Background: an optimization exercise with open tools, aiming at small area. Do not read the settings as production practice. The RTL was checked by simulation tests, not by an equivalence proof against the original design. Some runs may be left out. An edit can pass the tests and still lose a function that they never use. No activity file was given, so power comes from the tool's default toggle rates.

### Sequential cells coloured by netlist name, run 1

The bar under the picture is 100 um long. Other sequential cells in the stronger grey, the rest of the logic in the fainter grey.
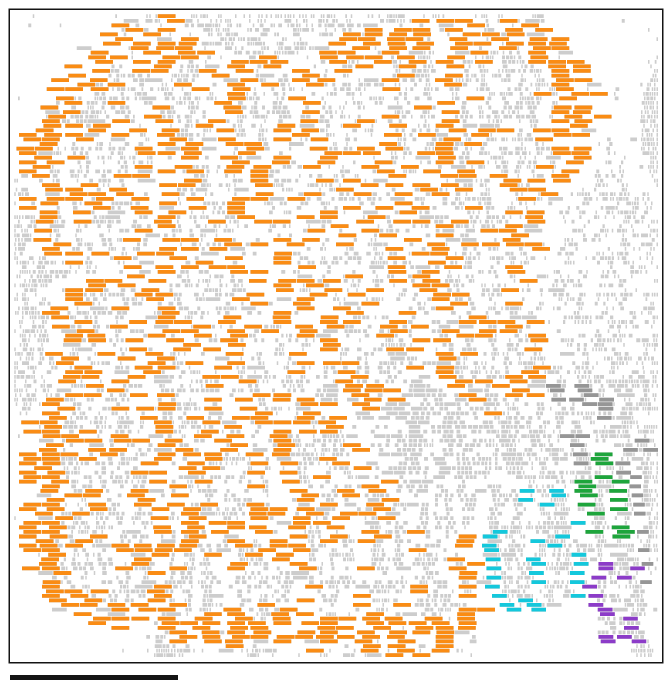
### Drive-strength map, run 1

The bar under the picture is 100 um long.
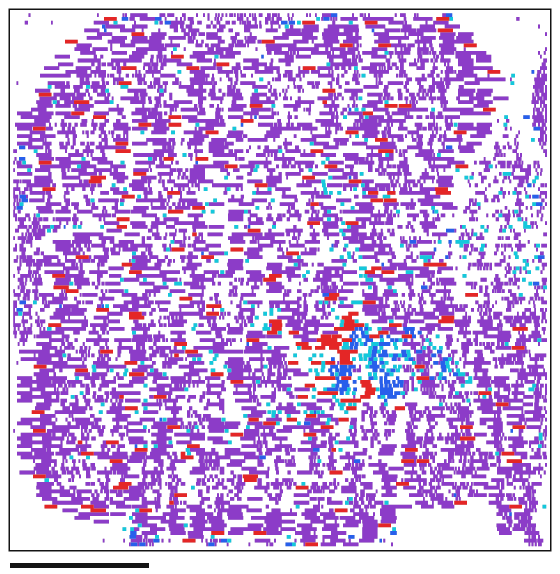
### Clock nets, run 1

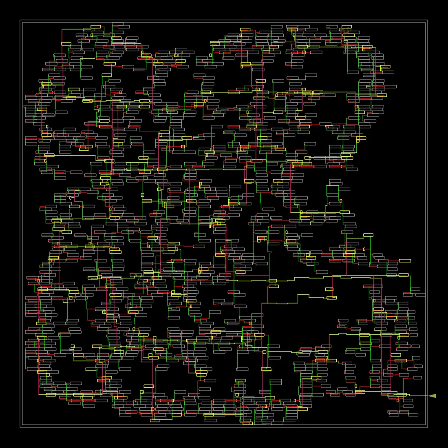
File: flow/design.v
package fpnew_pkg;
  typedef enum logic [2:0] {
    FP32    = 3'd0,
    FP64    = 3'd1,
    FP16    = 3'd2,
    FP8     = 3'd3,
    FP16ALT = 3'd4,
    FP8ALT  = 3'd5
  } fp_format_e;
  typedef enum logic [1:0] {
    INT8  = 2'd0,
    INT16 = 2'd1,
    INT32 = 2'd2,
    INT64 = 2'd3
  } int_format_e;
  typedef enum logic [2:0] {
    RNE = 3'b000,
    RTZ = 3'b001,
    RDN = 3'b010,
    RUP = 3'b011,
    RMM = 3'b100,
    ROD = 3'b101,
    DYN = 3'b111
  } roundmode_e;
  typedef enum logic [4:0] {
    FMADD    = 5'd0,
    FNMSUB   = 5'd1,
    ADD      = 5'd2,
    MUL      = 5'd3,
    DIV      = 5'd4,
    SQRT     = 5'd5,
    SGNJ     = 5'd6,
    MINMAX   = 5'd7,
    CMP      = 5'd8,
    CLASSIFY = 5'd9,
    F2F      = 5'd10,
    F2I      = 5'd11,
    I2F      = 5'd12,
    CPKAB    = 5'd13,
    CPKCD    = 5'd14,
    SDOTP    = 5'd15,
    EXVSUM   = 5'd16,
    VSUM     = 5'd17
  } operation_e;
  typedef struct packed {
    logic src;
    logic src2;
    logic dst;
  } fmt_mode_t;
  typedef struct packed {
    logic NV;
    logic DZ;
    logic OF;
    logic UF;
    logic NX;
  } status_t;
endpackage
package fpu_ss_pkg;
  parameter int          X_NUM_RS    = 3;
  parameter int          X_ID_WIDTH  = 4;
  parameter int          X_MEM_WIDTH = 32;
  parameter int          X_RFR_WIDTH = 32;
  parameter int          X_RFW_WIDTH = 32;
  parameter logic [31:0] X_MISA      = '0;
  parameter logic [ 1:0] X_ECS_XS    = '0;
  typedef struct packed {
    logic [          15:0] instr;
    logic [           1:0] mode;
    logic [X_ID_WIDTH-1:0] id;
  } x_compressed_req_t;
  typedef struct packed {
    logic [31:0] instr;
    logic        accept;
  } x_compressed_resp_t;
  typedef struct packed {
    logic                 [           31:0] instr;
    logic                 [            1:0] mode;
    logic                 [ X_ID_WIDTH-1:0] id;
    logic [  X_NUM_RS-1:0][X_RFR_WIDTH-1:0] rs;
    logic                 [   X_NUM_RS-1:0] rs_valid;
    logic                 [            5:0] ecs;
    logic                                   ecs_valid;
  } x_issue_req_t;
  typedef struct packed {
    logic accept;
    logic writeback;
    logic float;
    logic dualwrite;
    logic dualread;
    logic loadstore;
    logic exc;
  } x_issue_resp_t;
  typedef struct packed {
    logic [X_ID_WIDTH-1:0] id;
    logic                  commit_kill;
  } x_commit_t;
  typedef struct packed {
    logic [ X_ID_WIDTH-1:0] id;
    logic [           31:0] addr;
    logic [            1:0] mode;
    logic [            1:0] size;
    logic                   we;
    logic [X_MEM_WIDTH-1:0] wdata;
    logic                   last;
    logic                   spec;
  } x_mem_req_t;
  typedef struct packed {
    logic       exc;
    logic [5:0] exccode;
    logic       dbg;
  } x_mem_resp_t;
    typedef struct packed {
    logic [ X_ID_WIDTH-1:0] id;
    logic [X_MEM_WIDTH-1:0] rdata;
    logic                   err;
    logic                   dbg;
  } x_mem_result_t;
  typedef struct packed {
    logic [    X_ID_WIDTH-1:0] id;
    logic [   X_RFW_WIDTH-1:0] data;
    logic [               4:0] rd;
    logic                      we;
    logic [               2:0] ecswe;
    logic [               5:0] ecsdata;
    logic                      exc;
    logic [               5:0] exccode;
  } x_result_t;
  typedef struct packed {
    logic [16:0] comp_instr;
  } comp_prd_req_t;
  typedef struct packed {
    logic        accept;
    logic [32:0] decomp_instr;
  } comp_prd_rsp_t;
  typedef struct packed {
    logic [31:0] q_instr_data;
  } acc_prd_req_t;
  typedef struct packed {
    logic       p_accept;
    logic       p_is_mem_op;
    logic       p_writeback;
    logic [2:0] p_use_rs;
  } acc_prd_rsp_t;
  typedef struct packed {
    logic [31:0]  instr_data;
    logic [31:0]  instr_mask;
    acc_prd_rsp_t prd_rsp;
  } offload_instr_t;
  typedef enum logic [2:0] {
    None,
    AccBus,
    RegA,
    RegB,
    RegC,
    RegBRep,   
    RegDest
  } op_select_e;
  typedef enum logic [1:0] {
    Byte       = 2'b00,
    HalfWord   = 2'b01,
    Word       = 2'b10,
    DoubleWord = 2'b11
  } ls_size_e;
  typedef struct packed {
    logic [2:0][31:0] rs;
    logic [31:0]      instr_data;
    logic [3:0]       id;
    logic [1:0]       mode;
  } offloaded_data_t;
  typedef struct packed {
    logic [ 3:0] id;
    logic [ 4:0] rd;
    logic        we;
  } mem_metadata_t;
  typedef struct packed {
    logic [ 4:0] addr;
    logic        rd_is_fp;
    logic [ 3:0] id;
  } fpu_tag_t;
  parameter bit C_RVF = 1'b1;   
  parameter bit C_RVD = 1'b0;   
  parameter bit C_XF16 = 1'b1;   
  parameter bit C_XF16ALT = 1'b1;  
  parameter bit C_XF8 = 1'b1;   
  parameter bit C_XF8ALT = 1'b1;  
  parameter bit C_XFVEC = 1'b1;   
  parameter int unsigned C_LAT_FP64 = 'd2;  
  parameter int unsigned C_LAT_FP32 = 'd1;  
  parameter int unsigned C_LAT_FP16 = 'd1;  
  parameter int unsigned C_LAT_FP16ALT = 'd1;  
  parameter int unsigned C_LAT_FP8 = 'd1;  
  parameter int unsigned C_LAT_FP8ALT = 'd1;
  parameter int unsigned C_LAT_DIVSQRT = 'd1;   
  parameter int unsigned C_LAT_NONCOMP = 'd1;  
  parameter int unsigned C_LAT_CONV = 'd1;  
  parameter int unsigned C_LAT_DOTP = 'd2;
  parameter C_FLEN = C_RVD ? 64 :   
  C_RVF ? 32 :   
  C_XF16 ? 16 :   
  C_XF16ALT ? 16 :   
  C_XF8 ? 8 :   
  0;   
endpackage  
  package fpu_ss_instr_pkg;
  localparam logic [15:0] C_FLWSP            = 16'b011???????????10;
  localparam logic [15:0] C_FSWSP            = 16'b111???????????10;
  localparam logic [15:0] C_FLW              = 16'b011???????????00;
  localparam logic [15:0] C_FSW              = 16'b111???????????00;
  localparam logic [31:0] CSRRW_FSCSR        = 32'b000000000011?????001?????1110011;
  localparam logic [31:0] CSRRS_FRCSR        = 32'b000000000011?????010?????1110011;
  localparam logic [31:0] CSRRW_FSRM         = 32'b000000000010?????001?????1110011;
  localparam logic [31:0] CSRRS_FRRM         = 32'b000000000010?????010?????1110011;
  localparam logic [31:0] CSRRWI_FSRMI       = 32'b000000000010?????101?????1110011;
  localparam logic [31:0] CSRRW_FSFLAGS      = 32'b000000000001?????001?????1110011;
  localparam logic [31:0] CSRRS_FRFLAGS      = 32'b000000000001?????010?????1110011;
  localparam logic [31:0] CSRRWI_FSFLAGSI    = 32'b000000000001?????101?????1110011;
  localparam logic [31:0] CSRRW_FSMODE       = 32'b100000000000?????001?????1110011;
  localparam logic [31:0] CSRRS_FRMODE       = 32'b100000000000?????010?????1110011;
  localparam logic [31:0] CSRRWI_FSMODEI     = 32'b100000000000?????101?????1110011;
  localparam logic [31:0] CSRRW_FSSRM        = 32'b100000000001?????001?????1110011;
  localparam logic [31:0] CSRRS_FRSRM        = 32'b100000000001?????010?????1110011;
  localparam logic [31:0] CSRRWI_FSSRMI      = 32'b100000000001?????101?????1110011;
  localparam logic [31:0] BEQ                = 32'b?????????????????000?????1100011;
  localparam logic [31:0] BNE                = 32'b?????????????????001?????1100011;
  localparam logic [31:0] BLT                = 32'b?????????????????100?????1100011;
  localparam logic [31:0] BGE                = 32'b?????????????????101?????1100011;
  localparam logic [31:0] BLTU               = 32'b?????????????????110?????1100011;
  localparam logic [31:0] BGEU               = 32'b?????????????????111?????1100011;
  localparam logic [31:0] JALR               = 32'b?????????????????000?????1100111;
  localparam logic [31:0] JAL                = 32'b?????????????????????????1101111;
  localparam logic [31:0] LUI                = 32'b?????????????????????????0110111;
  localparam logic [31:0] AUIPC              = 32'b?????????????????????????0010111;
  localparam logic [31:0] ADDI               = 32'b?????????????????000?????0010011;
  localparam logic [31:0] SLLI               = 32'b000000???????????001?????0010011;
  localparam logic [31:0] SLTI               = 32'b?????????????????010?????0010011;
  localparam logic [31:0] SLTIU              = 32'b?????????????????011?????0010011;
  localparam logic [31:0] XORI               = 32'b?????????????????100?????0010011;
  localparam logic [31:0] SRLI               = 32'b000000???????????101?????0010011;
  localparam logic [31:0] SRAI               = 32'b010000???????????101?????0010011;
  localparam logic [31:0] ORI                = 32'b?????????????????110?????0010011;
  localparam logic [31:0] ANDI               = 32'b?????????????????111?????0010011;
  localparam logic [31:0] ADD                = 32'b0000000??????????000?????0110011;
  localparam logic [31:0] SUB                = 32'b0100000??????????000?????0110011;
  localparam logic [31:0] SLL                = 32'b0000000??????????001?????0110011;
  localparam logic [31:0] SLT                = 32'b0000000??????????010?????0110011;
  localparam logic [31:0] SLTU               = 32'b0000000??????????011?????0110011;
  localparam logic [31:0] XOR                = 32'b0000000??????????100?????0110011;
  localparam logic [31:0] SRL                = 32'b0000000??????????101?????0110011;
  localparam logic [31:0] SRA                = 32'b0100000??????????101?????0110011;
  localparam logic [31:0] OR                 = 32'b0000000??????????110?????0110011;
  localparam logic [31:0] AND                = 32'b0000000??????????111?????0110011;
  localparam logic [31:0] ADDIW              = 32'b?????????????????000?????0011011;
  localparam logic [31:0] SLLIW              = 32'b0000000??????????001?????0011011;
  localparam logic [31:0] SRLIW              = 32'b0000000??????????101?????0011011;
  localparam logic [31:0] SRAIW              = 32'b0100000??????????101?????0011011;
  localparam logic [31:0] ADDW               = 32'b0000000??????????000?????0111011;
  localparam logic [31:0] SUBW               = 32'b0100000??????????000?????0111011;
  localparam logic [31:0] SLLW               = 32'b0000000??????????001?????0111011;
  localparam logic [31:0] SRLW               = 32'b0000000??????????101?????0111011;
  localparam logic [31:0] SRAW               = 32'b0100000??????????101?????0111011;
  localparam logic [31:0] LB                 = 32'b?????????????????000?????0000011;
  localparam logic [31:0] LH                 = 32'b?????????????????001?????0000011;
  localparam logic [31:0] LW                 = 32'b?????????????????010?????0000011;
  localparam logic [31:0] LD                 = 32'b?????????????????011?????0000011;
  localparam logic [31:0] LBU                = 32'b?????????????????100?????0000011;
  localparam logic [31:0] LHU                = 32'b?????????????????101?????0000011;
  localparam logic [31:0] LWU                = 32'b?????????????????110?????0000011;
  localparam logic [31:0] SB                 = 32'b?????????????????000?????0100011;
  localparam logic [31:0] SH                 = 32'b?????????????????001?????0100011;
  localparam logic [31:0] SW                 = 32'b?????????????????010?????0100011;
  localparam logic [31:0] SD                 = 32'b?????????????????011?????0100011;
  localparam logic [31:0] FENCE              = 32'b?????????????????000?????0001111;
  localparam logic [31:0] FENCE_I            = 32'b?????????????????001?????0001111;
  localparam logic [31:0] MUL                = 32'b0000001??????????000?????0110011;
  localparam logic [31:0] MULH               = 32'b0000001??????????001?????0110011;
  localparam logic [31:0] MULHSU             = 32'b0000001??????????010?????0110011;
  localparam logic [31:0] MULHU              = 32'b0000001??????????011?????0110011;
  localparam logic [31:0] DIV                = 32'b0000001??????????100?????0110011;
  localparam logic [31:0] DIVU               = 32'b0000001??????????101?????0110011;
  localparam logic [31:0] REM                = 32'b0000001??????????110?????0110011;
  localparam logic [31:0] REMU               = 32'b0000001??????????111?????0110011;
  localparam logic [31:0] MULW               = 32'b0000001??????????000?????0111011;
  localparam logic [31:0] DIVW               = 32'b0000001??????????100?????0111011;
  localparam logic [31:0] DIVUW              = 32'b0000001??????????101?????0111011;
  localparam logic [31:0] REMW               = 32'b0000001??????????110?????0111011;
  localparam logic [31:0] REMUW              = 32'b0000001??????????111?????0111011;
  localparam logic [31:0] ANDN               = 32'b0100000??????????111?????0110011;
  localparam logic [31:0] ORN                = 32'b0100000??????????110?????0110011;
  localparam logic [31:0] XNOR               = 32'b0100000??????????100?????0110011;
  localparam logic [31:0] SLO                = 32'b0010000??????????001?????0110011;
  localparam logic [31:0] SRO                = 32'b0010000??????????101?????0110011;
  localparam logic [31:0] ROL                = 32'b0110000??????????001?????0110011;
  localparam logic [31:0] ROR                = 32'b0110000??????????101?????0110011;
  localparam logic [31:0] SBCLR              = 32'b0100100??????????001?????0110011;
  localparam logic [31:0] SBSET              = 32'b0010100??????????001?????0110011;
  localparam logic [31:0] SBINV              = 32'b0110100??????????001?????0110011;
  localparam logic [31:0] SBEXT              = 32'b0100100??????????101?????0110011;
  localparam logic [31:0] GORC               = 32'b0010100??????????101?????0110011;
  localparam logic [31:0] GREV               = 32'b0110100??????????101?????0110011;
  localparam logic [31:0] SLOI               = 32'b001000???????????001?????0010011;
  localparam logic [31:0] SROI               = 32'b001000???????????101?????0010011;
  localparam logic [31:0] RORI               = 32'b011000???????????101?????0010011;
  localparam logic [31:0] SBCLRI             = 32'b010010???????????001?????0010011;
  localparam logic [31:0] SBSETI             = 32'b001010???????????001?????0010011;
  localparam logic [31:0] SBINVI             = 32'b011010???????????001?????0010011;
  localparam logic [31:0] SBEXTI             = 32'b010010???????????101?????0010011;
  localparam logic [31:0] GORCI              = 32'b001010???????????101?????0010011;
  localparam logic [31:0] GREVI              = 32'b011010???????????101?????0010011;
  localparam logic [31:0] CMIX               = 32'b?????11??????????001?????0110011;
  localparam logic [31:0] CMOV               = 32'b?????11??????????101?????0110011;
  localparam logic [31:0] FSL                = 32'b?????10??????????001?????0110011;
  localparam logic [31:0] FSR                = 32'b?????10??????????101?????0110011;
  localparam logic [31:0] FSRI               = 32'b?????1???????????101?????0010011;
  localparam logic [31:0] CLZ                = 32'b011000000000?????001?????0010011;
  localparam logic [31:0] CTZ                = 32'b011000000001?????001?????0010011;
  localparam logic [31:0] PCNT               = 32'b011000000010?????001?????0010011;
  localparam logic [31:0] SEXT_B             = 32'b011000000100?????001?????0010011;
  localparam logic [31:0] SEXT_H             = 32'b011000000101?????001?????0010011;
  localparam logic [31:0] CRC32_B            = 32'b011000010000?????001?????0010011;
  localparam logic [31:0] CRC32_H            = 32'b011000010001?????001?????0010011;
  localparam logic [31:0] CRC32_W            = 32'b011000010010?????001?????0010011;
  localparam logic [31:0] CRC32C_B           = 32'b011000011000?????001?????0010011;
  localparam logic [31:0] CRC32C_H           = 32'b011000011001?????001?????0010011;
  localparam logic [31:0] CRC32C_W           = 32'b011000011010?????001?????0010011;
  localparam logic [31:0] SH1ADD             = 32'b0010000??????????010?????0110011;
  localparam logic [31:0] SH2ADD             = 32'b0010000??????????100?????0110011;
  localparam logic [31:0] SH3ADD             = 32'b0010000??????????110?????0110011;
  localparam logic [31:0] CLMUL              = 32'b0000101??????????001?????0110011;
  localparam logic [31:0] CLMULR             = 32'b0000101??????????010?????0110011;
  localparam logic [31:0] CLMULH             = 32'b0000101??????????011?????0110011;
  localparam logic [31:0] MIN                = 32'b0000101??????????100?????0110011;
  localparam logic [31:0] MAX                = 32'b0000101??????????101?????0110011;
  localparam logic [31:0] MINU               = 32'b0000101??????????110?????0110011;
  localparam logic [31:0] MAXU               = 32'b0000101??????????111?????0110011;
  localparam logic [31:0] SHFL               = 32'b0000100??????????001?????0110011;
  localparam logic [31:0] UNSHFL             = 32'b0000100??????????101?????0110011;
  localparam logic [31:0] BEXT               = 32'b0000100??????????110?????0110011;
  localparam logic [31:0] BDEP               = 32'b0100100??????????110?????0110011;
  localparam logic [31:0] PACK               = 32'b0000100??????????100?????0110011;
  localparam logic [31:0] PACKU              = 32'b0100100??????????100?????0110011;
  localparam logic [31:0] PACKH              = 32'b0000100??????????111?????0110011;
  localparam logic [31:0] BFP                = 32'b0100100??????????111?????0110011;
  localparam logic [31:0] SHFLI              = 32'b0000100??????????001?????0010011;
  localparam logic [31:0] UNSHFLI            = 32'b0000100??????????101?????0010011;
  localparam logic [31:0] AMOADD_W           = 32'b00000????????????010?????0101111;
  localparam logic [31:0] AMOXOR_W           = 32'b00100????????????010?????0101111;
  localparam logic [31:0] AMOOR_W            = 32'b01000????????????010?????0101111;
  localparam logic [31:0] AMOAND_W           = 32'b01100????????????010?????0101111;
  localparam logic [31:0] AMOMIN_W           = 32'b10000????????????010?????0101111;
  localparam logic [31:0] AMOMAX_W           = 32'b10100????????????010?????0101111;
  localparam logic [31:0] AMOMINU_W          = 32'b11000????????????010?????0101111;
  localparam logic [31:0] AMOMAXU_W          = 32'b11100????????????010?????0101111;
  localparam logic [31:0] AMOSWAP_W          = 32'b00001????????????010?????0101111;
  localparam logic [31:0] LR_W               = 32'b00010??00000?????010?????0101111;
  localparam logic [31:0] SC_W               = 32'b00011????????????010?????0101111;
  localparam logic [31:0] AMOADD_D           = 32'b00000????????????011?????0101111;
  localparam logic [31:0] AMOXOR_D           = 32'b00100????????????011?????0101111;
  localparam logic [31:0] AMOOR_D            = 32'b01000????????????011?????0101111;
  localparam logic [31:0] AMOAND_D           = 32'b01100????????????011?????0101111;
  localparam logic [31:0] AMOMIN_D           = 32'b10000????????????011?????0101111;
  localparam logic [31:0] AMOMAX_D           = 32'b10100????????????011?????0101111;
  localparam logic [31:0] AMOMINU_D          = 32'b11000????????????011?????0101111;
  localparam logic [31:0] AMOMAXU_D          = 32'b11100????????????011?????0101111;
  localparam logic [31:0] AMOSWAP_D          = 32'b00001????????????011?????0101111;
  localparam logic [31:0] LR_D               = 32'b00010??00000?????011?????0101111;
  localparam logic [31:0] SC_D               = 32'b00011????????????011?????0101111;
  localparam logic [31:0] ECALL              = 32'b00000000000000000000000001110011;
  localparam logic [31:0] EBREAK             = 32'b00000000000100000000000001110011;
  localparam logic [31:0] URET               = 32'b00000000001000000000000001110011;
  localparam logic [31:0] SRET               = 32'b00010000001000000000000001110011;
  localparam logic [31:0] MRET               = 32'b00110000001000000000000001110011;
  localparam logic [31:0] DRET               = 32'b01111011001000000000000001110011;
  localparam logic [31:0] SFENCE_VMA         = 32'b0001001??????????000000001110011;
  localparam logic [31:0] WFI                = 32'b00010000010100000000000001110011;
  localparam logic [31:0] CSRRW              = 32'b?????????????????001?????1110011;
  localparam logic [31:0] CSRRS              = 32'b?????????????????010?????1110011;
  localparam logic [31:0] CSRRC              = 32'b?????????????????011?????1110011;
  localparam logic [31:0] CSRRWI             = 32'b?????????????????101?????1110011;
  localparam logic [31:0] CSRRSI             = 32'b?????????????????110?????1110011;
  localparam logic [31:0] CSRRCI             = 32'b?????????????????111?????1110011;
  localparam logic [31:0] HFENCE_BVMA        = 32'b0010001??????????000000001110011;
  localparam logic [31:0] HFENCE_GVMA        = 32'b1010001??????????000000001110011;
  localparam logic [31:0] FADD_S             = 32'b0000000??????????????????1010011;
  localparam logic [31:0] FSUB_S             = 32'b0000100??????????????????1010011;
  localparam logic [31:0] FMUL_S             = 32'b0001000??????????????????1010011;
  localparam logic [31:0] FDIV_S             = 32'b0001100??????????????????1010011;
  localparam logic [31:0] FSGNJ_S            = 32'b0010000??????????000?????1010011;
  localparam logic [31:0] FSGNJN_S           = 32'b0010000??????????001?????1010011;
  localparam logic [31:0] FSGNJX_S           = 32'b0010000??????????010?????1010011;
  localparam logic [31:0] FMIN_S             = 32'b0010100??????????000?????1010011;
  localparam logic [31:0] FMAX_S             = 32'b0010100??????????001?????1010011;
  localparam logic [31:0] FSQRT_S            = 32'b010110000000?????????????1010011;
  localparam logic [31:0] FADD_D             = 32'b0000001??????????????????1010011;
  localparam logic [31:0] FSUB_D             = 32'b0000101??????????????????1010011;
  localparam logic [31:0] FMUL_D             = 32'b0001001??????????????????1010011;
  localparam logic [31:0] FDIV_D             = 32'b0001101??????????????????1010011;
  localparam logic [31:0] FSGNJ_D            = 32'b0010001??????????000?????1010011;
  localparam logic [31:0] FSGNJN_D           = 32'b0010001??????????001?????1010011;
  localparam logic [31:0] FSGNJX_D           = 32'b0010001??????????010?????1010011;
  localparam logic [31:0] FMIN_D             = 32'b0010101??????????000?????1010011;
  localparam logic [31:0] FMAX_D             = 32'b0010101??????????001?????1010011;
  localparam logic [31:0] FCVT_S_D           = 32'b010000000001?????????????1010011;
  localparam logic [31:0] FCVT_D_S           = 32'b010000100000?????????????1010011;
  localparam logic [31:0] FSQRT_D            = 32'b010110100000?????????????1010011;
  localparam logic [31:0] FADD_Q             = 32'b0000011??????????????????1010011;
  localparam logic [31:0] FSUB_Q             = 32'b0000111??????????????????1010011;
  localparam logic [31:0] FMUL_Q             = 32'b0001011??????????????????1010011;
  localparam logic [31:0] FDIV_Q             = 32'b0001111??????????????????1010011;
  localparam logic [31:0] FSGNJ_Q            = 32'b0010011??????????000?????1010011;
  localparam logic [31:0] FSGNJN_Q           = 32'b0010011??????????001?????1010011;
  localparam logic [31:0] FSGNJX_Q           = 32'b0010011??????????010?????1010011;
  localparam logic [31:0] FMIN_Q             = 32'b0010111??????????000?????1010011;
  localparam logic [31:0] FMAX_Q             = 32'b0010111??????????001?????1010011;
  localparam logic [31:0] FCVT_S_Q           = 32'b010000000011?????????????1010011;
  localparam logic [31:0] FCVT_Q_S           = 32'b010001100000?????????????1010011;
  localparam logic [31:0] FCVT_D_Q           = 32'b010000100011?????????????1010011;
  localparam logic [31:0] FCVT_Q_D           = 32'b010001100001?????????????1010011;
  localparam logic [31:0] FSQRT_Q            = 32'b010111100000?????????????1010011;
  localparam logic [31:0] FLE_S              = 32'b1010000??????????000?????1010011;
  localparam logic [31:0] FLT_S              = 32'b1010000??????????001?????1010011;
  localparam logic [31:0] FEQ_S              = 32'b1010000??????????010?????1010011;
  localparam logic [31:0] FLE_D              = 32'b1010001??????????000?????1010011;
  localparam logic [31:0] FLT_D              = 32'b1010001??????????001?????1010011;
  localparam logic [31:0] FEQ_D              = 32'b1010001??????????010?????1010011;
  localparam logic [31:0] FLE_Q              = 32'b1010011??????????000?????1010011;
  localparam logic [31:0] FLT_Q              = 32'b1010011??????????001?????1010011;
  localparam logic [31:0] FEQ_Q              = 32'b1010011??????????010?????1010011;
  localparam logic [31:0] FCVT_W_S           = 32'b110000000000?????????????1010011;
  localparam logic [31:0] FCVT_WU_S          = 32'b110000000001?????????????1010011;
  localparam logic [31:0] FCVT_L_S           = 32'b110000000010?????????????1010011;
  localparam logic [31:0] FCVT_LU_S          = 32'b110000000011?????????????1010011;
  localparam logic [31:0] FMV_X_W            = 32'b111000000000?????000?????1010011;
  localparam logic [31:0] FCLASS_S           = 32'b111000000000?????001?????1010011;
  localparam logic [31:0] FCVT_W_D           = 32'b110000100000?????????????1010011;
  localparam logic [31:0] FCVT_WU_D          = 32'b110000100001?????????????1010011;
  localparam logic [31:0] FCVT_L_D           = 32'b110000100010?????????????1010011;
  localparam logic [31:0] FCVT_LU_D          = 32'b110000100011?????????????1010011;
  localparam logic [31:0] FMV_X_D            = 32'b111000100000?????000?????1010011;
  localparam logic [31:0] FCLASS_D           = 32'b111000100000?????001?????1010011;
  localparam logic [31:0] FCVT_W_Q           = 32'b110001100000?????????????1010011;
  localparam logic [31:0] FCVT_WU_Q          = 32'b110001100001?????????????1010011;
  localparam logic [31:0] FCVT_L_Q           = 32'b110001100010?????????????1010011;
  localparam logic [31:0] FCVT_LU_Q          = 32'b110001100011?????????????1010011;
  localparam logic [31:0] FMV_X_Q            = 32'b111001100000?????000?????1010011;
  localparam logic [31:0] FCLASS_Q           = 32'b111001100000?????001?????1010011;
  localparam logic [31:0] FCVT_S_W           = 32'b110100000000?????????????1010011;
  localparam logic [31:0] FCVT_S_WU          = 32'b110100000001?????????????1010011;
  localparam logic [31:0] FCVT_S_L           = 32'b110100000010?????????????1010011;
  localparam logic [31:0] FCVT_S_LU          = 32'b110100000011?????????????1010011;
  localparam logic [31:0] FMV_W_X            = 32'b111100000000?????000?????1010011;
  localparam logic [31:0] FCVT_D_W           = 32'b110100100000?????????????1010011;
  localparam logic [31:0] FCVT_D_WU          = 32'b110100100001?????????????1010011;
  localparam logic [31:0] FCVT_D_L           = 32'b110100100010?????????????1010011;
  localparam logic [31:0] FCVT_D_LU          = 32'b110100100011?????????????1010011;
  localparam logic [31:0] FMV_D_X            = 32'b111100100000?????000?????1010011;
  localparam logic [31:0] FCVT_Q_W           = 32'b110101100000?????????????1010011;
  localparam logic [31:0] FCVT_Q_WU          = 32'b110101100001?????????????1010011;
  localparam logic [31:0] FCVT_Q_L           = 32'b110101100010?????????????1010011;
  localparam logic [31:0] FCVT_Q_LU          = 32'b110101100011?????????????1010011;
  localparam logic [31:0] FMV_Q_X            = 32'b111101100000?????000?????1010011;
  localparam logic [31:0] FLW                = 32'b?????????????????010?????0000111;
  localparam logic [31:0] FLD                = 32'b?????????????????011?????0000111;
  localparam logic [31:0] FLQ                = 32'b?????????????????100?????0000111;
  localparam logic [31:0] FSW                = 32'b?????????????????010?????0100111;
  localparam logic [31:0] FSD                = 32'b?????????????????011?????0100111;
  localparam logic [31:0] FSQ                = 32'b?????????????????100?????0100111;
  localparam logic [31:0] FMADD_S            = 32'b?????00??????????????????1000011;
  localparam logic [31:0] FMSUB_S            = 32'b?????00??????????????????1000111;
  localparam logic [31:0] FNMSUB_S           = 32'b?????00??????????????????1001011;
  localparam logic [31:0] FNMADD_S           = 32'b?????00??????????????????1001111;
  localparam logic [31:0] FMADD_D            = 32'b?????01??????????????????1000011;
  localparam logic [31:0] FMSUB_D            = 32'b?????01??????????????????1000111;
  localparam logic [31:0] FNMSUB_D           = 32'b?????01??????????????????1001011;
  localparam logic [31:0] FNMADD_D           = 32'b?????01??????????????????1001111;
  localparam logic [31:0] FMADD_Q            = 32'b?????11??????????????????1000011;
  localparam logic [31:0] FMSUB_Q            = 32'b?????11??????????????????1000111;
  localparam logic [31:0] FNMSUB_Q           = 32'b?????11??????????????????1001011;
  localparam logic [31:0] FNMADD_Q           = 32'b?????11??????????????????1001111;
  localparam logic [31:0] DMSRC              = 32'b0000000??????????000000000101011;
  localparam logic [31:0] DMDST              = 32'b0000001??????????000000000101011;
  localparam logic [31:0] DMCPYI             = 32'b0000010??????????000?????0101011;
  localparam logic [31:0] DMCPY              = 32'b0000011??????????000?????0101011;
  localparam logic [31:0] DMSTATI            = 32'b0000100?????00000000?????0101011;
  localparam logic [31:0] DMSTAT             = 32'b0000101?????00000000?????0101011;
  localparam logic [31:0] DMSTR              = 32'b0000110??????????000000000101011;
  localparam logic [31:0] DMREP              = 32'b000011100000?????000000000101011;
  localparam logic [31:0] FREP_O             = 32'b????????????????????????10001011;
  localparam logic [31:0] FREP_I             = 32'b????????????????????????00001011;
  localparam logic [31:0] IREP               = 32'b?????????????????????????0111111;
  localparam logic [31:0] SCFGRI             = 32'b????????????00000001?????0101011;
  localparam logic [31:0] SCFGWI             = 32'b?????????????????010000000101011;
  localparam logic [31:0] SCFGR              = 32'b0000000?????00001001?????0101011;
  localparam logic [31:0] SCFGW              = 32'b0000000??????????010000010101011;
  localparam logic [31:0] FLH                = 32'b?????????????????001?????0000111;
  localparam logic [31:0] FSH                = 32'b?????????????????001?????0100111;
  localparam logic [31:0] FMADD_H            = 32'b?????10??????????????????1000011;
  localparam logic [31:0] FMSUB_H            = 32'b?????10??????????????????1000111;
  localparam logic [31:0] FNMSUB_H           = 32'b?????10??????????????????1001011;
  localparam logic [31:0] FNMADD_H           = 32'b?????10??????????????????1001111;
  localparam logic [31:0] FADD_H             = 32'b0000010??????????????????1010011;
  localparam logic [31:0] FSUB_H             = 32'b0000110??????????????????1010011;
  localparam logic [31:0] FMUL_H             = 32'b0001010??????????????????1010011;
  localparam logic [31:0] FDIV_H             = 32'b0001110??????????????????1010011;
  localparam logic [31:0] FSQRT_H            = 32'b010111000000?????????????1010011;
  localparam logic [31:0] FSGNJ_H            = 32'b0010010??????????000?????1010011;
  localparam logic [31:0] FSGNJN_H           = 32'b0010010??????????001?????1010011;
  localparam logic [31:0] FSGNJX_H           = 32'b0010010??????????010?????1010011;
  localparam logic [31:0] FMIN_H             = 32'b0010110??????????000?????1010011;
  localparam logic [31:0] FMAX_H             = 32'b0010110??????????001?????1010011;
  localparam logic [31:0] FEQ_H              = 32'b1010010??????????010?????1010011;
  localparam logic [31:0] FLT_H              = 32'b1010010??????????001?????1010011;
  localparam logic [31:0] FLE_H              = 32'b1010010??????????000?????1010011;
  localparam logic [31:0] FCVT_W_H           = 32'b110001000000?????????????1010011;
  localparam logic [31:0] FCVT_WU_H          = 32'b110001000001?????????????1010011;
  localparam logic [31:0] FCVT_H_W           = 32'b110101000000?????????????1010011;
  localparam logic [31:0] FCVT_H_WU          = 32'b110101000001?????????????1010011;
  localparam logic [31:0] FMV_X_H            = 32'b111001000000?????000?????1010011;
  localparam logic [31:0] FCLASS_H           = 32'b111001000000?????001?????1010011;
  localparam logic [31:0] FMV_H_X            = 32'b111101000000?????000?????1010011;
  localparam logic [31:0] FCVT_L_H           = 32'b110001000010?????????????1010011;
  localparam logic [31:0] FCVT_LU_H          = 32'b110001000011?????????????1010011;
  localparam logic [31:0] FCVT_H_L           = 32'b110101000010?????????????1010011;
  localparam logic [31:0] FCVT_H_LU          = 32'b110101000011?????????????1010011;
  localparam logic [31:0] FCVT_S_H           = 32'b010000000010?????000?????1010011;
  localparam logic [31:0] FCVT_H_S           = 32'b010001000000?????????????1010011;
  localparam logic [31:0] FCVT_D_H           = 32'b010000100010?????000?????1010011;
  localparam logic [31:0] FCVT_H_D           = 32'b010001000001?????????????1010011;
  localparam logic [31:0] FLAH               = 32'b?????????????????001?????0000111;
  localparam logic [31:0] FSAH               = 32'b?????????????????001?????0100111;
  localparam logic [31:0] FMADD_AH           = 32'b?????10??????????????????1000011;
  localparam logic [31:0] FMSUB_AH           = 32'b?????10??????????????????1000111;
  localparam logic [31:0] FNMSUB_AH          = 32'b?????10??????????????????1001011;
  localparam logic [31:0] FNMADD_AH          = 32'b?????10??????????????????1001111;
  localparam logic [31:0] FADD_AH            = 32'b0000010??????????????????1010011;
  localparam logic [31:0] FSUB_AH            = 32'b0000110??????????????????1010011;
  localparam logic [31:0] FMUL_AH            = 32'b0001010??????????????????1010011;
  localparam logic [31:0] FDIV_AH            = 32'b0001110??????????????????1010011;
  localparam logic [31:0] FSQRT_AH           = 32'b010111000000?????????????1010011;
  localparam logic [31:0] FSGNJ_AH           = 32'b0010010??????????000?????1010011;
  localparam logic [31:0] FSGNJN_AH          = 32'b0010010??????????001?????1010011;
  localparam logic [31:0] FSGNJX_AH          = 32'b0010010??????????010?????1010011;
  localparam logic [31:0] FMIN_AH            = 32'b0010110??????????000?????1010011;
  localparam logic [31:0] FMAX_AH            = 32'b0010110??????????001?????1010011;
  localparam logic [31:0] FEQ_AH             = 32'b1010010??????????010?????1010011;
  localparam logic [31:0] FLT_AH             = 32'b1010010??????????001?????1010011;
  localparam logic [31:0] FLE_AH             = 32'b1010010??????????000?????1010011;
  localparam logic [31:0] FCVT_W_AH          = 32'b110001000000?????????????1010011;
  localparam logic [31:0] FCVT_WU_AH         = 32'b110001000001?????????????1010011;
  localparam logic [31:0] FCVT_AH_W          = 32'b110101000000?????????????1010011;
  localparam logic [31:0] FCVT_AH_WU         = 32'b110101000001?????????????1010011;
  localparam logic [31:0] FMV_X_AH           = 32'b111001000000?????000?????1010011;
  localparam logic [31:0] FCLASS_AH          = 32'b111001000000?????001?????1010011;
  localparam logic [31:0] FMV_AH_X           = 32'b111101000000?????000?????1010011;
  localparam logic [31:0] FCVT_L_AH          = 32'b110001000010?????????????1010011;
  localparam logic [31:0] FCVT_LU_AH         = 32'b110001000011?????????????1010011;
  localparam logic [31:0] FCVT_AH_L          = 32'b110101000010?????????????1010011;
  localparam logic [31:0] FCVT_AH_LU         = 32'b110101000011?????????????1010011;
  localparam logic [31:0] FCVT_S_AH          = 32'b010000000010?????000?????1010011;
  localparam logic [31:0] FCVT_AH_S          = 32'b010001000000?????????????1010011;
  localparam logic [31:0] FCVT_D_AH          = 32'b010000100010?????000?????1010011;
  localparam logic [31:0] FCVT_AH_D          = 32'b010001000001?????????????1010011;
  localparam logic [31:0] FCVT_H_H           = 32'b010001000010?????????????1010011;
  localparam logic [31:0] FCVT_AH_H          = 32'b010001000010?????????????1010011;
  localparam logic [31:0] FCVT_H_AH          = 32'b010001000010?????????????1010011;
  localparam logic [31:0] FCVT_AH_AH         = 32'b010001000010?????????????1010011;
  localparam logic [31:0] FLB                = 32'b?????????????????000?????0000111;
  localparam logic [31:0] FSB                = 32'b?????????????????000?????0100111;
  localparam logic [31:0] FMADD_B            = 32'b?????11??????????????????1000011;
  localparam logic [31:0] FMSUB_B            = 32'b?????11??????????????????1000111;
  localparam logic [31:0] FNMSUB_B           = 32'b?????11??????????????????1001011;
  localparam logic [31:0] FNMADD_B           = 32'b?????11??????????????????1001111;
  localparam logic [31:0] FADD_B             = 32'b0000011??????????????????1010011;
  localparam logic [31:0] FSUB_B             = 32'b0000111??????????????????1010011;
  localparam logic [31:0] FMUL_B             = 32'b0001011??????????????????1010011;
  localparam logic [31:0] FDIV_B             = 32'b0001111??????????????????1010011;
  localparam logic [31:0] FSQRT_B            = 32'b010111100000?????????????1010011;
  localparam logic [31:0] FSGNJ_B            = 32'b0010011??????????000?????1010011;
  localparam logic [31:0] FSGNJN_B           = 32'b0010011??????????001?????1010011;
  localparam logic [31:0] FSGNJX_B           = 32'b0010011??????????010?????1010011;
  localparam logic [31:0] FMIN_B             = 32'b0010111??????????000?????1010011;
  localparam logic [31:0] FMAX_B             = 32'b0010111??????????001?????1010011;
  localparam logic [31:0] FEQ_B              = 32'b1010011??????????010?????1010011;
  localparam logic [31:0] FLT_B              = 32'b1010011??????????001?????1010011;
  localparam logic [31:0] FLE_B              = 32'b1010011??????????000?????1010011;
  localparam logic [31:0] FCVT_W_B           = 32'b110001100000?????????????1010011;
  localparam logic [31:0] FCVT_WU_B          = 32'b110001100001?????????????1010011;
  localparam logic [31:0] FCVT_B_W           = 32'b110101100000?????????????1010011;
  localparam logic [31:0] FCVT_B_WU          = 32'b110101100001?????????????1010011;
  localparam logic [31:0] FMV_X_B            = 32'b111001100000?????000?????1010011;
  localparam logic [31:0] FCLASS_B           = 32'b111001100000?????001?????1010011;
  localparam logic [31:0] FMV_B_X            = 32'b111101100000?????000?????1010011;
  localparam logic [31:0] FCVT_L_B           = 32'b110001100010?????????????1010011;
  localparam logic [31:0] FCVT_LU_B          = 32'b110001100011?????????????1010011;
  localparam logic [31:0] FCVT_B_L           = 32'b110101100010?????????????1010011;
  localparam logic [31:0] FCVT_B_LU          = 32'b110101100011?????????????1010011;
  localparam logic [31:0] FCVT_S_B           = 32'b010000000011?????000?????1010011;
  localparam logic [31:0] FCVT_B_S           = 32'b010001100000?????????????1010011;
  localparam logic [31:0] FCVT_D_B           = 32'b010000100011?????000?????1010011;
  localparam logic [31:0] FCVT_B_D           = 32'b010001100001?????????????1010011;
  localparam logic [31:0] FCVT_H_B           = 32'b010001000011?????000?????1010011;
  localparam logic [31:0] FCVT_B_H           = 32'b010001100010?????????????1010011;
  localparam logic [31:0] FCVT_AH_B          = 32'b010001000011?????000?????1010011;
  localparam logic [31:0] FCVT_B_AH          = 32'b010001100010?????????????1010011;
  localparam logic [31:0] FLAB               = 32'b?????????????????000?????0000111;
  localparam logic [31:0] FSAB               = 32'b?????????????????000?????0100111;
  localparam logic [31:0] FMADD_AB           = 32'b?????11??????????????????1000011;
  localparam logic [31:0] FMSUB_AB           = 32'b?????11??????????????????1000111;
  localparam logic [31:0] FNMSUB_AB          = 32'b?????11??????????????????1001011;
  localparam logic [31:0] FNMADD_AB          = 32'b?????11??????????????????1001111;
  localparam logic [31:0] FADD_AB            = 32'b0000011??????????????????1010011;
  localparam logic [31:0] FSUB_AB            = 32'b0000111??????????????????1010011;
  localparam logic [31:0] FMUL_AB            = 32'b0001011??????????????????1010011;
  localparam logic [31:0] FDIV_AB            = 32'b0001111??????????????????1010011;
  localparam logic [31:0] FSQRT_AB           = 32'b010111100000?????????????1010011;
  localparam logic [31:0] FSGNJ_AB           = 32'b0010011??????????000?????1010011;
  localparam logic [31:0] FSGNJN_AB          = 32'b0010011??????????001?????1010011;
  localparam logic [31:0] FSGNJX_AB          = 32'b0010011??????????010?????1010011;
  localparam logic [31:0] FMIN_AB            = 32'b0010111??????????000?????1010011;
  localparam logic [31:0] FMAX_AB            = 32'b0010111??????????001?????1010011;
  localparam logic [31:0] FEQ_AB             = 32'b1010011??????????010?????1010011;
  localparam logic [31:0] FLT_AB             = 32'b1010011??????????001?????1010011;
  localparam logic [31:0] FLE_AB             = 32'b1010011??????????000?????1010011;
  localparam logic [31:0] FCVT_W_AB          = 32'b110001100000?????????????1010011;
  localparam logic [31:0] FCVT_WU_AB         = 32'b110001100001?????????????1010011;
  localparam logic [31:0] FCVT_AB_W          = 32'b110101100000?????????????1010011;
  localparam logic [31:0] FCVT_AB_WU         = 32'b110101100001?????????????1010011;
  localparam logic [31:0] FMV_X_AB           = 32'b111001100000?????000?????1010011;
  localparam logic [31:0] FCLASS_AB          = 32'b111001100000?????001?????1010011;
  localparam logic [31:0] FMV_AB_X           = 32'b111101100000?????000?????1010011;
  localparam logic [31:0] FCVT_L_AB          = 32'b110001100010?????????????1010011;
  localparam logic [31:0] FCVT_LU_AB         = 32'b110001100011?????????????1010011;
  localparam logic [31:0] FCVT_AB_L          = 32'b110101100010?????????????1010011;
  localparam logic [31:0] FCVT_AB_LU         = 32'b110101100011?????????????1010011;
  localparam logic [31:0] FCVT_S_AB          = 32'b010000000011?????000?????1010011;
  localparam logic [31:0] FCVT_AB_S          = 32'b010001100000?????????????1010011;
  localparam logic [31:0] FCVT_D_AB          = 32'b010000100011?????000?????1010011;
  localparam logic [31:0] FCVT_AB_D          = 32'b010001100001?????????????1010011;
  localparam logic [31:0] FCVT_H_AB          = 32'b010001000011?????000?????1010011;
  localparam logic [31:0] FCVT_AB_H          = 32'b010001100010?????????????1010011;
  localparam logic [31:0] FCVT_AH_AB         = 32'b010001000011?????000?????1010011;
  localparam logic [31:0] FCVT_AB_AH         = 32'b010001100010?????????????1010011;
  localparam logic [31:0] FCVT_B_B           = 32'b010001100011?????000?????1010011;
  localparam logic [31:0] FCVT_AB_B          = 32'b010001100011?????000?????1010011;
  localparam logic [31:0] FCVT_B_AB          = 32'b010001100011?????000?????1010011;
  localparam logic [31:0] FCVT_AB_AB         = 32'b010001100011?????000?????1010011;
  localparam logic [31:0] VFADD_S            = 32'b1000001??????????000?????0110011;
  localparam logic [31:0] VFADD_R_S          = 32'b1000001??????????100?????0110011;
  localparam logic [31:0] VFSUB_S            = 32'b1000010??????????000?????0110011;
  localparam logic [31:0] VFSUB_R_S          = 32'b1000010??????????100?????0110011;
  localparam logic [31:0] VFMUL_S            = 32'b1000011??????????000?????0110011;
  localparam logic [31:0] VFMUL_R_S          = 32'b1000011??????????100?????0110011;
  localparam logic [31:0] VFDIV_S            = 32'b1000100??????????000?????0110011;
  localparam logic [31:0] VFDIV_R_S          = 32'b1000100??????????100?????0110011;
  localparam logic [31:0] VFMIN_S            = 32'b1000101??????????000?????0110011;
  localparam logic [31:0] VFMIN_R_S          = 32'b1000101??????????100?????0110011;
  localparam logic [31:0] VFMAX_S            = 32'b1000110??????????000?????0110011;
  localparam logic [31:0] VFMAX_R_S          = 32'b1000110??????????100?????0110011;
  localparam logic [31:0] VFSQRT_S           = 32'b100011100000?????000?????0110011;
  localparam logic [31:0] VFMAC_S            = 32'b1001000??????????000?????0110011;
  localparam logic [31:0] VFMAC_R_S          = 32'b1001000??????????100?????0110011;
  localparam logic [31:0] VFMRE_S            = 32'b1001001??????????000?????0110011;
  localparam logic [31:0] VFMRE_R_S          = 32'b1001001??????????100?????0110011;
  localparam logic [31:0] VFCLASS_S          = 32'b100110000001?????000?????0110011;
  localparam logic [31:0] VFSGNJ_S           = 32'b1001101??????????000?????0110011;
  localparam logic [31:0] VFSGNJ_R_S         = 32'b1001101??????????100?????0110011;
  localparam logic [31:0] VFSGNJN_S          = 32'b1001110??????????000?????0110011;
  localparam logic [31:0] VFSGNJN_R_S        = 32'b1001110??????????100?????0110011;
  localparam logic [31:0] VFSGNJX_S          = 32'b1001111??????????000?????0110011;
  localparam logic [31:0] VFSGNJX_R_S        = 32'b1001111??????????100?????0110011;
  localparam logic [31:0] VFEQ_S             = 32'b1010000??????????000?????0110011;
  localparam logic [31:0] VFEQ_R_S           = 32'b1010000??????????100?????0110011;
  localparam logic [31:0] VFNE_S             = 32'b1010001??????????000?????0110011;
  localparam logic [31:0] VFNE_R_S           = 32'b1010001??????????100?????0110011;
  localparam logic [31:0] VFLT_S             = 32'b1010010??????????000?????0110011;
  localparam logic [31:0] VFLT_R_S           = 32'b1010010??????????100?????0110011;
  localparam logic [31:0] VFGE_S             = 32'b1010011??????????000?????0110011;
  localparam logic [31:0] VFGE_R_S           = 32'b1010011??????????100?????0110011;
  localparam logic [31:0] VFLE_S             = 32'b1010100??????????000?????0110011;
  localparam logic [31:0] VFLE_R_S           = 32'b1010100??????????100?????0110011;
  localparam logic [31:0] VFGT_S             = 32'b1010101??????????000?????0110011;
  localparam logic [31:0] VFGT_R_S           = 32'b1010101??????????100?????0110011;
  localparam logic [31:0] VFMV_X_S           = 32'b100110000000?????000?????0110011;
  localparam logic [31:0] VFMV_S_X           = 32'b100110000000?????100?????0110011;
  localparam logic [31:0] VFCVT_X_S          = 32'b100110000010?????000?????0110011;
  localparam logic [31:0] VFCVT_XU_S         = 32'b100110000010?????100?????0110011;
  localparam logic [31:0] VFCVT_S_X          = 32'b100110000011?????000?????0110011;
  localparam logic [31:0] VFCVT_S_XU         = 32'b100110000011?????100?????0110011;
  localparam logic [31:0] VFCPKA_S_S         = 32'b1011000??????????000?????0110011;
  localparam logic [31:0] VFCPKB_S_S         = 32'b1011000??????????100?????0110011;
  localparam logic [31:0] VFCPKC_S_S         = 32'b1011001??????????000?????0110011;
  localparam logic [31:0] VFCPKD_S_S         = 32'b1011001??????????100?????0110011;
  localparam logic [31:0] VFCPKA_S_D         = 32'b1011010??????????000?????0110011;
  localparam logic [31:0] VFCPKB_S_D         = 32'b1011010??????????100?????0110011;
  localparam logic [31:0] VFCPKC_S_D         = 32'b1011011??????????000?????0110011;
  localparam logic [31:0] VFCPKD_S_D         = 32'b1011011??????????100?????0110011;
  localparam logic [31:0] VFCVT_H_H          = 32'b100110000101?????010?????0110011;
  localparam logic [31:0] VFCVT_H_AH         = 32'b100110000101?????010?????0110011;
  localparam logic [31:0] VFCVT_AH_H         = 32'b100110000101?????010?????0110011;
  localparam logic [31:0] VFCVTU_H_H         = 32'b100110000101?????110?????0110011;
  localparam logic [31:0] VFCVTU_H_AH        = 32'b100110000101?????110?????0110011;
  localparam logic [31:0] VFCVTU_AH_H        = 32'b100110000101?????110?????0110011;
  localparam logic [31:0] VFADD_H            = 32'b1000001??????????010?????0110011;
  localparam logic [31:0] VFADD_R_H          = 32'b1000001??????????110?????0110011;
  localparam logic [31:0] VFSUB_H            = 32'b1000010??????????010?????0110011;
  localparam logic [31:0] VFSUB_R_H          = 32'b1000010??????????110?????0110011;
  localparam logic [31:0] VFMUL_H            = 32'b1000011??????????010?????0110011;
  localparam logic [31:0] VFMUL_R_H          = 32'b1000011??????????110?????0110011;
  localparam logic [31:0] VFDIV_H            = 32'b1000100??????????010?????0110011;
  localparam logic [31:0] VFDIV_R_H          = 32'b1000100??????????110?????0110011;
  localparam logic [31:0] VFMIN_H            = 32'b1000101??????????010?????0110011;
  localparam logic [31:0] VFMIN_R_H          = 32'b1000101??????????110?????0110011;
  localparam logic [31:0] VFMAX_H            = 32'b1000110??????????010?????0110011;
  localparam logic [31:0] VFMAX_R_H          = 32'b1000110??????????110?????0110011;
  localparam logic [31:0] VFSQRT_H           = 32'b100011100000?????010?????0110011;
  localparam logic [31:0] VFMAC_H            = 32'b1001000??????????010?????0110011;
  localparam logic [31:0] VFMAC_R_H          = 32'b1001000??????????110?????0110011;
  localparam logic [31:0] VFMRE_H            = 32'b1001001??????????010?????0110011;
  localparam logic [31:0] VFMRE_R_H          = 32'b1001001??????????110?????0110011;
  localparam logic [31:0] VFCLASS_H          = 32'b100110000001?????010?????0110011;
  localparam logic [31:0] VFSGNJ_H           = 32'b1001101??????????010?????0110011;
  localparam logic [31:0] VFSGNJ_R_H         = 32'b1001101??????????110?????0110011;
  localparam logic [31:0] VFSGNJN_H          = 32'b1001110??????????010?????0110011;
  localparam logic [31:0] VFSGNJN_R_H        = 32'b1001110??????????110?????0110011;
  localparam logic [31:0] VFSGNJX_H          = 32'b1001111??????????010?????0110011;
  localparam logic [31:0] VFSGNJX_R_H        = 32'b1001111??????????110?????0110011;
  localparam logic [31:0] VFEQ_H             = 32'b1010000??????????010?????0110011;
  localparam logic [31:0] VFEQ_R_H           = 32'b1010000??????????110?????0110011;
  localparam logic [31:0] VFNE_H             = 32'b1010001??????????010?????0110011;
  localparam logic [31:0] VFNE_R_H           = 32'b1010001??????????110?????0110011;
  localparam logic [31:0] VFLT_H             = 32'b1010010??????????010?????0110011;
  localparam logic [31:0] VFLT_R_H           = 32'b1010010??????????110?????0110011;
  localparam logic [31:0] VFGE_H             = 32'b1010011??????????010?????0110011;
  localparam logic [31:0] VFGE_R_H           = 32'b1010011??????????110?????0110011;
  localparam logic [31:0] VFLE_H             = 32'b1010100??????????010?????0110011;
  localparam logic [31:0] VFLE_R_H           = 32'b1010100??????????110?????0110011;
  localparam logic [31:0] VFGT_H             = 32'b1010101??????????010?????0110011;
  localparam logic [31:0] VFGT_R_H           = 32'b1010101??????????110?????0110011;
  localparam logic [31:0] VFMV_X_H           = 32'b100110000000?????010?????0110011;
  localparam logic [31:0] VFMV_H_X           = 32'b100110000000?????110?????0110011;
  localparam logic [31:0] VFCVT_X_H          = 32'b100110000010?????010?????0110011;
  localparam logic [31:0] VFCVT_XU_H         = 32'b100110000010?????110?????0110011;
  localparam logic [31:0] VFCVT_H_X          = 32'b100110000011?????010?????0110011;
  localparam logic [31:0] VFCVT_H_XU         = 32'b100110000011?????110?????0110011;
  localparam logic [31:0] VFCPKA_H_S         = 32'b1011000??????????010?????0110011;
  localparam logic [31:0] VFCPKB_H_S         = 32'b1011000??????????110?????0110011;
  localparam logic [31:0] VFCPKC_H_S         = 32'b1011001??????????010?????0110011;
  localparam logic [31:0] VFCPKD_H_S         = 32'b1011001??????????110?????0110011;
  localparam logic [31:0] VFCPKA_H_D         = 32'b1011010??????????010?????0110011;
  localparam logic [31:0] VFCPKB_H_D         = 32'b1011010??????????110?????0110011;
  localparam logic [31:0] VFCPKC_H_D         = 32'b1011011??????????010?????0110011;
  localparam logic [31:0] VFCPKD_H_D         = 32'b1011011??????????110?????0110011;
  localparam logic [31:0] VFCVT_S_H          = 32'b100110000110?????000?????0110011;
  localparam logic [31:0] VFCVTU_S_H         = 32'b100110000110?????100?????0110011;
  localparam logic [31:0] VFCVT_H_S          = 32'b100110000100?????010?????0110011;
  localparam logic [31:0] VFCVTU_H_S         = 32'b100110000100?????110?????0110011;
  localparam logic [31:0] VFADD_AH           = 32'b1000001??????????010?????0110011;
  localparam logic [31:0] VFADD_R_AH         = 32'b1000001??????????110?????0110011;
  localparam logic [31:0] VFSUB_AH           = 32'b1000010??????????010?????0110011;
  localparam logic [31:0] VFSUB_R_AH         = 32'b1000010??????????110?????0110011;
  localparam logic [31:0] VFMUL_AH           = 32'b1000011??????????010?????0110011;
  localparam logic [31:0] VFMUL_R_AH         = 32'b1000011??????????110?????0110011;
  localparam logic [31:0] VFDIV_AH           = 32'b1000100??????????010?????0110011;
  localparam logic [31:0] VFDIV_R_AH         = 32'b1000100??????????110?????0110011;
  localparam logic [31:0] VFMIN_AH           = 32'b1000101??????????010?????0110011;
  localparam logic [31:0] VFMIN_R_AH         = 32'b1000101??????????110?????0110011;
  localparam logic [31:0] VFMAX_AH           = 32'b1000110??????????010?????0110011;
  localparam logic [31:0] VFMAX_R_AH         = 32'b1000110??????????110?????0110011;
  localparam logic [31:0] VFSQRT_AH          = 32'b100011100000?????010?????0110011;
  localparam logic [31:0] VFMAC_AH           = 32'b1001000??????????010?????0110011;
  localparam logic [31:0] VFMAC_R_AH         = 32'b1001000??????????110?????0110011;
  localparam logic [31:0] VFMRE_AH           = 32'b1001001??????????010?????0110011;
  localparam logic [31:0] VFMRE_R_AH         = 32'b1001001??????????110?????0110011;
  localparam logic [31:0] VFCLASS_AH         = 32'b100110000001?????010?????0110011;
  localparam logic [31:0] VFSGNJ_AH          = 32'b1001101??????????010?????0110011;
  localparam logic [31:0] VFSGNJ_R_AH        = 32'b1001101??????????110?????0110011;
  localparam logic [31:0] VFSGNJN_AH         = 32'b1001110??????????010?????0110011;
  localparam logic [31:0] VFSGNJN_R_AH       = 32'b1001110??????????110?????0110011;
  localparam logic [31:0] VFSGNJX_AH         = 32'b1001111??????????010?????0110011;
  localparam logic [31:0] VFSGNJX_R_AH       = 32'b1001111??????????110?????0110011;
  localparam logic [31:0] VFEQ_AH            = 32'b1010000??????????010?????0110011;
  localparam logic [31:0] VFEQ_R_AH          = 32'b1010000??????????110?????0110011;
  localparam logic [31:0] VFNE_AH            = 32'b1010001??????????010?????0110011;
  localparam logic [31:0] VFNE_R_AH          = 32'b1010001??????????110?????0110011;
  localparam logic [31:0] VFLT_AH            = 32'b1010010??????????010?????0110011;
  localparam logic [31:0] VFLT_R_AH          = 32'b1010010??????????110?????0110011;
  localparam logic [31:0] VFGE_AH            = 32'b1010011??????????010?????0110011;
  localparam logic [31:0] VFGE_R_AH          = 32'b1010011??????????110?????0110011;
  localparam logic [31:0] VFLE_AH            = 32'b1010100??????????010?????0110011;
  localparam logic [31:0] VFLE_R_AH          = 32'b1010100??????????110?????0110011;
  localparam logic [31:0] VFGT_AH            = 32'b1010101??????????010?????0110011;
  localparam logic [31:0] VFGT_R_AH          = 32'b1010101??????????110?????0110011;
  localparam logic [31:0] VFMV_X_AH          = 32'b100110000000?????010?????0110011;
  localparam logic [31:0] VFMV_AH_X          = 32'b100110000000?????110?????0110011;
  localparam logic [31:0] VFCVT_X_AH         = 32'b100110000010?????010?????0110011;
  localparam logic [31:0] VFCVT_XU_AH        = 32'b100110000010?????110?????0110011;
  localparam logic [31:0] VFCVT_AH_X         = 32'b100110000011?????010?????0110011;
  localparam logic [31:0] VFCVT_AH_XU        = 32'b100110000011?????110?????0110011;
  localparam logic [31:0] VFCPKA_AH_S        = 32'b1011000??????????010?????0110011;
  localparam logic [31:0] VFCPKB_AH_S        = 32'b1011000??????????110?????0110011;
  localparam logic [31:0] VFCPKC_AH_S        = 32'b1011001??????????010?????0110011;
  localparam logic [31:0] VFCPKD_AH_S        = 32'b1011001??????????110?????0110011;
  localparam logic [31:0] VFCPKA_AH_D        = 32'b1011010??????????010?????0110011;
  localparam logic [31:0] VFCPKB_AH_D        = 32'b1011010??????????110?????0110011;
  localparam logic [31:0] VFCPKC_AH_D        = 32'b1011011??????????010?????0110011;
  localparam logic [31:0] VFCPKD_AH_D        = 32'b1011011??????????110?????0110011;
  localparam logic [31:0] VFCVT_S_AH         = 32'b100110000110?????000?????0110011;
  localparam logic [31:0] VFCVTU_S_AH        = 32'b100110000110?????100?????0110011;
  localparam logic [31:0] VFCVT_AH_S         = 32'b100110000100?????010?????0110011;
  localparam logic [31:0] VFCVTU_AH_S        = 32'b100110000100?????110?????0110011;
  localparam logic [31:0] VFADD_B            = 32'b1000001??????????011?????0110011;
  localparam logic [31:0] VFADD_R_B          = 32'b1000001??????????111?????0110011;
  localparam logic [31:0] VFSUB_B            = 32'b1000010??????????011?????0110011;
  localparam logic [31:0] VFSUB_R_B          = 32'b1000010??????????111?????0110011;
  localparam logic [31:0] VFMUL_B            = 32'b1000011??????????011?????0110011;
  localparam logic [31:0] VFMUL_R_B          = 32'b1000011??????????111?????0110011;
  localparam logic [31:0] VFDIV_B            = 32'b1000100??????????011?????0110011;
  localparam logic [31:0] VFDIV_R_B          = 32'b1000100??????????111?????0110011;
  localparam logic [31:0] VFMIN_B            = 32'b1000101??????????011?????0110011;
  localparam logic [31:0] VFMIN_R_B          = 32'b1000101??????????111?????0110011;
  localparam logic [31:0] VFMAX_B            = 32'b1000110??????????011?????0110011;
  localparam logic [31:0] VFMAX_R_B          = 32'b1000110??????????111?????0110011;
  localparam logic [31:0] VFSQRT_B           = 32'b100011100000?????011?????0110011;
  localparam logic [31:0] VFMAC_B            = 32'b1001000??????????011?????0110011;
  localparam logic [31:0] VFMAC_R_B          = 32'b1001000??????????111?????0110011;
  localparam logic [31:0] VFMRE_B            = 32'b1001001??????????011?????0110011;
  localparam logic [31:0] VFMRE_R_B          = 32'b1001001??????????111?????0110011;
  localparam logic [31:0] VFSGNJ_B           = 32'b1001101??????????011?????0110011;
  localparam logic [31:0] VFSGNJ_R_B         = 32'b1001101??????????111?????0110011;
  localparam logic [31:0] VFSGNJN_B          = 32'b1001110??????????011?????0110011;
  localparam logic [31:0] VFSGNJN_R_B        = 32'b1001110??????????111?????0110011;
  localparam logic [31:0] VFSGNJX_B          = 32'b1001111??????????011?????0110011;
  localparam logic [31:0] VFSGNJX_R_B        = 32'b1001111??????????111?????0110011;
  localparam logic [31:0] VFEQ_B             = 32'b1010000??????????011?????0110011;
  localparam logic [31:0] VFEQ_R_B           = 32'b1010000??????????111?????0110011;
  localparam logic [31:0] VFNE_B             = 32'b1010001??????????011?????0110011;
  localparam logic [31:0] VFNE_R_B           = 32'b1010001??????????111?????0110011;
  localparam logic [31:0] VFLT_B             = 32'b1010010??????????011?????0110011;
  localparam logic [31:0] VFLT_R_B           = 32'b1010010??????????111?????0110011;
  localparam logic [31:0] VFGE_B             = 32'b1010011??????????011?????0110011;
  localparam logic [31:0] VFGE_R_B           = 32'b1010011??????????111?????0110011;
  localparam logic [31:0] VFLE_B             = 32'b1010100??????????011?????0110011;
  localparam logic [31:0] VFLE_R_B           = 32'b1010100??????????111?????0110011;
  localparam logic [31:0] VFGT_B             = 32'b1010101??????????011?????0110011;
  localparam logic [31:0] VFGT_R_B           = 32'b1010101??????????111?????0110011;
  localparam logic [31:0] VFMV_X_B           = 32'b100110000000?????011?????0110011;
  localparam logic [31:0] VFMV_B_X           = 32'b100110000000?????111?????0110011;
  localparam logic [31:0] VFCLASS_B          = 32'b100110000001?????011?????0110011;
  localparam logic [31:0] VFCVT_X_B          = 32'b100110000010?????011?????0110011;
  localparam logic [31:0] VFCVT_XU_B         = 32'b100110000010?????111?????0110011;
  localparam logic [31:0] VFCVT_B_X          = 32'b100110000011?????011?????0110011;
  localparam logic [31:0] VFCVT_B_XU         = 32'b100110000011?????111?????0110011;
  localparam logic [31:0] VFCPKA_B_S         = 32'b1011000??????????011?????0110011;
  localparam logic [31:0] VFCPKB_B_S         = 32'b1011000??????????111?????0110011;
  localparam logic [31:0] VFCPKC_B_S         = 32'b1011001??????????011?????0110011;
  localparam logic [31:0] VFCPKD_B_S         = 32'b1011001??????????111?????0110011;
  localparam logic [31:0] VFCPKA_B_D         = 32'b1011010??????????011?????0110011;
  localparam logic [31:0] VFCPKB_B_D         = 32'b1011010??????????111?????0110011;
  localparam logic [31:0] VFCPKC_B_D         = 32'b1011011??????????011?????0110011;
  localparam logic [31:0] VFCPKD_B_D         = 32'b1011011??????????111?????0110011;
  localparam logic [31:0] VFCVT_S_B          = 32'b100110000111?????000?????0110011;
  localparam logic [31:0] VFCVTU_S_B         = 32'b100110000111?????100?????0110011;
  localparam logic [31:0] VFCVT_B_S          = 32'b100110000100?????011?????0110011;
  localparam logic [31:0] VFCVTU_B_S         = 32'b100110000100?????111?????0110011;
  localparam logic [31:0] VFCVT_H_B          = 32'b100110000111?????010?????0110011;
  localparam logic [31:0] VFCVTU_H_B         = 32'b100110000111?????110?????0110011;
  localparam logic [31:0] VFCVT_B_H          = 32'b100110000110?????011?????0110011;
  localparam logic [31:0] VFCVTU_B_H         = 32'b100110000110?????111?????0110011;
  localparam logic [31:0] VFCVT_AH_B         = 32'b100110000111?????010?????0110011;
  localparam logic [31:0] VFCVTU_AH_B        = 32'b100110000111?????110?????0110011;
  localparam logic [31:0] VFCVT_B_AH         = 32'b100110000110?????011?????0110011;
  localparam logic [31:0] VFCVTU_B_AH        = 32'b100110000110?????111?????0110011;
  localparam logic [31:0] VFCVT_B_B          = 32'b100110000111?????011?????0110011;
  localparam logic [31:0] VFCVT_AB_B         = 32'b100110000111?????011?????0110011;
  localparam logic [31:0] VFCVT_B_AB         = 32'b100110000111?????011?????0110011;
  localparam logic [31:0] VFCVTU_B_B         = 32'b100110000111?????111?????0110011;
  localparam logic [31:0] VFCVTU_AB_B        = 32'b100110000111?????111?????0110011;
  localparam logic [31:0] VFCVTU_B_AB        = 32'b100110000111?????111?????0110011;
  localparam logic [31:0] VFADD_AB           = 32'b1000001??????????011?????0110011;
  localparam logic [31:0] VFADD_R_AB         = 32'b1000001??????????111?????0110011;
  localparam logic [31:0] VFSUB_AB           = 32'b1000010??????????011?????0110011;
  localparam logic [31:0] VFSUB_R_AB         = 32'b1000010??????????111?????0110011;
  localparam logic [31:0] VFMUL_AB           = 32'b1000011??????????011?????0110011;
  localparam logic [31:0] VFMUL_R_AB         = 32'b1000011??????????111?????0110011;
  localparam logic [31:0] VFDIV_AB           = 32'b1000100??????????011?????0110011;
  localparam logic [31:0] VFDIV_R_AB         = 32'b1000100??????????111?????0110011;
  localparam logic [31:0] VFMIN_AB           = 32'b1000101??????????011?????0110011;
  localparam logic [31:0] VFMIN_R_AB         = 32'b1000101??????????111?????0110011;
  localparam logic [31:0] VFMAX_AB           = 32'b1000110??????????011?????0110011;
  localparam logic [31:0] VFMAX_R_AB         = 32'b1000110??????????111?????0110011;
  localparam logic [31:0] VFSQRT_AB          = 32'b100011100000?????011?????0110011;
  localparam logic [31:0] VFMAC_AB           = 32'b1001000??????????011?????0110011;
  localparam logic [31:0] VFMAC_R_AB         = 32'b1001000??????????111?????0110011;
  localparam logic [31:0] VFMRE_AB           = 32'b1001001??????????011?????0110011;
  localparam logic [31:0] VFMRE_R_AB         = 32'b1001001??????????111?????0110011;
  localparam logic [31:0] VFSGNJ_AB          = 32'b1001101??????????011?????0110011;
  localparam logic [31:0] VFSGNJ_R_AB        = 32'b1001101??????????111?????0110011;
  localparam logic [31:0] VFSGNJN_AB         = 32'b1001110??????????011?????0110011;
  localparam logic [31:0] VFSGNJN_R_AB       = 32'b1001110??????????111?????0110011;
  localparam logic [31:0] VFSGNJX_AB         = 32'b1001111??????????011?????0110011;
  localparam logic [31:0] VFSGNJX_R_AB       = 32'b1001111??????????111?????0110011;
  localparam logic [31:0] VFEQ_AB            = 32'b1010000??????????011?????0110011;
  localparam logic [31:0] VFEQ_R_AB          = 32'b1010000??????????111?????0110011;
  localparam logic [31:0] VFNE_AB            = 32'b1010001??????????011?????0110011;
  localparam logic [31:0] VFNE_R_AB          = 32'b1010001??????????111?????0110011;
  localparam logic [31:0] VFLT_AB            = 32'b1010010??????????011?????0110011;
  localparam logic [31:0] VFLT_R_AB          = 32'b1010010??????????111?????0110011;
  localparam logic [31:0] VFGE_AB            = 32'b1010011??????????011?????0110011;
  localparam logic [31:0] VFGE_R_AB          = 32'b1010011??????????111?????0110011;
  localparam logic [31:0] VFLE_AB            = 32'b1010100??????????011?????0110011;
  localparam logic [31:0] VFLE_R_AB          = 32'b1010100??????????111?????0110011;
  localparam logic [31:0] VFGT_AB            = 32'b1010101??????????011?????0110011;
  localparam logic [31:0] VFGT_R_AB          = 32'b1010101??????????111?????0110011;
  localparam logic [31:0] VFMV_X_AB          = 32'b100110000000?????011?????0110011;
  localparam logic [31:0] VFMV_AB_X          = 32'b100110000000?????111?????0110011;
  localparam logic [31:0] VFCLASS_AB         = 32'b100110000001?????011?????0110011;
  localparam logic [31:0] VFCVT_X_AB         = 32'b100110000010?????011?????0110011;
  localparam logic [31:0] VFCVT_XU_AB        = 32'b100110000010?????111?????0110011;
  localparam logic [31:0] VFCVT_AB_X         = 32'b100110000011?????011?????0110011;
  localparam logic [31:0] VFCVT_AB_XU        = 32'b100110000011?????111?????0110011;
  localparam logic [31:0] VFCPKA_AB_S        = 32'b1011000??????????011?????0110011;
  localparam logic [31:0] VFCPKB_AB_S        = 32'b1011000??????????111?????0110011;
  localparam logic [31:0] VFCPKC_AB_S        = 32'b1011001??????????011?????0110011;
  localparam logic [31:0] VFCPKD_AB_S        = 32'b1011001??????????111?????0110011;
  localparam logic [31:0] VFCPKA_AB_D        = 32'b1011010??????????011?????0110011;
  localparam logic [31:0] VFCPKB_AB_D        = 32'b1011010??????????111?????0110011;
  localparam logic [31:0] VFCPKC_AB_D        = 32'b1011011??????????011?????0110011;
  localparam logic [31:0] VFCPKD_AB_D        = 32'b1011011??????????111?????0110011;
  localparam logic [31:0] VFCVT_S_AB         = 32'b100110000111?????000?????0110011;
  localparam logic [31:0] VFCVTU_S_AB        = 32'b100110000111?????100?????0110011;
  localparam logic [31:0] VFCVT_AB_S         = 32'b100110000100?????011?????0110011;
  localparam logic [31:0] VFCVTU_AB_S        = 32'b100110000100?????111?????0110011;
  localparam logic [31:0] VFCVT_H_AB         = 32'b100110000111?????010?????0110011;
  localparam logic [31:0] VFCVTU_H_AB        = 32'b100110000111?????110?????0110011;
  localparam logic [31:0] VFCVT_AB_H         = 32'b100110000110?????011?????0110011;
  localparam logic [31:0] VFCVTU_AB_H        = 32'b100110000110?????111?????0110011;
  localparam logic [31:0] VFCVT_AH_AB        = 32'b100110000111?????010?????0110011;
  localparam logic [31:0] VFCVTU_AH_AB       = 32'b100110000111?????110?????0110011;
  localparam logic [31:0] VFCVT_AB_AH        = 32'b100110000110?????011?????0110011;
  localparam logic [31:0] VFCVTU_AB_AH       = 32'b100110000110?????111?????0110011;
  localparam logic [31:0] FMULEX_S_H         = 32'b0100110??????????????????1010011;
  localparam logic [31:0] FMACEX_S_H         = 32'b0101010??????????????????1010011;
  localparam logic [31:0] FMULEX_S_AH        = 32'b0100110??????????????????1010011;
  localparam logic [31:0] FMACEX_S_AH        = 32'b0101010??????????????????1010011;
  localparam logic [31:0] FMULEX_S_B         = 32'b0100111??????????????????1010011;
  localparam logic [31:0] FMACEX_S_B         = 32'b0101011??????????????????1010011;
  localparam logic [31:0] FMULEX_S_AB        = 32'b0100111??????????????????1010011;
  localparam logic [31:0] FMACEX_S_AB        = 32'b0101011??????????????????1010011;
  localparam logic [31:0] VFSUM_S            = 32'b100011111100?????000?????0110011;
  localparam logic [31:0] VFNSUM_S           = 32'b101011111100?????000?????0110011;
  localparam logic [31:0] VFSUM_H            = 32'b100011111110?????010?????0110011;
  localparam logic [31:0] VFNSUM_H           = 32'b101011111110?????010?????0110011;
  localparam logic [31:0] VFSUM_AH           = 32'b100011111110?????010?????0110011;
  localparam logic [31:0] VFNSUM_AH          = 32'b101011111110?????010?????0110011;
  localparam logic [31:0] VFSUM_B            = 32'b100011100111?????011?????0110011;
  localparam logic [31:0] VFNSUM_B           = 32'b101011100111?????011?????0110011;
  localparam logic [31:0] VFSUM_AB           = 32'b100011100111?????011?????0110011;
  localparam logic [31:0] VFNSUM_AB          = 32'b101011100111?????011?????0110011;
  localparam logic [31:0] VFSUMEX_S_H        = 32'b100011110110?????000?????0110011;
  localparam logic [31:0] VFNSUMEX_S_H       = 32'b101011110110?????000?????0110011;
  localparam logic [31:0] VFDOTPEX_S_H       = 32'b1001011??????????000?????0110011;
  localparam logic [31:0] VFDOTPEX_S_R_H     = 32'b1001011??????????100?????0110011;
  localparam logic [31:0] VFNDOTPEX_S_H      = 32'b1011101??????????000?????0110011;
  localparam logic [31:0] VFNDOTPEX_S_R_H    = 32'b1011101??????????100?????0110011;
  localparam logic [31:0] VFSUMEX_S_AH       = 32'b100011110110?????000?????0110011;
  localparam logic [31:0] VFNSUMEX_S_AH      = 32'b101011110110?????000?????0110011;
  localparam logic [31:0] VFDOTPEX_S_AH      = 32'b1001011??????????000?????0110011;
  localparam logic [31:0] VFDOTPEX_S_R_AH    = 32'b1001011??????????100?????0110011;
  localparam logic [31:0] VFNDOTPEX_S_AH     = 32'b1011101??????????000?????0110011;
  localparam logic [31:0] VFNDOTPEX_S_R_AH   = 32'b1011101??????????100?????0110011;
  localparam logic [31:0] VFSUMEX_H_B        = 32'b100011110111?????010?????0110011;
  localparam logic [31:0] VFNSUMEX_H_B       = 32'b101011110111?????010?????0110011;
  localparam logic [31:0] VFDOTPEX_H_B       = 32'b1001011??????????010?????0110011;
  localparam logic [31:0] VFDOTPEX_H_R_B     = 32'b1001011??????????110?????0110011;
  localparam logic [31:0] VFNDOTPEX_H_B      = 32'b1011101??????????010?????0110011;
  localparam logic [31:0] VFNDOTPEX_H_R_B    = 32'b1011101??????????110?????0110011;
  localparam logic [31:0] VFSUMEX_AH_B       = 32'b100011110111?????010?????0110011;
  localparam logic [31:0] VFNSUMEX_AH_B      = 32'b101011110111?????010?????0110011;
  localparam logic [31:0] VFDOTPEX_AH_B      = 32'b1001011??????????010?????0110011;
  localparam logic [31:0] VFDOTPEX_AH_R_B    = 32'b1001011??????????110?????0110011;
  localparam logic [31:0] VFNDOTPEX_AH_B     = 32'b1011101??????????010?????0110011;
  localparam logic [31:0] VFNDOTPEX_AH_R_B   = 32'b1011101??????????110?????0110011;
  localparam logic [31:0] VFSUMEX_H_AB       = 32'b100011110111?????010?????0110011;
  localparam logic [31:0] VFNSUMEX_H_AB      = 32'b101011110111?????010?????0110011;
  localparam logic [31:0] VFDOTPEX_H_AB      = 32'b1001011??????????010?????0110011;
  localparam logic [31:0] VFDOTPEX_H_R_AB    = 32'b1001011??????????110?????0110011;
  localparam logic [31:0] VFNDOTPEX_H_AB     = 32'b1011101??????????010?????0110011;
  localparam logic [31:0] VFNDOTPEX_H_R_AB   = 32'b1011101??????????110?????0110011;
  localparam logic [31:0] VFSUMEX_AH_AB      = 32'b100011110111?????010?????0110011;
  localparam logic [31:0] VFNSUMEX_AH_AB     = 32'b101011110111?????010?????0110011;
  localparam logic [31:0] VFDOTPEX_AH_AB     = 32'b1001011??????????010?????0110011;
  localparam logic [31:0] VFDOTPEX_AH_R_AB   = 32'b1001011??????????110?????0110011;
  localparam logic [31:0] VFNDOTPEX_AH_AB    = 32'b1011101??????????010?????0110011;
  localparam logic [31:0] VFNDOTPEX_AH_R_AB  = 32'b1011101??????????110?????0110011;
  localparam logic [31:0] IMV_X_W            = 32'b111000000000?????000?????1011011;
  localparam logic [31:0] IMV_W_X            = 32'b111100000000?????000?????1011011;
  localparam logic [31:0] IADDI              = 32'b?????????????????000?????1111011;
  localparam logic [31:0] ISLLI              = 32'b000000???????????001?????1111011;
  localparam logic [31:0] ISLTI              = 32'b?????????????????010?????1111011;
  localparam logic [31:0] ISLTIU             = 32'b?????????????????011?????1111011;
  localparam logic [31:0] IXORI              = 32'b?????????????????100?????1111011;
  localparam logic [31:0] ISRLI              = 32'b000000???????????101?????1111011;
  localparam logic [31:0] ISRAI              = 32'b010000???????????101?????1111011;
  localparam logic [31:0] IORI               = 32'b?????????????????110?????1111011;
  localparam logic [31:0] IANDI              = 32'b?????????????????111?????1111011;
  localparam logic [31:0] IADD               = 32'b0000000??????????000?????1011011;
  localparam logic [31:0] ISUB               = 32'b0100000??????????000?????1011011;
  localparam logic [31:0] ISLL               = 32'b0000000??????????001?????1011011;
  localparam logic [31:0] ISLT               = 32'b0000000??????????010?????1011011;
  localparam logic [31:0] ISLTU              = 32'b0000000??????????011?????1011011;
  localparam logic [31:0] IXOR               = 32'b0000000??????????100?????1011011;
  localparam logic [31:0] ISRL               = 32'b0000000??????????101?????1011011;
  localparam logic [31:0] ISRA               = 32'b0100000??????????101?????1011011;
  localparam logic [31:0] IOR                = 32'b0000000??????????110?????1011011;
  localparam logic [31:0] IAND               = 32'b0000000??????????111?????1011011;
  localparam logic [31:0] IMADD              = 32'b?????01??????????000?????1011011;
  localparam logic [31:0] IMSUB              = 32'b?????01??????????001?????1011011;
  localparam logic [31:0] INMSUB             = 32'b?????01??????????010?????1011011;
  localparam logic [31:0] INMADD             = 32'b?????01??????????011?????1011011;
  localparam logic [31:0] IMUL               = 32'b0000010??????????000?????1011011;
  localparam logic [31:0] IMULH              = 32'b0000010??????????001?????1011011;
  localparam logic [31:0] IMULHSU            = 32'b0000010??????????010?????1011011;
  localparam logic [31:0] IMULHU             = 32'b0000010??????????011?????1011011;
  localparam logic [31:0] IANDN              = 32'b0100000??????????111?????1011011;
  localparam logic [31:0] IORN               = 32'b0100000??????????110?????1011011;
  localparam logic [31:0] IXNOR              = 32'b0100000??????????100?????1011011;
  localparam logic [31:0] ISLO               = 32'b0010000??????????001?????1011011;
  localparam logic [31:0] ISRO               = 32'b0010000??????????101?????1011011;
  localparam logic [31:0] IROL               = 32'b0110000??????????001?????1011011;
  localparam logic [31:0] IROR               = 32'b0110000??????????101?????1011011;
  localparam logic [31:0] ISBCLR             = 32'b0100100??????????001?????1011011;
  localparam logic [31:0] ISBSET             = 32'b0010100??????????001?????1011011;
  localparam logic [31:0] ISBINV             = 32'b0110100??????????001?????1011011;
  localparam logic [31:0] ISBEXT             = 32'b0100100??????????101?????1011011;
  localparam logic [31:0] IGORC              = 32'b0010100??????????101?????1011011;
  localparam logic [31:0] IGREV              = 32'b0110100??????????101?????1011011;
  localparam logic [31:0] ISLOI              = 32'b001000???????????001?????1111011;
  localparam logic [31:0] ISROI              = 32'b001000???????????101?????1111011;
  localparam logic [31:0] IRORI              = 32'b011000???????????101?????1111011;
  localparam logic [31:0] ISBCLRI            = 32'b010010???????????001?????1111011;
  localparam logic [31:0] ISBSETI            = 32'b001010???????????001?????1111011;
  localparam logic [31:0] ISBINVI            = 32'b011010???????????001?????1111011;
  localparam logic [31:0] ISBEXTI            = 32'b010010???????????101?????1111011;
  localparam logic [31:0] IGORCI             = 32'b001010???????????101?????1111011;
  localparam logic [31:0] IGREVI             = 32'b011010???????????101?????1111011;
  localparam logic [31:0] ICLZ               = 32'b011000000000?????010?????1011011;
  localparam logic [31:0] ICTZ               = 32'b011000000001?????010?????1011011;
  localparam logic [31:0] IPCNT              = 32'b011000000010?????010?????1011011;
  localparam logic [31:0] ISEXT_B            = 32'b011000000100?????010?????1011011;
  localparam logic [31:0] ISEXT_H            = 32'b011000000101?????010?????1011011;
  localparam logic [31:0] ICRC32_B           = 32'b011000010000?????001?????1011011;
  localparam logic [31:0] ICRC32_H           = 32'b011000010001?????001?????1011011;
  localparam logic [31:0] ICRC32_W           = 32'b011000010010?????001?????1011011;
  localparam logic [31:0] ICRC32C_B          = 32'b011000011000?????001?????1011011;
  localparam logic [31:0] ICRC32C_H          = 32'b011000011001?????001?????1011011;
  localparam logic [31:0] ICRC32C_W          = 32'b011000011010?????001?????1011011;
  localparam logic [31:0] ISH1ADD            = 32'b0010000??????????010?????1011011;
  localparam logic [31:0] ISH2ADD            = 32'b0010000??????????100?????1011011;
  localparam logic [31:0] ISH3ADD            = 32'b0010000??????????110?????1011011;
  localparam logic [31:0] ICLMUL             = 32'b0000101??????????001?????1011011;
  localparam logic [31:0] ICLMULR            = 32'b0000101??????????010?????1011011;
  localparam logic [31:0] ICLMULH            = 32'b0000101??????????011?????1011011;
  localparam logic [31:0] IMIN               = 32'b0000101??????????100?????1011011;
  localparam logic [31:0] IMAX               = 32'b0000101??????????101?????1011011;
  localparam logic [31:0] IMINU              = 32'b0000101??????????110?????1011011;
  localparam logic [31:0] IMAXU              = 32'b0000101??????????111?????1011011;
  localparam logic [31:0] ISHFL              = 32'b0000100??????????001?????1011011;
  localparam logic [31:0] IUNSHFL            = 32'b0000100??????????101?????1011011;
  localparam logic [31:0] IBEXT              = 32'b0000100??????????110?????1011011;
  localparam logic [31:0] IBDEP              = 32'b0100100??????????110?????1011011;
  localparam logic [31:0] IPACK              = 32'b0000100??????????100?????1011011;
  localparam logic [31:0] IPACKU             = 32'b0100100??????????100?????1011011;
  localparam logic [31:0] IPACKH             = 32'b0000100??????????111?????1011011;
  localparam logic [31:0] IBFP               = 32'b0100100??????????111?????1011011;
  localparam logic [31:0] ISHFLI             = 32'b0000100??????????001?????1111011;
  localparam logic [31:0] IUNSHFLI           = 32'b0000100??????????101?????1111011;
  localparam logic [11:0] CSR_FFLAGS = 12'h1;
  localparam logic [11:0] CSR_FRM = 12'h2;
  localparam logic [11:0] CSR_FCSR = 12'h3;
  localparam logic [11:0] CSR_FMODE = 12'h800;
  localparam logic [11:0] CSR_FSRM = 12'h801;
  localparam logic [11:0] CSR_CYCLE = 12'hc00;
  localparam logic [11:0] CSR_TIME = 12'hc01;
  localparam logic [11:0] CSR_INSTRET = 12'hc02;
  localparam logic [11:0] CSR_HPMCOUNTER3 = 12'hc03;
  localparam logic [11:0] CSR_HPMCOUNTER4 = 12'hc04;
  localparam logic [11:0] CSR_HPMCOUNTER5 = 12'hc05;
  localparam logic [11:0] CSR_HPMCOUNTER6 = 12'hc06;
  localparam logic [11:0] CSR_HPMCOUNTER7 = 12'hc07;
  localparam logic [11:0] CSR_HPMCOUNTER8 = 12'hc08;
  localparam logic [11:0] CSR_HPMCOUNTER9 = 12'hc09;
  localparam logic [11:0] CSR_HPMCOUNTER10 = 12'hc0a;
  localparam logic [11:0] CSR_HPMCOUNTER11 = 12'hc0b;
  localparam logic [11:0] CSR_HPMCOUNTER12 = 12'hc0c;
  localparam logic [11:0] CSR_HPMCOUNTER13 = 12'hc0d;
  localparam logic [11:0] CSR_HPMCOUNTER14 = 12'hc0e;
  localparam logic [11:0] CSR_HPMCOUNTER15 = 12'hc0f;
  localparam logic [11:0] CSR_HPMCOUNTER16 = 12'hc10;
  localparam logic [11:0] CSR_HPMCOUNTER17 = 12'hc11;
  localparam logic [11:0] CSR_HPMCOUNTER18 = 12'hc12;
  localparam logic [11:0] CSR_HPMCOUNTER19 = 12'hc13;
  localparam logic [11:0] CSR_HPMCOUNTER20 = 12'hc14;
  localparam logic [11:0] CSR_HPMCOUNTER21 = 12'hc15;
  localparam logic [11:0] CSR_HPMCOUNTER22 = 12'hc16;
  localparam logic [11:0] CSR_HPMCOUNTER23 = 12'hc17;
  localparam logic [11:0] CSR_HPMCOUNTER24 = 12'hc18;
  localparam logic [11:0] CSR_HPMCOUNTER25 = 12'hc19;
  localparam logic [11:0] CSR_HPMCOUNTER26 = 12'hc1a;
  localparam logic [11:0] CSR_HPMCOUNTER27 = 12'hc1b;
  localparam logic [11:0] CSR_HPMCOUNTER28 = 12'hc1c;
  localparam logic [11:0] CSR_HPMCOUNTER29 = 12'hc1d;
  localparam logic [11:0] CSR_HPMCOUNTER30 = 12'hc1e;
  localparam logic [11:0] CSR_HPMCOUNTER31 = 12'hc1f;
  localparam logic [11:0] CSR_SSTATUS = 12'h100;
  localparam logic [11:0] CSR_SIE = 12'h104;
  localparam logic [11:0] CSR_STVEC = 12'h105;
  localparam logic [11:0] CSR_SCOUNTEREN = 12'h106;
  localparam logic [11:0] CSR_SSCRATCH = 12'h140;
  localparam logic [11:0] CSR_SEPC = 12'h141;
  localparam logic [11:0] CSR_SCAUSE = 12'h142;
  localparam logic [11:0] CSR_STVAL = 12'h143;
  localparam logic [11:0] CSR_SIP = 12'h144;
  localparam logic [11:0] CSR_SATP = 12'h180;
  localparam logic [11:0] CSR_BSSTATUS = 12'h200;
  localparam logic [11:0] CSR_BSIE = 12'h204;
  localparam logic [11:0] CSR_BSTVEC = 12'h205;
  localparam logic [11:0] CSR_BSSCRATCH = 12'h240;
  localparam logic [11:0] CSR_BSEPC = 12'h241;
  localparam logic [11:0] CSR_BSCAUSE = 12'h242;
  localparam logic [11:0] CSR_BSTVAL = 12'h243;
  localparam logic [11:0] CSR_BSIP = 12'h244;
  localparam logic [11:0] CSR_BSATP = 12'h280;
  localparam logic [11:0] CSR_HSTATUS = 12'ha00;
  localparam logic [11:0] CSR_HEDELEG = 12'ha02;
  localparam logic [11:0] CSR_HIDELEG = 12'ha03;
  localparam logic [11:0] CSR_HGATP = 12'ha80;
  localparam logic [11:0] CSR_UTVT = 12'h7;
  localparam logic [11:0] CSR_UNXTI = 12'h45;
  localparam logic [11:0] CSR_UINTSTATUS = 12'h46;
  localparam logic [11:0] CSR_USCRATCHCSW = 12'h48;
  localparam logic [11:0] CSR_USCRATCHCSWL = 12'h49;
  localparam logic [11:0] CSR_STVT = 12'h107;
  localparam logic [11:0] CSR_SNXTI = 12'h145;
  localparam logic [11:0] CSR_SINTSTATUS = 12'h146;
  localparam logic [11:0] CSR_SSCRATCHCSW = 12'h148;
  localparam logic [11:0] CSR_SSCRATCHCSWL = 12'h149;
  localparam logic [11:0] CSR_MTVT = 12'h307;
  localparam logic [11:0] CSR_MNXTI = 12'h345;
  localparam logic [11:0] CSR_MINTSTATUS = 12'h346;
  localparam logic [11:0] CSR_MSCRATCHCSW = 12'h348;
  localparam logic [11:0] CSR_MSCRATCHCSWL = 12'h349;
  localparam logic [11:0] CSR_MSTATUS = 12'h300;
  localparam logic [11:0] CSR_MISA = 12'h301;
  localparam logic [11:0] CSR_MEDELEG = 12'h302;
  localparam logic [11:0] CSR_MIDELEG = 12'h303;
  localparam logic [11:0] CSR_MIE = 12'h304;
  localparam logic [11:0] CSR_MTVEC = 12'h305;
  localparam logic [11:0] CSR_MCOUNTEREN = 12'h306;
  localparam logic [11:0] CSR_MSCRATCH = 12'h340;
  localparam logic [11:0] CSR_MEPC = 12'h341;
  localparam logic [11:0] CSR_MCAUSE = 12'h342;
  localparam logic [11:0] CSR_MTVAL = 12'h343;
  localparam logic [11:0] CSR_MIP = 12'h344;
  localparam logic [11:0] CSR_PMPCFG0 = 12'h3a0;
  localparam logic [11:0] CSR_PMPCFG1 = 12'h3a1;
  localparam logic [11:0] CSR_PMPCFG2 = 12'h3a2;
  localparam logic [11:0] CSR_PMPCFG3 = 12'h3a3;
  localparam logic [11:0] CSR_PMPADDR0 = 12'h3b0;
  localparam logic [11:0] CSR_PMPADDR1 = 12'h3b1;
  localparam logic [11:0] CSR_PMPADDR2 = 12'h3b2;
  localparam logic [11:0] CSR_PMPADDR3 = 12'h3b3;
  localparam logic [11:0] CSR_PMPADDR4 = 12'h3b4;
  localparam logic [11:0] CSR_PMPADDR5 = 12'h3b5;
  localparam logic [11:0] CSR_PMPADDR6 = 12'h3b6;
  localparam logic [11:0] CSR_PMPADDR7 = 12'h3b7;
  localparam logic [11:0] CSR_PMPADDR8 = 12'h3b8;
  localparam logic [11:0] CSR_PMPADDR9 = 12'h3b9;
  localparam logic [11:0] CSR_PMPADDR10 = 12'h3ba;
  localparam logic [11:0] CSR_PMPADDR11 = 12'h3bb;
  localparam logic [11:0] CSR_PMPADDR12 = 12'h3bc;
  localparam logic [11:0] CSR_PMPADDR13 = 12'h3bd;
  localparam logic [11:0] CSR_PMPADDR14 = 12'h3be;
  localparam logic [11:0] CSR_PMPADDR15 = 12'h3bf;
  localparam logic [11:0] CSR_TSELECT = 12'h7a0;
  localparam logic [11:0] CSR_TDATA1 = 12'h7a1;
  localparam logic [11:0] CSR_TDATA2 = 12'h7a2;
  localparam logic [11:0] CSR_TDATA3 = 12'h7a3;
  localparam logic [11:0] CSR_DCSR = 12'h7b0;
  localparam logic [11:0] CSR_DPC = 12'h7b1;
  localparam logic [11:0] CSR_DSCRATCH = 12'h7b2;
  localparam logic [11:0] CSR_MCYCLE = 12'hb00;
  localparam logic [11:0] CSR_MINSTRET = 12'hb02;
  localparam logic [11:0] CSR_MHPMCOUNTER3 = 12'hb03;
  localparam logic [11:0] CSR_MHPMCOUNTER4 = 12'hb04;
  localparam logic [11:0] CSR_MHPMCOUNTER5 = 12'hb05;
  localparam logic [11:0] CSR_MHPMCOUNTER6 = 12'hb06;
  localparam logic [11:0] CSR_MHPMCOUNTER7 = 12'hb07;
  localparam logic [11:0] CSR_MHPMCOUNTER8 = 12'hb08;
  localparam logic [11:0] CSR_MHPMCOUNTER9 = 12'hb09;
  localparam logic [11:0] CSR_MHPMCOUNTER10 = 12'hb0a;
  localparam logic [11:0] CSR_MHPMCOUNTER11 = 12'hb0b;
  localparam logic [11:0] CSR_MHPMCOUNTER12 = 12'hb0c;
  localparam logic [11:0] CSR_MHPMCOUNTER13 = 12'hb0d;
  localparam logic [11:0] CSR_MHPMCOUNTER14 = 12'hb0e;
  localparam logic [11:0] CSR_MHPMCOUNTER15 = 12'hb0f;
  localparam logic [11:0] CSR_MHPMCOUNTER16 = 12'hb10;
  localparam logic [11:0] CSR_MHPMCOUNTER17 = 12'hb11;
  localparam logic [11:0] CSR_MHPMCOUNTER18 = 12'hb12;
  localparam logic [11:0] CSR_MHPMCOUNTER19 = 12'hb13;
  localparam logic [11:0] CSR_MHPMCOUNTER20 = 12'hb14;
  localparam logic [11:0] CSR_MHPMCOUNTER21 = 12'hb15;
  localparam logic [11:0] CSR_MHPMCOUNTER22 = 12'hb16;
  localparam logic [11:0] CSR_MHPMCOUNTER23 = 12'hb17;
  localparam logic [11:0] CSR_MHPMCOUNTER24 = 12'hb18;
  localparam logic [11:0] CSR_MHPMCOUNTER25 = 12'hb19;
  localparam logic [11:0] CSR_MHPMCOUNTER26 = 12'hb1a;
  localparam logic [11:0] CSR_MHPMCOUNTER27 = 12'hb1b;
  localparam logic [11:0] CSR_MHPMCOUNTER28 = 12'hb1c;
  localparam logic [11:0] CSR_MHPMCOUNTER29 = 12'hb1d;
  localparam logic [11:0] CSR_MHPMCOUNTER30 = 12'hb1e;
  localparam logic [11:0] CSR_MHPMCOUNTER31 = 12'hb1f;
  localparam logic [11:0] CSR_MHPMEVENT3 = 12'h323;
  localparam logic [11:0] CSR_MHPMEVENT4 = 12'h324;
  localparam logic [11:0] CSR_MHPMEVENT5 = 12'h325;
  localparam logic [11:0] CSR_MHPMEVENT6 = 12'h326;
  localparam logic [11:0] CSR_MHPMEVENT7 = 12'h327;
  localparam logic [11:0] CSR_MHPMEVENT8 = 12'h328;
  localparam logic [11:0] CSR_MHPMEVENT9 = 12'h329;
  localparam logic [11:0] CSR_MHPMEVENT10 = 12'h32a;
  localparam logic [11:0] CSR_MHPMEVENT11 = 12'h32b;
  localparam logic [11:0] CSR_MHPMEVENT12 = 12'h32c;
  localparam logic [11:0] CSR_MHPMEVENT13 = 12'h32d;
  localparam logic [11:0] CSR_MHPMEVENT14 = 12'h32e;
  localparam logic [11:0] CSR_MHPMEVENT15 = 12'h32f;
  localparam logic [11:0] CSR_MHPMEVENT16 = 12'h330;
  localparam logic [11:0] CSR_MHPMEVENT17 = 12'h331;
  localparam logic [11:0] CSR_MHPMEVENT18 = 12'h332;
  localparam logic [11:0] CSR_MHPMEVENT19 = 12'h333;
  localparam logic [11:0] CSR_MHPMEVENT20 = 12'h334;
  localparam logic [11:0] CSR_MHPMEVENT21 = 12'h335;
  localparam logic [11:0] CSR_MHPMEVENT22 = 12'h336;
  localparam logic [11:0] CSR_MHPMEVENT23 = 12'h337;
  localparam logic [11:0] CSR_MHPMEVENT24 = 12'h338;
  localparam logic [11:0] CSR_MHPMEVENT25 = 12'h339;
  localparam logic [11:0] CSR_MHPMEVENT26 = 12'h33a;
  localparam logic [11:0] CSR_MHPMEVENT27 = 12'h33b;
  localparam logic [11:0] CSR_MHPMEVENT28 = 12'h33c;
  localparam logic [11:0] CSR_MHPMEVENT29 = 12'h33d;
  localparam logic [11:0] CSR_MHPMEVENT30 = 12'h33e;
  localparam logic [11:0] CSR_MHPMEVENT31 = 12'h33f;
  localparam logic [11:0] CSR_MVENDORID = 12'hf11;
  localparam logic [11:0] CSR_MARCHID = 12'hf12;
  localparam logic [11:0] CSR_MIMPID = 12'hf13;
  localparam logic [11:0] CSR_MHARTID = 12'hf14;
  localparam logic [11:0] CSR_SSR = 12'h7c0;
  localparam logic [11:0] CSR_FPMODE = 12'h7c1;
  localparam logic [11:0] CSR_CYCLEH = 12'hc80;
  localparam logic [11:0] CSR_TIMEH = 12'hc81;
  localparam logic [11:0] CSR_INSTRETH = 12'hc82;
  localparam logic [11:0] CSR_HPMCOUNTER3H = 12'hc83;
  localparam logic [11:0] CSR_HPMCOUNTER4H = 12'hc84;
  localparam logic [11:0] CSR_HPMCOUNTER5H = 12'hc85;
  localparam logic [11:0] CSR_HPMCOUNTER6H = 12'hc86;
  localparam logic [11:0] CSR_HPMCOUNTER7H = 12'hc87;
  localparam logic [11:0] CSR_HPMCOUNTER8H = 12'hc88;
  localparam logic [11:0] CSR_HPMCOUNTER9H = 12'hc89;
  localparam logic [11:0] CSR_HPMCOUNTER10H = 12'hc8a;
  localparam logic [11:0] CSR_HPMCOUNTER11H = 12'hc8b;
  localparam logic [11:0] CSR_HPMCOUNTER12H = 12'hc8c;
  localparam logic [11:0] CSR_HPMCOUNTER13H = 12'hc8d;
  localparam logic [11:0] CSR_HPMCOUNTER14H = 12'hc8e;
  localparam logic [11:0] CSR_HPMCOUNTER15H = 12'hc8f;
  localparam logic [11:0] CSR_HPMCOUNTER16H = 12'hc90;
  localparam logic [11:0] CSR_HPMCOUNTER17H = 12'hc91;
  localparam logic [11:0] CSR_HPMCOUNTER18H = 12'hc92;
  localparam logic [11:0] CSR_HPMCOUNTER19H = 12'hc93;
  localparam logic [11:0] CSR_HPMCOUNTER20H = 12'hc94;
  localparam logic [11:0] CSR_HPMCOUNTER21H = 12'hc95;
  localparam logic [11:0] CSR_HPMCOUNTER22H = 12'hc96;
  localparam logic [11:0] CSR_HPMCOUNTER23H = 12'hc97;
  localparam logic [11:0] CSR_HPMCOUNTER24H = 12'hc98;
  localparam logic [11:0] CSR_HPMCOUNTER25H = 12'hc99;
  localparam logic [11:0] CSR_HPMCOUNTER26H = 12'hc9a;
  localparam logic [11:0] CSR_HPMCOUNTER27H = 12'hc9b;
  localparam logic [11:0] CSR_HPMCOUNTER28H = 12'hc9c;
  localparam logic [11:0] CSR_HPMCOUNTER29H = 12'hc9d;
  localparam logic [11:0] CSR_HPMCOUNTER30H = 12'hc9e;
  localparam logic [11:0] CSR_HPMCOUNTER31H = 12'hc9f;
  localparam logic [11:0] CSR_MCYCLEH = 12'hb80;
  localparam logic [11:0] CSR_MINSTRETH = 12'hb82;
  localparam logic [11:0] CSR_MHPMCOUNTER3H = 12'hb83;
  localparam logic [11:0] CSR_MHPMCOUNTER4H = 12'hb84;
  localparam logic [11:0] CSR_MHPMCOUNTER5H = 12'hb85;
  localparam logic [11:0] CSR_MHPMCOUNTER6H = 12'hb86;
  localparam logic [11:0] CSR_MHPMCOUNTER7H = 12'hb87;
  localparam logic [11:0] CSR_MHPMCOUNTER8H = 12'hb88;
  localparam logic [11:0] CSR_MHPMCOUNTER9H = 12'hb89;
  localparam logic [11:0] CSR_MHPMCOUNTER10H = 12'hb8a;
  localparam logic [11:0] CSR_MHPMCOUNTER11H = 12'hb8b;
  localparam logic [11:0] CSR_MHPMCOUNTER12H = 12'hb8c;
  localparam logic [11:0] CSR_MHPMCOUNTER13H = 12'hb8d;
  localparam logic [11:0] CSR_MHPMCOUNTER14H = 12'hb8e;
  localparam logic [11:0] CSR_MHPMCOUNTER15H = 12'hb8f;
  localparam logic [11:0] CSR_MHPMCOUNTER16H = 12'hb90;
  localparam logic [11:0] CSR_MHPMCOUNTER17H = 12'hb91;
  localparam logic [11:0] CSR_MHPMCOUNTER18H = 12'hb92;
  localparam logic [11:0] CSR_MHPMCOUNTER19H = 12'hb93;
  localparam logic [11:0] CSR_MHPMCOUNTER20H = 12'hb94;
  localparam logic [11:0] CSR_MHPMCOUNTER21H = 12'hb95;
  localparam logic [11:0] CSR_MHPMCOUNTER22H = 12'hb96;
  localparam logic [11:0] CSR_MHPMCOUNTER23H = 12'hb97;
  localparam logic [11:0] CSR_MHPMCOUNTER24H = 12'hb98;
  localparam logic [11:0] CSR_MHPMCOUNTER25H = 12'hb99;
  localparam logic [11:0] CSR_MHPMCOUNTER26H = 12'hb9a;
  localparam logic [11:0] CSR_MHPMCOUNTER27H = 12'hb9b;
  localparam logic [11:0] CSR_MHPMCOUNTER28H = 12'hb9c;
  localparam logic [11:0] CSR_MHPMCOUNTER29H = 12'hb9d;
  localparam logic [11:0] CSR_MHPMCOUNTER30H = 12'hb9e;
  localparam logic [11:0] CSR_MHPMCOUNTER31H = 12'hb9f;
endpackage
module stream_fifo #(
    parameter int unsigned DEPTH = 3,
    parameter int unsigned WIDTH = 1
) (
    input  logic clk_i,
    input  logic rst_ni,
    input  logic [WIDTH-1:0] data_i,
    input  logic valid_i,
    output logic ready_o,
    output logic [WIDTH-1:0] data_o,
    output logic valid_o,
    input  logic ready_i
);
  localparam int unsigned AddrW = (DEPTH > 1) ? $clog2(DEPTH) : 1;
  logic [DEPTH-1:0][WIDTH-1:0] mem_q;
  logic [AddrW-1:0] rd_ptr_q, wr_ptr_q;
  logic [AddrW:0]   cnt_q;
  logic push, pop;
  assign ready_o = (cnt_q != DEPTH[AddrW:0]);
  assign valid_o = (cnt_q != '0);
  assign data_o  = mem_q[rd_ptr_q];
  assign push    = valid_i & ready_o;
  assign pop     = ready_i & valid_o;
  for (genvar i = 0; i < DEPTH; i++) begin : gen_entries
    always_ff @(posedge clk_i) begin
      if (push && (wr_ptr_q == i)) begin
        mem_q[i] <= data_i;
      end
    end
  end
  always_ff @(posedge clk_i, negedge rst_ni) begin
    if (~rst_ni) begin
      rd_ptr_q <= '0;
      wr_ptr_q <= '0;
      cnt_q    <= '0;
    end else begin
      if (push) begin
        wr_ptr_q <= (wr_ptr_q == AddrW'(DEPTH - 1)) ? '0 : wr_ptr_q + 1'b1;
      end
      if (pop) begin
        rd_ptr_q <= (rd_ptr_q == AddrW'(DEPTH - 1)) ? '0 : rd_ptr_q + 1'b1;
      end
      cnt_q <= cnt_q + {{AddrW{1'b0}}, push} - {{AddrW{1'b0}}, pop};
    end
  end
endmodule
module fpu_ss_compressed_predecoder_core(prd_req_i, prd_rsp_o);
  input [16:0] prd_req_i;
  wire [16:0] prd_req_i;
  output [33:0] prd_rsp_o;
  wire [33:0] prd_rsp_o;
  wire _00_;
  wire _01_;
  wire _02_;
  wire _03_;
  wire _04_;
  wire _05_;
  wire _06_;
  wire _07_;
  wire _08_;
  wire _09_;
  wire _10_;
  wire _11_;
  wire _12_;
  wire _13_;
  wire _14_;
  wire _15_;
  wire _16_;
  wire _17_;
  wire _18_;
  wire _19_;
  wire _20_;
  wire _21_;
  wire _22_;
  wire _23_;
  wire _24_;
  wire _25_;
  wire _26_;
  wire _27_;
  wire _28_;
  wire _29_;
  wire _30_;
  assign _00_ = prd_req_i[0] | prd_req_i[16];
  assign _01_ = ~(prd_req_i[14] & prd_req_i[13]);
  assign _02_ = _00_ | _01_;
  assign prd_rsp_o[0] = ~_02_;
  assign prd_rsp_o[5] = prd_req_i[15] & ~(_02_);
  assign _03_ = _02_ | prd_req_i[1];
  assign _04_ = _03_ | prd_req_i[15];
  assign _05_ = prd_req_i[3] & ~(_04_);
  assign _06_ = ~prd_req_i[1];
  assign _07_ = _02_ | _06_;
  assign _08_ = _07_ | prd_req_i[15];
  assign _09_ = prd_req_i[8] & ~(_08_);
  assign prd_rsp_o[8] = _05_ | _09_;
  assign _10_ = prd_req_i[2] & ~(_04_);
  assign _11_ = prd_req_i[7] & ~(_08_);
  assign prd_rsp_o[7] = _10_ | _11_;
  assign _12_ = _07_ & ~(prd_rsp_o[5]);
  assign prd_rsp_o[11] = prd_req_i[11] & ~(_12_);
  assign _13_ = prd_req_i[15] ? prd_req_i[6] : prd_req_i[4];
  assign _14_ = _13_ & ~(_03_);
  assign _15_ = prd_req_i[9] & ~(_07_);
  assign prd_rsp_o[9] = _14_ | _15_;
  assign prd_rsp_o[25] = prd_req_i[12] & ~(_02_);
  assign _16_ = prd_req_i[5] & ~(_03_);
  assign _17_ = prd_req_i[2] & ~(_08_);
  assign _18_ = _16_ | _17_;
  assign _19_ = _07_ | ~(prd_req_i[15]);
  assign _20_ = prd_req_i[7] & ~(_19_);
  assign prd_rsp_o[26] = _18_ | _20_;
  assign _21_ = prd_req_i[6] & ~(_04_);
  assign _22_ = prd_req_i[4] & ~(_12_);
  assign prd_rsp_o[22] = _21_ | _22_;
  assign _23_ = prd_req_i[11] & ~(_04_);
  assign _24_ = prd_req_i[6] & ~(_07_);
  assign prd_rsp_o[24] = _23_ | _24_;
  assign _25_ = prd_req_i[5] | ~(prd_req_i[1]);
  assign _26_ = prd_req_i[10] & ~(_02_);
  assign _27_ = _12_ & ~(_26_);
  assign prd_rsp_o[23] = _25_ & ~(_27_);
  assign prd_rsp_o[21] = prd_rsp_o[5] & prd_req_i[3];
  assign prd_rsp_o[20] = prd_rsp_o[5] & prd_req_i[2];
  assign prd_rsp_o[18] = ~_03_;
  assign prd_rsp_o[17] = prd_req_i[9] & ~(_03_);
  assign _28_ = ~(prd_req_i[8] | prd_req_i[1]);
  assign prd_rsp_o[16] = ~(_28_ | _02_);
  assign _29_ = prd_req_i[3] & ~(_08_);
  assign _30_ = prd_req_i[8] & ~(_19_);
  assign prd_rsp_o[27] = _29_ | _30_;
  assign prd_rsp_o[10] = _26_ | ~(_04_);
  assign prd_rsp_o[15] = prd_req_i[7] & ~(_03_);
  assign { prd_rsp_o[33:28], prd_rsp_o[19], prd_rsp_o[14:12], prd_rsp_o[6], prd_rsp_o[4:1] } = { prd_rsp_o[0], 7'h00, prd_rsp_o[0], 4'h0, prd_rsp_o[0], prd_rsp_o[0] };
endmodule
module fpu_ss_compressed_predecoder
  (
    input  fpu_ss_pkg::comp_prd_req_t prd_req_i,
    output fpu_ss_pkg::comp_prd_rsp_t prd_rsp_o
);
  logic [33:0] prd_rsp_o_w;
  assign prd_rsp_o = prd_rsp_o_w;
  fpu_ss_compressed_predecoder_core u_core (
      .prd_req_i(prd_req_i),
      .prd_rsp_o(prd_rsp_o_w)
  );
endmodule
module fpu_ss_predecoder_core(prd_req_i, prd_rsp_o);
  input [31:0] prd_req_i;
  wire [31:0] prd_req_i;
  output [5:0] prd_rsp_o;
  wire [5:0] prd_rsp_o;
  wire _000_;
  wire _001_;
  wire _002_;
  wire _003_;
  wire _004_;
  wire _005_;
  wire _006_;
  wire _007_;
  wire _008_;
  wire _009_;
  wire _010_;
  wire _011_;
  wire _012_;
  wire _013_;
  wire _014_;
  wire _015_;
  wire _016_;
  wire _017_;
  wire _018_;
  wire _019_;
  wire _020_;
  wire _021_;
  wire _022_;
  wire _023_;
  wire _024_;
  wire _025_;
  wire _026_;
  wire _027_;
  wire _028_;
  wire _029_;
  wire _030_;
  wire _031_;
  wire _032_;
  wire _033_;
  wire _034_;
  wire _035_;
  wire _036_;
  wire _037_;
  wire _038_;
  wire _039_;
  wire _040_;
  wire _041_;
  wire _042_;
  wire _043_;
  wire _044_;
  wire _045_;
  wire _046_;
  wire _047_;
  wire _048_;
  wire _049_;
  wire _050_;
  wire _051_;
  wire _052_;
  wire _053_;
  wire _054_;
  wire _055_;
  wire _056_;
  wire _057_;
  wire _058_;
  wire _059_;
  wire _060_;
  wire _061_;
  wire _062_;
  wire _063_;
  wire _064_;
  wire _065_;
  wire _066_;
  wire _067_;
  wire _068_;
  wire _069_;
  wire _070_;
  wire _071_;
  wire _072_;
  wire _073_;
  wire _074_;
  wire _075_;
  wire _076_;
  wire _077_;
  wire _078_;
  wire _079_;
  wire _080_;
  wire _081_;
  wire _082_;
  wire _083_;
  wire _084_;
  wire _085_;
  wire _086_;
  wire _087_;
  wire _088_;
  wire _089_;
  wire _090_;
  wire _091_;
  wire _092_;
  wire _093_;
  wire _094_;
  wire _095_;
  wire _096_;
  wire _097_;
  wire _098_;
  wire _099_;
  wire _100_;
  wire _101_;
  wire _102_;
  wire _103_;
  wire _104_;
  wire _105_;
  wire _106_;
  wire _107_;
  wire _108_;
  wire _109_;
  wire _110_;
  wire _111_;
  wire _112_;
  wire _113_;
  wire _114_;
  wire _115_;
  wire _116_;
  wire _117_;
  wire _118_;
  wire _119_;
  wire _120_;
  wire _121_;
  wire _122_;
  wire _123_;
  wire _124_;
  wire _125_;
  wire _126_;
  wire _127_;
  wire _128_;
  wire _129_;
  wire _130_;
  wire _131_;
  wire _132_;
  wire _133_;
  wire _134_;
  wire _135_;
  wire _136_;
  wire _137_;
  wire _138_;
  wire _139_;
  wire _140_;
  wire _141_;
  wire _142_;
  wire _143_;
  wire _144_;
  wire _145_;
  wire _146_;
  wire _147_;
  wire _148_;
  wire _149_;
  assign _078_ = prd_req_i[14] | prd_req_i[6];
  assign _079_ = prd_req_i[4] | ~(prd_req_i[2]);
  assign _080_ = _078_ | _079_;
  assign _081_ = prd_req_i[13] & prd_req_i[12];
  assign _082_ = ~(_080_ | _081_);
  assign _083_ = ~(prd_req_i[0] & prd_req_i[1]);
  assign _084_ = _083_ | prd_req_i[3];
  assign prd_rsp_o[4] = _082_ & ~(_084_);
  assign _085_ = ~prd_req_i[30];
  assign _086_ = _085_ & ~(_081_);
  assign _087_ = prd_req_i[28] | prd_req_i[14];
  assign _088_ = prd_req_i[27] & prd_req_i[13];
  assign _089_ = _087_ | _088_;
  assign _090_ = _086_ & ~(_089_);
  assign _091_ = ~prd_req_i[29];
  assign _092_ = _090_ & ~(_091_);
  assign _093_ = prd_req_i[21] | ~(prd_req_i[30]);
  assign _094_ = prd_req_i[24] | prd_req_i[23];
  assign _095_ = _094_ | prd_req_i[22];
  assign _096_ = _093_ | _095_;
  assign _097_ = ~(prd_req_i[13] | prd_req_i[14]);
  assign _098_ = _097_ & ~(prd_req_i[20]);
  assign _099_ = _098_ | _091_;
  assign _100_ = _096_ | ~(_099_);
  assign _101_ = _092_ | ~(_100_);
  assign _102_ = prd_req_i[2] | ~(prd_req_i[4]);
  assign _103_ = _102_ | _084_;
  assign _104_ = prd_req_i[31] & ~(_103_);
  assign _105_ = prd_req_i[5] | ~(prd_req_i[6]);
  assign _106_ = prd_req_i[25] & ~(prd_req_i[26]);
  assign _107_ = _105_ | _106_;
  assign _108_ = _104_ & ~(_107_);
  assign _109_ = ~(prd_req_i[28] | prd_req_i[27]);
  assign _110_ = ~(_108_ & _109_);
  assign _111_ = _101_ & ~(_110_);
  assign _112_ = ~prd_req_i[13];
  assign _113_ = prd_req_i[20] & prd_req_i[21];
  assign _114_ = _112_ & ~(_113_);
  assign _115_ = ~prd_req_i[14];
  assign _116_ = _114_ | _115_;
  assign _117_ = prd_req_i[26] | prd_req_i[25];
  assign _118_ = _117_ | _095_;
  assign _119_ = _118_ | _103_;
  assign _120_ = prd_req_i[30] | ~(prd_req_i[5]);
  assign _121_ = _109_ & ~(_120_);
  assign _122_ = ~(prd_req_i[31] & prd_req_i[21]);
  assign _123_ = prd_req_i[13] | prd_req_i[12];
  assign _124_ = ~(_122_ & _123_);
  assign _125_ = _121_ & ~(_124_);
  assign _126_ = prd_req_i[29] | ~(prd_req_i[6]);
  assign _127_ = _126_ | _081_;
  assign _128_ = prd_req_i[20] | prd_req_i[21];
  assign _129_ = ~(_128_ | prd_req_i[31]);
  assign _130_ = _127_ | _129_;
  assign _131_ = _125_ & ~(_130_);
  assign _132_ = _119_ | ~(_131_);
  assign _133_ = _116_ & ~(_132_);
  assign _134_ = _111_ | _133_;
  assign _135_ = _120_ | prd_req_i[6];
  assign _136_ = _104_ & ~(_135_);
  assign _137_ = _136_ & ~(_112_);
  assign _138_ = prd_req_i[21] ? prd_req_i[20] : prd_req_i[14];
  assign _139_ = prd_req_i[29] & ~(_106_);
  assign _140_ = ~prd_req_i[26];
  assign _141_ = prd_req_i[28] & prd_req_i[27];
  assign _142_ = _140_ & ~(_141_);
  assign _143_ = _139_ | _142_;
  assign _144_ = _143_ | _118_;
  assign _145_ = _138_ | _144_;
  assign _146_ = _109_ | _140_;
  assign _147_ = prd_req_i[28] | ~(prd_req_i[29]);
  assign _148_ = _146_ & ~(_147_);
  assign _149_ = _145_ & ~(_148_);
  assign _000_ = _137_ & ~(_149_);
  assign prd_rsp_o[3] = _134_ | _000_;
  assign _001_ = ~prd_req_i[22];
  assign _002_ = _094_ | _001_;
  assign _003_ = _002_ | _117_;
  assign _004_ = prd_req_i[21] & ~(prd_req_i[12]);
  assign _005_ = _112_ & ~(_004_);
  assign _006_ = _003_ | _005_;
  assign _007_ = prd_req_i[13] & ~(prd_req_i[20]);
  assign _008_ = _007_ | prd_req_i[12];
  assign _009_ = prd_req_i[21] | ~(prd_req_i[20]);
  assign _010_ = _009_ & ~(_004_);
  assign _011_ = _008_ & ~(_010_);
  assign _012_ = _006_ | _011_;
  assign _013_ = prd_req_i[28] & ~(prd_req_i[27]);
  assign _014_ = _013_ | prd_req_i[29];
  assign _015_ = prd_req_i[12] | ~(prd_req_i[25]);
  assign _016_ = _014_ & ~(_015_);
  assign _017_ = _012_ & ~(_016_);
  assign _018_ = _017_ | _143_;
  assign _019_ = ~(prd_req_i[20] ^ prd_req_i[13]);
  assign _020_ = _019_ | prd_req_i[23];
  assign _021_ = prd_req_i[23] & ~(_007_);
  assign _022_ = _021_ | prd_req_i[12];
  assign _023_ = _020_ & ~(_022_);
  assign _024_ = prd_req_i[20] & ~(_094_);
  assign _025_ = _023_ | _024_;
  assign _026_ = _087_ | ~(prd_req_i[21]);
  assign _027_ = _026_ | _001_;
  assign _028_ = ~(_081_ | prd_req_i[24]);
  assign _029_ = _027_ | _028_;
  assign _030_ = prd_req_i[25] & ~(prd_req_i[28]);
  assign _031_ = prd_req_i[27] & ~(_030_);
  assign _032_ = _031_ | _146_;
  assign _033_ = _029_ | _032_;
  assign _034_ = _025_ & ~(_033_);
  assign _035_ = prd_req_i[12] | ~(prd_req_i[14]);
  assign _036_ = prd_req_i[27] | prd_req_i[25];
  assign _037_ = _035_ & ~(_036_);
  assign _038_ = _037_ | _091_;
  assign _039_ = ~(_013_ | _117_);
  assign _040_ = prd_req_i[13] & ~(_039_);
  assign _041_ = ~(_040_ & _032_);
  assign _042_ = _038_ & ~(_041_);
  assign _043_ = _034_ | _042_;
  assign _044_ = _018_ & ~(_043_);
  assign _045_ = _136_ & ~(_044_);
  assign _046_ = _045_ | prd_rsp_o[3];
  assign _047_ = ~(_146_ & prd_req_i[30]);
  assign _048_ = _140_ ? prd_req_i[25] : _141_;
  assign _049_ = _047_ & ~(_048_);
  assign _050_ = ~(_128_ | _144_);
  assign _051_ = _049_ | _050_;
  assign _052_ = ~(_123_ | prd_req_i[25]);
  assign _053_ = _052_ & ~(_026_);
  assign _054_ = prd_req_i[26] & ~(prd_req_i[20]);
  assign _055_ = _053_ | _054_;
  assign _056_ = _095_ | prd_req_i[27];
  assign _057_ = _055_ & ~(_056_);
  assign _058_ = _051_ | _057_;
  assign _059_ = _105_ | prd_req_i[31];
  assign _060_ = _059_ | _103_;
  assign _061_ = prd_req_i[29] & ~(_090_);
  assign _062_ = _060_ | _061_;
  assign _063_ = _058_ & ~(_062_);
  assign _064_ = ~(_083_ | prd_req_i[4]);
  assign _065_ = _064_ & ~(_107_);
  assign _066_ = _063_ | _065_;
  assign _067_ = ~(prd_req_i[29] & prd_req_i[12]);
  assign _068_ = ~(_067_ & _013_);
  assign _069_ = _068_ | _100_;
  assign _070_ = _108_ & ~(_069_);
  assign _071_ = _070_ | prd_rsp_o[4];
  assign _072_ = ~(_009_ & _138_);
  assign _073_ = _072_ | _144_;
  assign _074_ = _137_ & ~(_073_);
  assign _075_ = _071_ | _074_;
  assign _076_ = _066_ | _075_;
  assign prd_rsp_o[5] = _046_ | _076_;
  assign _077_ = _115_ & ~(_132_);
  assign prd_rsp_o[0] = _077_ | _075_;
  assign prd_rsp_o[2:1] = 2'h0;
endmodule
module fpu_ss_predecoder #(
    parameter XDivSqrt   = 0,
    parameter XFVEC      = 0
) (
    input  fpu_ss_pkg::acc_prd_req_t prd_req_i,
    output fpu_ss_pkg::acc_prd_rsp_t prd_rsp_o
);
  logic [5:0] prd_rsp_o_w;
  assign prd_rsp_o = prd_rsp_o_w;
  fpu_ss_predecoder_core u_core (
      .prd_req_i(prd_req_i),
      .prd_rsp_o(prd_rsp_o_w)
  );
endmodule
module fpu_ss_decoder_core(instr_i, stochastic_rm_i, set_dyn_rm_o, rd_is_fp_o, vectorial_op_o, op_mode_o, use_fpu_o, is_store_o, is_load_o, fpu_rnd_mode_i, fpu_fmt_mode, fpu_op_o, op_select_o, fpu_rnd_mode_o, src_fmt_o, src2_fmt_o, dst_fmt_o, int_fmt_o, ls_size_o);
  input [31:0] instr_i;
  wire [31:0] instr_i;
  input stochastic_rm_i;
  wire stochastic_rm_i;
  output set_dyn_rm_o;
  wire set_dyn_rm_o;
  output rd_is_fp_o;
  wire rd_is_fp_o;
  output vectorial_op_o;
  wire vectorial_op_o;
  output op_mode_o;
  wire op_mode_o;
  output use_fpu_o;
  wire use_fpu_o;
  output is_store_o;
  wire is_store_o;
  output is_load_o;
  wire is_load_o;
  input [2:0] fpu_rnd_mode_i;
  wire [2:0] fpu_rnd_mode_i;
  input [2:0] fpu_fmt_mode;
  wire [2:0] fpu_fmt_mode;
  output [4:0] fpu_op_o;
  wire [4:0] fpu_op_o;
  output [8:0] op_select_o;
  wire [8:0] op_select_o;
  output [2:0] fpu_rnd_mode_o;
  wire [2:0] fpu_rnd_mode_o;
  output [2:0] src_fmt_o;
  wire [2:0] src_fmt_o;
  output [2:0] src2_fmt_o;
  wire [2:0] src2_fmt_o;
  output [2:0] dst_fmt_o;
  wire [2:0] dst_fmt_o;
  output [1:0] int_fmt_o;
  wire [1:0] int_fmt_o;
  output [1:0] ls_size_o;
  wire [1:0] ls_size_o;
  wire _000_;
  wire _001_;
  wire _002_;
  wire _003_;
  wire _004_;
  wire _005_;
  wire _006_;
  wire _007_;
  wire _008_;
  wire _009_;
  wire _010_;
  wire _011_;
  wire _012_;
  wire _013_;
  wire _014_;
  wire _015_;
  wire _016_;
  wire _017_;
  wire _018_;
  wire _019_;
  wire _020_;
  wire _021_;
  wire _022_;
  wire _023_;
  wire _024_;
  wire _025_;
  wire _026_;
  wire _027_;
  wire _028_;
  wire _029_;
  wire _030_;
  wire _031_;
  wire _032_;
  wire _033_;
  wire _034_;
  wire _035_;
  wire _036_;
  wire _037_;
  wire _038_;
  wire _039_;
  wire _040_;
  wire _041_;
  wire _042_;
  wire _043_;
  wire _044_;
  wire _045_;
  wire _046_;
  wire _047_;
  wire _048_;
  wire _049_;
  wire _050_;
  wire _051_;
  wire _052_;
  wire _053_;
  wire _054_;
  wire _055_;
  wire _056_;
  wire _057_;
  wire _058_;
  wire _059_;
  wire _060_;
  wire _061_;
  wire _062_;
  wire _063_;
  wire _064_;
  wire _065_;
  wire _066_;
  wire _067_;
  wire _068_;
  wire _069_;
  wire _070_;
  wire _071_;
  wire _072_;
  wire _073_;
  wire _074_;
  wire _075_;
  wire _076_;
  wire _077_;
  wire _078_;
  wire _079_;
  wire _080_;
  wire _081_;
  wire _082_;
  wire _083_;
  wire _084_;
  wire _085_;
  wire _086_;
  wire _087_;
  wire _088_;
  wire _089_;
  wire _090_;
  wire _091_;
  wire _092_;
  wire _093_;
  wire _094_;
  wire _095_;
  wire _096_;
  wire _097_;
  wire _098_;
  wire _099_;
  wire _100_;
  wire _101_;
  wire _102_;
  wire _103_;
  wire _104_;
  wire _105_;
  wire _106_;
  wire _107_;
  wire _108_;
  wire _109_;
  wire _110_;
  wire _111_;
  wire _112_;
  wire _113_;
  wire _114_;
  wire _115_;
  wire _116_;
  wire _117_;
  wire _118_;
  wire _119_;
  wire _120_;
  wire _121_;
  wire _122_;
  wire _123_;
  wire _124_;
  wire _125_;
  wire _126_;
  wire _127_;
  wire _128_;
  wire _129_;
  wire _130_;
  wire _131_;
  wire _132_;
  wire _133_;
  wire _134_;
  wire _135_;
  wire _136_;
  wire _137_;
  wire _138_;
  wire _139_;
  wire _140_;
  wire _141_;
  wire _142_;
  wire _143_;
  wire _144_;
  wire _145_;
  wire _146_;
  wire _147_;
  wire _148_;
  wire _149_;
  wire _150_;
  wire _151_;
  wire _152_;
  wire _153_;
  wire _154_;
  wire _155_;
  wire _156_;
  wire _157_;
  wire _158_;
  wire _159_;
  wire _160_;
  wire _161_;
  wire _162_;
  wire _163_;
  wire _164_;
  wire _165_;
  wire _166_;
  wire _167_;
  wire _168_;
  wire _169_;
  wire _170_;
  wire _171_;
  wire _172_;
  wire _173_;
  wire _174_;
  wire _175_;
  wire _176_;
  wire _177_;
  wire _178_;
  wire _179_;
  wire _180_;
  wire _181_;
  wire _182_;
  wire _183_;
  wire _184_;
  wire _185_;
  wire _186_;
  wire _187_;
  wire _188_;
  wire _189_;
  wire _190_;
  wire _191_;
  wire _192_;
  wire _193_;
  wire _194_;
  wire _195_;
  wire _196_;
  wire _197_;
  wire _198_;
  wire _199_;
  wire _200_;
  wire _201_;
  wire _202_;
  wire _203_;
  wire _204_;
  wire _205_;
  wire _206_;
  wire _207_;
  wire _208_;
  wire _209_;
  wire _210_;
  wire _211_;
  wire _212_;
  wire _213_;
  wire _214_;
  wire _215_;
  wire _216_;
  wire _217_;
  wire _218_;
  wire _219_;
  wire _220_;
  wire _221_;
  wire _222_;
  wire _223_;
  wire _224_;
  wire _225_;
  wire _226_;
  wire _227_;
  wire _228_;
  wire _229_;
  wire _230_;
  wire _231_;
  wire _232_;
  wire _233_;
  wire _234_;
  wire _235_;
  wire _236_;
  wire _237_;
  wire _238_;
  wire _239_;
  wire _240_;
  wire _241_;
  wire _242_;
  wire _243_;
  wire _244_;
  wire _245_;
  wire _246_;
  wire _247_;
  wire _248_;
  wire _249_;
  wire _250_;
  wire _251_;
  wire _252_;
  wire _253_;
  wire _254_;
  wire _255_;
  wire _256_;
  wire _257_;
  wire _258_;
  wire _259_;
  wire _260_;
  wire _261_;
  wire _262_;
  wire _263_;
  wire _264_;
  wire _265_;
  wire _266_;
  wire _267_;
  wire _268_;
  wire _269_;
  wire _270_;
  wire _271_;
  wire _272_;
  wire _273_;
  wire _274_;
  wire _275_;
  wire _276_;
  wire _277_;
  wire _278_;
  wire _279_;
  wire _280_;
  wire _281_;
  wire _282_;
  wire _283_;
  wire _284_;
  wire _285_;
  wire _286_;
  wire _287_;
  wire _288_;
  wire _289_;
  wire _290_;
  wire _291_;
  wire _292_;
  wire _293_;
  wire _294_;
  wire _295_;
  wire _296_;
  wire _297_;
  wire _298_;
  wire _299_;
  wire _300_;
  wire _301_;
  wire _302_;
  wire _303_;
  wire _304_;
  wire _305_;
  wire _306_;
  wire _307_;
  wire _308_;
  wire _309_;
  wire _310_;
  wire _311_;
  wire _312_;
  wire _313_;
  wire _314_;
  wire _315_;
  wire _316_;
  wire _317_;
  wire _318_;
  wire _319_;
  wire _320_;
  wire _321_;
  wire _322_;
  wire _323_;
  wire _324_;
  wire _325_;
  wire _326_;
  wire _327_;
  wire _328_;
  wire _329_;
  wire _330_;
  wire _331_;
  wire _332_;
  wire _333_;
  wire _334_;
  wire _335_;
  wire _336_;
  wire _337_;
  wire _338_;
  wire _339_;
  wire _340_;
  wire _341_;
  wire _342_;
  wire _343_;
  wire _344_;
  wire _345_;
  wire _346_;
  wire _347_;
  wire _348_;
  wire _349_;
  wire _350_;
  wire _351_;
  wire _352_;
  wire _353_;
  wire _354_;
  wire _355_;
  wire _356_;
  wire _357_;
  wire _358_;
  wire _359_;
  wire _360_;
  wire _361_;
  wire _362_;
  wire _363_;
  wire _364_;
  wire _365_;
  wire _366_;
  wire _367_;
  wire _368_;
  wire _369_;
  wire _370_;
  wire _371_;
  wire _372_;
  wire _373_;
  wire _374_;
  wire _375_;
  wire _376_;
  wire _377_;
  wire _378_;
  wire _379_;
  wire _380_;
  wire _381_;
  wire _382_;
  wire _383_;
  wire _384_;
  wire _385_;
  wire _386_;
  assign _353_ = ~(instr_i[28] & instr_i[25]);
  assign _354_ = instr_i[12] | instr_i[30];
  assign _355_ = _353_ | _354_;
  assign _356_ = instr_i[27] & ~(instr_i[26]);
  assign _357_ = instr_i[29] & ~(_356_);
  assign _358_ = _355_ | _357_;
  assign _359_ = ~instr_i[29];
  assign _360_ = instr_i[26] & ~(instr_i[27]);
  assign _361_ = _359_ & ~(_360_);
  assign _362_ = _358_ | _361_;
  assign _363_ = ~(instr_i[5] & instr_i[31]);
  assign _364_ = _363_ | instr_i[6];
  assign _365_ = instr_i[3] | ~(instr_i[4]);
  assign _366_ = _365_ | instr_i[2];
  assign _367_ = ~(instr_i[1] & instr_i[0]);
  assign _368_ = _366_ | _367_;
  assign _369_ = _364_ | _368_;
  assign _370_ = ~(_362_ | _369_);
  assign _371_ = ~instr_i[14];
  assign _372_ = _370_ & ~(_371_);
  assign _373_ = ~(instr_i[26] & instr_i[25]);
  assign _374_ = _373_ | instr_i[27];
  assign _375_ = ~(instr_i[26] | instr_i[25]);
  assign _376_ = ~instr_i[27];
  assign _377_ = ~instr_i[13];
  assign _378_ = _369_ | _377_;
  assign _379_ = instr_i[30] | instr_i[29];
  assign _380_ = _378_ | _379_;
  assign _381_ = _380_ | instr_i[28];
  assign _382_ = _376_ & ~(_381_);
  assign _383_ = _375_ | ~(_382_);
  assign _384_ = ~instr_i[28];
  assign _385_ = instr_i[5] | ~(instr_i[6]);
  assign _386_ = _368_ | _385_;
  assign _000_ = _386_ | instr_i[31];
  assign _001_ = instr_i[25] & ~(instr_i[26]);
  assign _002_ = _000_ | _001_;
  assign _003_ = _379_ | _002_;
  assign _004_ = _384_ & ~(_003_);
  assign _005_ = _004_ & ~(_375_);
  assign _006_ = _383_ & ~(_005_);
  assign _007_ = _374_ & ~(_006_);
  assign _008_ = _007_ | _004_;
  assign op_select_o[6] = _372_ | _008_;
  assign _009_ = instr_i[27] & instr_i[26];
  assign _010_ = instr_i[30] | ~(instr_i[29]);
  assign _011_ = _010_ | instr_i[28];
  assign _012_ = _009_ | _011_;
  assign _013_ = ~(_012_ | _378_);
  assign _014_ = instr_i[21] | instr_i[29];
  assign _015_ = instr_i[24] | instr_i[23];
  assign _016_ = _015_ | instr_i[22];
  assign _017_ = ~instr_i[30];
  assign _018_ = _016_ | _017_;
  assign _019_ = instr_i[27] | ~(instr_i[31]);
  assign _020_ = _018_ | _019_;
  assign _021_ = _014_ | _020_;
  assign _022_ = _386_ | _001_;
  assign _023_ = _021_ | _022_;
  assign _024_ = _013_ | ~(_023_);
  assign _025_ = instr_i[25] | ~(instr_i[28]);
  assign _026_ = _025_ | ~(_356_);
  assign _027_ = _026_ | _016_;
  assign _028_ = _027_ | _380_;
  assign _029_ = instr_i[21] & ~(_028_);
  assign _030_ = _024_ | _029_;
  assign _031_ = instr_i[14] | instr_i[13];
  assign _032_ = _031_ | _359_;
  assign _033_ = instr_i[21] | instr_i[20];
  assign _034_ = _032_ | _033_;
  assign _035_ = _034_ | _020_;
  assign _036_ = _035_ | instr_i[28];
  assign _037_ = _036_ | _022_;
  assign _038_ = instr_i[12] & ~(_037_);
  assign _039_ = instr_i[12] | ~(instr_i[14]);
  assign _040_ = instr_i[28] & ~(instr_i[27]);
  assign _041_ = ~(_039_ & _040_);
  assign _042_ = _010_ | ~(_375_);
  assign _043_ = _041_ | _042_;
  assign _044_ = ~(_043_ | _378_);
  assign _045_ = _044_ | _370_;
  assign _046_ = _038_ | _045_;
  assign _047_ = instr_i[21] | ~(instr_i[20]);
  assign _048_ = instr_i[14] & ~(_047_);
  assign _049_ = _048_ | _028_;
  assign _050_ = ~(_049_ | _047_);
  assign _051_ = _046_ | _050_;
  assign _052_ = _030_ | _051_;
  assign _053_ = instr_i[12] | ~(instr_i[21]);
  assign _054_ = _053_ | instr_i[25];
  assign _055_ = _054_ | _031_;
  assign _056_ = _000_ | instr_i[29];
  assign _057_ = _056_ | instr_i[28];
  assign _058_ = _018_ | instr_i[27];
  assign _059_ = _057_ | _058_;
  assign _060_ = ~(_055_ | _059_);
  assign _061_ = instr_i[13] & ~(instr_i[20]);
  assign _062_ = _053_ ? _377_ : _061_;
  assign _063_ = instr_i[12] & ~(_047_);
  assign _064_ = _063_ | _015_;
  assign _065_ = _062_ | _064_;
  assign _066_ = _026_ | _379_;
  assign _067_ = ~(_065_ | _066_);
  assign _068_ = _369_ | ~(instr_i[22]);
  assign _069_ = _067_ & ~(_068_);
  assign _070_ = _060_ | _069_;
  assign _071_ = ~_022_;
  assign _072_ = instr_i[12] & instr_i[13];
  assign _073_ = _019_ | _072_;
  assign _074_ = _011_ | instr_i[14];
  assign _075_ = _073_ | _074_;
  assign _076_ = instr_i[26] & ~(instr_i[20]);
  assign _077_ = _058_ | instr_i[28];
  assign _078_ = instr_i[29] | instr_i[31];
  assign _079_ = _078_ | _386_;
  assign _080_ = _077_ | _079_;
  assign _081_ = _076_ & ~(_080_);
  assign _082_ = _075_ & ~(_081_);
  assign _083_ = _071_ & ~(_082_);
  assign _084_ = _070_ | _083_;
  assign fpu_op_o[3] = _052_ | _084_;
  assign _085_ = instr_i[13] & ~(instr_i[23]);
  assign _086_ = _085_ & instr_i[20];
  assign _087_ = ~(instr_i[12] ^ instr_i[24]);
  assign _088_ = instr_i[30] | ~(instr_i[21]);
  assign _089_ = instr_i[14] | ~(instr_i[27]);
  assign _090_ = _088_ | _089_;
  assign _091_ = ~(_087_ | _090_);
  assign _092_ = _384_ & ~(_373_);
  assign _093_ = ~(_091_ & _092_);
  assign _094_ = _093_ | _068_;
  assign _095_ = _086_ & ~(_094_);
  assign _096_ = instr_i[12] | instr_i[20];
  assign _097_ = _096_ | _085_;
  assign _098_ = instr_i[23] & ~(instr_i[13]);
  assign _099_ = _097_ | _098_;
  assign _100_ = _099_ | _094_;
  assign fpu_op_o[4] = _095_ | ~(_100_);
  assign _101_ = ~(fpu_op_o[4] | _370_);
  assign _102_ = instr_i[29] & ~(_101_);
  assign _103_ = _044_ | _069_;
  assign _104_ = _103_ | _029_;
  assign _105_ = _104_ & ~(_371_);
  assign _106_ = _102_ | _105_;
  assign _107_ = _028_ | instr_i[20];
  assign _108_ = _035_ | instr_i[12];
  assign _109_ = _108_ | ~(_071_);
  assign _110_ = ~(_107_ & _109_);
  assign _111_ = instr_i[21] | instr_i[14];
  assign _112_ = _035_ ? _111_ : instr_i[28];
  assign _113_ = _110_ & ~(_112_);
  assign _114_ = _106_ | _113_;
  assign _115_ = ~instr_i[31];
  assign _116_ = _115_ & ~(_022_);
  assign _117_ = _116_ & ~(_379_);
  assign _118_ = _117_ & ~(instr_i[28]);
  assign _119_ = _118_ & ~(_376_);
  assign _120_ = ~instr_i[25];
  assign _121_ = _013_ & ~(_120_);
  assign _122_ = _367_ | instr_i[4];
  assign _123_ = _122_ | _385_;
  assign _124_ = _123_ | _001_;
  assign _125_ = instr_i[2] & ~(_124_);
  assign _126_ = _121_ | _125_;
  assign _127_ = instr_i[20] & ~(_023_);
  assign _128_ = _126_ | _127_;
  assign _129_ = instr_i[26] & ~(instr_i[25]);
  assign _130_ = _129_ & _382_;
  assign _131_ = _128_ | _130_;
  assign _132_ = _119_ | _131_;
  assign op_mode_o = _114_ | _132_;
  assign _133_ = ~instr_i[26];
  assign _134_ = ~(_040_ & _133_);
  assign _135_ = ~(_134_ | _380_);
  assign _136_ = _383_ & ~(_135_);
  assign _137_ = ~(_136_ & _101_);
  assign _138_ = _137_ | _103_;
  assign _139_ = _138_ | _029_;
  assign _140_ = _104_ | ~(stochastic_rm_i);
  assign _141_ = _136_ & ~(_140_);
  assign set_dyn_rm_o = _139_ & ~(_141_);
  assign _142_ = _115_ & ~(_074_);
  assign _143_ = ~(instr_i[12] | instr_i[27]);
  assign _144_ = instr_i[13] & ~(_143_);
  assign _145_ = _142_ & ~(_144_);
  assign _146_ = _066_ & ~(_145_);
  assign _147_ = _116_ & ~(_146_);
  assign _148_ = _147_ | _045_;
  assign _149_ = _375_ | _376_;
  assign _150_ = ~(_149_ | _092_);
  assign _151_ = _150_ & ~(_380_);
  assign _152_ = _148_ | _151_;
  assign _153_ = _152_ | _113_;
  assign _154_ = _033_ | _027_;
  assign _155_ = _154_ | _056_;
  assign _156_ = ~_155_;
  assign _157_ = _108_ | _384_;
  assign _158_ = _157_ | ~(_071_);
  assign _159_ = instr_i[21] ? instr_i[20] : instr_i[14];
  assign _160_ = ~_159_;
  assign _161_ = _160_ | _049_;
  assign _162_ = instr_i[28] & ~(_023_);
  assign _163_ = _161_ & ~(_162_);
  assign op_select_o[0] = ~(_158_ & _163_);
  assign _164_ = _156_ | op_select_o[0];
  assign fpu_op_o[2] = _153_ | _164_;
  assign _165_ = _069_ | _370_;
  assign _166_ = instr_i[29] & instr_i[31];
  assign _167_ = _384_ & ~(_166_);
  assign _168_ = _167_ & ~(_022_);
  assign _169_ = _165_ | _168_;
  assign _170_ = _169_ | _151_;
  assign _171_ = _170_ | _110_;
  assign _172_ = instr_i[27] & ~(instr_i[13]);
  assign _173_ = ~(_172_ & _142_);
  assign _174_ = _079_ | _133_;
  assign _175_ = _174_ | instr_i[28];
  assign _176_ = instr_i[27] & ~(_175_);
  assign _177_ = _117_ ? _040_ : _176_;
  assign _178_ = _173_ & ~(_177_);
  assign _179_ = _071_ & ~(_178_);
  assign _180_ = _151_ | _013_;
  assign _181_ = _180_ | _135_;
  assign _182_ = _381_ | _374_;
  assign _183_ = _181_ | ~(_182_);
  assign _184_ = _183_ & ~(_381_);
  assign _185_ = _179_ | _184_;
  assign _186_ = ~(_171_ | _185_);
  assign _187_ = _183_ | _113_;
  assign _188_ = ~(_055_ | _080_);
  assign _189_ = _188_ | _069_;
  assign _190_ = _189_ | _083_;
  assign _191_ = _190_ | fpu_op_o[4];
  assign _192_ = _187_ | _191_;
  assign _193_ = _056_ | _133_;
  assign _194_ = _193_ | _017_;
  assign _195_ = _040_ & ~(_194_);
  assign _196_ = _195_ | ~(_124_);
  assign _197_ = _196_ | _147_;
  assign _198_ = _197_ | _177_;
  assign _199_ = _198_ | _081_;
  assign _200_ = _192_ | _199_;
  assign _201_ = instr_i[21] & ~(_107_);
  assign _202_ = _023_ | instr_i[28];
  assign _203_ = _124_ | ~(instr_i[3]);
  assign _204_ = ~(_202_ & _203_);
  assign _205_ = instr_i[30] & ~(_155_);
  assign _206_ = _204_ | _205_;
  assign _207_ = _201_ | _206_;
  assign _208_ = _135_ & ~(_120_);
  assign _209_ = instr_i[13] & ~(_100_);
  assign _210_ = ~instr_i[12];
  assign _211_ = _095_ & ~(_210_);
  assign _212_ = _209_ | _211_;
  assign _213_ = _208_ | _212_;
  assign _214_ = _207_ | _213_;
  assign _215_ = _214_ | _051_;
  assign fpu_op_o[0] = _185_ | _215_;
  assign op_select_o[1] = _200_ | fpu_op_o[0];
  assign _216_ = op_select_o[1] | op_select_o[0];
  assign fpu_op_o[1] = ~(_186_ & _216_);
  assign _217_ = _354_ & ~(instr_i[26]);
  assign _218_ = _217_ | instr_i[25];
  assign _219_ = _218_ | _163_;
  assign _220_ = _145_ | ~(_157_);
  assign _221_ = instr_i[26] & ~(_386_);
  assign _222_ = ~(_220_ & _221_);
  assign _223_ = _151_ | ~(_222_);
  assign _224_ = _219_ & ~(_223_);
  assign _225_ = fpu_fmt_mode[0] & ~(_224_);
  assign _226_ = _174_ | _017_;
  assign _227_ = _040_ & ~(_079_);
  assign _228_ = _123_ & ~(_227_);
  assign _229_ = instr_i[26] & ~(_228_);
  assign _230_ = _175_ & ~(_229_);
  assign _231_ = _226_ & ~(_230_);
  assign _232_ = instr_i[20] | ~(instr_i[21]);
  assign _233_ = _232_ | _058_;
  assign _234_ = _231_ | ~(_233_);
  assign _235_ = _234_ & ~(_174_);
  assign _236_ = instr_i[25] & ~(_202_);
  assign _237_ = _160_ & ~(_028_);
  assign _238_ = _236_ | _237_;
  assign _239_ = _036_ & _075_;
  assign _240_ = _221_ & ~(_239_);
  assign _241_ = _240_ | _013_;
  assign _242_ = _238_ | _241_;
  assign _243_ = _235_ | _242_;
  assign _244_ = ~(_189_ & _033_);
  assign _245_ = _079_ | instr_i[28];
  assign _246_ = _009_ & ~(_245_);
  assign _247_ = ~(_229_ | _246_);
  assign _248_ = ~(_244_ & _247_);
  assign _249_ = _248_ | _137_;
  assign _250_ = _243_ | _249_;
  assign src_fmt_o[2] = _250_ ? fpu_fmt_mode[2] : _225_;
  assign _251_ = fpu_fmt_mode[1] & ~(_008_);
  assign _252_ = ~(_226_ | _025_);
  assign _253_ = _252_ | _247_;
  assign _254_ = _370_ | ~(_136_);
  assign _255_ = _253_ & ~(_254_);
  assign src2_fmt_o[2] = _251_ & ~(_255_);
  assign int_fmt_o[0] = ~(_028_ | _053_);
  assign _256_ = instr_i[3] | ~(instr_i[2]);
  assign _257_ = instr_i[6] | instr_i[14];
  assign _258_ = _256_ | _257_;
  assign _259_ = _258_ | _122_;
  assign ls_size_o[1] = _259_ | instr_i[13];
  assign _260_ = _259_ | _072_;
  assign is_store_o = instr_i[5] & ~(_260_);
  assign _261_ = is_store_o | _045_;
  assign _262_ = _261_ | _209_;
  assign _263_ = _262_ | _190_;
  assign _264_ = _263_ | _198_;
  assign op_select_o[3] = _264_ | _183_;
  assign op_select_o[5] = _183_ & ~(_371_);
  assign _265_ = _135_ | _044_;
  assign _266_ = _265_ | _004_;
  assign _267_ = _195_ & ~(_120_);
  assign _268_ = _266_ | _267_;
  assign _269_ = _136_ | ~(_373_);
  assign _270_ = ~_101_;
  assign _271_ = _269_ & ~(_270_);
  assign _272_ = _371_ & ~(_271_);
  assign op_select_o[7] = _268_ | _272_;
  assign _273_ = _265_ | ~(_101_);
  assign _274_ = _273_ | _196_;
  assign _275_ = instr_i[14] & ~(_269_);
  assign op_select_o[8] = _274_ | _275_;
  assign _276_ = _180_ | ~(_049_);
  assign vectorial_op_o = _276_ | _138_;
  assign _277_ = _037_ & ~(vectorial_op_o);
  assign _278_ = instr_i[12] & instr_i[14];
  assign _279_ = _278_ & ~(fpu_rnd_mode_i[1]);
  assign _280_ = _279_ | _377_;
  assign _281_ = _277_ & ~(_280_);
  assign _282_ = ~(_129_ | _360_);
  assign _283_ = _356_ | ~(_282_);
  assign _284_ = _180_ & ~(_283_);
  assign _285_ = _281_ | _284_;
  assign _286_ = set_dyn_rm_o ? fpu_rnd_mode_i[1] : _110_;
  assign fpu_rnd_mode_o[1] = _285_ | _286_;
  assign _287_ = _180_ & ~(_282_);
  assign _288_ = _287_ | _110_;
  assign _289_ = _288_ | _139_;
  assign _290_ = instr_i[14] & instr_i[13];
  assign _291_ = _290_ & ~(fpu_rnd_mode_i[0]);
  assign _292_ = _291_ | _210_;
  assign _293_ = _277_ & ~(_292_);
  assign _294_ = _289_ | _293_;
  assign _295_ = set_dyn_rm_o & ~(fpu_rnd_mode_i[0]);
  assign fpu_rnd_mode_o[0] = _294_ & ~(_295_);
  assign _296_ = ~(instr_i[21] | instr_i[25]);
  assign _297_ = _059_ | ~(_076_);
  assign _298_ = _296_ & ~(_297_);
  assign _299_ = _298_ | _242_;
  assign _300_ = ~fpu_fmt_mode[2];
  assign _301_ = _299_ & ~(_300_);
  assign _302_ = ~(_138_ & instr_i[13]);
  assign _303_ = _081_ & ~(_296_);
  assign _304_ = ~(_303_ | _188_);
  assign _305_ = instr_i[26] & ~(_304_);
  assign _306_ = ~(_305_ | _231_);
  assign _307_ = ~(_306_ & _224_);
  assign _308_ = _302_ & ~(_307_);
  assign _309_ = fpu_fmt_mode[0] & ~(_308_);
  assign dst_fmt_o[2] = _301_ | _309_;
  assign _310_ = _183_ & ~(instr_i[14]);
  assign _311_ = _310_ | _156_;
  assign _312_ = _311_ | _008_;
  assign op_select_o[4] = _312_ | _264_;
  assign int_fmt_o[1] = ~_029_;
  assign _313_ = vectorial_op_o & ~(_210_);
  assign _314_ = _240_ | ~(_023_);
  assign _315_ = _222_ & ~(_314_);
  assign _316_ = instr_i[25] & ~(_315_);
  assign _317_ = _297_ & ~(_231_);
  assign _318_ = instr_i[25] & ~(_317_);
  assign _319_ = _316_ | _318_;
  assign dst_fmt_o[0] = _313_ | _319_;
  assign _320_ = _021_ | ~(_221_);
  assign _321_ = _163_ & ~(_320_);
  assign _322_ = ~_163_;
  assign _323_ = _276_ & ~(_210_);
  assign _324_ = _323_ | _316_;
  assign _325_ = _324_ ? _322_ : _321_;
  assign _326_ = ~fpu_fmt_mode[0];
  assign _327_ = _326_ & ~(_224_);
  assign _328_ = _325_ | _327_;
  assign _329_ = _250_ & ~(fpu_fmt_mode[2]);
  assign src_fmt_o[1] = _328_ | _329_;
  assign _330_ = fpu_op_o[4] | _007_;
  assign _331_ = ~(_255_ | fpu_fmt_mode[1]);
  assign src2_fmt_o[1] = _330_ | _331_;
  assign _332_ = _370_ & ~(_377_);
  assign _333_ = _332_ | _095_;
  assign _334_ = instr_i[25] & ~(_247_);
  assign _335_ = _333_ | _334_;
  assign _336_ = instr_i[12] & ~(_136_);
  assign src2_fmt_o[0] = _335_ | _336_;
  assign _337_ = ~(instr_i[21] & instr_i[20]);
  assign _338_ = _189_ & ~(_337_);
  assign _339_ = _118_ & ~(_120_);
  assign _340_ = _338_ | _339_;
  assign _341_ = _340_ | _324_;
  assign src_fmt_o[0] = _341_ | src2_fmt_o[0];
  assign _342_ = _299_ ? _300_ : _325_;
  assign _343_ = _326_ & ~(_308_);
  assign dst_fmt_o[1] = _342_ | _343_;
  assign _344_ = ~(_141_ | fpu_rnd_mode_i[2]);
  assign _345_ = _139_ & ~(_344_);
  assign _346_ = _072_ & ~(fpu_rnd_mode_i[2]);
  assign _347_ = _346_ | _371_;
  assign _348_ = _277_ & ~(_347_);
  assign fpu_rnd_mode_o[2] = _345_ | _348_;
  assign ls_size_o[0] = instr_i[12] & ~(ls_size_o[1]);
  assign _349_ = _249_ | _199_;
  assign is_load_o = ~(_260_ | instr_i[5]);
  assign _350_ = is_load_o | _118_;
  assign _351_ = _350_ | _164_;
  assign _352_ = _349_ | _351_;
  assign rd_is_fp_o = _352_ | ~(_308_);
  assign use_fpu_o = _216_ | _008_;
  assign op_select_o[2] = 1'h0;
endmodule
module fpu_ss_decoder #(
    parameter PULP_ZFINX = 0,
    parameter XDivSqrt   = 0,
    parameter XFVEC      = 0
) (
    input  logic                   [31:0] instr_i,
    input  fpnew_pkg::roundmode_e         fpu_rnd_mode_i,
    input  logic                          stochastic_rm_i,
    input  fpnew_pkg::fmt_mode_t          fpu_fmt_mode,
    output fpnew_pkg::operation_e         fpu_op_o,
    output fpu_ss_pkg::op_select_e [ 2:0] op_select_o,
    output fpnew_pkg::roundmode_e         fpu_rnd_mode_o,
    output logic                          set_dyn_rm_o,
    output fpnew_pkg::fp_format_e         src_fmt_o,
    output fpnew_pkg::fp_format_e         src2_fmt_o,
    output fpnew_pkg::fp_format_e         dst_fmt_o,
    output fpnew_pkg::int_format_e        int_fmt_o,
    output logic                          rd_is_fp_o,
    output logic                          vectorial_op_o,
    output logic                          op_mode_o,
    output logic                          use_fpu_o,
    output logic                          is_store_o,
    output logic                          is_load_o,
    output fpu_ss_pkg::ls_size_e          ls_size_o
);
  logic [0:0] set_dyn_rm_o_w;
  assign set_dyn_rm_o = set_dyn_rm_o_w;
  logic [0:0] rd_is_fp_o_w;
  assign rd_is_fp_o = rd_is_fp_o_w;
  logic [0:0] vectorial_op_o_w;
  assign vectorial_op_o = vectorial_op_o_w;
  logic [0:0] op_mode_o_w;
  assign op_mode_o = op_mode_o_w;
  logic [0:0] use_fpu_o_w;
  assign use_fpu_o = use_fpu_o_w;
  logic [0:0] is_store_o_w;
  assign is_store_o = is_store_o_w;
  logic [0:0] is_load_o_w;
  assign is_load_o = is_load_o_w;
  logic [4:0] fpu_op_o_w;
  assign fpu_op_o = fpnew_pkg::operation_e'(fpu_op_o_w);
  logic [8:0] op_select_o_w;
  assign op_select_o[0] = fpu_ss_pkg::op_select_e'(op_select_o_w[2:0]);
  assign op_select_o[1] = fpu_ss_pkg::op_select_e'(op_select_o_w[5:3]);
  assign op_select_o[2] = fpu_ss_pkg::op_select_e'(op_select_o_w[8:6]);
  logic [2:0] fpu_rnd_mode_o_w;
  assign fpu_rnd_mode_o = fpnew_pkg::roundmode_e'(fpu_rnd_mode_o_w);
  logic [2:0] src_fmt_o_w;
  assign src_fmt_o = fpnew_pkg::fp_format_e'(src_fmt_o_w);
  logic [2:0] src2_fmt_o_w;
  assign src2_fmt_o = fpnew_pkg::fp_format_e'(src2_fmt_o_w);
  logic [2:0] dst_fmt_o_w;
  assign dst_fmt_o = fpnew_pkg::fp_format_e'(dst_fmt_o_w);
  logic [1:0] int_fmt_o_w;
  assign int_fmt_o = fpnew_pkg::int_format_e'(int_fmt_o_w);
  logic [1:0] ls_size_o_w;
  assign ls_size_o = fpu_ss_pkg::ls_size_e'(ls_size_o_w);
  fpu_ss_decoder_core u_core (
      .instr_i(instr_i),
      .stochastic_rm_i(stochastic_rm_i),
      .set_dyn_rm_o(set_dyn_rm_o_w),
      .rd_is_fp_o(rd_is_fp_o_w),
      .vectorial_op_o(vectorial_op_o_w),
      .op_mode_o(op_mode_o_w),
      .use_fpu_o(use_fpu_o_w),
      .is_store_o(is_store_o_w),
      .is_load_o(is_load_o_w),
      .fpu_rnd_mode_i(fpu_rnd_mode_i),
      .fpu_fmt_mode(fpu_fmt_mode),
      .fpu_op_o(fpu_op_o_w),
      .op_select_o(op_select_o_w),
      .fpu_rnd_mode_o(fpu_rnd_mode_o_w),
      .src_fmt_o(src_fmt_o_w),
      .src2_fmt_o(src2_fmt_o_w),
      .dst_fmt_o(dst_fmt_o_w),
      .int_fmt_o(int_fmt_o_w),
      .ls_size_o(ls_size_o_w)
  );
endmodule
module fpu_ss_controller (
    input logic clk_i,
    input logic rst_ni,
    input  logic [2:0] prd_rsp_use_rs_i,
    input  logic [2:0] x_issue_req_rs_valid_i,
    output logic       x_issue_ready_o,
    input  logic                  x_commit_valid_i,
    input  fpu_ss_pkg::x_commit_t x_commit_i,
    input  logic in_buf_pop_valid_i,
    input  logic [4:0] fpr_wb_addr_i,
    input  logic       fpr_we_i,
    input  logic [4:0] rd_i,
    input  logic [3:0] fpu_out_id_i,
    input  logic            rd_in_is_fp_i,
    input  logic [2:0][31:0] rsel_i,    
    input  logic [2:0]      dep_chk_i,
    output logic            dep_rs_o,
    output logic            dep_rd_o,
    input  logic            x_issue_ready_i,
    input logic is_load_i,
    input logic is_store_i,
    output logic x_mem_valid_o,
    input  logic x_mem_ready_i,
    output logic x_mem_req_we_o,
    output logic       mem_push_valid_o,
    input  logic       mem_push_ready_i,
    output logic       mem_pop_ready_o,
    input  logic       mem_pop_we_i,
    input  logic [4:0] mem_pop_rd_i,
    input  logic x_mem_result_valid_i,
    input  logic       use_fpu_i,
    output logic       fpu_in_valid_o,
    input  logic       fpu_in_ready_i,
    input  logic [3:0] fpu_in_id_i,
    input  logic       fpu_out_valid_i,
    output logic       fpu_out_ready_o,
    output logic x_result_valid_o,
    input  logic csr_instr_i
);
  logic        x_mem_req_hs;
  logic        fpu_in_hs;
  logic        fpu_out_hs;
  logic [31:0] rd_scoreboard_d;
  logic [31:0] rd_scoreboard_q;
  logic [15:0] id_scoreboard_d;
  logic [15:0] id_scoreboard_q;
  assign x_issue_ready_o = &(~prd_rsp_use_rs_i | x_issue_req_rs_valid_i);
  always_comb begin
    dep_rs_o = 1'b0;
    for (int p = 0; p < 3; p++) begin
      if (dep_chk_i[p] & |(rsel_i[p] & rd_scoreboard_q)) dep_rs_o = in_buf_pop_valid_i;
    end
  end
  assign dep_rd_o = rd_scoreboard_q[rd_i] & rd_in_is_fp_i & ~(fpr_we_i & (fpr_wb_addr_i == rd_i));
  assign x_mem_req_hs     = x_mem_valid_o & x_mem_ready_i;
  assign mem_push_valid_o = x_mem_req_hs;
  assign mem_pop_ready_o  = x_mem_result_valid_i;
  assign x_mem_valid_o    = (is_load_i | is_store_i) & ~dep_rs_o & ~dep_rd_o & in_buf_pop_valid_i
                          & mem_push_ready_i & x_issue_ready_i;
  assign x_mem_req_we_o   = is_store_i;
  assign fpu_out_ready_o = ~x_mem_result_valid_i;
  assign fpu_out_hs      = fpu_out_valid_i & ~x_mem_result_valid_i;
  assign fpu_in_valid_o  = use_fpu_i & in_buf_pop_valid_i
                         & (id_scoreboard_q[fpu_in_id_i] | ((x_commit_i.id == fpu_in_id_i) & ~x_commit_i.commit_kill))
                         & ~dep_rs_o & ~dep_rd_o;
  assign fpu_in_hs       = fpu_in_valid_o & fpu_in_ready_i;
  assign x_result_valid_o = fpu_out_valid_i | csr_instr_i;
  always_comb begin
    rd_scoreboard_d = rd_scoreboard_q;
    if ((fpu_in_hs & rd_in_is_fp_i) | (x_mem_req_hs & is_load_i)) begin
      rd_scoreboard_d[rd_i] = 1'b1;
    end
    if (fpu_out_hs & ~(fpu_in_hs & fpr_wb_addr_i == rd_i)) begin
      rd_scoreboard_d[fpr_wb_addr_i] = 1'b0;
    end else if (x_mem_result_valid_i & mem_pop_we_i & ~(fpu_in_hs & rd_in_is_fp_i & (mem_pop_rd_i == rd_i))) begin
      rd_scoreboard_d[mem_pop_rd_i] = 1'b0;
    end
  end
  always_comb begin
    id_scoreboard_d = id_scoreboard_q;
    if (x_commit_valid_i & ~x_commit_i.commit_kill) begin
      id_scoreboard_d[x_commit_i.id] = 1'b1;
    end
    if (fpu_out_hs) begin
      id_scoreboard_d[fpu_out_id_i] = 1'b0;
    end
  end
  always_ff @(posedge clk_i, negedge rst_ni) begin
    if (~rst_ni) begin
      rd_scoreboard_q <= '0;
      id_scoreboard_q <= '0;
    end else begin
      rd_scoreboard_q <= rd_scoreboard_d;
      id_scoreboard_q <= id_scoreboard_d;
    end
  end
endmodule  
module fpu_ss_csr (
    input logic clk_i,
    input logic rst_ni,
    input  logic               [31:0] instr_i,
    input  logic               [31:0] csr_data_i,
    input  fpnew_pkg::status_t        fpu_status_i,
    input  logic                      in_buf_pop_valid_i,
    input  logic                      fpu_out_valid_i,
    input  logic               [ 3:0] csr_id_i,
    output logic               [ 3:0] csr_fmode_o,    
    output logic               [ 2:0] frm_o,
    output logic                      csr_wb_o,
    output logic               [ 4:0] csr_wb_addr_o,
    output logic               [ 3:0] csr_wb_id_o,
    output logic                      csr_instr_o
);
  logic [11:0] fcsr_d, fcsr_q;
  logic       sys_d;
  logic [4:0] fld_d, fld_q;    
  logic [2:0] acc_d, acc_q;    
  assign sys_d  = (instr_i[6:0] == 7'b1110011) & in_buf_pop_valid_i;
  assign fld_d[0] = sys_d & (instr_i[31:20] == 12'h003);
  assign fld_d[1] = sys_d & (instr_i[31:20] == 12'h002);
  assign fld_d[2] = sys_d & (instr_i[31:20] == 12'h001);
  assign fld_d[3] = sys_d & (instr_i[31:20] == 12'h800);
  assign fld_d[4] = sys_d & (instr_i[31:20] == 12'h801);
  assign acc_d[0] = (instr_i[14:12] == 3'b001);
  assign acc_d[1] = (instr_i[14:12] == 3'b010);
  assign acc_d[2] = (instr_i[14:12] == 3'b101) & ~(instr_i[31:20] == 12'h003);
  always_ff @(posedge clk_i, negedge rst_ni) begin
    if (~rst_ni) begin
      fld_q <= '0;
      acc_q <= '0;
    end else begin
      fld_q <= (|acc_d) ? fld_d : 5'b0;
      acc_q <= acc_d;
    end
  end
  always_ff @(posedge clk_i) begin
    csr_wb_id_o   <= csr_id_i;
    csr_wb_addr_o <= instr_i[11:7];
  end
  assign csr_instr_o = |fld_q;
  assign csr_wb_o    = csr_instr_o & (acc_q[0] | acc_q[1]);
  assign csr_fmode_o = (fld_q[0] & (acc_q[0] | acc_q[1])) ? fcsr_q[11:8] : 4'b0;
  assign frm_o       = fcsr_q[7:5];
  always_comb begin
    fcsr_d = fcsr_q;
    if (!csr_instr_o) begin
      if (fpu_out_valid_i) fcsr_d[4:0] = fpu_status_i;
    end else if (acc_q[0]) begin
      if (fld_q[0]) fcsr_d        = csr_data_i[11:0];
      if (fld_q[1]) fcsr_d[7:5]   = csr_data_i[2:0];
      if (fld_q[2]) fcsr_d[4:0]   = csr_data_i[4:0];
      if (fld_q[3]) fcsr_d[10:8]  = csr_data_i[2:0];
      if (fld_q[4]) fcsr_d[11]    = csr_data_i[0];
    end else if (acc_q[2]) begin
      if (fld_q[1]) fcsr_d[7:5]   = instr_i[17:15];
      if (fld_q[2]) fcsr_d[4:0]   = instr_i[19:15];
      if (fld_q[3]) fcsr_d[10:8]  = instr_i[17:15];
      if (fld_q[4]) fcsr_d[11]    = instr_i[15];
    end
  end
  always_ff @(posedge clk_i, negedge rst_ni) begin
    if (~rst_ni) begin
      fcsr_q <= '0;
    end else begin
      fcsr_q <= fcsr_d;
    end
  end
endmodule  
module fpu_ss_regfile (
    input  logic              clk_i,
    input  logic [ 2:0][31:0] rsel_i,
    output logic [ 2:0][31:0] rdata_o,
    input  logic [31:0]       wsel_i,
    input  logic [31:0]       wdata_i
);
  localparam int unsigned NumWords = 32;
  logic [NumWords-1:0][31:0] mem_n;
  for (genvar i = 0; i < NumWords; i++) begin : gen_words
    always_ff @(posedge clk_i) begin
      if (wsel_i[i]) begin
        mem_n[i] <= ~wdata_i;
      end
    end
  end
  for (genvar p = 0; p < 3; p++) begin : gen_read_port
    always_comb begin
      rdata_o[p] = '0;
      for (int unsigned i = 0; i < NumWords; i++) begin
        rdata_o[p] = rdata_o[p] | ({32{rsel_i[p][i]}} & ~mem_n[i]);
      end
    end
  end
endmodule  
module fpu_ss
#(
    parameter                                 PULP_ZFINX         = 0,
    parameter                                 INPUT_BUFFER_DEPTH = 0,
    parameter                                 OUT_OF_ORDER       = 1,
    parameter                                 FORWARDING         = 1,
    parameter                                 XDIVSQRT           = 1,
    parameter                                 XFVEC              = 1
) (
    input logic clk_i,
    input logic rst_ni,
    input  logic x_compressed_valid_i,
    output logic x_compressed_ready_o,
    input  fpu_ss_pkg::x_compressed_req_t x_compressed_req_i,
    output fpu_ss_pkg::x_compressed_resp_t x_compressed_resp_o,
    input  logic x_issue_valid_i,
    output logic x_issue_ready_o,
    input  fpu_ss_pkg::x_issue_req_t x_issue_req_i,
    output fpu_ss_pkg::x_issue_resp_t x_issue_resp_o,
    input  logic x_commit_valid_i,
    input  fpu_ss_pkg::x_commit_t x_commit_i,
    output logic x_mem_valid_o,
    input  logic x_mem_ready_i,
    output fpu_ss_pkg::x_mem_req_t x_mem_req_o,
    input  fpu_ss_pkg::x_mem_resp_t x_mem_resp_i,
    input  logic x_mem_result_valid_i,
    input  fpu_ss_pkg::x_mem_result_t x_mem_result_i,
    output logic x_result_valid_o,
    input  logic x_result_ready_i,
    output fpu_ss_pkg::x_result_t x_result_o,
    output logic [ 2:0][31:0]      fpu_operands_o,
    output fpnew_pkg::roundmode_e  fpu_rnd_mode_o,
    output fpnew_pkg::operation_e  fpu_op_o,
    output logic                   fpu_op_mod_o,
    output fpnew_pkg::fp_format_e  fpu_src_fmt_o,
    output fpnew_pkg::fp_format_e  fpu_src2_fmt_o,
    output fpnew_pkg::fp_format_e  fpu_dst_fmt_o,
    output fpnew_pkg::int_format_e fpu_int_fmt_o,
    output logic                   fpu_vectorial_op_o,
    output fpu_ss_pkg::fpu_tag_t               fpu_tag_o,
    output logic                   fpu_in_valid_o,
    input  logic                   fpu_in_ready_i,
    input  logic [31:0]            fpu_result_i,
    input  fpnew_pkg::status_t     fpu_status_i,
    input  fpu_ss_pkg::fpu_tag_t               fpu_tag_i,
    input  logic                   fpu_out_valid_i,
    output logic                   fpu_out_ready_o
);
  fpu_ss_pkg::comp_prd_req_t comp_prd_req;
  fpu_ss_pkg::comp_prd_rsp_t comp_prd_rsp;
  fpu_ss_pkg::acc_prd_req_t  prd_req;
  fpu_ss_pkg::acc_prd_rsp_t  prd_rsp;
  fpnew_pkg::operation_e                fpu_op;
  fpu_ss_pkg::op_select_e [2:0]         op_select;
  fpnew_pkg::roundmode_e                fpu_rnd_mode;
  logic                                 set_dyn_rm;
  fpnew_pkg::fp_format_e                src_fmt;
  fpnew_pkg::fp_format_e                src2_fmt;
  fpnew_pkg::fp_format_e                dst_fmt;
  fpnew_pkg::int_format_e               int_fmt;
  logic                                 rd_is_fp;
  logic                                 csr_instr;
  logic                                 vectorial_op;
  logic                                 op_mode;
  logic                                 use_fpu;
  logic                                 is_store;
  logic                                 is_load;
  fpu_ss_pkg::ls_size_e                 ls_size;
  logic [31:0] instr;
  logic [ 4:0] rs1, rs2, rs3, rd;
  logic [31:0] offset;
  logic [2:0][ 4:0] fpr_raddr;
  logic [2:0][31:0] rsel;        
  logic [2:0][31:0] fpr_rdata;   
  logic [2:0][31:0] opnd;        
  logic [2:0]       valid_op;    
  logic [2:0]       dep_chk;     
  logic [2:0]       fwd;         
  logic [ 4:0]      fpr_wb_addr;
  logic [31:0]      fpr_wb_data;
  logic             fpr_we;
  logic [31:0]      fpr_wsel;
  logic                      mem_push_valid;
  logic                      mem_push_ready;
  logic                      mem_pop_valid;
  logic                      mem_pop_ready;
  fpu_ss_pkg::mem_metadata_t mem_push_data;
  fpu_ss_pkg::mem_metadata_t mem_pop_data;
  logic        csr_wb;
  logic [ 3:0] csr_fmode;
  logic [ 4:0] csr_wb_addr;
  logic [ 3:0] csr_wb_id;
  logic [ 2:0] frm;
  fpu_ss_pkg::fpu_tag_t fpu_tag_in;
  fpu_ss_pkg::fpu_tag_t fpu_tag_out;
  logic                 x_issue_ready;
  logic                 dep_rs;
  logic                 dep_rd;
  assign x_compressed_ready_o       = x_compressed_valid_i;
  assign comp_prd_req.comp_instr    = x_compressed_req_i.instr;
  assign x_compressed_resp_o.instr  = comp_prd_rsp.decomp_instr;
  assign x_compressed_resp_o.accept = comp_prd_rsp.accept;
  assign prd_req.q_instr_data        = x_issue_req_i.instr;
  assign x_issue_resp_o.accept       = prd_rsp.p_accept;
  assign x_issue_resp_o.writeback    = prd_rsp.p_writeback;
  assign x_issue_resp_o.loadstore    = prd_rsp.p_is_mem_op;
  assign x_issue_resp_o.float        = '0;
  assign x_issue_resp_o.dualwrite    = '0;
  assign x_issue_resp_o.dualread     = '0;
  assign x_issue_resp_o.exc          = '0;
  assign instr = x_issue_req_i.instr;
  assign rs1   = instr[19:15];
  assign rs2   = instr[24:20];
  assign rs3   = instr[31:27];
  assign rd    = instr[11:7];
  assign x_issue_ready_o = x_issue_ready & ~dep_rs & ~dep_rd;
  assign fpu_tag_in.addr     = rd;
  assign fpu_tag_in.rd_is_fp = rd_is_fp;
  assign fpu_tag_in.id       = x_issue_req_i.id;
  assign fpu_tag_out         = fpu_tag_i;
  assign mem_push_data.id = x_issue_req_i.id;
  assign mem_push_data.rd = rd;
  assign mem_push_data.we = is_load;
  assign x_mem_req_o.mode = x_issue_req_i.mode;
  assign x_mem_req_o.size = instr[13:12];
  assign x_mem_req_o.id   = x_issue_req_i.id;
  assign x_mem_req_o.wdata = opnd[1];
  assign offset = x_mem_req_o.we ? {{20{instr[31]}}, instr[31:25], instr[11:7]}
                                 : {{20{instr[31]}}, instr[31:20]};
  assign x_mem_req_o.addr = x_issue_req_i.rs[0] + offset;
  fpu_ss_compressed_predecoder fpu_ss_compressed_predecoder_i (
      .prd_req_i(comp_prd_req),
      .prd_rsp_o(comp_prd_rsp)
  );
  fpu_ss_predecoder #(
      .XDivSqrt(XDIVSQRT),
      .XFVEC(XFVEC)
  ) fpu_ss_predecoder_i (
      .prd_req_i(prd_req),
      .prd_rsp_o(prd_rsp)
  );
  fpu_ss_decoder #(
      .PULP_ZFINX(PULP_ZFINX),
      .XDivSqrt(XDIVSQRT),
      .XFVEC(XFVEC)
  ) fpu_ss_decoder_i (
      .instr_i        (instr),
      .fpu_rnd_mode_i (fpnew_pkg::roundmode_e'(frm)),
      .stochastic_rm_i(csr_fmode[3]),
      .fpu_fmt_mode   (fpnew_pkg::fmt_mode_t'(csr_fmode[2:0])),
      .fpu_op_o       (fpu_op),
      .op_select_o    (op_select),
      .fpu_rnd_mode_o (fpu_rnd_mode),
      .set_dyn_rm_o   (set_dyn_rm),
      .src_fmt_o      (src_fmt),
      .src2_fmt_o     (src2_fmt),
      .dst_fmt_o      (dst_fmt),
      .int_fmt_o      (int_fmt),
      .rd_is_fp_o     (rd_is_fp),
      .vectorial_op_o (vectorial_op),
      .op_mode_o      (op_mode),
      .use_fpu_o      (use_fpu),
      .is_store_o     (is_store),
      .is_load_o      (is_load),
      .ls_size_o      (ls_size)
  );
  stream_fifo #(
      .DEPTH(3),
      .WIDTH(6)
  ) mem_stream_fifo_i (
      .clk_i  (clk_i),
      .rst_ni (rst_ni),
      .data_i ({mem_push_data.rd, mem_push_data.we}),
      .valid_i(mem_push_valid),
      .ready_o(mem_push_ready),
      .data_o ({mem_pop_data.rd, mem_pop_data.we}),
      .valid_o(mem_pop_valid),
      .ready_i(mem_pop_ready)
  );
  assign mem_pop_data.id = '0;
  fpu_ss_csr fpu_ss_csr_i (
      .clk_i             (clk_i),
      .rst_ni            (rst_ni),
      .instr_i           (instr),
      .csr_data_i        (x_issue_req_i.rs[0]),
      .fpu_status_i      (fpu_status_i),
      .in_buf_pop_valid_i(x_issue_valid_i),
      .fpu_out_valid_i   (fpu_out_valid_i),
      .csr_id_i          (x_issue_req_i.id),
      .csr_fmode_o       (csr_fmode),
      .frm_o             (frm),
      .csr_wb_o          (csr_wb),
      .csr_wb_addr_o     (csr_wb_addr),
      .csr_wb_id_o       (csr_wb_id),
      .csr_instr_o       (csr_instr)
  );
  fpu_ss_controller fpu_ss_controller_i (
      .clk_i                 (clk_i),
      .rst_ni                (rst_ni),
      .prd_rsp_use_rs_i      (prd_rsp.p_use_rs),
      .x_issue_req_rs_valid_i(x_issue_req_i.rs_valid),
      .x_issue_ready_o       (x_issue_ready),
      .x_commit_valid_i      (x_commit_valid_i),
      .x_commit_i            (x_commit_i),
      .in_buf_pop_valid_i    (x_issue_valid_i),
      .fpr_wb_addr_i         (fpr_wb_addr),
      .fpr_we_i              (fpr_we),
      .rd_i                  (rd),
      .fpu_out_id_i          (fpu_tag_out.id),
      .rd_in_is_fp_i         (rd_is_fp),
      .rsel_i                (rsel),
      .dep_chk_i             (dep_chk),
      .dep_rs_o              (dep_rs),
      .dep_rd_o              (dep_rd),
      .x_issue_ready_i       (x_issue_ready_o),
      .is_load_i             (is_load),
      .is_store_i            (is_store),
      .x_mem_valid_o         (x_mem_valid_o),
      .x_mem_ready_i         (x_mem_ready_i),
      .x_mem_req_we_o        (x_mem_req_o.we),
      .mem_push_valid_o      (mem_push_valid),
      .mem_push_ready_i      (mem_push_ready),
      .mem_pop_ready_o       (mem_pop_ready),
      .mem_pop_we_i          (mem_pop_data.we),
      .mem_pop_rd_i          (mem_pop_data.rd),
      .x_mem_result_valid_i  (x_mem_result_valid_i),
      .fpu_in_valid_o        (fpu_in_valid_o),
      .fpu_in_ready_i        (fpu_in_ready_i),
      .use_fpu_i             (use_fpu),
      .fpu_in_id_i           (x_issue_req_i.id),
      .fpu_out_valid_i       (fpu_out_valid_i),
      .fpu_out_ready_o       (fpu_out_ready_o),
      .x_result_valid_o      (x_result_valid_o),
      .csr_instr_i           (csr_instr)
  );
  assign x_mem_req_o.spec = 1'b0;
  assign x_mem_req_o.last = x_mem_valid_o;
  always_comb begin
    fpr_raddr[0] = rs1;
    fpr_raddr[1] = (op_select[1] == fpu_ss_pkg::RegA) ? rs1 : rs2;
    case (op_select[2])
      fpu_ss_pkg::RegB, fpu_ss_pkg::RegBRep: fpr_raddr[2] = rs2;
      fpu_ss_pkg::RegDest:                   fpr_raddr[2] = rd;
      default:                               fpr_raddr[2] = rs3;
    endcase
  end
  assign fpr_wb_addr = x_mem_result_valid_i ? mem_pop_data.rd : fpu_tag_out.addr;
  assign fpr_wb_data = x_mem_result_valid_i ? x_mem_result_i.rdata : fpu_result_i;
  assign fpr_we      = x_mem_result_valid_i ? mem_pop_data.we
                                            : (fpu_out_valid_i & fpu_tag_out.rd_is_fp);
  assign valid_op[0] = (op_select[0] == fpu_ss_pkg::RegA);
  assign valid_op[1] = (op_select[1] == fpu_ss_pkg::RegA) | (op_select[1] == fpu_ss_pkg::RegB);
  assign valid_op[2] = (op_select[2] == fpu_ss_pkg::RegB) | (op_select[2] == fpu_ss_pkg::RegC)
                     | (op_select[2] == fpu_ss_pkg::RegDest);
  assign dep_chk[0] = valid_op[0];
  assign dep_chk[1] = valid_op[1];
  assign dep_chk[2] = (op_select[2] == fpu_ss_pkg::RegB) | (op_select[2] == fpu_ss_pkg::RegC);
  for (genvar p = 0; p < 3; p++) begin : gen_fwd
    assign fwd[p] = valid_op[p] & fpr_we & (fpr_raddr[p] == fpr_wb_addr);
  end
  for (genvar p = 0; p < 3; p++) begin : gen_rsel
    logic [3:0] lo;
    logic [7:0] hi;
    for (genvar k = 0; k < 4; k++) begin : gen_lo
      assign lo[k] = (fpr_raddr[p][1:0] == k) & ~fwd[p];
    end
    for (genvar m = 0; m < 8; m++) begin : gen_hi
      assign hi[m] = (fpr_raddr[p][4:2] == m);
    end
    for (genvar j = 0; j < 32; j++) begin : gen_sel
      assign rsel[p][j] = hi[j/4] & lo[j%4];
    end
  end
  for (genvar j = 0; j < 32; j++) begin : gen_wsel
    assign fpr_wsel[j] = fpr_we & (fpr_wb_addr == j);
  end
  fpu_ss_regfile fpu_ss_regfile_i (
      .clk_i  (clk_i),
      .rsel_i (rsel),
      .rdata_o(fpr_rdata),
      .wsel_i (fpr_wsel),
      .wdata_i(fpr_wb_data)
  );
  for (genvar p = 0; p < 3; p++) begin : gen_opnd
    assign opnd[p] = fpr_rdata[p] | ({32{fwd[p]}} & fpr_wb_data);
  end
  function automatic logic [31:0] replicate(input logic [31:0] x, input fpnew_pkg::fp_format_e fmt);
    case (fmt)
      fpnew_pkg::FP16, fpnew_pkg::FP16ALT: replicate = {2{x[15:0]}};
      fpnew_pkg::FP8:                      replicate = {4{x[7:0]}};
      default:                             replicate = x;
    endcase
  endfunction
  always_comb begin
    case (op_select[0])
      fpu_ss_pkg::None:   fpu_operands_o[0] = '1;
      fpu_ss_pkg::AccBus: fpu_operands_o[0] = x_issue_req_i.rs[0];
      default:            fpu_operands_o[0] = opnd[0];
    endcase
    case (op_select[1])
      fpu_ss_pkg::None:    fpu_operands_o[1] = '1;
      fpu_ss_pkg::RegBRep: fpu_operands_o[1] = replicate(opnd[1], src_fmt);
      default:             fpu_operands_o[1] = opnd[1];
    endcase
    case (op_select[2])
      fpu_ss_pkg::None:    fpu_operands_o[2] = '1;
      fpu_ss_pkg::RegBRep: fpu_operands_o[2] = replicate(opnd[2], src_fmt);
      default:             fpu_operands_o[2] = opnd[2];
    endcase
  end
  assign fpu_rnd_mode_o     = fpu_rnd_mode;
  assign fpu_op_o           = fpu_op;
  assign fpu_op_mod_o       = op_mode;
  assign fpu_src_fmt_o      = src_fmt;
  assign fpu_src2_fmt_o     = src2_fmt;
  assign fpu_dst_fmt_o      = dst_fmt;
  assign fpu_int_fmt_o      = int_fmt;
  assign fpu_vectorial_op_o = vectorial_op;
  assign fpu_tag_o          = fpu_tag_in;
  assign x_result_o.exc     = 1'b0;
  assign x_result_o.exccode = '0;
  assign x_result_o.data = (csr_wb & ~fpu_out_valid_i) ? {27'b0, csr_wb_addr} : fpu_result_i;
  assign x_result_o.rd   = fpu_out_valid_i ? fpu_tag_out.addr : csr_wb_addr;
  assign x_result_o.id   = fpu_out_valid_i ? fpu_tag_out.id   : csr_wb_id;
  assign x_result_o.we   = (fpu_out_valid_i & ~fpu_tag_out.rd_is_fp) | csr_wb;
  assign x_result_o.ecswe   = (fpu_out_valid_i & fpu_tag_out.rd_is_fp) ? 3'b010 : 3'b000;
  assign x_result_o.ecsdata = (fpu_out_valid_i & fpu_tag_out.rd_is_fp) ? 6'b001100 : 6'b000000;
endmodule   
module fpu_ss_top (
    input  logic        clk_i,
    input  logic        rst_ni,
    input  logic        x_compressed_valid_i,
    output logic        x_compressed_ready_o,
    input  logic [15:0] x_compressed_instr_i,
    output logic [31:0] x_compressed_resp_instr_o,
    output logic        x_compressed_resp_accept_o,
    input  logic        x_issue_valid_i,
    output logic        x_issue_ready_o,
    input  logic [31:0] x_issue_instr_i,
    input  logic [ 1:0] x_issue_mode_i,
    input  logic [ 3:0] x_issue_id_i,
    input  logic [31:0] x_issue_rs0_i,
    input  logic [31:0] x_issue_rs1_i,
    input  logic [31:0] x_issue_rs2_i,
    input  logic [ 2:0] x_issue_rs_valid_i,
    output logic        x_issue_resp_accept_o,
    output logic        x_issue_resp_writeback_o,
    output logic        x_issue_resp_loadstore_o,
    input  logic        x_commit_valid_i,
    input  logic [ 3:0] x_commit_id_i,
    input  logic        x_commit_kill_i,
    output logic        x_mem_valid_o,
    input  logic        x_mem_ready_i,
    output logic [ 3:0] x_mem_id_o,
    output logic [31:0] x_mem_addr_o,
    output logic [ 1:0] x_mem_mode_o,
    output logic [ 1:0] x_mem_size_o,
    output logic        x_mem_we_o,
    output logic [31:0] x_mem_wdata_o,
    input  logic        x_mem_result_valid_i,
    input  logic [31:0] x_mem_result_rdata_i,
    output logic        x_result_valid_o,
    input  logic        x_result_ready_i,
    output logic [ 3:0] x_result_id_o,
    output logic [31:0] x_result_data_o,
    output logic [ 4:0] x_result_rd_o,
    output logic        x_result_we_o,
    output logic [ 2:0] x_result_ecswe_o,
    output logic [ 5:0] x_result_ecsdata_o,
    output logic        fpu_in_valid_o,
    input  logic        fpu_in_ready_i,
    output logic [95:0] fpu_operands_o,
    output logic [ 2:0] fpu_rnd_mode_o,
    output logic [ 4:0] fpu_op_o,
    output logic        fpu_op_mod_o,
    output logic [ 2:0] fpu_src_fmt_o,
    output logic [ 2:0] fpu_src2_fmt_o,
    output logic [ 2:0] fpu_dst_fmt_o,
    output logic [ 1:0] fpu_int_fmt_o,
    output logic        fpu_vectorial_op_o,
    output logic [ 9:0] fpu_tag_o,
    input  logic        fpu_out_valid_i,
    output logic        fpu_out_ready_o,
    input  logic [31:0] fpu_result_i,
    input  logic [ 4:0] fpu_status_i,
    input  logic [ 9:0] fpu_tag_i
);
  fpu_ss_pkg::x_compressed_req_t  x_compressed_req;
  fpu_ss_pkg::x_compressed_resp_t x_compressed_resp;
  fpu_ss_pkg::x_issue_req_t       x_issue_req;
  fpu_ss_pkg::x_issue_resp_t      x_issue_resp;
  fpu_ss_pkg::x_commit_t          x_commit;
  fpu_ss_pkg::x_mem_req_t         x_mem_req;
  fpu_ss_pkg::x_mem_resp_t        x_mem_resp;
  fpu_ss_pkg::x_mem_result_t      x_mem_result;
  fpu_ss_pkg::x_result_t          x_result;
  fpnew_pkg::roundmode_e  fpu_rnd_mode;
  fpnew_pkg::operation_e  fpu_op;
  fpnew_pkg::fp_format_e  fpu_src_fmt, fpu_src2_fmt, fpu_dst_fmt;
  fpnew_pkg::int_format_e fpu_int_fmt;
  fpu_ss_pkg::fpu_tag_t               fpu_tag_in, fpu_tag_out;
  assign x_compressed_req.instr = x_compressed_instr_i;
  assign x_compressed_req.mode  = '0;
  assign x_compressed_req.id    = '0;
  assign x_compressed_resp_instr_o  = x_compressed_resp.instr;
  assign x_compressed_resp_accept_o = x_compressed_resp.accept;
  assign x_issue_req.instr     = x_issue_instr_i;
  assign x_issue_req.mode      = x_issue_mode_i;
  assign x_issue_req.id        = x_issue_id_i;
  assign x_issue_req.rs        = {x_issue_rs2_i, x_issue_rs1_i, x_issue_rs0_i};
  assign x_issue_req.rs_valid  = x_issue_rs_valid_i;
  assign x_issue_req.ecs       = '0;
  assign x_issue_req.ecs_valid = 1'b0;
  assign x_issue_resp_accept_o    = x_issue_resp.accept;
  assign x_issue_resp_writeback_o = x_issue_resp.writeback;
  assign x_issue_resp_loadstore_o = x_issue_resp.loadstore;
  assign x_commit.id          = x_commit_id_i;
  assign x_commit.commit_kill = x_commit_kill_i;
  assign x_mem_id_o    = x_mem_req.id;
  assign x_mem_addr_o  = x_mem_req.addr;
  assign x_mem_mode_o  = x_mem_req.mode;
  assign x_mem_size_o  = x_mem_req.size;
  assign x_mem_we_o    = x_mem_req.we;
  assign x_mem_wdata_o = x_mem_req.wdata;
  assign x_mem_resp    = '0;
  assign x_mem_result.id    = '0;
  assign x_mem_result.rdata = x_mem_result_rdata_i;
  assign x_mem_result.err   = 1'b0;
  assign x_mem_result.dbg   = 1'b0;
  assign x_result_id_o      = x_result.id;
  assign x_result_data_o    = x_result.data;
  assign x_result_rd_o      = x_result.rd;
  assign x_result_we_o      = x_result.we;
  assign x_result_ecswe_o   = x_result.ecswe;
  assign x_result_ecsdata_o = x_result.ecsdata;
  assign fpu_rnd_mode_o = fpu_rnd_mode;
  assign fpu_op_o       = fpu_op;
  assign fpu_src_fmt_o  = fpu_src_fmt;
  assign fpu_src2_fmt_o = fpu_src2_fmt;
  assign fpu_dst_fmt_o  = fpu_dst_fmt;
  assign fpu_int_fmt_o  = fpu_int_fmt;
  assign fpu_tag_o      = fpu_tag_in;
  assign fpu_tag_out    = fpu_tag_i;
  fpu_ss #(
      .PULP_ZFINX        (0),
      .INPUT_BUFFER_DEPTH(0),
      .OUT_OF_ORDER      (1),
      .FORWARDING        (1)
  ) fpu_ss_i (
      .clk_i               (clk_i),
      .rst_ni              (rst_ni),
      .x_compressed_valid_i(x_compressed_valid_i),
      .x_compressed_ready_o(x_compressed_ready_o),
      .x_compressed_req_i  (x_compressed_req),
      .x_compressed_resp_o (x_compressed_resp),
      .x_issue_valid_i     (x_issue_valid_i),
      .x_issue_ready_o     (x_issue_ready_o),
      .x_issue_req_i       (x_issue_req),
      .x_issue_resp_o      (x_issue_resp),
      .x_commit_valid_i    (x_commit_valid_i),
      .x_commit_i          (x_commit),
      .x_mem_valid_o       (x_mem_valid_o),
      .x_mem_ready_i       (x_mem_ready_i),
      .x_mem_req_o         (x_mem_req),
      .x_mem_resp_i        (x_mem_resp),
      .x_mem_result_valid_i(x_mem_result_valid_i),
      .x_mem_result_i      (x_mem_result),
      .x_result_valid_o    (x_result_valid_o),
      .x_result_ready_i    (x_result_ready_i),
      .x_result_o          (x_result),
      .fpu_operands_o      (fpu_operands_o),
      .fpu_rnd_mode_o      (fpu_rnd_mode),
      .fpu_op_o            (fpu_op),
      .fpu_op_mod_o        (fpu_op_mod_o),
      .fpu_src_fmt_o       (fpu_src_fmt),
      .fpu_src2_fmt_o      (fpu_src2_fmt),
      .fpu_dst_fmt_o       (fpu_dst_fmt),
      .fpu_int_fmt_o       (fpu_int_fmt),
      .fpu_vectorial_op_o  (fpu_vectorial_op_o),
      .fpu_tag_o           (fpu_tag_in),
      .fpu_in_valid_o      (fpu_in_valid_o),
      .fpu_in_ready_i      (fpu_in_ready_i),
      .fpu_result_i        (fpu_result_i),
      .fpu_status_i        (fpu_status_i),
      .fpu_tag_i           (fpu_tag_out),
      .fpu_out_valid_i     (fpu_out_valid_i),
      .fpu_out_ready_o     (fpu_out_ready_o)
  );
endmodule
File: flow/flow/run.sh
#!/bin/bash
# Own layout flow: the standard layout (standard.sh) with two changes.
#  1. Synthesis is the standard flow's synthesis script (synth_recipe.tcl, sourcing ORFS's
#     synth.tcl) with only the ABC script replaced by flow/area.abc, an
#     area-oriented mapping (the clock period leaves plenty of slack). The
#     registers, their names and cell types are those of the standard synthesis.
#  2. Ports are buffered with sky130_fd_sc_hd__buf_1.
# Each tool's output goes to a log file in this folder.
set -euo pipefail
W=$(pwd)

# synthesis script with the ABC script replaced
sed "s#^source \$::env(SCRIPTS_DIR)/synth_preamble.tcl#&\nset abc_args [lreplace \$abc_args 1 1 $W/flow/area.abc]#" \
  "$FLOW_HOME/scripts/synth.tcl" > "$W/flow_synth.tcl"
grep -q "flow/area.abc" "$W/flow_synth.tcl"
sed "s#source \$::env(SCRIPTS_DIR)/synth.tcl#source $W/flow_synth.tcl#" synth_recipe.tcl > "$W/flow_synth_recipe.tcl"
grep -q "flow_synth.tcl" "$W/flow_synth_recipe.tcl"
sed "s#$W/synth_recipe.tcl#$W/flow_synth_recipe.tcl#" standard.sh > "$W/flow_standard.sh"
grep -q "flow_synth_recipe.tcl" "$W/flow_standard.sh"

bash "$W/flow_standard.sh" synth > "$W/synth.log" 2>&1
bash standard.sh "BUFFER_PORTS_ARGS=-buffer_cell sky130_fd_sc_hd__buf_1" finish > "$W/layout.log" 2>&1
File: flow/flow/area.abc
strash
balance
rewrite
refactor
balance
rewrite
rewrite -z
balance
refactor -z
rewrite -z
balance
dch
amap
topo
File: flow/standard.sh
#!/bin/bash
# synth_recipe.tcl (not shown) runs the flow's synth.tcl, then flattens the netlist and writes it again
# the make line also repeats each setting of config.mk as NAME=value (left out here)
make -C /OpenROAD-flow-scripts/flow DESIGN_CONFIG=/design/flow/config.mk WORK_HOME=/design/flow/orfs CLKGATE_MAP_FILE= SYNTH_SCRIPT=/design/flow/synth_recipe.tcl "${@:-finish}"
File: flow/config.mk
export PLATFORM = sky130hd
export DESIGN_NAME = fpu_ss_top
export DESIGN_NICKNAME = fpu_ss_top
export VERILOG_FILES = /design/flow/design.v
export SDC_FILE = /design/flow/constraint.sdc
export NUM_CORES = 4
export LEC_CHECK = 0
export ABC_CLOCK_PERIOD_IN_PS = 15000
export CAP_MARGIN = 20
export CORE_MARGIN = 2
export CORE_UTILIZATION = 40
export SLEW_MARGIN = 20
File: flow/constraint.sdc
create_clock -name core_clock -period 15.0 [get_ports {clk_i}]
set_input_delay 3.0000 -clock core_clock [delete_from_list [all_inputs] [get_ports {clk_i}]]
set_output_delay 3.0000 -clock core_clock [all_outputs]
set_load 0.01 [all_outputs]
==> run_results.csv, run 1 <==
group,metric,value,unit
drt,drt_pass1_iterations,15,
synthesis,synth_compound_area_frac,0.215,
drt,met3WireLength,81900,um
global_route,grt_pass1_vias,62700,
place,post-place-ws,0.578,ns
timing,slew_violations,0,
final_layout,multiInputGateArea,0.0254,mm^2
setup_path,timing.rr.start,"fpu_ss_i.mem_stream_fifo_i.rd_ptr_q[0]",
timing,setup_ws,-0.0686,ns
setup_path,crit_fanout,12,
synthesis,synth_top_flop_cell,"edfxtp_1",
synthesis,yosys-top-cells-count,"1215 x nor2_1, 1042 x edfxtp_1, 761 x o22ai_1",
drt,postRouteAntennaNets,0,
synthesis,ys_seq_area_frac,0.562,
floorplan,ios,540,
synthesis,ys_warn_count,869,
drt,drt-met1-wl,138000,um
synthesis,yosys-top-cells-area,"edfxtp_1 53%, o22ai_1 8.0%, nor2_1 7.7%",
floorplan,start_util,0.402,
floorplan,coreArea,0.147,mm^2
setup_path,r2r_slack,5.59,ns
floorplan,fp-row-count,141,
hold_path,hp-start,"fpu_ss_i.fpu_ss_csr_i.fcsr_q[9]",
final_layout,clk_share,0.0611,
place,place.gp.congestion,1.11,
global_route,grt_util_met2,0.692,
timing,setup_viol,1,
synthesis,synth-adder-area-share,0.0125,
global_route,grt_pass1_wl,550000,um
run_status,so_faults,"negative setup slack",
power,ir_worst_vdd,0.0883,mV
setup_path,end_kind,"primary output",
synthesis,avgSynthCellArea,10.6,um^2
run_status,status,"complete, but fails checks",
flow_run,cap_violations,0,
power,power.total,8.49,mW
clock_network,cts_max_path_buffers,3,
synthesis,synth_top_area_share,0.529,
setup_path,path_class,"in -> out",
synthesis,synth-simple-area-share,0.191,
drt,num_vias,70700,
setup_path,r2r_end,"fpu_ss_i.fpu_ss_controller_i.rd_scoreboard_q[13]",
final_layout,nets,6904,
global_route,grt_usage,0.539,
synthesis,post_synth_mux_area_share,0,
setup_path,critPathRequiredTime,12.00,ns
final_layout,num-multi-input-gates,4212,
## Picture notes: 'Sequential cells coloured by netlist name'
`fpu_ss_i.fpu_ss_controller_i.rd_scoreboard_q` -> cyan  # sequential cells 32, where south-east
`fpu_ss_i.fpu_ss_controller_i.id_scoreboard_q` -> purple  # sequential cells 16, where south-east
`fpu_ss_i.mem_stream_fifo_i.mem_q` -> green  # sequential cells 18, where south-east
`fpu_ss_i.fpu_ss_regfile_i.mem_n` -> orange  # sequential cells 1024, where spread over the die
sequential share of cell area: 0.459
final core occ: 0.491
Storage cell area: 0.0332 mm^2
Power Sequential: 3.63 mW

## Picture notes: 'Drive-strength map'
drive 1 or less -> purple  # cells 5849
drive 6 and up -> red  # cells 223
drive 3 to 4 -> cyan  # cells 435
drive 2 -> blue  # cells 195
final instance area: 0.0724 mm^2
Area growth, synth to finish: 22.3%
Plain + repair buffers: 910

## Picture notes: 'Clock nets'
clkbuf count: 151
clock latency (worst-skew pair): 0.83 ns
clock skew: 0.0203 ns
clock network power: 3.42 mW
Sink Count: 1121

-- run 1: worst max-delay path: cells and delay by family --
family	cells	cell delay [ns]
simple gates	14	4.17
compound gates	7	2.59
buf+inv	11	2.27
-- run 1: how the worst min path moves through the flow --
stage	cells past startpoint	slack [ns]	to
floorplan	1	0.47	fpu_ss_i.fpu_ss_csr_i.fcsr_q[10]
global placement	1	0.49	fpu_ss_i.fpu_ss_csr_i.fcsr_q[10]
detailed placement	1	0.49	fpu_ss_i.fpu_ss_csr_i.fcsr_q[9]
CTS	1	0.51	fpu_ss_i.fpu_ss_csr_i.fcsr_q[9]
global route	2	0.53	fpu_ss_i.fpu_ss_csr_i.fcsr_q[11]
finish	1	0.51	fpu_ss_i.fpu_ss_csr_i.fcsr_q[9]
-- run 1: power breakdown --
part | internal, mW | total [mW] | switching [mW]
Sequential | 3.56 | 3.63 | 0.0697
Combinational | 0.347 | 1.45 | 1.10
Clock | 1.97 | 3.42 | 1.45
-- run 1: timing repair --
item / CTS / global route
hold buffers: 0 / 0
gates resized for setup: 0 / 1
setup endpoints to repair: 0 / 2
### Wiring by layer, run 1

The bar under the picture is 100 um long. Two of the layers only.
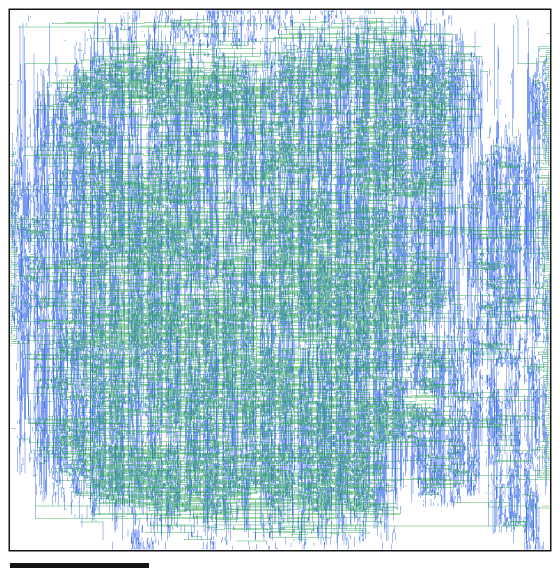

## Run 2: large edit since run 1, in outline
flow/design.v: 3402 -> 7895 lines; modules unchanged: 11
  fpu_ss_core: new, 4692 lines
  fpu_ss: edited, 328 -> 129 lines
==> module fpu_ss as of run 2 <==
module fpu_ss
#(
    parameter                                 PULP_ZFINX         = 0,
    parameter                                 INPUT_BUFFER_DEPTH = 0,
    parameter                                 OUT_OF_ORDER       = 1,
    parameter                                 FORWARDING         = 1,
    parameter                                 XDIVSQRT           = 1,
    parameter                                 XFVEC              = 1
) (
    input logic clk_i,
    input logic rst_ni,
    input  logic x_compressed_valid_i,
    output logic x_compressed_ready_o,
    input  fpu_ss_pkg::x_compressed_req_t x_compressed_req_i,
    output fpu_ss_pkg::x_compressed_resp_t x_compressed_resp_o,
    input  logic x_issue_valid_i,
    output logic x_issue_ready_o,
    input  fpu_ss_pkg::x_issue_req_t x_issue_req_i,
    output fpu_ss_pkg::x_issue_resp_t x_issue_resp_o,
    input  logic x_commit_valid_i,
    input  fpu_ss_pkg::x_commit_t x_commit_i,
    output logic x_mem_valid_o,
    input  logic x_mem_ready_i,
    output fpu_ss_pkg::x_mem_req_t x_mem_req_o,
    input  fpu_ss_pkg::x_mem_resp_t x_mem_resp_i,
    input  logic x_mem_result_valid_i,
    input  fpu_ss_pkg::x_mem_result_t x_mem_result_i,
    output logic x_result_valid_o,
    input  logic x_result_ready_i,
    output fpu_ss_pkg::x_result_t x_result_o,
    output logic [ 2:0][31:0]      fpu_operands_o,
    output fpnew_pkg::roundmode_e  fpu_rnd_mode_o,
    output fpnew_pkg::operation_e  fpu_op_o,
    output logic                   fpu_op_mod_o,
    output fpnew_pkg::fp_format_e  fpu_src_fmt_o,
    output fpnew_pkg::fp_format_e  fpu_src2_fmt_o,
    output fpnew_pkg::fp_format_e  fpu_dst_fmt_o,
    output fpnew_pkg::int_format_e fpu_int_fmt_o,
    output logic                   fpu_vectorial_op_o,
    output fpu_ss_pkg::fpu_tag_t               fpu_tag_o,
    output logic                   fpu_in_valid_o,
    input  logic                   fpu_in_ready_i,
    input  logic [31:0]            fpu_result_i,
    input  fpnew_pkg::status_t     fpu_status_i,
    input  fpu_ss_pkg::fpu_tag_t               fpu_tag_i,
    input  logic                   fpu_out_valid_i,
    output logic                   fpu_out_ready_o
);
  logic [0:0] x_compressed_ready_o_w;
  assign x_compressed_ready_o = x_compressed_ready_o_w;
  logic [0:0] x_issue_ready_o_w;
  assign x_issue_ready_o = x_issue_ready_o_w;
  logic [0:0] x_mem_valid_o_w;
  assign x_mem_valid_o = x_mem_valid_o_w;
  logic [0:0] x_result_valid_o_w;
  assign x_result_valid_o = x_result_valid_o_w;
  logic [95:0] fpu_operands_o_w;
  assign fpu_operands_o = fpu_operands_o_w;
  logic [0:0] fpu_op_mod_o_w;
  assign fpu_op_mod_o = fpu_op_mod_o_w;
  logic [0:0] fpu_vectorial_op_o_w;
  assign fpu_vectorial_op_o = fpu_vectorial_op_o_w;
  logic [0:0] fpu_in_valid_o_w;
  assign fpu_in_valid_o = fpu_in_valid_o_w;
  logic [0:0] fpu_out_ready_o_w;
  assign fpu_out_ready_o = fpu_out_ready_o_w;
  logic [4:0] fpu_op_o_w;
  assign fpu_op_o = fpnew_pkg::operation_e'(fpu_op_o_w);
  logic [2:0] fpu_rnd_mode_o_w;
  assign fpu_rnd_mode_o = fpnew_pkg::roundmode_e'(fpu_rnd_mode_o_w);
  logic [32:0] x_compressed_resp_o_w;
  assign x_compressed_resp_o = x_compressed_resp_o_w;
  logic [6:0] x_issue_resp_o_w;
  assign x_issue_resp_o = x_issue_resp_o_w;
  logic [74:0] x_mem_req_o_w;
  assign x_mem_req_o = x_mem_req_o_w;
  logic [57:0] x_result_o_w;
  assign x_result_o = x_result_o_w;
  logic [2:0] fpu_src_fmt_o_w;
  assign fpu_src_fmt_o = fpnew_pkg::fp_format_e'(fpu_src_fmt_o_w);
  logic [2:0] fpu_src2_fmt_o_w;
  assign fpu_src2_fmt_o = fpnew_pkg::fp_format_e'(fpu_src2_fmt_o_w);
  logic [2:0] fpu_dst_fmt_o_w;
  assign fpu_dst_fmt_o = fpnew_pkg::fp_format_e'(fpu_dst_fmt_o_w);
  logic [1:0] fpu_int_fmt_o_w;
  assign fpu_int_fmt_o = fpnew_pkg::int_format_e'(fpu_int_fmt_o_w);
  logic [9:0] fpu_tag_o_w;
  assign fpu_tag_o = fpu_tag_o_w;
  fpu_ss_core u_core (
      .clk_i(clk_i),
      .rst_ni(rst_ni),
      .x_compressed_valid_i(x_compressed_valid_i),
      .x_compressed_ready_o(x_compressed_ready_o_w),
      .x_issue_valid_i(x_issue_valid_i),
      .x_issue_ready_o(x_issue_ready_o_w),
      .x_commit_valid_i(x_commit_valid_i),
      .x_mem_valid_o(x_mem_valid_o_w),
      .x_mem_ready_i(x_mem_ready_i),
      .x_mem_result_valid_i(x_mem_result_valid_i),
      .x_result_valid_o(x_result_valid_o_w),
      .x_result_ready_i(x_result_ready_i),
      .fpu_operands_o(fpu_operands_o_w),
      .fpu_op_mod_o(fpu_op_mod_o_w),
      .fpu_vectorial_op_o(fpu_vectorial_op_o_w),
      .fpu_in_valid_o(fpu_in_valid_o_w),
      .fpu_in_ready_i(fpu_in_ready_i),
      .fpu_result_i(fpu_result_i),
      .fpu_out_valid_i(fpu_out_valid_i),
      .fpu_out_ready_o(fpu_out_ready_o_w),
      .fpu_op_o(fpu_op_o_w),
      .fpu_rnd_mode_o(fpu_rnd_mode_o_w),
      .x_commit_i(x_commit_i),
      .fpu_status_i(fpu_status_i),
      .x_compressed_req_i(x_compressed_req_i),
      .x_compressed_resp_o(x_compressed_resp_o_w),
      .x_issue_req_i(x_issue_req_i),
      .x_issue_resp_o(x_issue_resp_o_w),
      .x_mem_req_o(x_mem_req_o_w),
      .x_mem_resp_i(x_mem_resp_i),
      .x_mem_result_i(x_mem_result_i),
      .x_result_o(x_result_o_w),
      .fpu_src_fmt_o(fpu_src_fmt_o_w),
      .fpu_src2_fmt_o(fpu_src2_fmt_o_w),
      .fpu_dst_fmt_o(fpu_dst_fmt_o_w),
      .fpu_int_fmt_o(fpu_int_fmt_o_w),
      .fpu_tag_o(fpu_tag_o_w),
      .fpu_tag_i(fpu_tag_i)
  );
endmodule   
==> flow/flow/run.sh (replaced) <==
#!/bin/bash
# Own layout flow: the standard layout (standard.sh) with these changes.
#  1. Synthesis is the standard flow's synthesis script (synth_recipe.tcl, sourcing ORFS's
#     synth.tcl) with the ABC script replaced by flow/area.abc, an area-oriented
#     mapping (the clock period leaves plenty of slack), and with the register
#     file array module (fpu_ss_regfile) mapped by ABC on its own before the
#     design is flattened (SYNTH_KEEP_MODULES). The registers, their names and
#     cell types are those of the standard synthesis.
#  2. Ports are buffered with sky130_fd_sc_hd__buf_1.
# Each tool's output goes to a log file in this folder.
set -euo pipefail
W=$(pwd)

# synthesis script with the ABC script replaced
sed "s#^source \$::env(SCRIPTS_DIR)/synth_preamble.tcl#&\nset abc_args [lreplace \$abc_args 1 1 $W/flow/area.abc]#" \
  "$FLOW_HOME/scripts/synth.tcl" > "$W/flow_synth.tcl"
grep -q "flow/area.abc" "$W/flow_synth.tcl"
sed "s#source \$::env(SCRIPTS_DIR)/synth.tcl#source $W/flow_synth.tcl#" synth_recipe.tcl > "$W/flow_synth_recipe.tcl"
grep -q "flow_synth.tcl" "$W/flow_synth_recipe.tcl"
# The standard flow's config, and the register file module kept apart until ABC has run
cp config.mk "$W/flow_config.mk"
echo "export SYNTH_KEEP_MODULES = fpu_ss_regfile" >> "$W/flow_config.mk"
sed -e "s#$W/synth_recipe.tcl#$W/flow_synth_recipe.tcl#" -e "s#DESIGN_CONFIG=$W/config.mk#DESIGN_CONFIG=$W/flow_config.mk#" \
  standard.sh > "$W/flow_standard.sh"
grep -q "flow_synth_recipe.tcl" "$W/flow_standard.sh"
grep -q "flow_config.mk" "$W/flow_standard.sh"

bash "$W/flow_standard.sh" synth > "$W/synth.log" 2>&1
bash standard.sh "BUFFER_PORTS_ARGS=-buffer_cell sky130_fd_sc_hd__buf_1" finish > "$W/layout.log" 2>&1
--- a/flow/config.mk
+++ b/flow/config.mk
@@ -9,4 +9,7 @@
 export CAP_MARGIN = 20
 export CORE_MARGIN = 2
-export CORE_UTILIZATION = 40
+export CORE_UTILIZATION = 45
+export CTS_CLUSTER_DIAMETER = 70
+export CTS_CLUSTER_SIZE = 22
+export SETUP_SLACK_MARGIN = 0.7
 export SLEW_MARGIN = 20
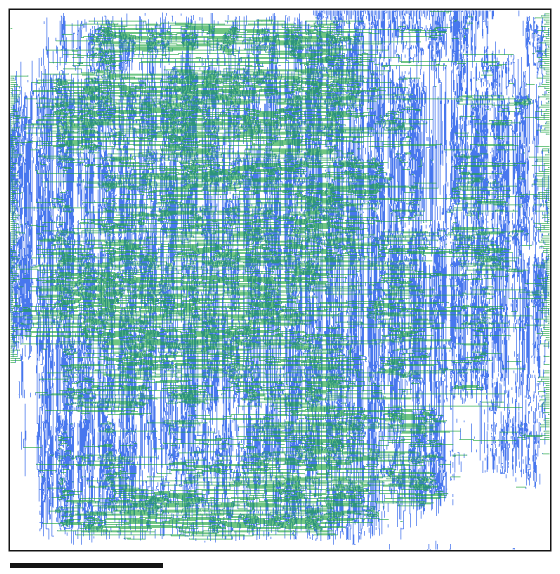
*Wiring by layer, run 2*
The bar under the picture is 100 um long. Two of the layers only.
met3 -> green  # wire length 58.5 mm
met2 -> blue  # wire length 122 mm
drt wl/cell: 42.1 um
WL final: 313000 um
Overall Global Routing Usage: 0.482
routed via count: 59000

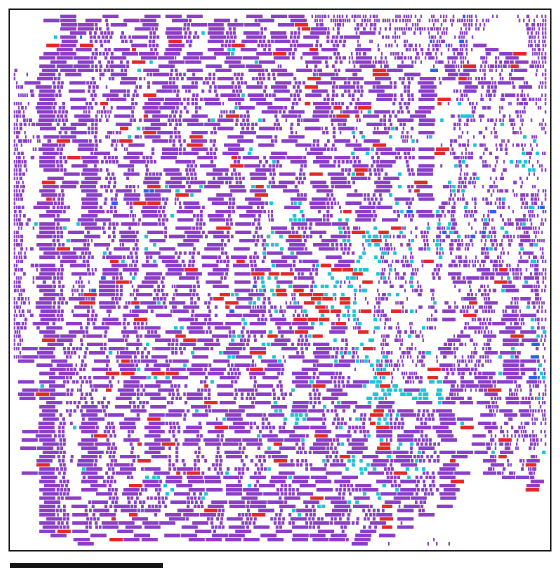
*Drive-strength map, run 2*
The bar under the picture is 100 um long.
Plain + repair buffers: 805
Area growth, synth to finish: 18.4%
Setup WS post-layout: 0.710 ns

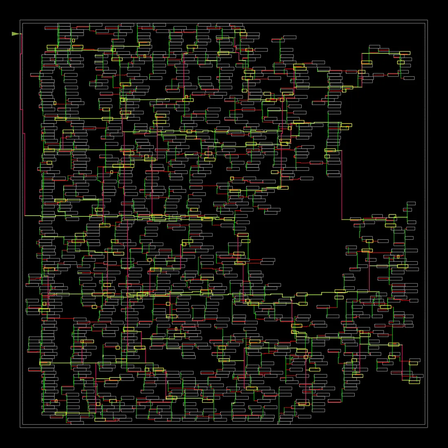
*Clock nets, run 2*
Seq Cell Count: 1121
clock skew: 0.0328 ns
clkbuf count: 89
clock network power: 2.52 mW

==> run 2 against run 1 <==
Net effect: now clean on timing, DRC and antenna; worst setup slack better by 0.78 ns; sequential cell count unchanged; clock power shrank 26%; global-route usage down 5.7 points; register-to-register slack better by 1.7 ns; combinational power down 33%; final cell count is 14% lower; sequential share of layout area is 5.1 points higher; critical path type unchanged.
==> run_results.csv, run 2 <==
group,metric,value,unit
run_status,status,"finished clean",
setup_path,end_kind,"primary output",
setup_path,path_buf_inv,9,
clock_network,clk_pin_slew_worst_paths,0.07,ns
timing,slew_violations,0,
place,place_inst,7253,
synthesis,ys_types,52,
synthesis,synthXorXnorAreaFrac,0,
floorplan,die_w,354,um
synthesis,ys_warn_count,866,
synthesis,synth.largest_area_cell,"edfxtp_1",
final_layout,final_common_cell,"o22ai_1",
global_route,use_met3,0.257,
global_route,grt.overflow.total,0,
setup_path,critPathMaxStageDelay,0.66,ns
setup_path,r2r_slack,7.26,ns
synthesis,synthArstFlopShare,0.0624,
global_route,grt_pass1_vias,53100,
setup_path,timing.rr.start,"fpu_ss_i.u_core.g_mem_stream_fifo_i_rd_ptr_q[1]",
clock_network,cts_resized,3,
final_layout,final_design_area_no_fill,0.0651,mm^2
synthesis,synth_top_flop_cell,"edfxtp_1",
global_route,grt_antenna_before_repair,28,
hold_path,hold_class,"reg -> reg",
floorplan,die_area,0.125,mm^2
drt,top_layer,"met5",
final_layout,multiInputGateArea,0.0205,mm^2
place,post-dp-hpwl,208000,um
drt,vias_per_cell,7.94,
place,post-place-ws,0.406,ns
global_route,grt_max_degree,62,
drt,met3WireLength,58500,um
clock_network,cts_tree,"yes",
synthesis,ys_seq_area_frac,0.604,
timing,fmax,0.0700,GHz
drt,drt-initial-drc-count,11600,
setup_path,critPathRequiredTime,12.00,ns
floorplan,coreArea,0.122,mm^2
setup_path,cp_common_cell,"clkinv_1",
synthesis,synth-simple-area-share,0.116,
synthesis,yosys-top-cells-count,"1634 x o22ai_1, 1042 x edfxtp_1, 409 x nor4_1",
drt,drt-met1-wl,103000,um
place,place_area,0.0619,mm^2
timing,period_needed,14.29,ns
global_route,grt_pass1_wl,419000,um
timing,setup_viol,0,
final_layout,ff_latch_area,0.0332,mm^2
floorplan,start_util,0.453,
synthesis,synth_compound_area_frac,0.242,
clock_network,ctsHoldBuffers,0,
synthesis,yosys_register_bits,1121,
final_layout,nets,5996,
clock_network,clock_latency,0.74,ns
final_layout,drive_above_1_share,0.101,
clock_network,cts_max_path_buffers,3,
drt,drc,0,
power,ir_worst_vdd,0.113,mV
synthesis,synth_top_area_share,0.569,
synthesis,post_synth_mux_area_share,0,
synthesis,synth_edf_count,1042,
clock_network,cts.sinks,1121,
place,place.gp.congestion,1.07,
hold_path,hold_depth,1,
timing,slew_headroom,0.0836,
floorplan,die_y,354,um
final_layout,largest_register_ffs,1024,
drt,postRouteAntennaNets,0,
setup_path,cpMaxStageDelayCell,"o22ai_1",
power,power.total,7.17,mW
clock_network,post_cts_buffers,0,
setup_path,path_class,"in -> out",
drt,drt_pass1_iterations,12,
power,cellLeakagePower,20.2,nW
synthesis,avgSynthCellArea,11.3,um^2
clock_network,clock-root-buffer,"clkbuf_16",
power,powerDensity,110,mW/mm^2
timing,worst-slew-pin-transition,1.37,ns
flow_run,cap_violations,0,
setup_path,crit_fanout,14,
final_layout,reg.largest.list,"fpu_ss_i.u_core.fpu_ss_regfile_i.mem_n x1024, fpu_ss_i.u_core.g_fpu_ss_controller_i_rd_scoreboard_q x32, fpu_ss_i.u_core.g_mem_stream_fifo_i_mem_q x18",
synthesis,yosys-top-cells-area,"edfxtp_1 57%, o22ai_1 19%, nor4_1 4.6%",
floorplan,ios,540,
drt,wl_met2,122000,um
timing,rsz0062_at_grt,"true",
floorplan,fp-row-count,128,
timing,hold_viol,0,
final_layout,final_core_util,0.536,
setup_path,reg2regPathDepth,28,
setup_path,critPathTopFamily,"compound AO/OA/AOI/OAI gates",
global_route,top_usage_layer,"met2",
setup_path,critical_path_depth,26,
global_route,grt_util_met2,0.659,
synthesis,synth-adder-area-share,0.00705,
## run 2: cell count changes in the layout (fill, tap and decap cells not counted), moves of 52 or more
cell and delta:
buf_4 -88, clkinv_1 +120, nand4_1 +80, nor2_1 -871, nor3_1 -127, nor4_1 +113
o221ai_1 -241, o22a_1 -217, o22ai_1 +905, or2_0 -52, or3_2 -63, or4_1 -99
## run 2: modules after synthesis (local to each module, per instance)
module,flip-flops and latches,cells inside,area [um^2]
fpu_ss_top,97,1692,11200
fpu_ss_regfile,1024,3168,43800
## run 2: area by class of cell
type / count / share of cell area
Clock inverter: 59 / 0.0119
Multi-Input combinational cell: 3342 / 0.315
Antenna cell: 23 / 0.000883
Clock buffer: 89 / 0.0335
Tap cell: 1625 / 0.0312
Sequential cell: 1121 / 0.510
Timing Repair Buffer: 805 / 0.0749
Inverter: 371 / 0.0222
## run 2: power by group
group | total (mW) | switching [mW] | internal, mW
clock network | 2.52 | 1.32 | 1.20
logic | 0.970 | 0.718 | 0.252
registers | 3.68 | 0.125 | 3.56
total | 7.17 | 2.16 | 5.01
### Cell classes on the final placement, run 2

Fill, decap, tap and diode cells in grey.
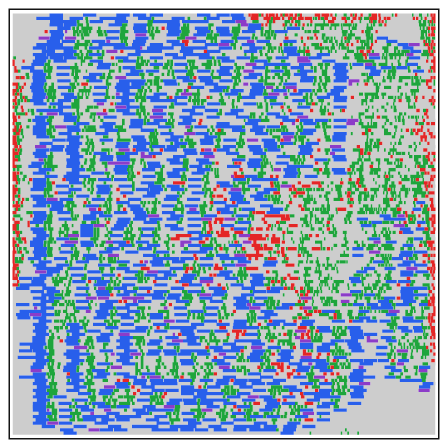

==> run 2 -> run 3 <==
--- a/flow/config.mk
+++ b/flow/config.mk
@@ -12,4 +12,4 @@
 export CTS_CLUSTER_DIAMETER = 70
 export CTS_CLUSTER_SIZE = 22
-export SETUP_SLACK_MARGIN = 0.7
+export SETUP_SLACK_MARGIN = 0.5
 export SLEW_MARGIN = 20
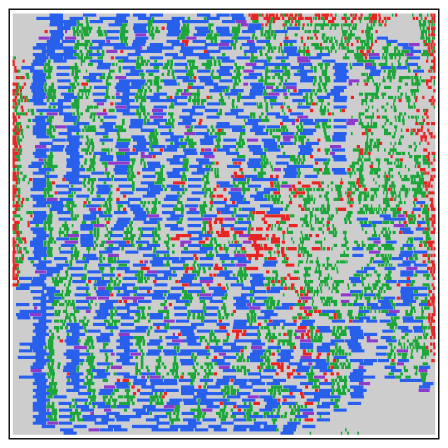
*Cell classes on the final placement, run 3*
Fill, decap, tap and diode cells in grey.
other buffers and delay cells -> red  # cells 802, share of their area 7.7%
clock drivers and dummy loads -> purple  # cells 148, share of their area 4.7%
flops -> blue  # cells 1121, share of their area 53%
all other logic -> green  # cells 3713, share of their area 35%
number of cell rows: 128
sequential share of cell area: 0.510
final core occ: 0.536
Core Footprint: 0.122 mm^2

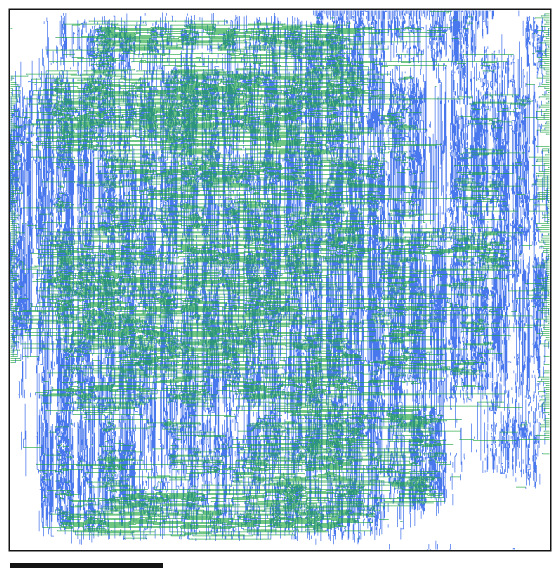
*Wiring by layer, run 3*
The bar under the picture is 100 um long. Two of the layers only.
met2 -> blue  # wire length 122 mm
met3 -> green  # wire length 58.1 mm
Overall Global Routing Usage: 0.482
drt wl/cell: 42.1 um
routed via count: 58900
WL final: 313000 um

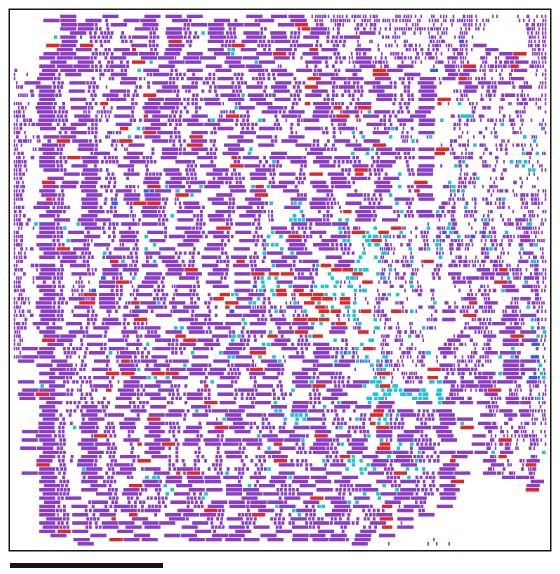
*Drive-strength map, run 3*
The bar under the picture is 100 um long.
final instance area: 0.0651 mm^2
Plain + repair buffers: 802
Area growth, synth to finish: 18.3%
Setup WS post-layout: 0.699 ns

==> run 3 against run 2 <==
Net effect: total power about the same; final cell count about the same; utilization about the same; synthesized area did not move; largest cell class unchanged; largest power group unchanged; worst setup slack lost 0.011 ns.
==> run_results.csv, run 3 <==
group,metric,value,unit
drt,vias_per_cell,7.92,
final_layout,seq_cells,1121,
run_status,status,"finished clean",
final_layout,final_common_cell,"o22ai_1",
final_layout,layout.nonclk_buf_frac,0.0746,
floorplan,ios,540,
synthesis,ys_types,52,
clock_network,clock_latency,0.75,ns
setup_path,r2r_slack,7.25,ns
clock_network,cts_resized,1,
synthesis,synth_top_area_share,0.569,
setup_path,critPathTopFamily,"simple AND/OR/NAND/NOR gates",
final_layout,inverters,371,
floorplan,die_w,354,um
timing,worst-slew-pin-transition,1.36,ns
final_layout,multi_input_area_share,0.315,
final_layout,nClkBuffers,89,
synthesis,synth_edf_count,1042,
global_route,grt_pass1_vias,53100,
synthesis,yosys_register_bits,1121,
flow_run,cap_violations,0,
floorplan,die_area,0.125,mm^2
setup_path,path_buf_inv,8,
power,ir_worst_vdd,0.114,mV
setup_path,critical_path_depth,32,
synthesis,synthArstFlopShare,0.0624,
global_route,grt_antenna_before_repair,27,
final_layout,largest_register_ffs,1024,
drt,drc,0,
clock_network,ctsHoldBuffers,0,
final_layout,diodes,25,
place,post-dp-hpwl,208000,um
place,place_inst,7253,
setup_path,critPathMaxStageDelay,0.74,ns
power,cellLeakagePower,20.2,nW
timing,final.setup_skew,0.0305,ns
synthesis,avgSynthCellArea,11.3,um^2
synthesis,yosys-top-cells-area,"edfxtp_1 57%, o22ai_1 19%, nor4_1 4.6%",
clock_network,post_cts_buffers,0,
final_layout,multiInputGateArea,0.0205,mm^2
synthesis,yosys-top-cells-count,"1634 x o22ai_1, 1042 x edfxtp_1, 409 x nor4_1",
timing,period_needed,14.30,ns
final_layout,reg.largest.list,"fpu_ss_i.u_core.fpu_ss_regfile_i.mem_n x1024, fpu_ss_i.u_core.g_fpu_ss_controller_i_rd_scoreboard_q x32, fpu_ss_i.u_core.g_mem_stream_fifo_i_mem_q x18",
final_layout,drive_above_1_share,0.0989,
floorplan,start_util,0.453,
clock_network,cts_tree,"yes",
setup_path,end_kind,"primary output",
timing,slew_violations,0,
clock_network,cts_max_path_buffers,3,
setup_path,crit_fanout,14,
final_layout,nets,5993,
-- run 3: layer usage --
layer	global-route usage	wire, um	up-vias
li1	-	-	22600
met1	0.577	103000	27900
met2	0.659	122000	6560
met3	0.256	58100	1808
met4	0.340	29500	40
met5	0.0260	830	-
-- run 3: cell families (layout without fill, tap and decap cells) --
family | count (synthesis) | count (layout) | share of synthesized area
AO/OA/AOI/OAI | 2064 | 2064 | 0.242
AND/OR/NAND/NOR | 1237 | 1237 | 0.116
flip-flops | 1121 | 1121 | 0.604
buffers and inverters | 412 | 1321 | 0.0309
adder cells (fa/ha/maj) | 25 | 25 | 0.00705
other | 1 | 41 | 0.0000681
-- run 3: power breakdown --
group | switching (mW) | internal (mW)
Sequential | 0.126 | 3.56
Clock | 1.31 | 1.20
Combinational | 0.717 | 0.251
-- run 3: worst min-delay path by stage --
stage | to | cells after the start | slack [ns]
after CTS | register | 1 | 0.52
after global routing | fpu_ss_i.u_core.g_fpu_ss_csr_i_fcsr_q_reg_11_ | 2 | 0.54
after detailed placement | register | 1 | 0.50
after global placement | register | 1 | 0.49
final | register | 1 | 0.51
after floorplan | fpu_ss_i.u_core.g_fpu_ss_csr_i_fcsr_q_reg_10_ | 1 | 0.47
### Sequential cells coloured by netlist name, run 3

The bar under the picture is 100 um long. Other sequential cells in the stronger grey, the rest of the logic in the fainter grey.
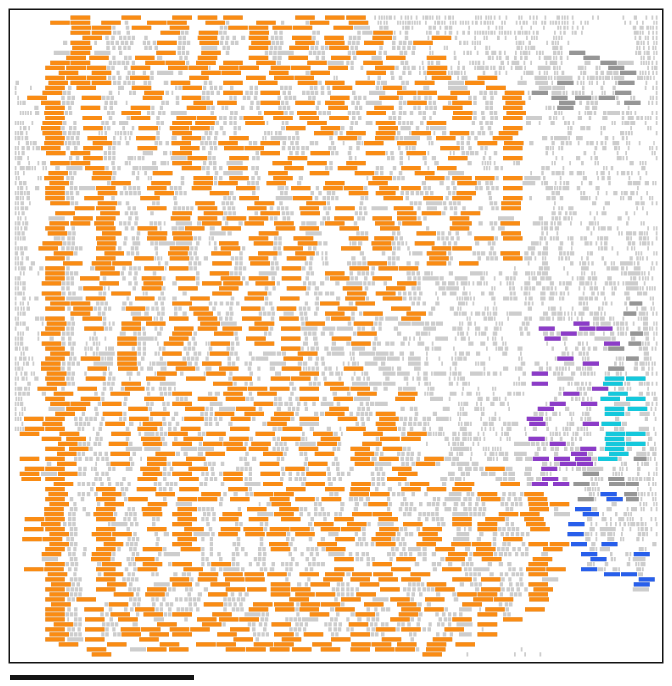

==> run 3 -> run 4 <==
--- a/flow/config.mk
+++ b/flow/config.mk
@@ -9,7 +9,7 @@
 export CAP_MARGIN = 20
 export CORE_MARGIN = 2
-export CORE_UTILIZATION = 45
-export CTS_CLUSTER_DIAMETER = 70
-export CTS_CLUSTER_SIZE = 22
-export SETUP_SLACK_MARGIN = 0.5
+export CORE_UTILIZATION = 48
+export CTS_CLUSTER_DIAMETER = 75
+export CTS_CLUSTER_SIZE = 24
+export SETUP_SLACK_MARGIN = 1.0
 export SLEW_MARGIN = 20
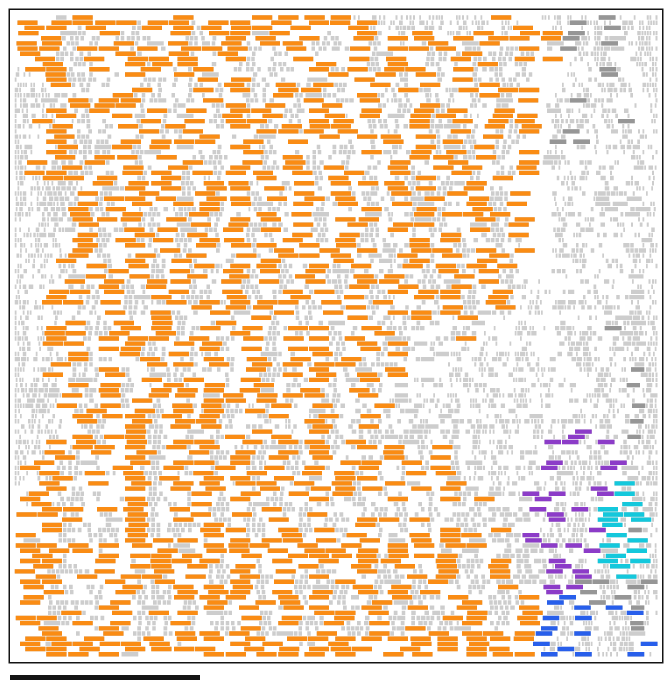
*Sequential cells coloured by netlist name, run 4*
The bar under the picture is 100 um long. Other sequential cells in the stronger grey, the rest of the logic in the fainter grey.
sequential share of cell area: 0.510
final core occ: 0.571

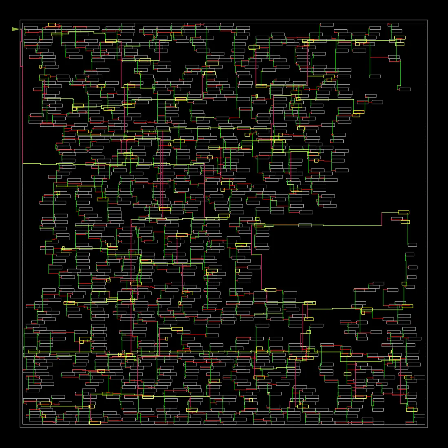
*Clock nets, run 4*
clkbuf count: 77
clock skew: 0.0408 ns
clock latency (worst-skew pair): 0.73 ns
number of buffers created by CTS: 70
clock network power: 2.18 mW

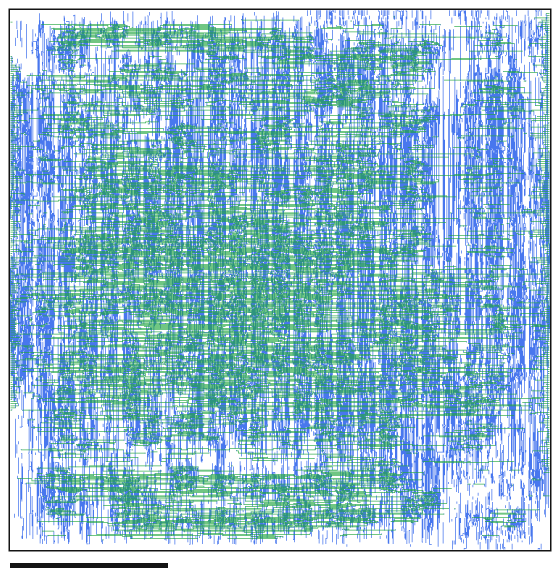
*Wiring by layer, run 4*
The bar under the picture is 100 um long. Two of the layers only.
met3 -> green  # wire length 63.1 mm
met2 -> blue  # wire length 122 mm
routed via count: 60100
Overall Global Routing Usage: 0.529
WL final: 322000 um
drt wl/cell: 43.7 um

==> run 4 against run 3 <==
Net effect: via count rose by 2.1%; clock skew rose by 0.010 ns; first-iteration DRC count rose by 9.9%; maximum frequency rose by 0.90%; combinational power rose by 1%; clock-buffer cell count fell by 12; synthesized area did not move; design area barely moved; largest cell class unchanged.
==> run_results.csv, run 4 <==
group,metric,value,unit
run_status,status,"finished clean",
synthesis,syn_area,0.0550,mm^2
synthesis,avgSynthCellArea,11.3,um^2
timing,hold_slack,0.516,ns
clock_network,cts_resized,34,
final_layout,reg.largest.list,"fpu_ss_i.u_core.fpu_ss_regfile_i.mem_n x1024, fpu_ss_i.u_core.g_fpu_ss_controller_i_rd_scoreboard_q x32, fpu_ss_i.u_core.g_mem_stream_fifo_i_mem_q x18",
global_route,grt_pass1_vias,54400,
clock_network,ctsHoldBuffers,0,
floorplan,start_util,0.483,
place,place_inst,7173,
final_layout,drive_above_1_share,0.122,
drt,drc,0,
setup_path,crit_end,"fpu_operands_o[80]",
final_layout,final_common_cell,"o22ai_1",
setup_path,critical_path_depth,25,
synthesis,synth.largest_area_cell,"edfxtp_1",
power,ir_worst_vdd,0.111,mV
global_route,grt_max_degree,71,
timing,slew_violations,0,
timing,hold_viol,0,
setup_path,cpMaxStageDelayCell,"nand2_1",
synthesis,synthCells,4860,
synthesis,yosys-top-cells-area,"edfxtp_1 57%, o22ai_1 19%, nor4_1 4.6%",
timing,final.setup.tns,0,ns
setup_path,path_buf_inv,10,
synthesis,synth_top_area_share,0.569,
global_route,grt_antenna_before_repair,27,
setup_path,reg2regPathDepth,24,
place,post-place-ws,-0.176,ns
setup_path,startpoint,"x_issue_instr_i[29]",
timing,setup_viol,0,
setup_path,critPathRequiredTime,12.00,ns
synthesis,synth_top_flop_cell,"edfxtp_1",
final_layout,ff_latch_area,0.0332,mm^2
setup_path,end_kind,"primary output",
power,cellLeakagePower,20.2,nW
floorplan,die_area,0.117,mm^2
clock_network,post_cts_buffers,24,
setup_path,r2r_slack,7.44,ns
final_layout,area_growth,18.3,%
timing,fin_crit_sh,0.945,
floorplan,die_y,343,um
timing,worst-slew-pin-transition,1.28,ns
power,power.total,6.85,mW
clock_network,cts_max_path_buffers,3,
clock_network,clk_pin_slew_worst_paths,0.09,ns
final_layout,largest_register_ffs,1024,
synthesis,yosysMostFrequentCell,"o22ai_1",
floorplan,coreArea,0.114,mm^2
drt,drt_pass1_iterations,14,
place,place.gp.congestion,1.09,
setup_path,path_class,"in -> out",
timing,fmax,0.0706,GHz
synthesis,synth_edf_count,1042,
synthesis,ys_warn_count,866,
global_route,grt.overflow.total,0,
hold_path,hold_depth,1,
power,powerDensity,105,mW/mm^2
timing,period_needed,14.17,ns
clock_network,cts-htree-levels,3,
synthesis,synthArstFlopShare,0.0624,
floorplan,fp-row-count,124,
timing,rsz0062_at_grt,"true",
synthesis,yosys-top-cells-count,"1634 x o22ai_1, 1042 x edfxtp_1, 409 x nor4_1",
timing,setup_ws,0.827,ns
drt,vias_per_cell,8.16,
setup_path,timing.rr.start,"fpu_ss_i.u_core.g_mem_stream_fifo_i_rd_ptr_q[1]",
floorplan,ios,540,
final_layout,n_fill_cell,9745,
final_layout,nets,6042,
setup_path,crit_fanout,15,
flow_run,cap_violations,0,
setup_path,crit_arrival,11.17,ns
setup_path,critPathTopFamily,"buffers and inverters",
clock_network,cts.sinks,1121,
floorplan,die_w,343,um
drt,drt-initial-drc-count,12400,
synthesis,ys_types,52,
place,place_area,0.0618,mm^2
final_layout,largest-register,"fpu_ss_i.u_core.fpu_ss_regfile_i.mem_n",
timing,slew_headroom,0.138,
clock_network,cts_tree,"yes",
final_layout,final_cell_mix,"1629 x o22ai_1, 1042 x edfxtp_1, 436 x buf_1",
setup_path,cp_common_cell,"clkinv_1",
hold_path,hold_class,"reg -> reg",
setup_path,critPathMaxStageDelay,1.41,ns
drt,postRouteAntennaNets,0,
place,post-dp-hpwl,215000,um
final_layout,final_cells,7363,
setup_path,critPathLaunchType,"input port",
clock_network,clock-root-buffer,"clkbuf_16",
synthesis,yosys_register_bits,1121,
place,port_buffers,445,
final_layout,multiInputGateArea,0.0209,mm^2
global_route,grt_pass1_wl,428000,um
final_layout,final_design_area_no_fill,0.0651,mm^2
synthesis,ys_seq_area_frac,0.604,
## run 4: final cells by class
class                      instances  share of cell area
antenna                           31             0.00119
clock buffer                      77              0.0279
clock inverter                    45             0.00773
inverter                         371              0.0228
multi-input combinational       3342               0.321
sequential                      1121               0.510
tap                             1512              0.0291
timing repair buffer             864              0.0799
## run 4: logic make-up after synthesis
| kind of cell | Yosys count | synth area share |
|---|---|---|
| other cells | 1 | 0.0000681 |
| buf+inv | 412 | 0.0309 |
| fa+ha+maj | 25 | 0.00705 |
| simple gates | 1237 | 0.116 |
| flops | 1121 | 0.604 |
| compound gates | 2064 | 0.242 |
## run 4: per-module statistics from Yosys (local to each module, per instance)
module	copies in the design	flops+latches	cells
fpu_ss_top	1	97	1692
fpu_ss_regfile	1	1024	3168
## run 4: power by group
part / switching [mW] / internal, mW / total (mW) / leakage [nW]
sequential: 0.132 / 3.56 / 3.69 / 10.4
combinational: 0.723 / 0.257 / 0.980 / 8.74
clock: 1.23 / 0.951 / 2.18 / 1.13
## run 4: routing by layer
metal	vias to the layer above	wire, um	GRT usage
met5	-	1860	0.0805
met4	53	33600	0.409
met3	2194	63100	0.308
met2	7134	122000	0.709
met1	28100	101000	0.608
li1	22600	-	-

==> afterwards: timing with drivers on the ports <==
In the flow no input, the clock included, has a driving cell. The finished layouts below were timed again as built, in two steps.
Step 1 (the two cells are an assumption about what drives the block):
set clk [get_ports {clk_i}]
set_driving_cell -lib_cell sky130_fd_sc_hd__clkbuf_16 $clk
set_driving_cell -lib_cell sky130_fd_sc_hd__buf_2 [delete_from_list [all_inputs] $clk]
Step 2 adds t to the input delays and takes it off the output delays; t is the mean of the earliest and latest rising clock arrival at the registers after step 1. Input paths then give back, and output paths get back, about the clock's delay inside the block.
Slacks: ideal ports / drivers / drivers and shift; pairs: ideal ports / drivers.
| run | shift t [ns] | slack for setup (ns) | latest minus earliest clock arrival (ns) |
|---|---|---|---|
| run 1 | 0.921 | -0.069 / -0.110 / -0.110 | 0.027 / 0.027 |
| run 2 | 0.804 | 0.710 / 0.646 / 0.646 | 0.052 / 0.052 |
| run 3 | 0.810 | 0.699 / 0.670 / 0.670 | 0.047 / 0.048 |
| run 4 | 0.800 | 0.827 / 0.797 / 0.797 | 0.052 / 0.052 |
The setup slack of run 2, which loses most, moves by -0.064 ns with the drivers and by -0.064 ns with both steps.
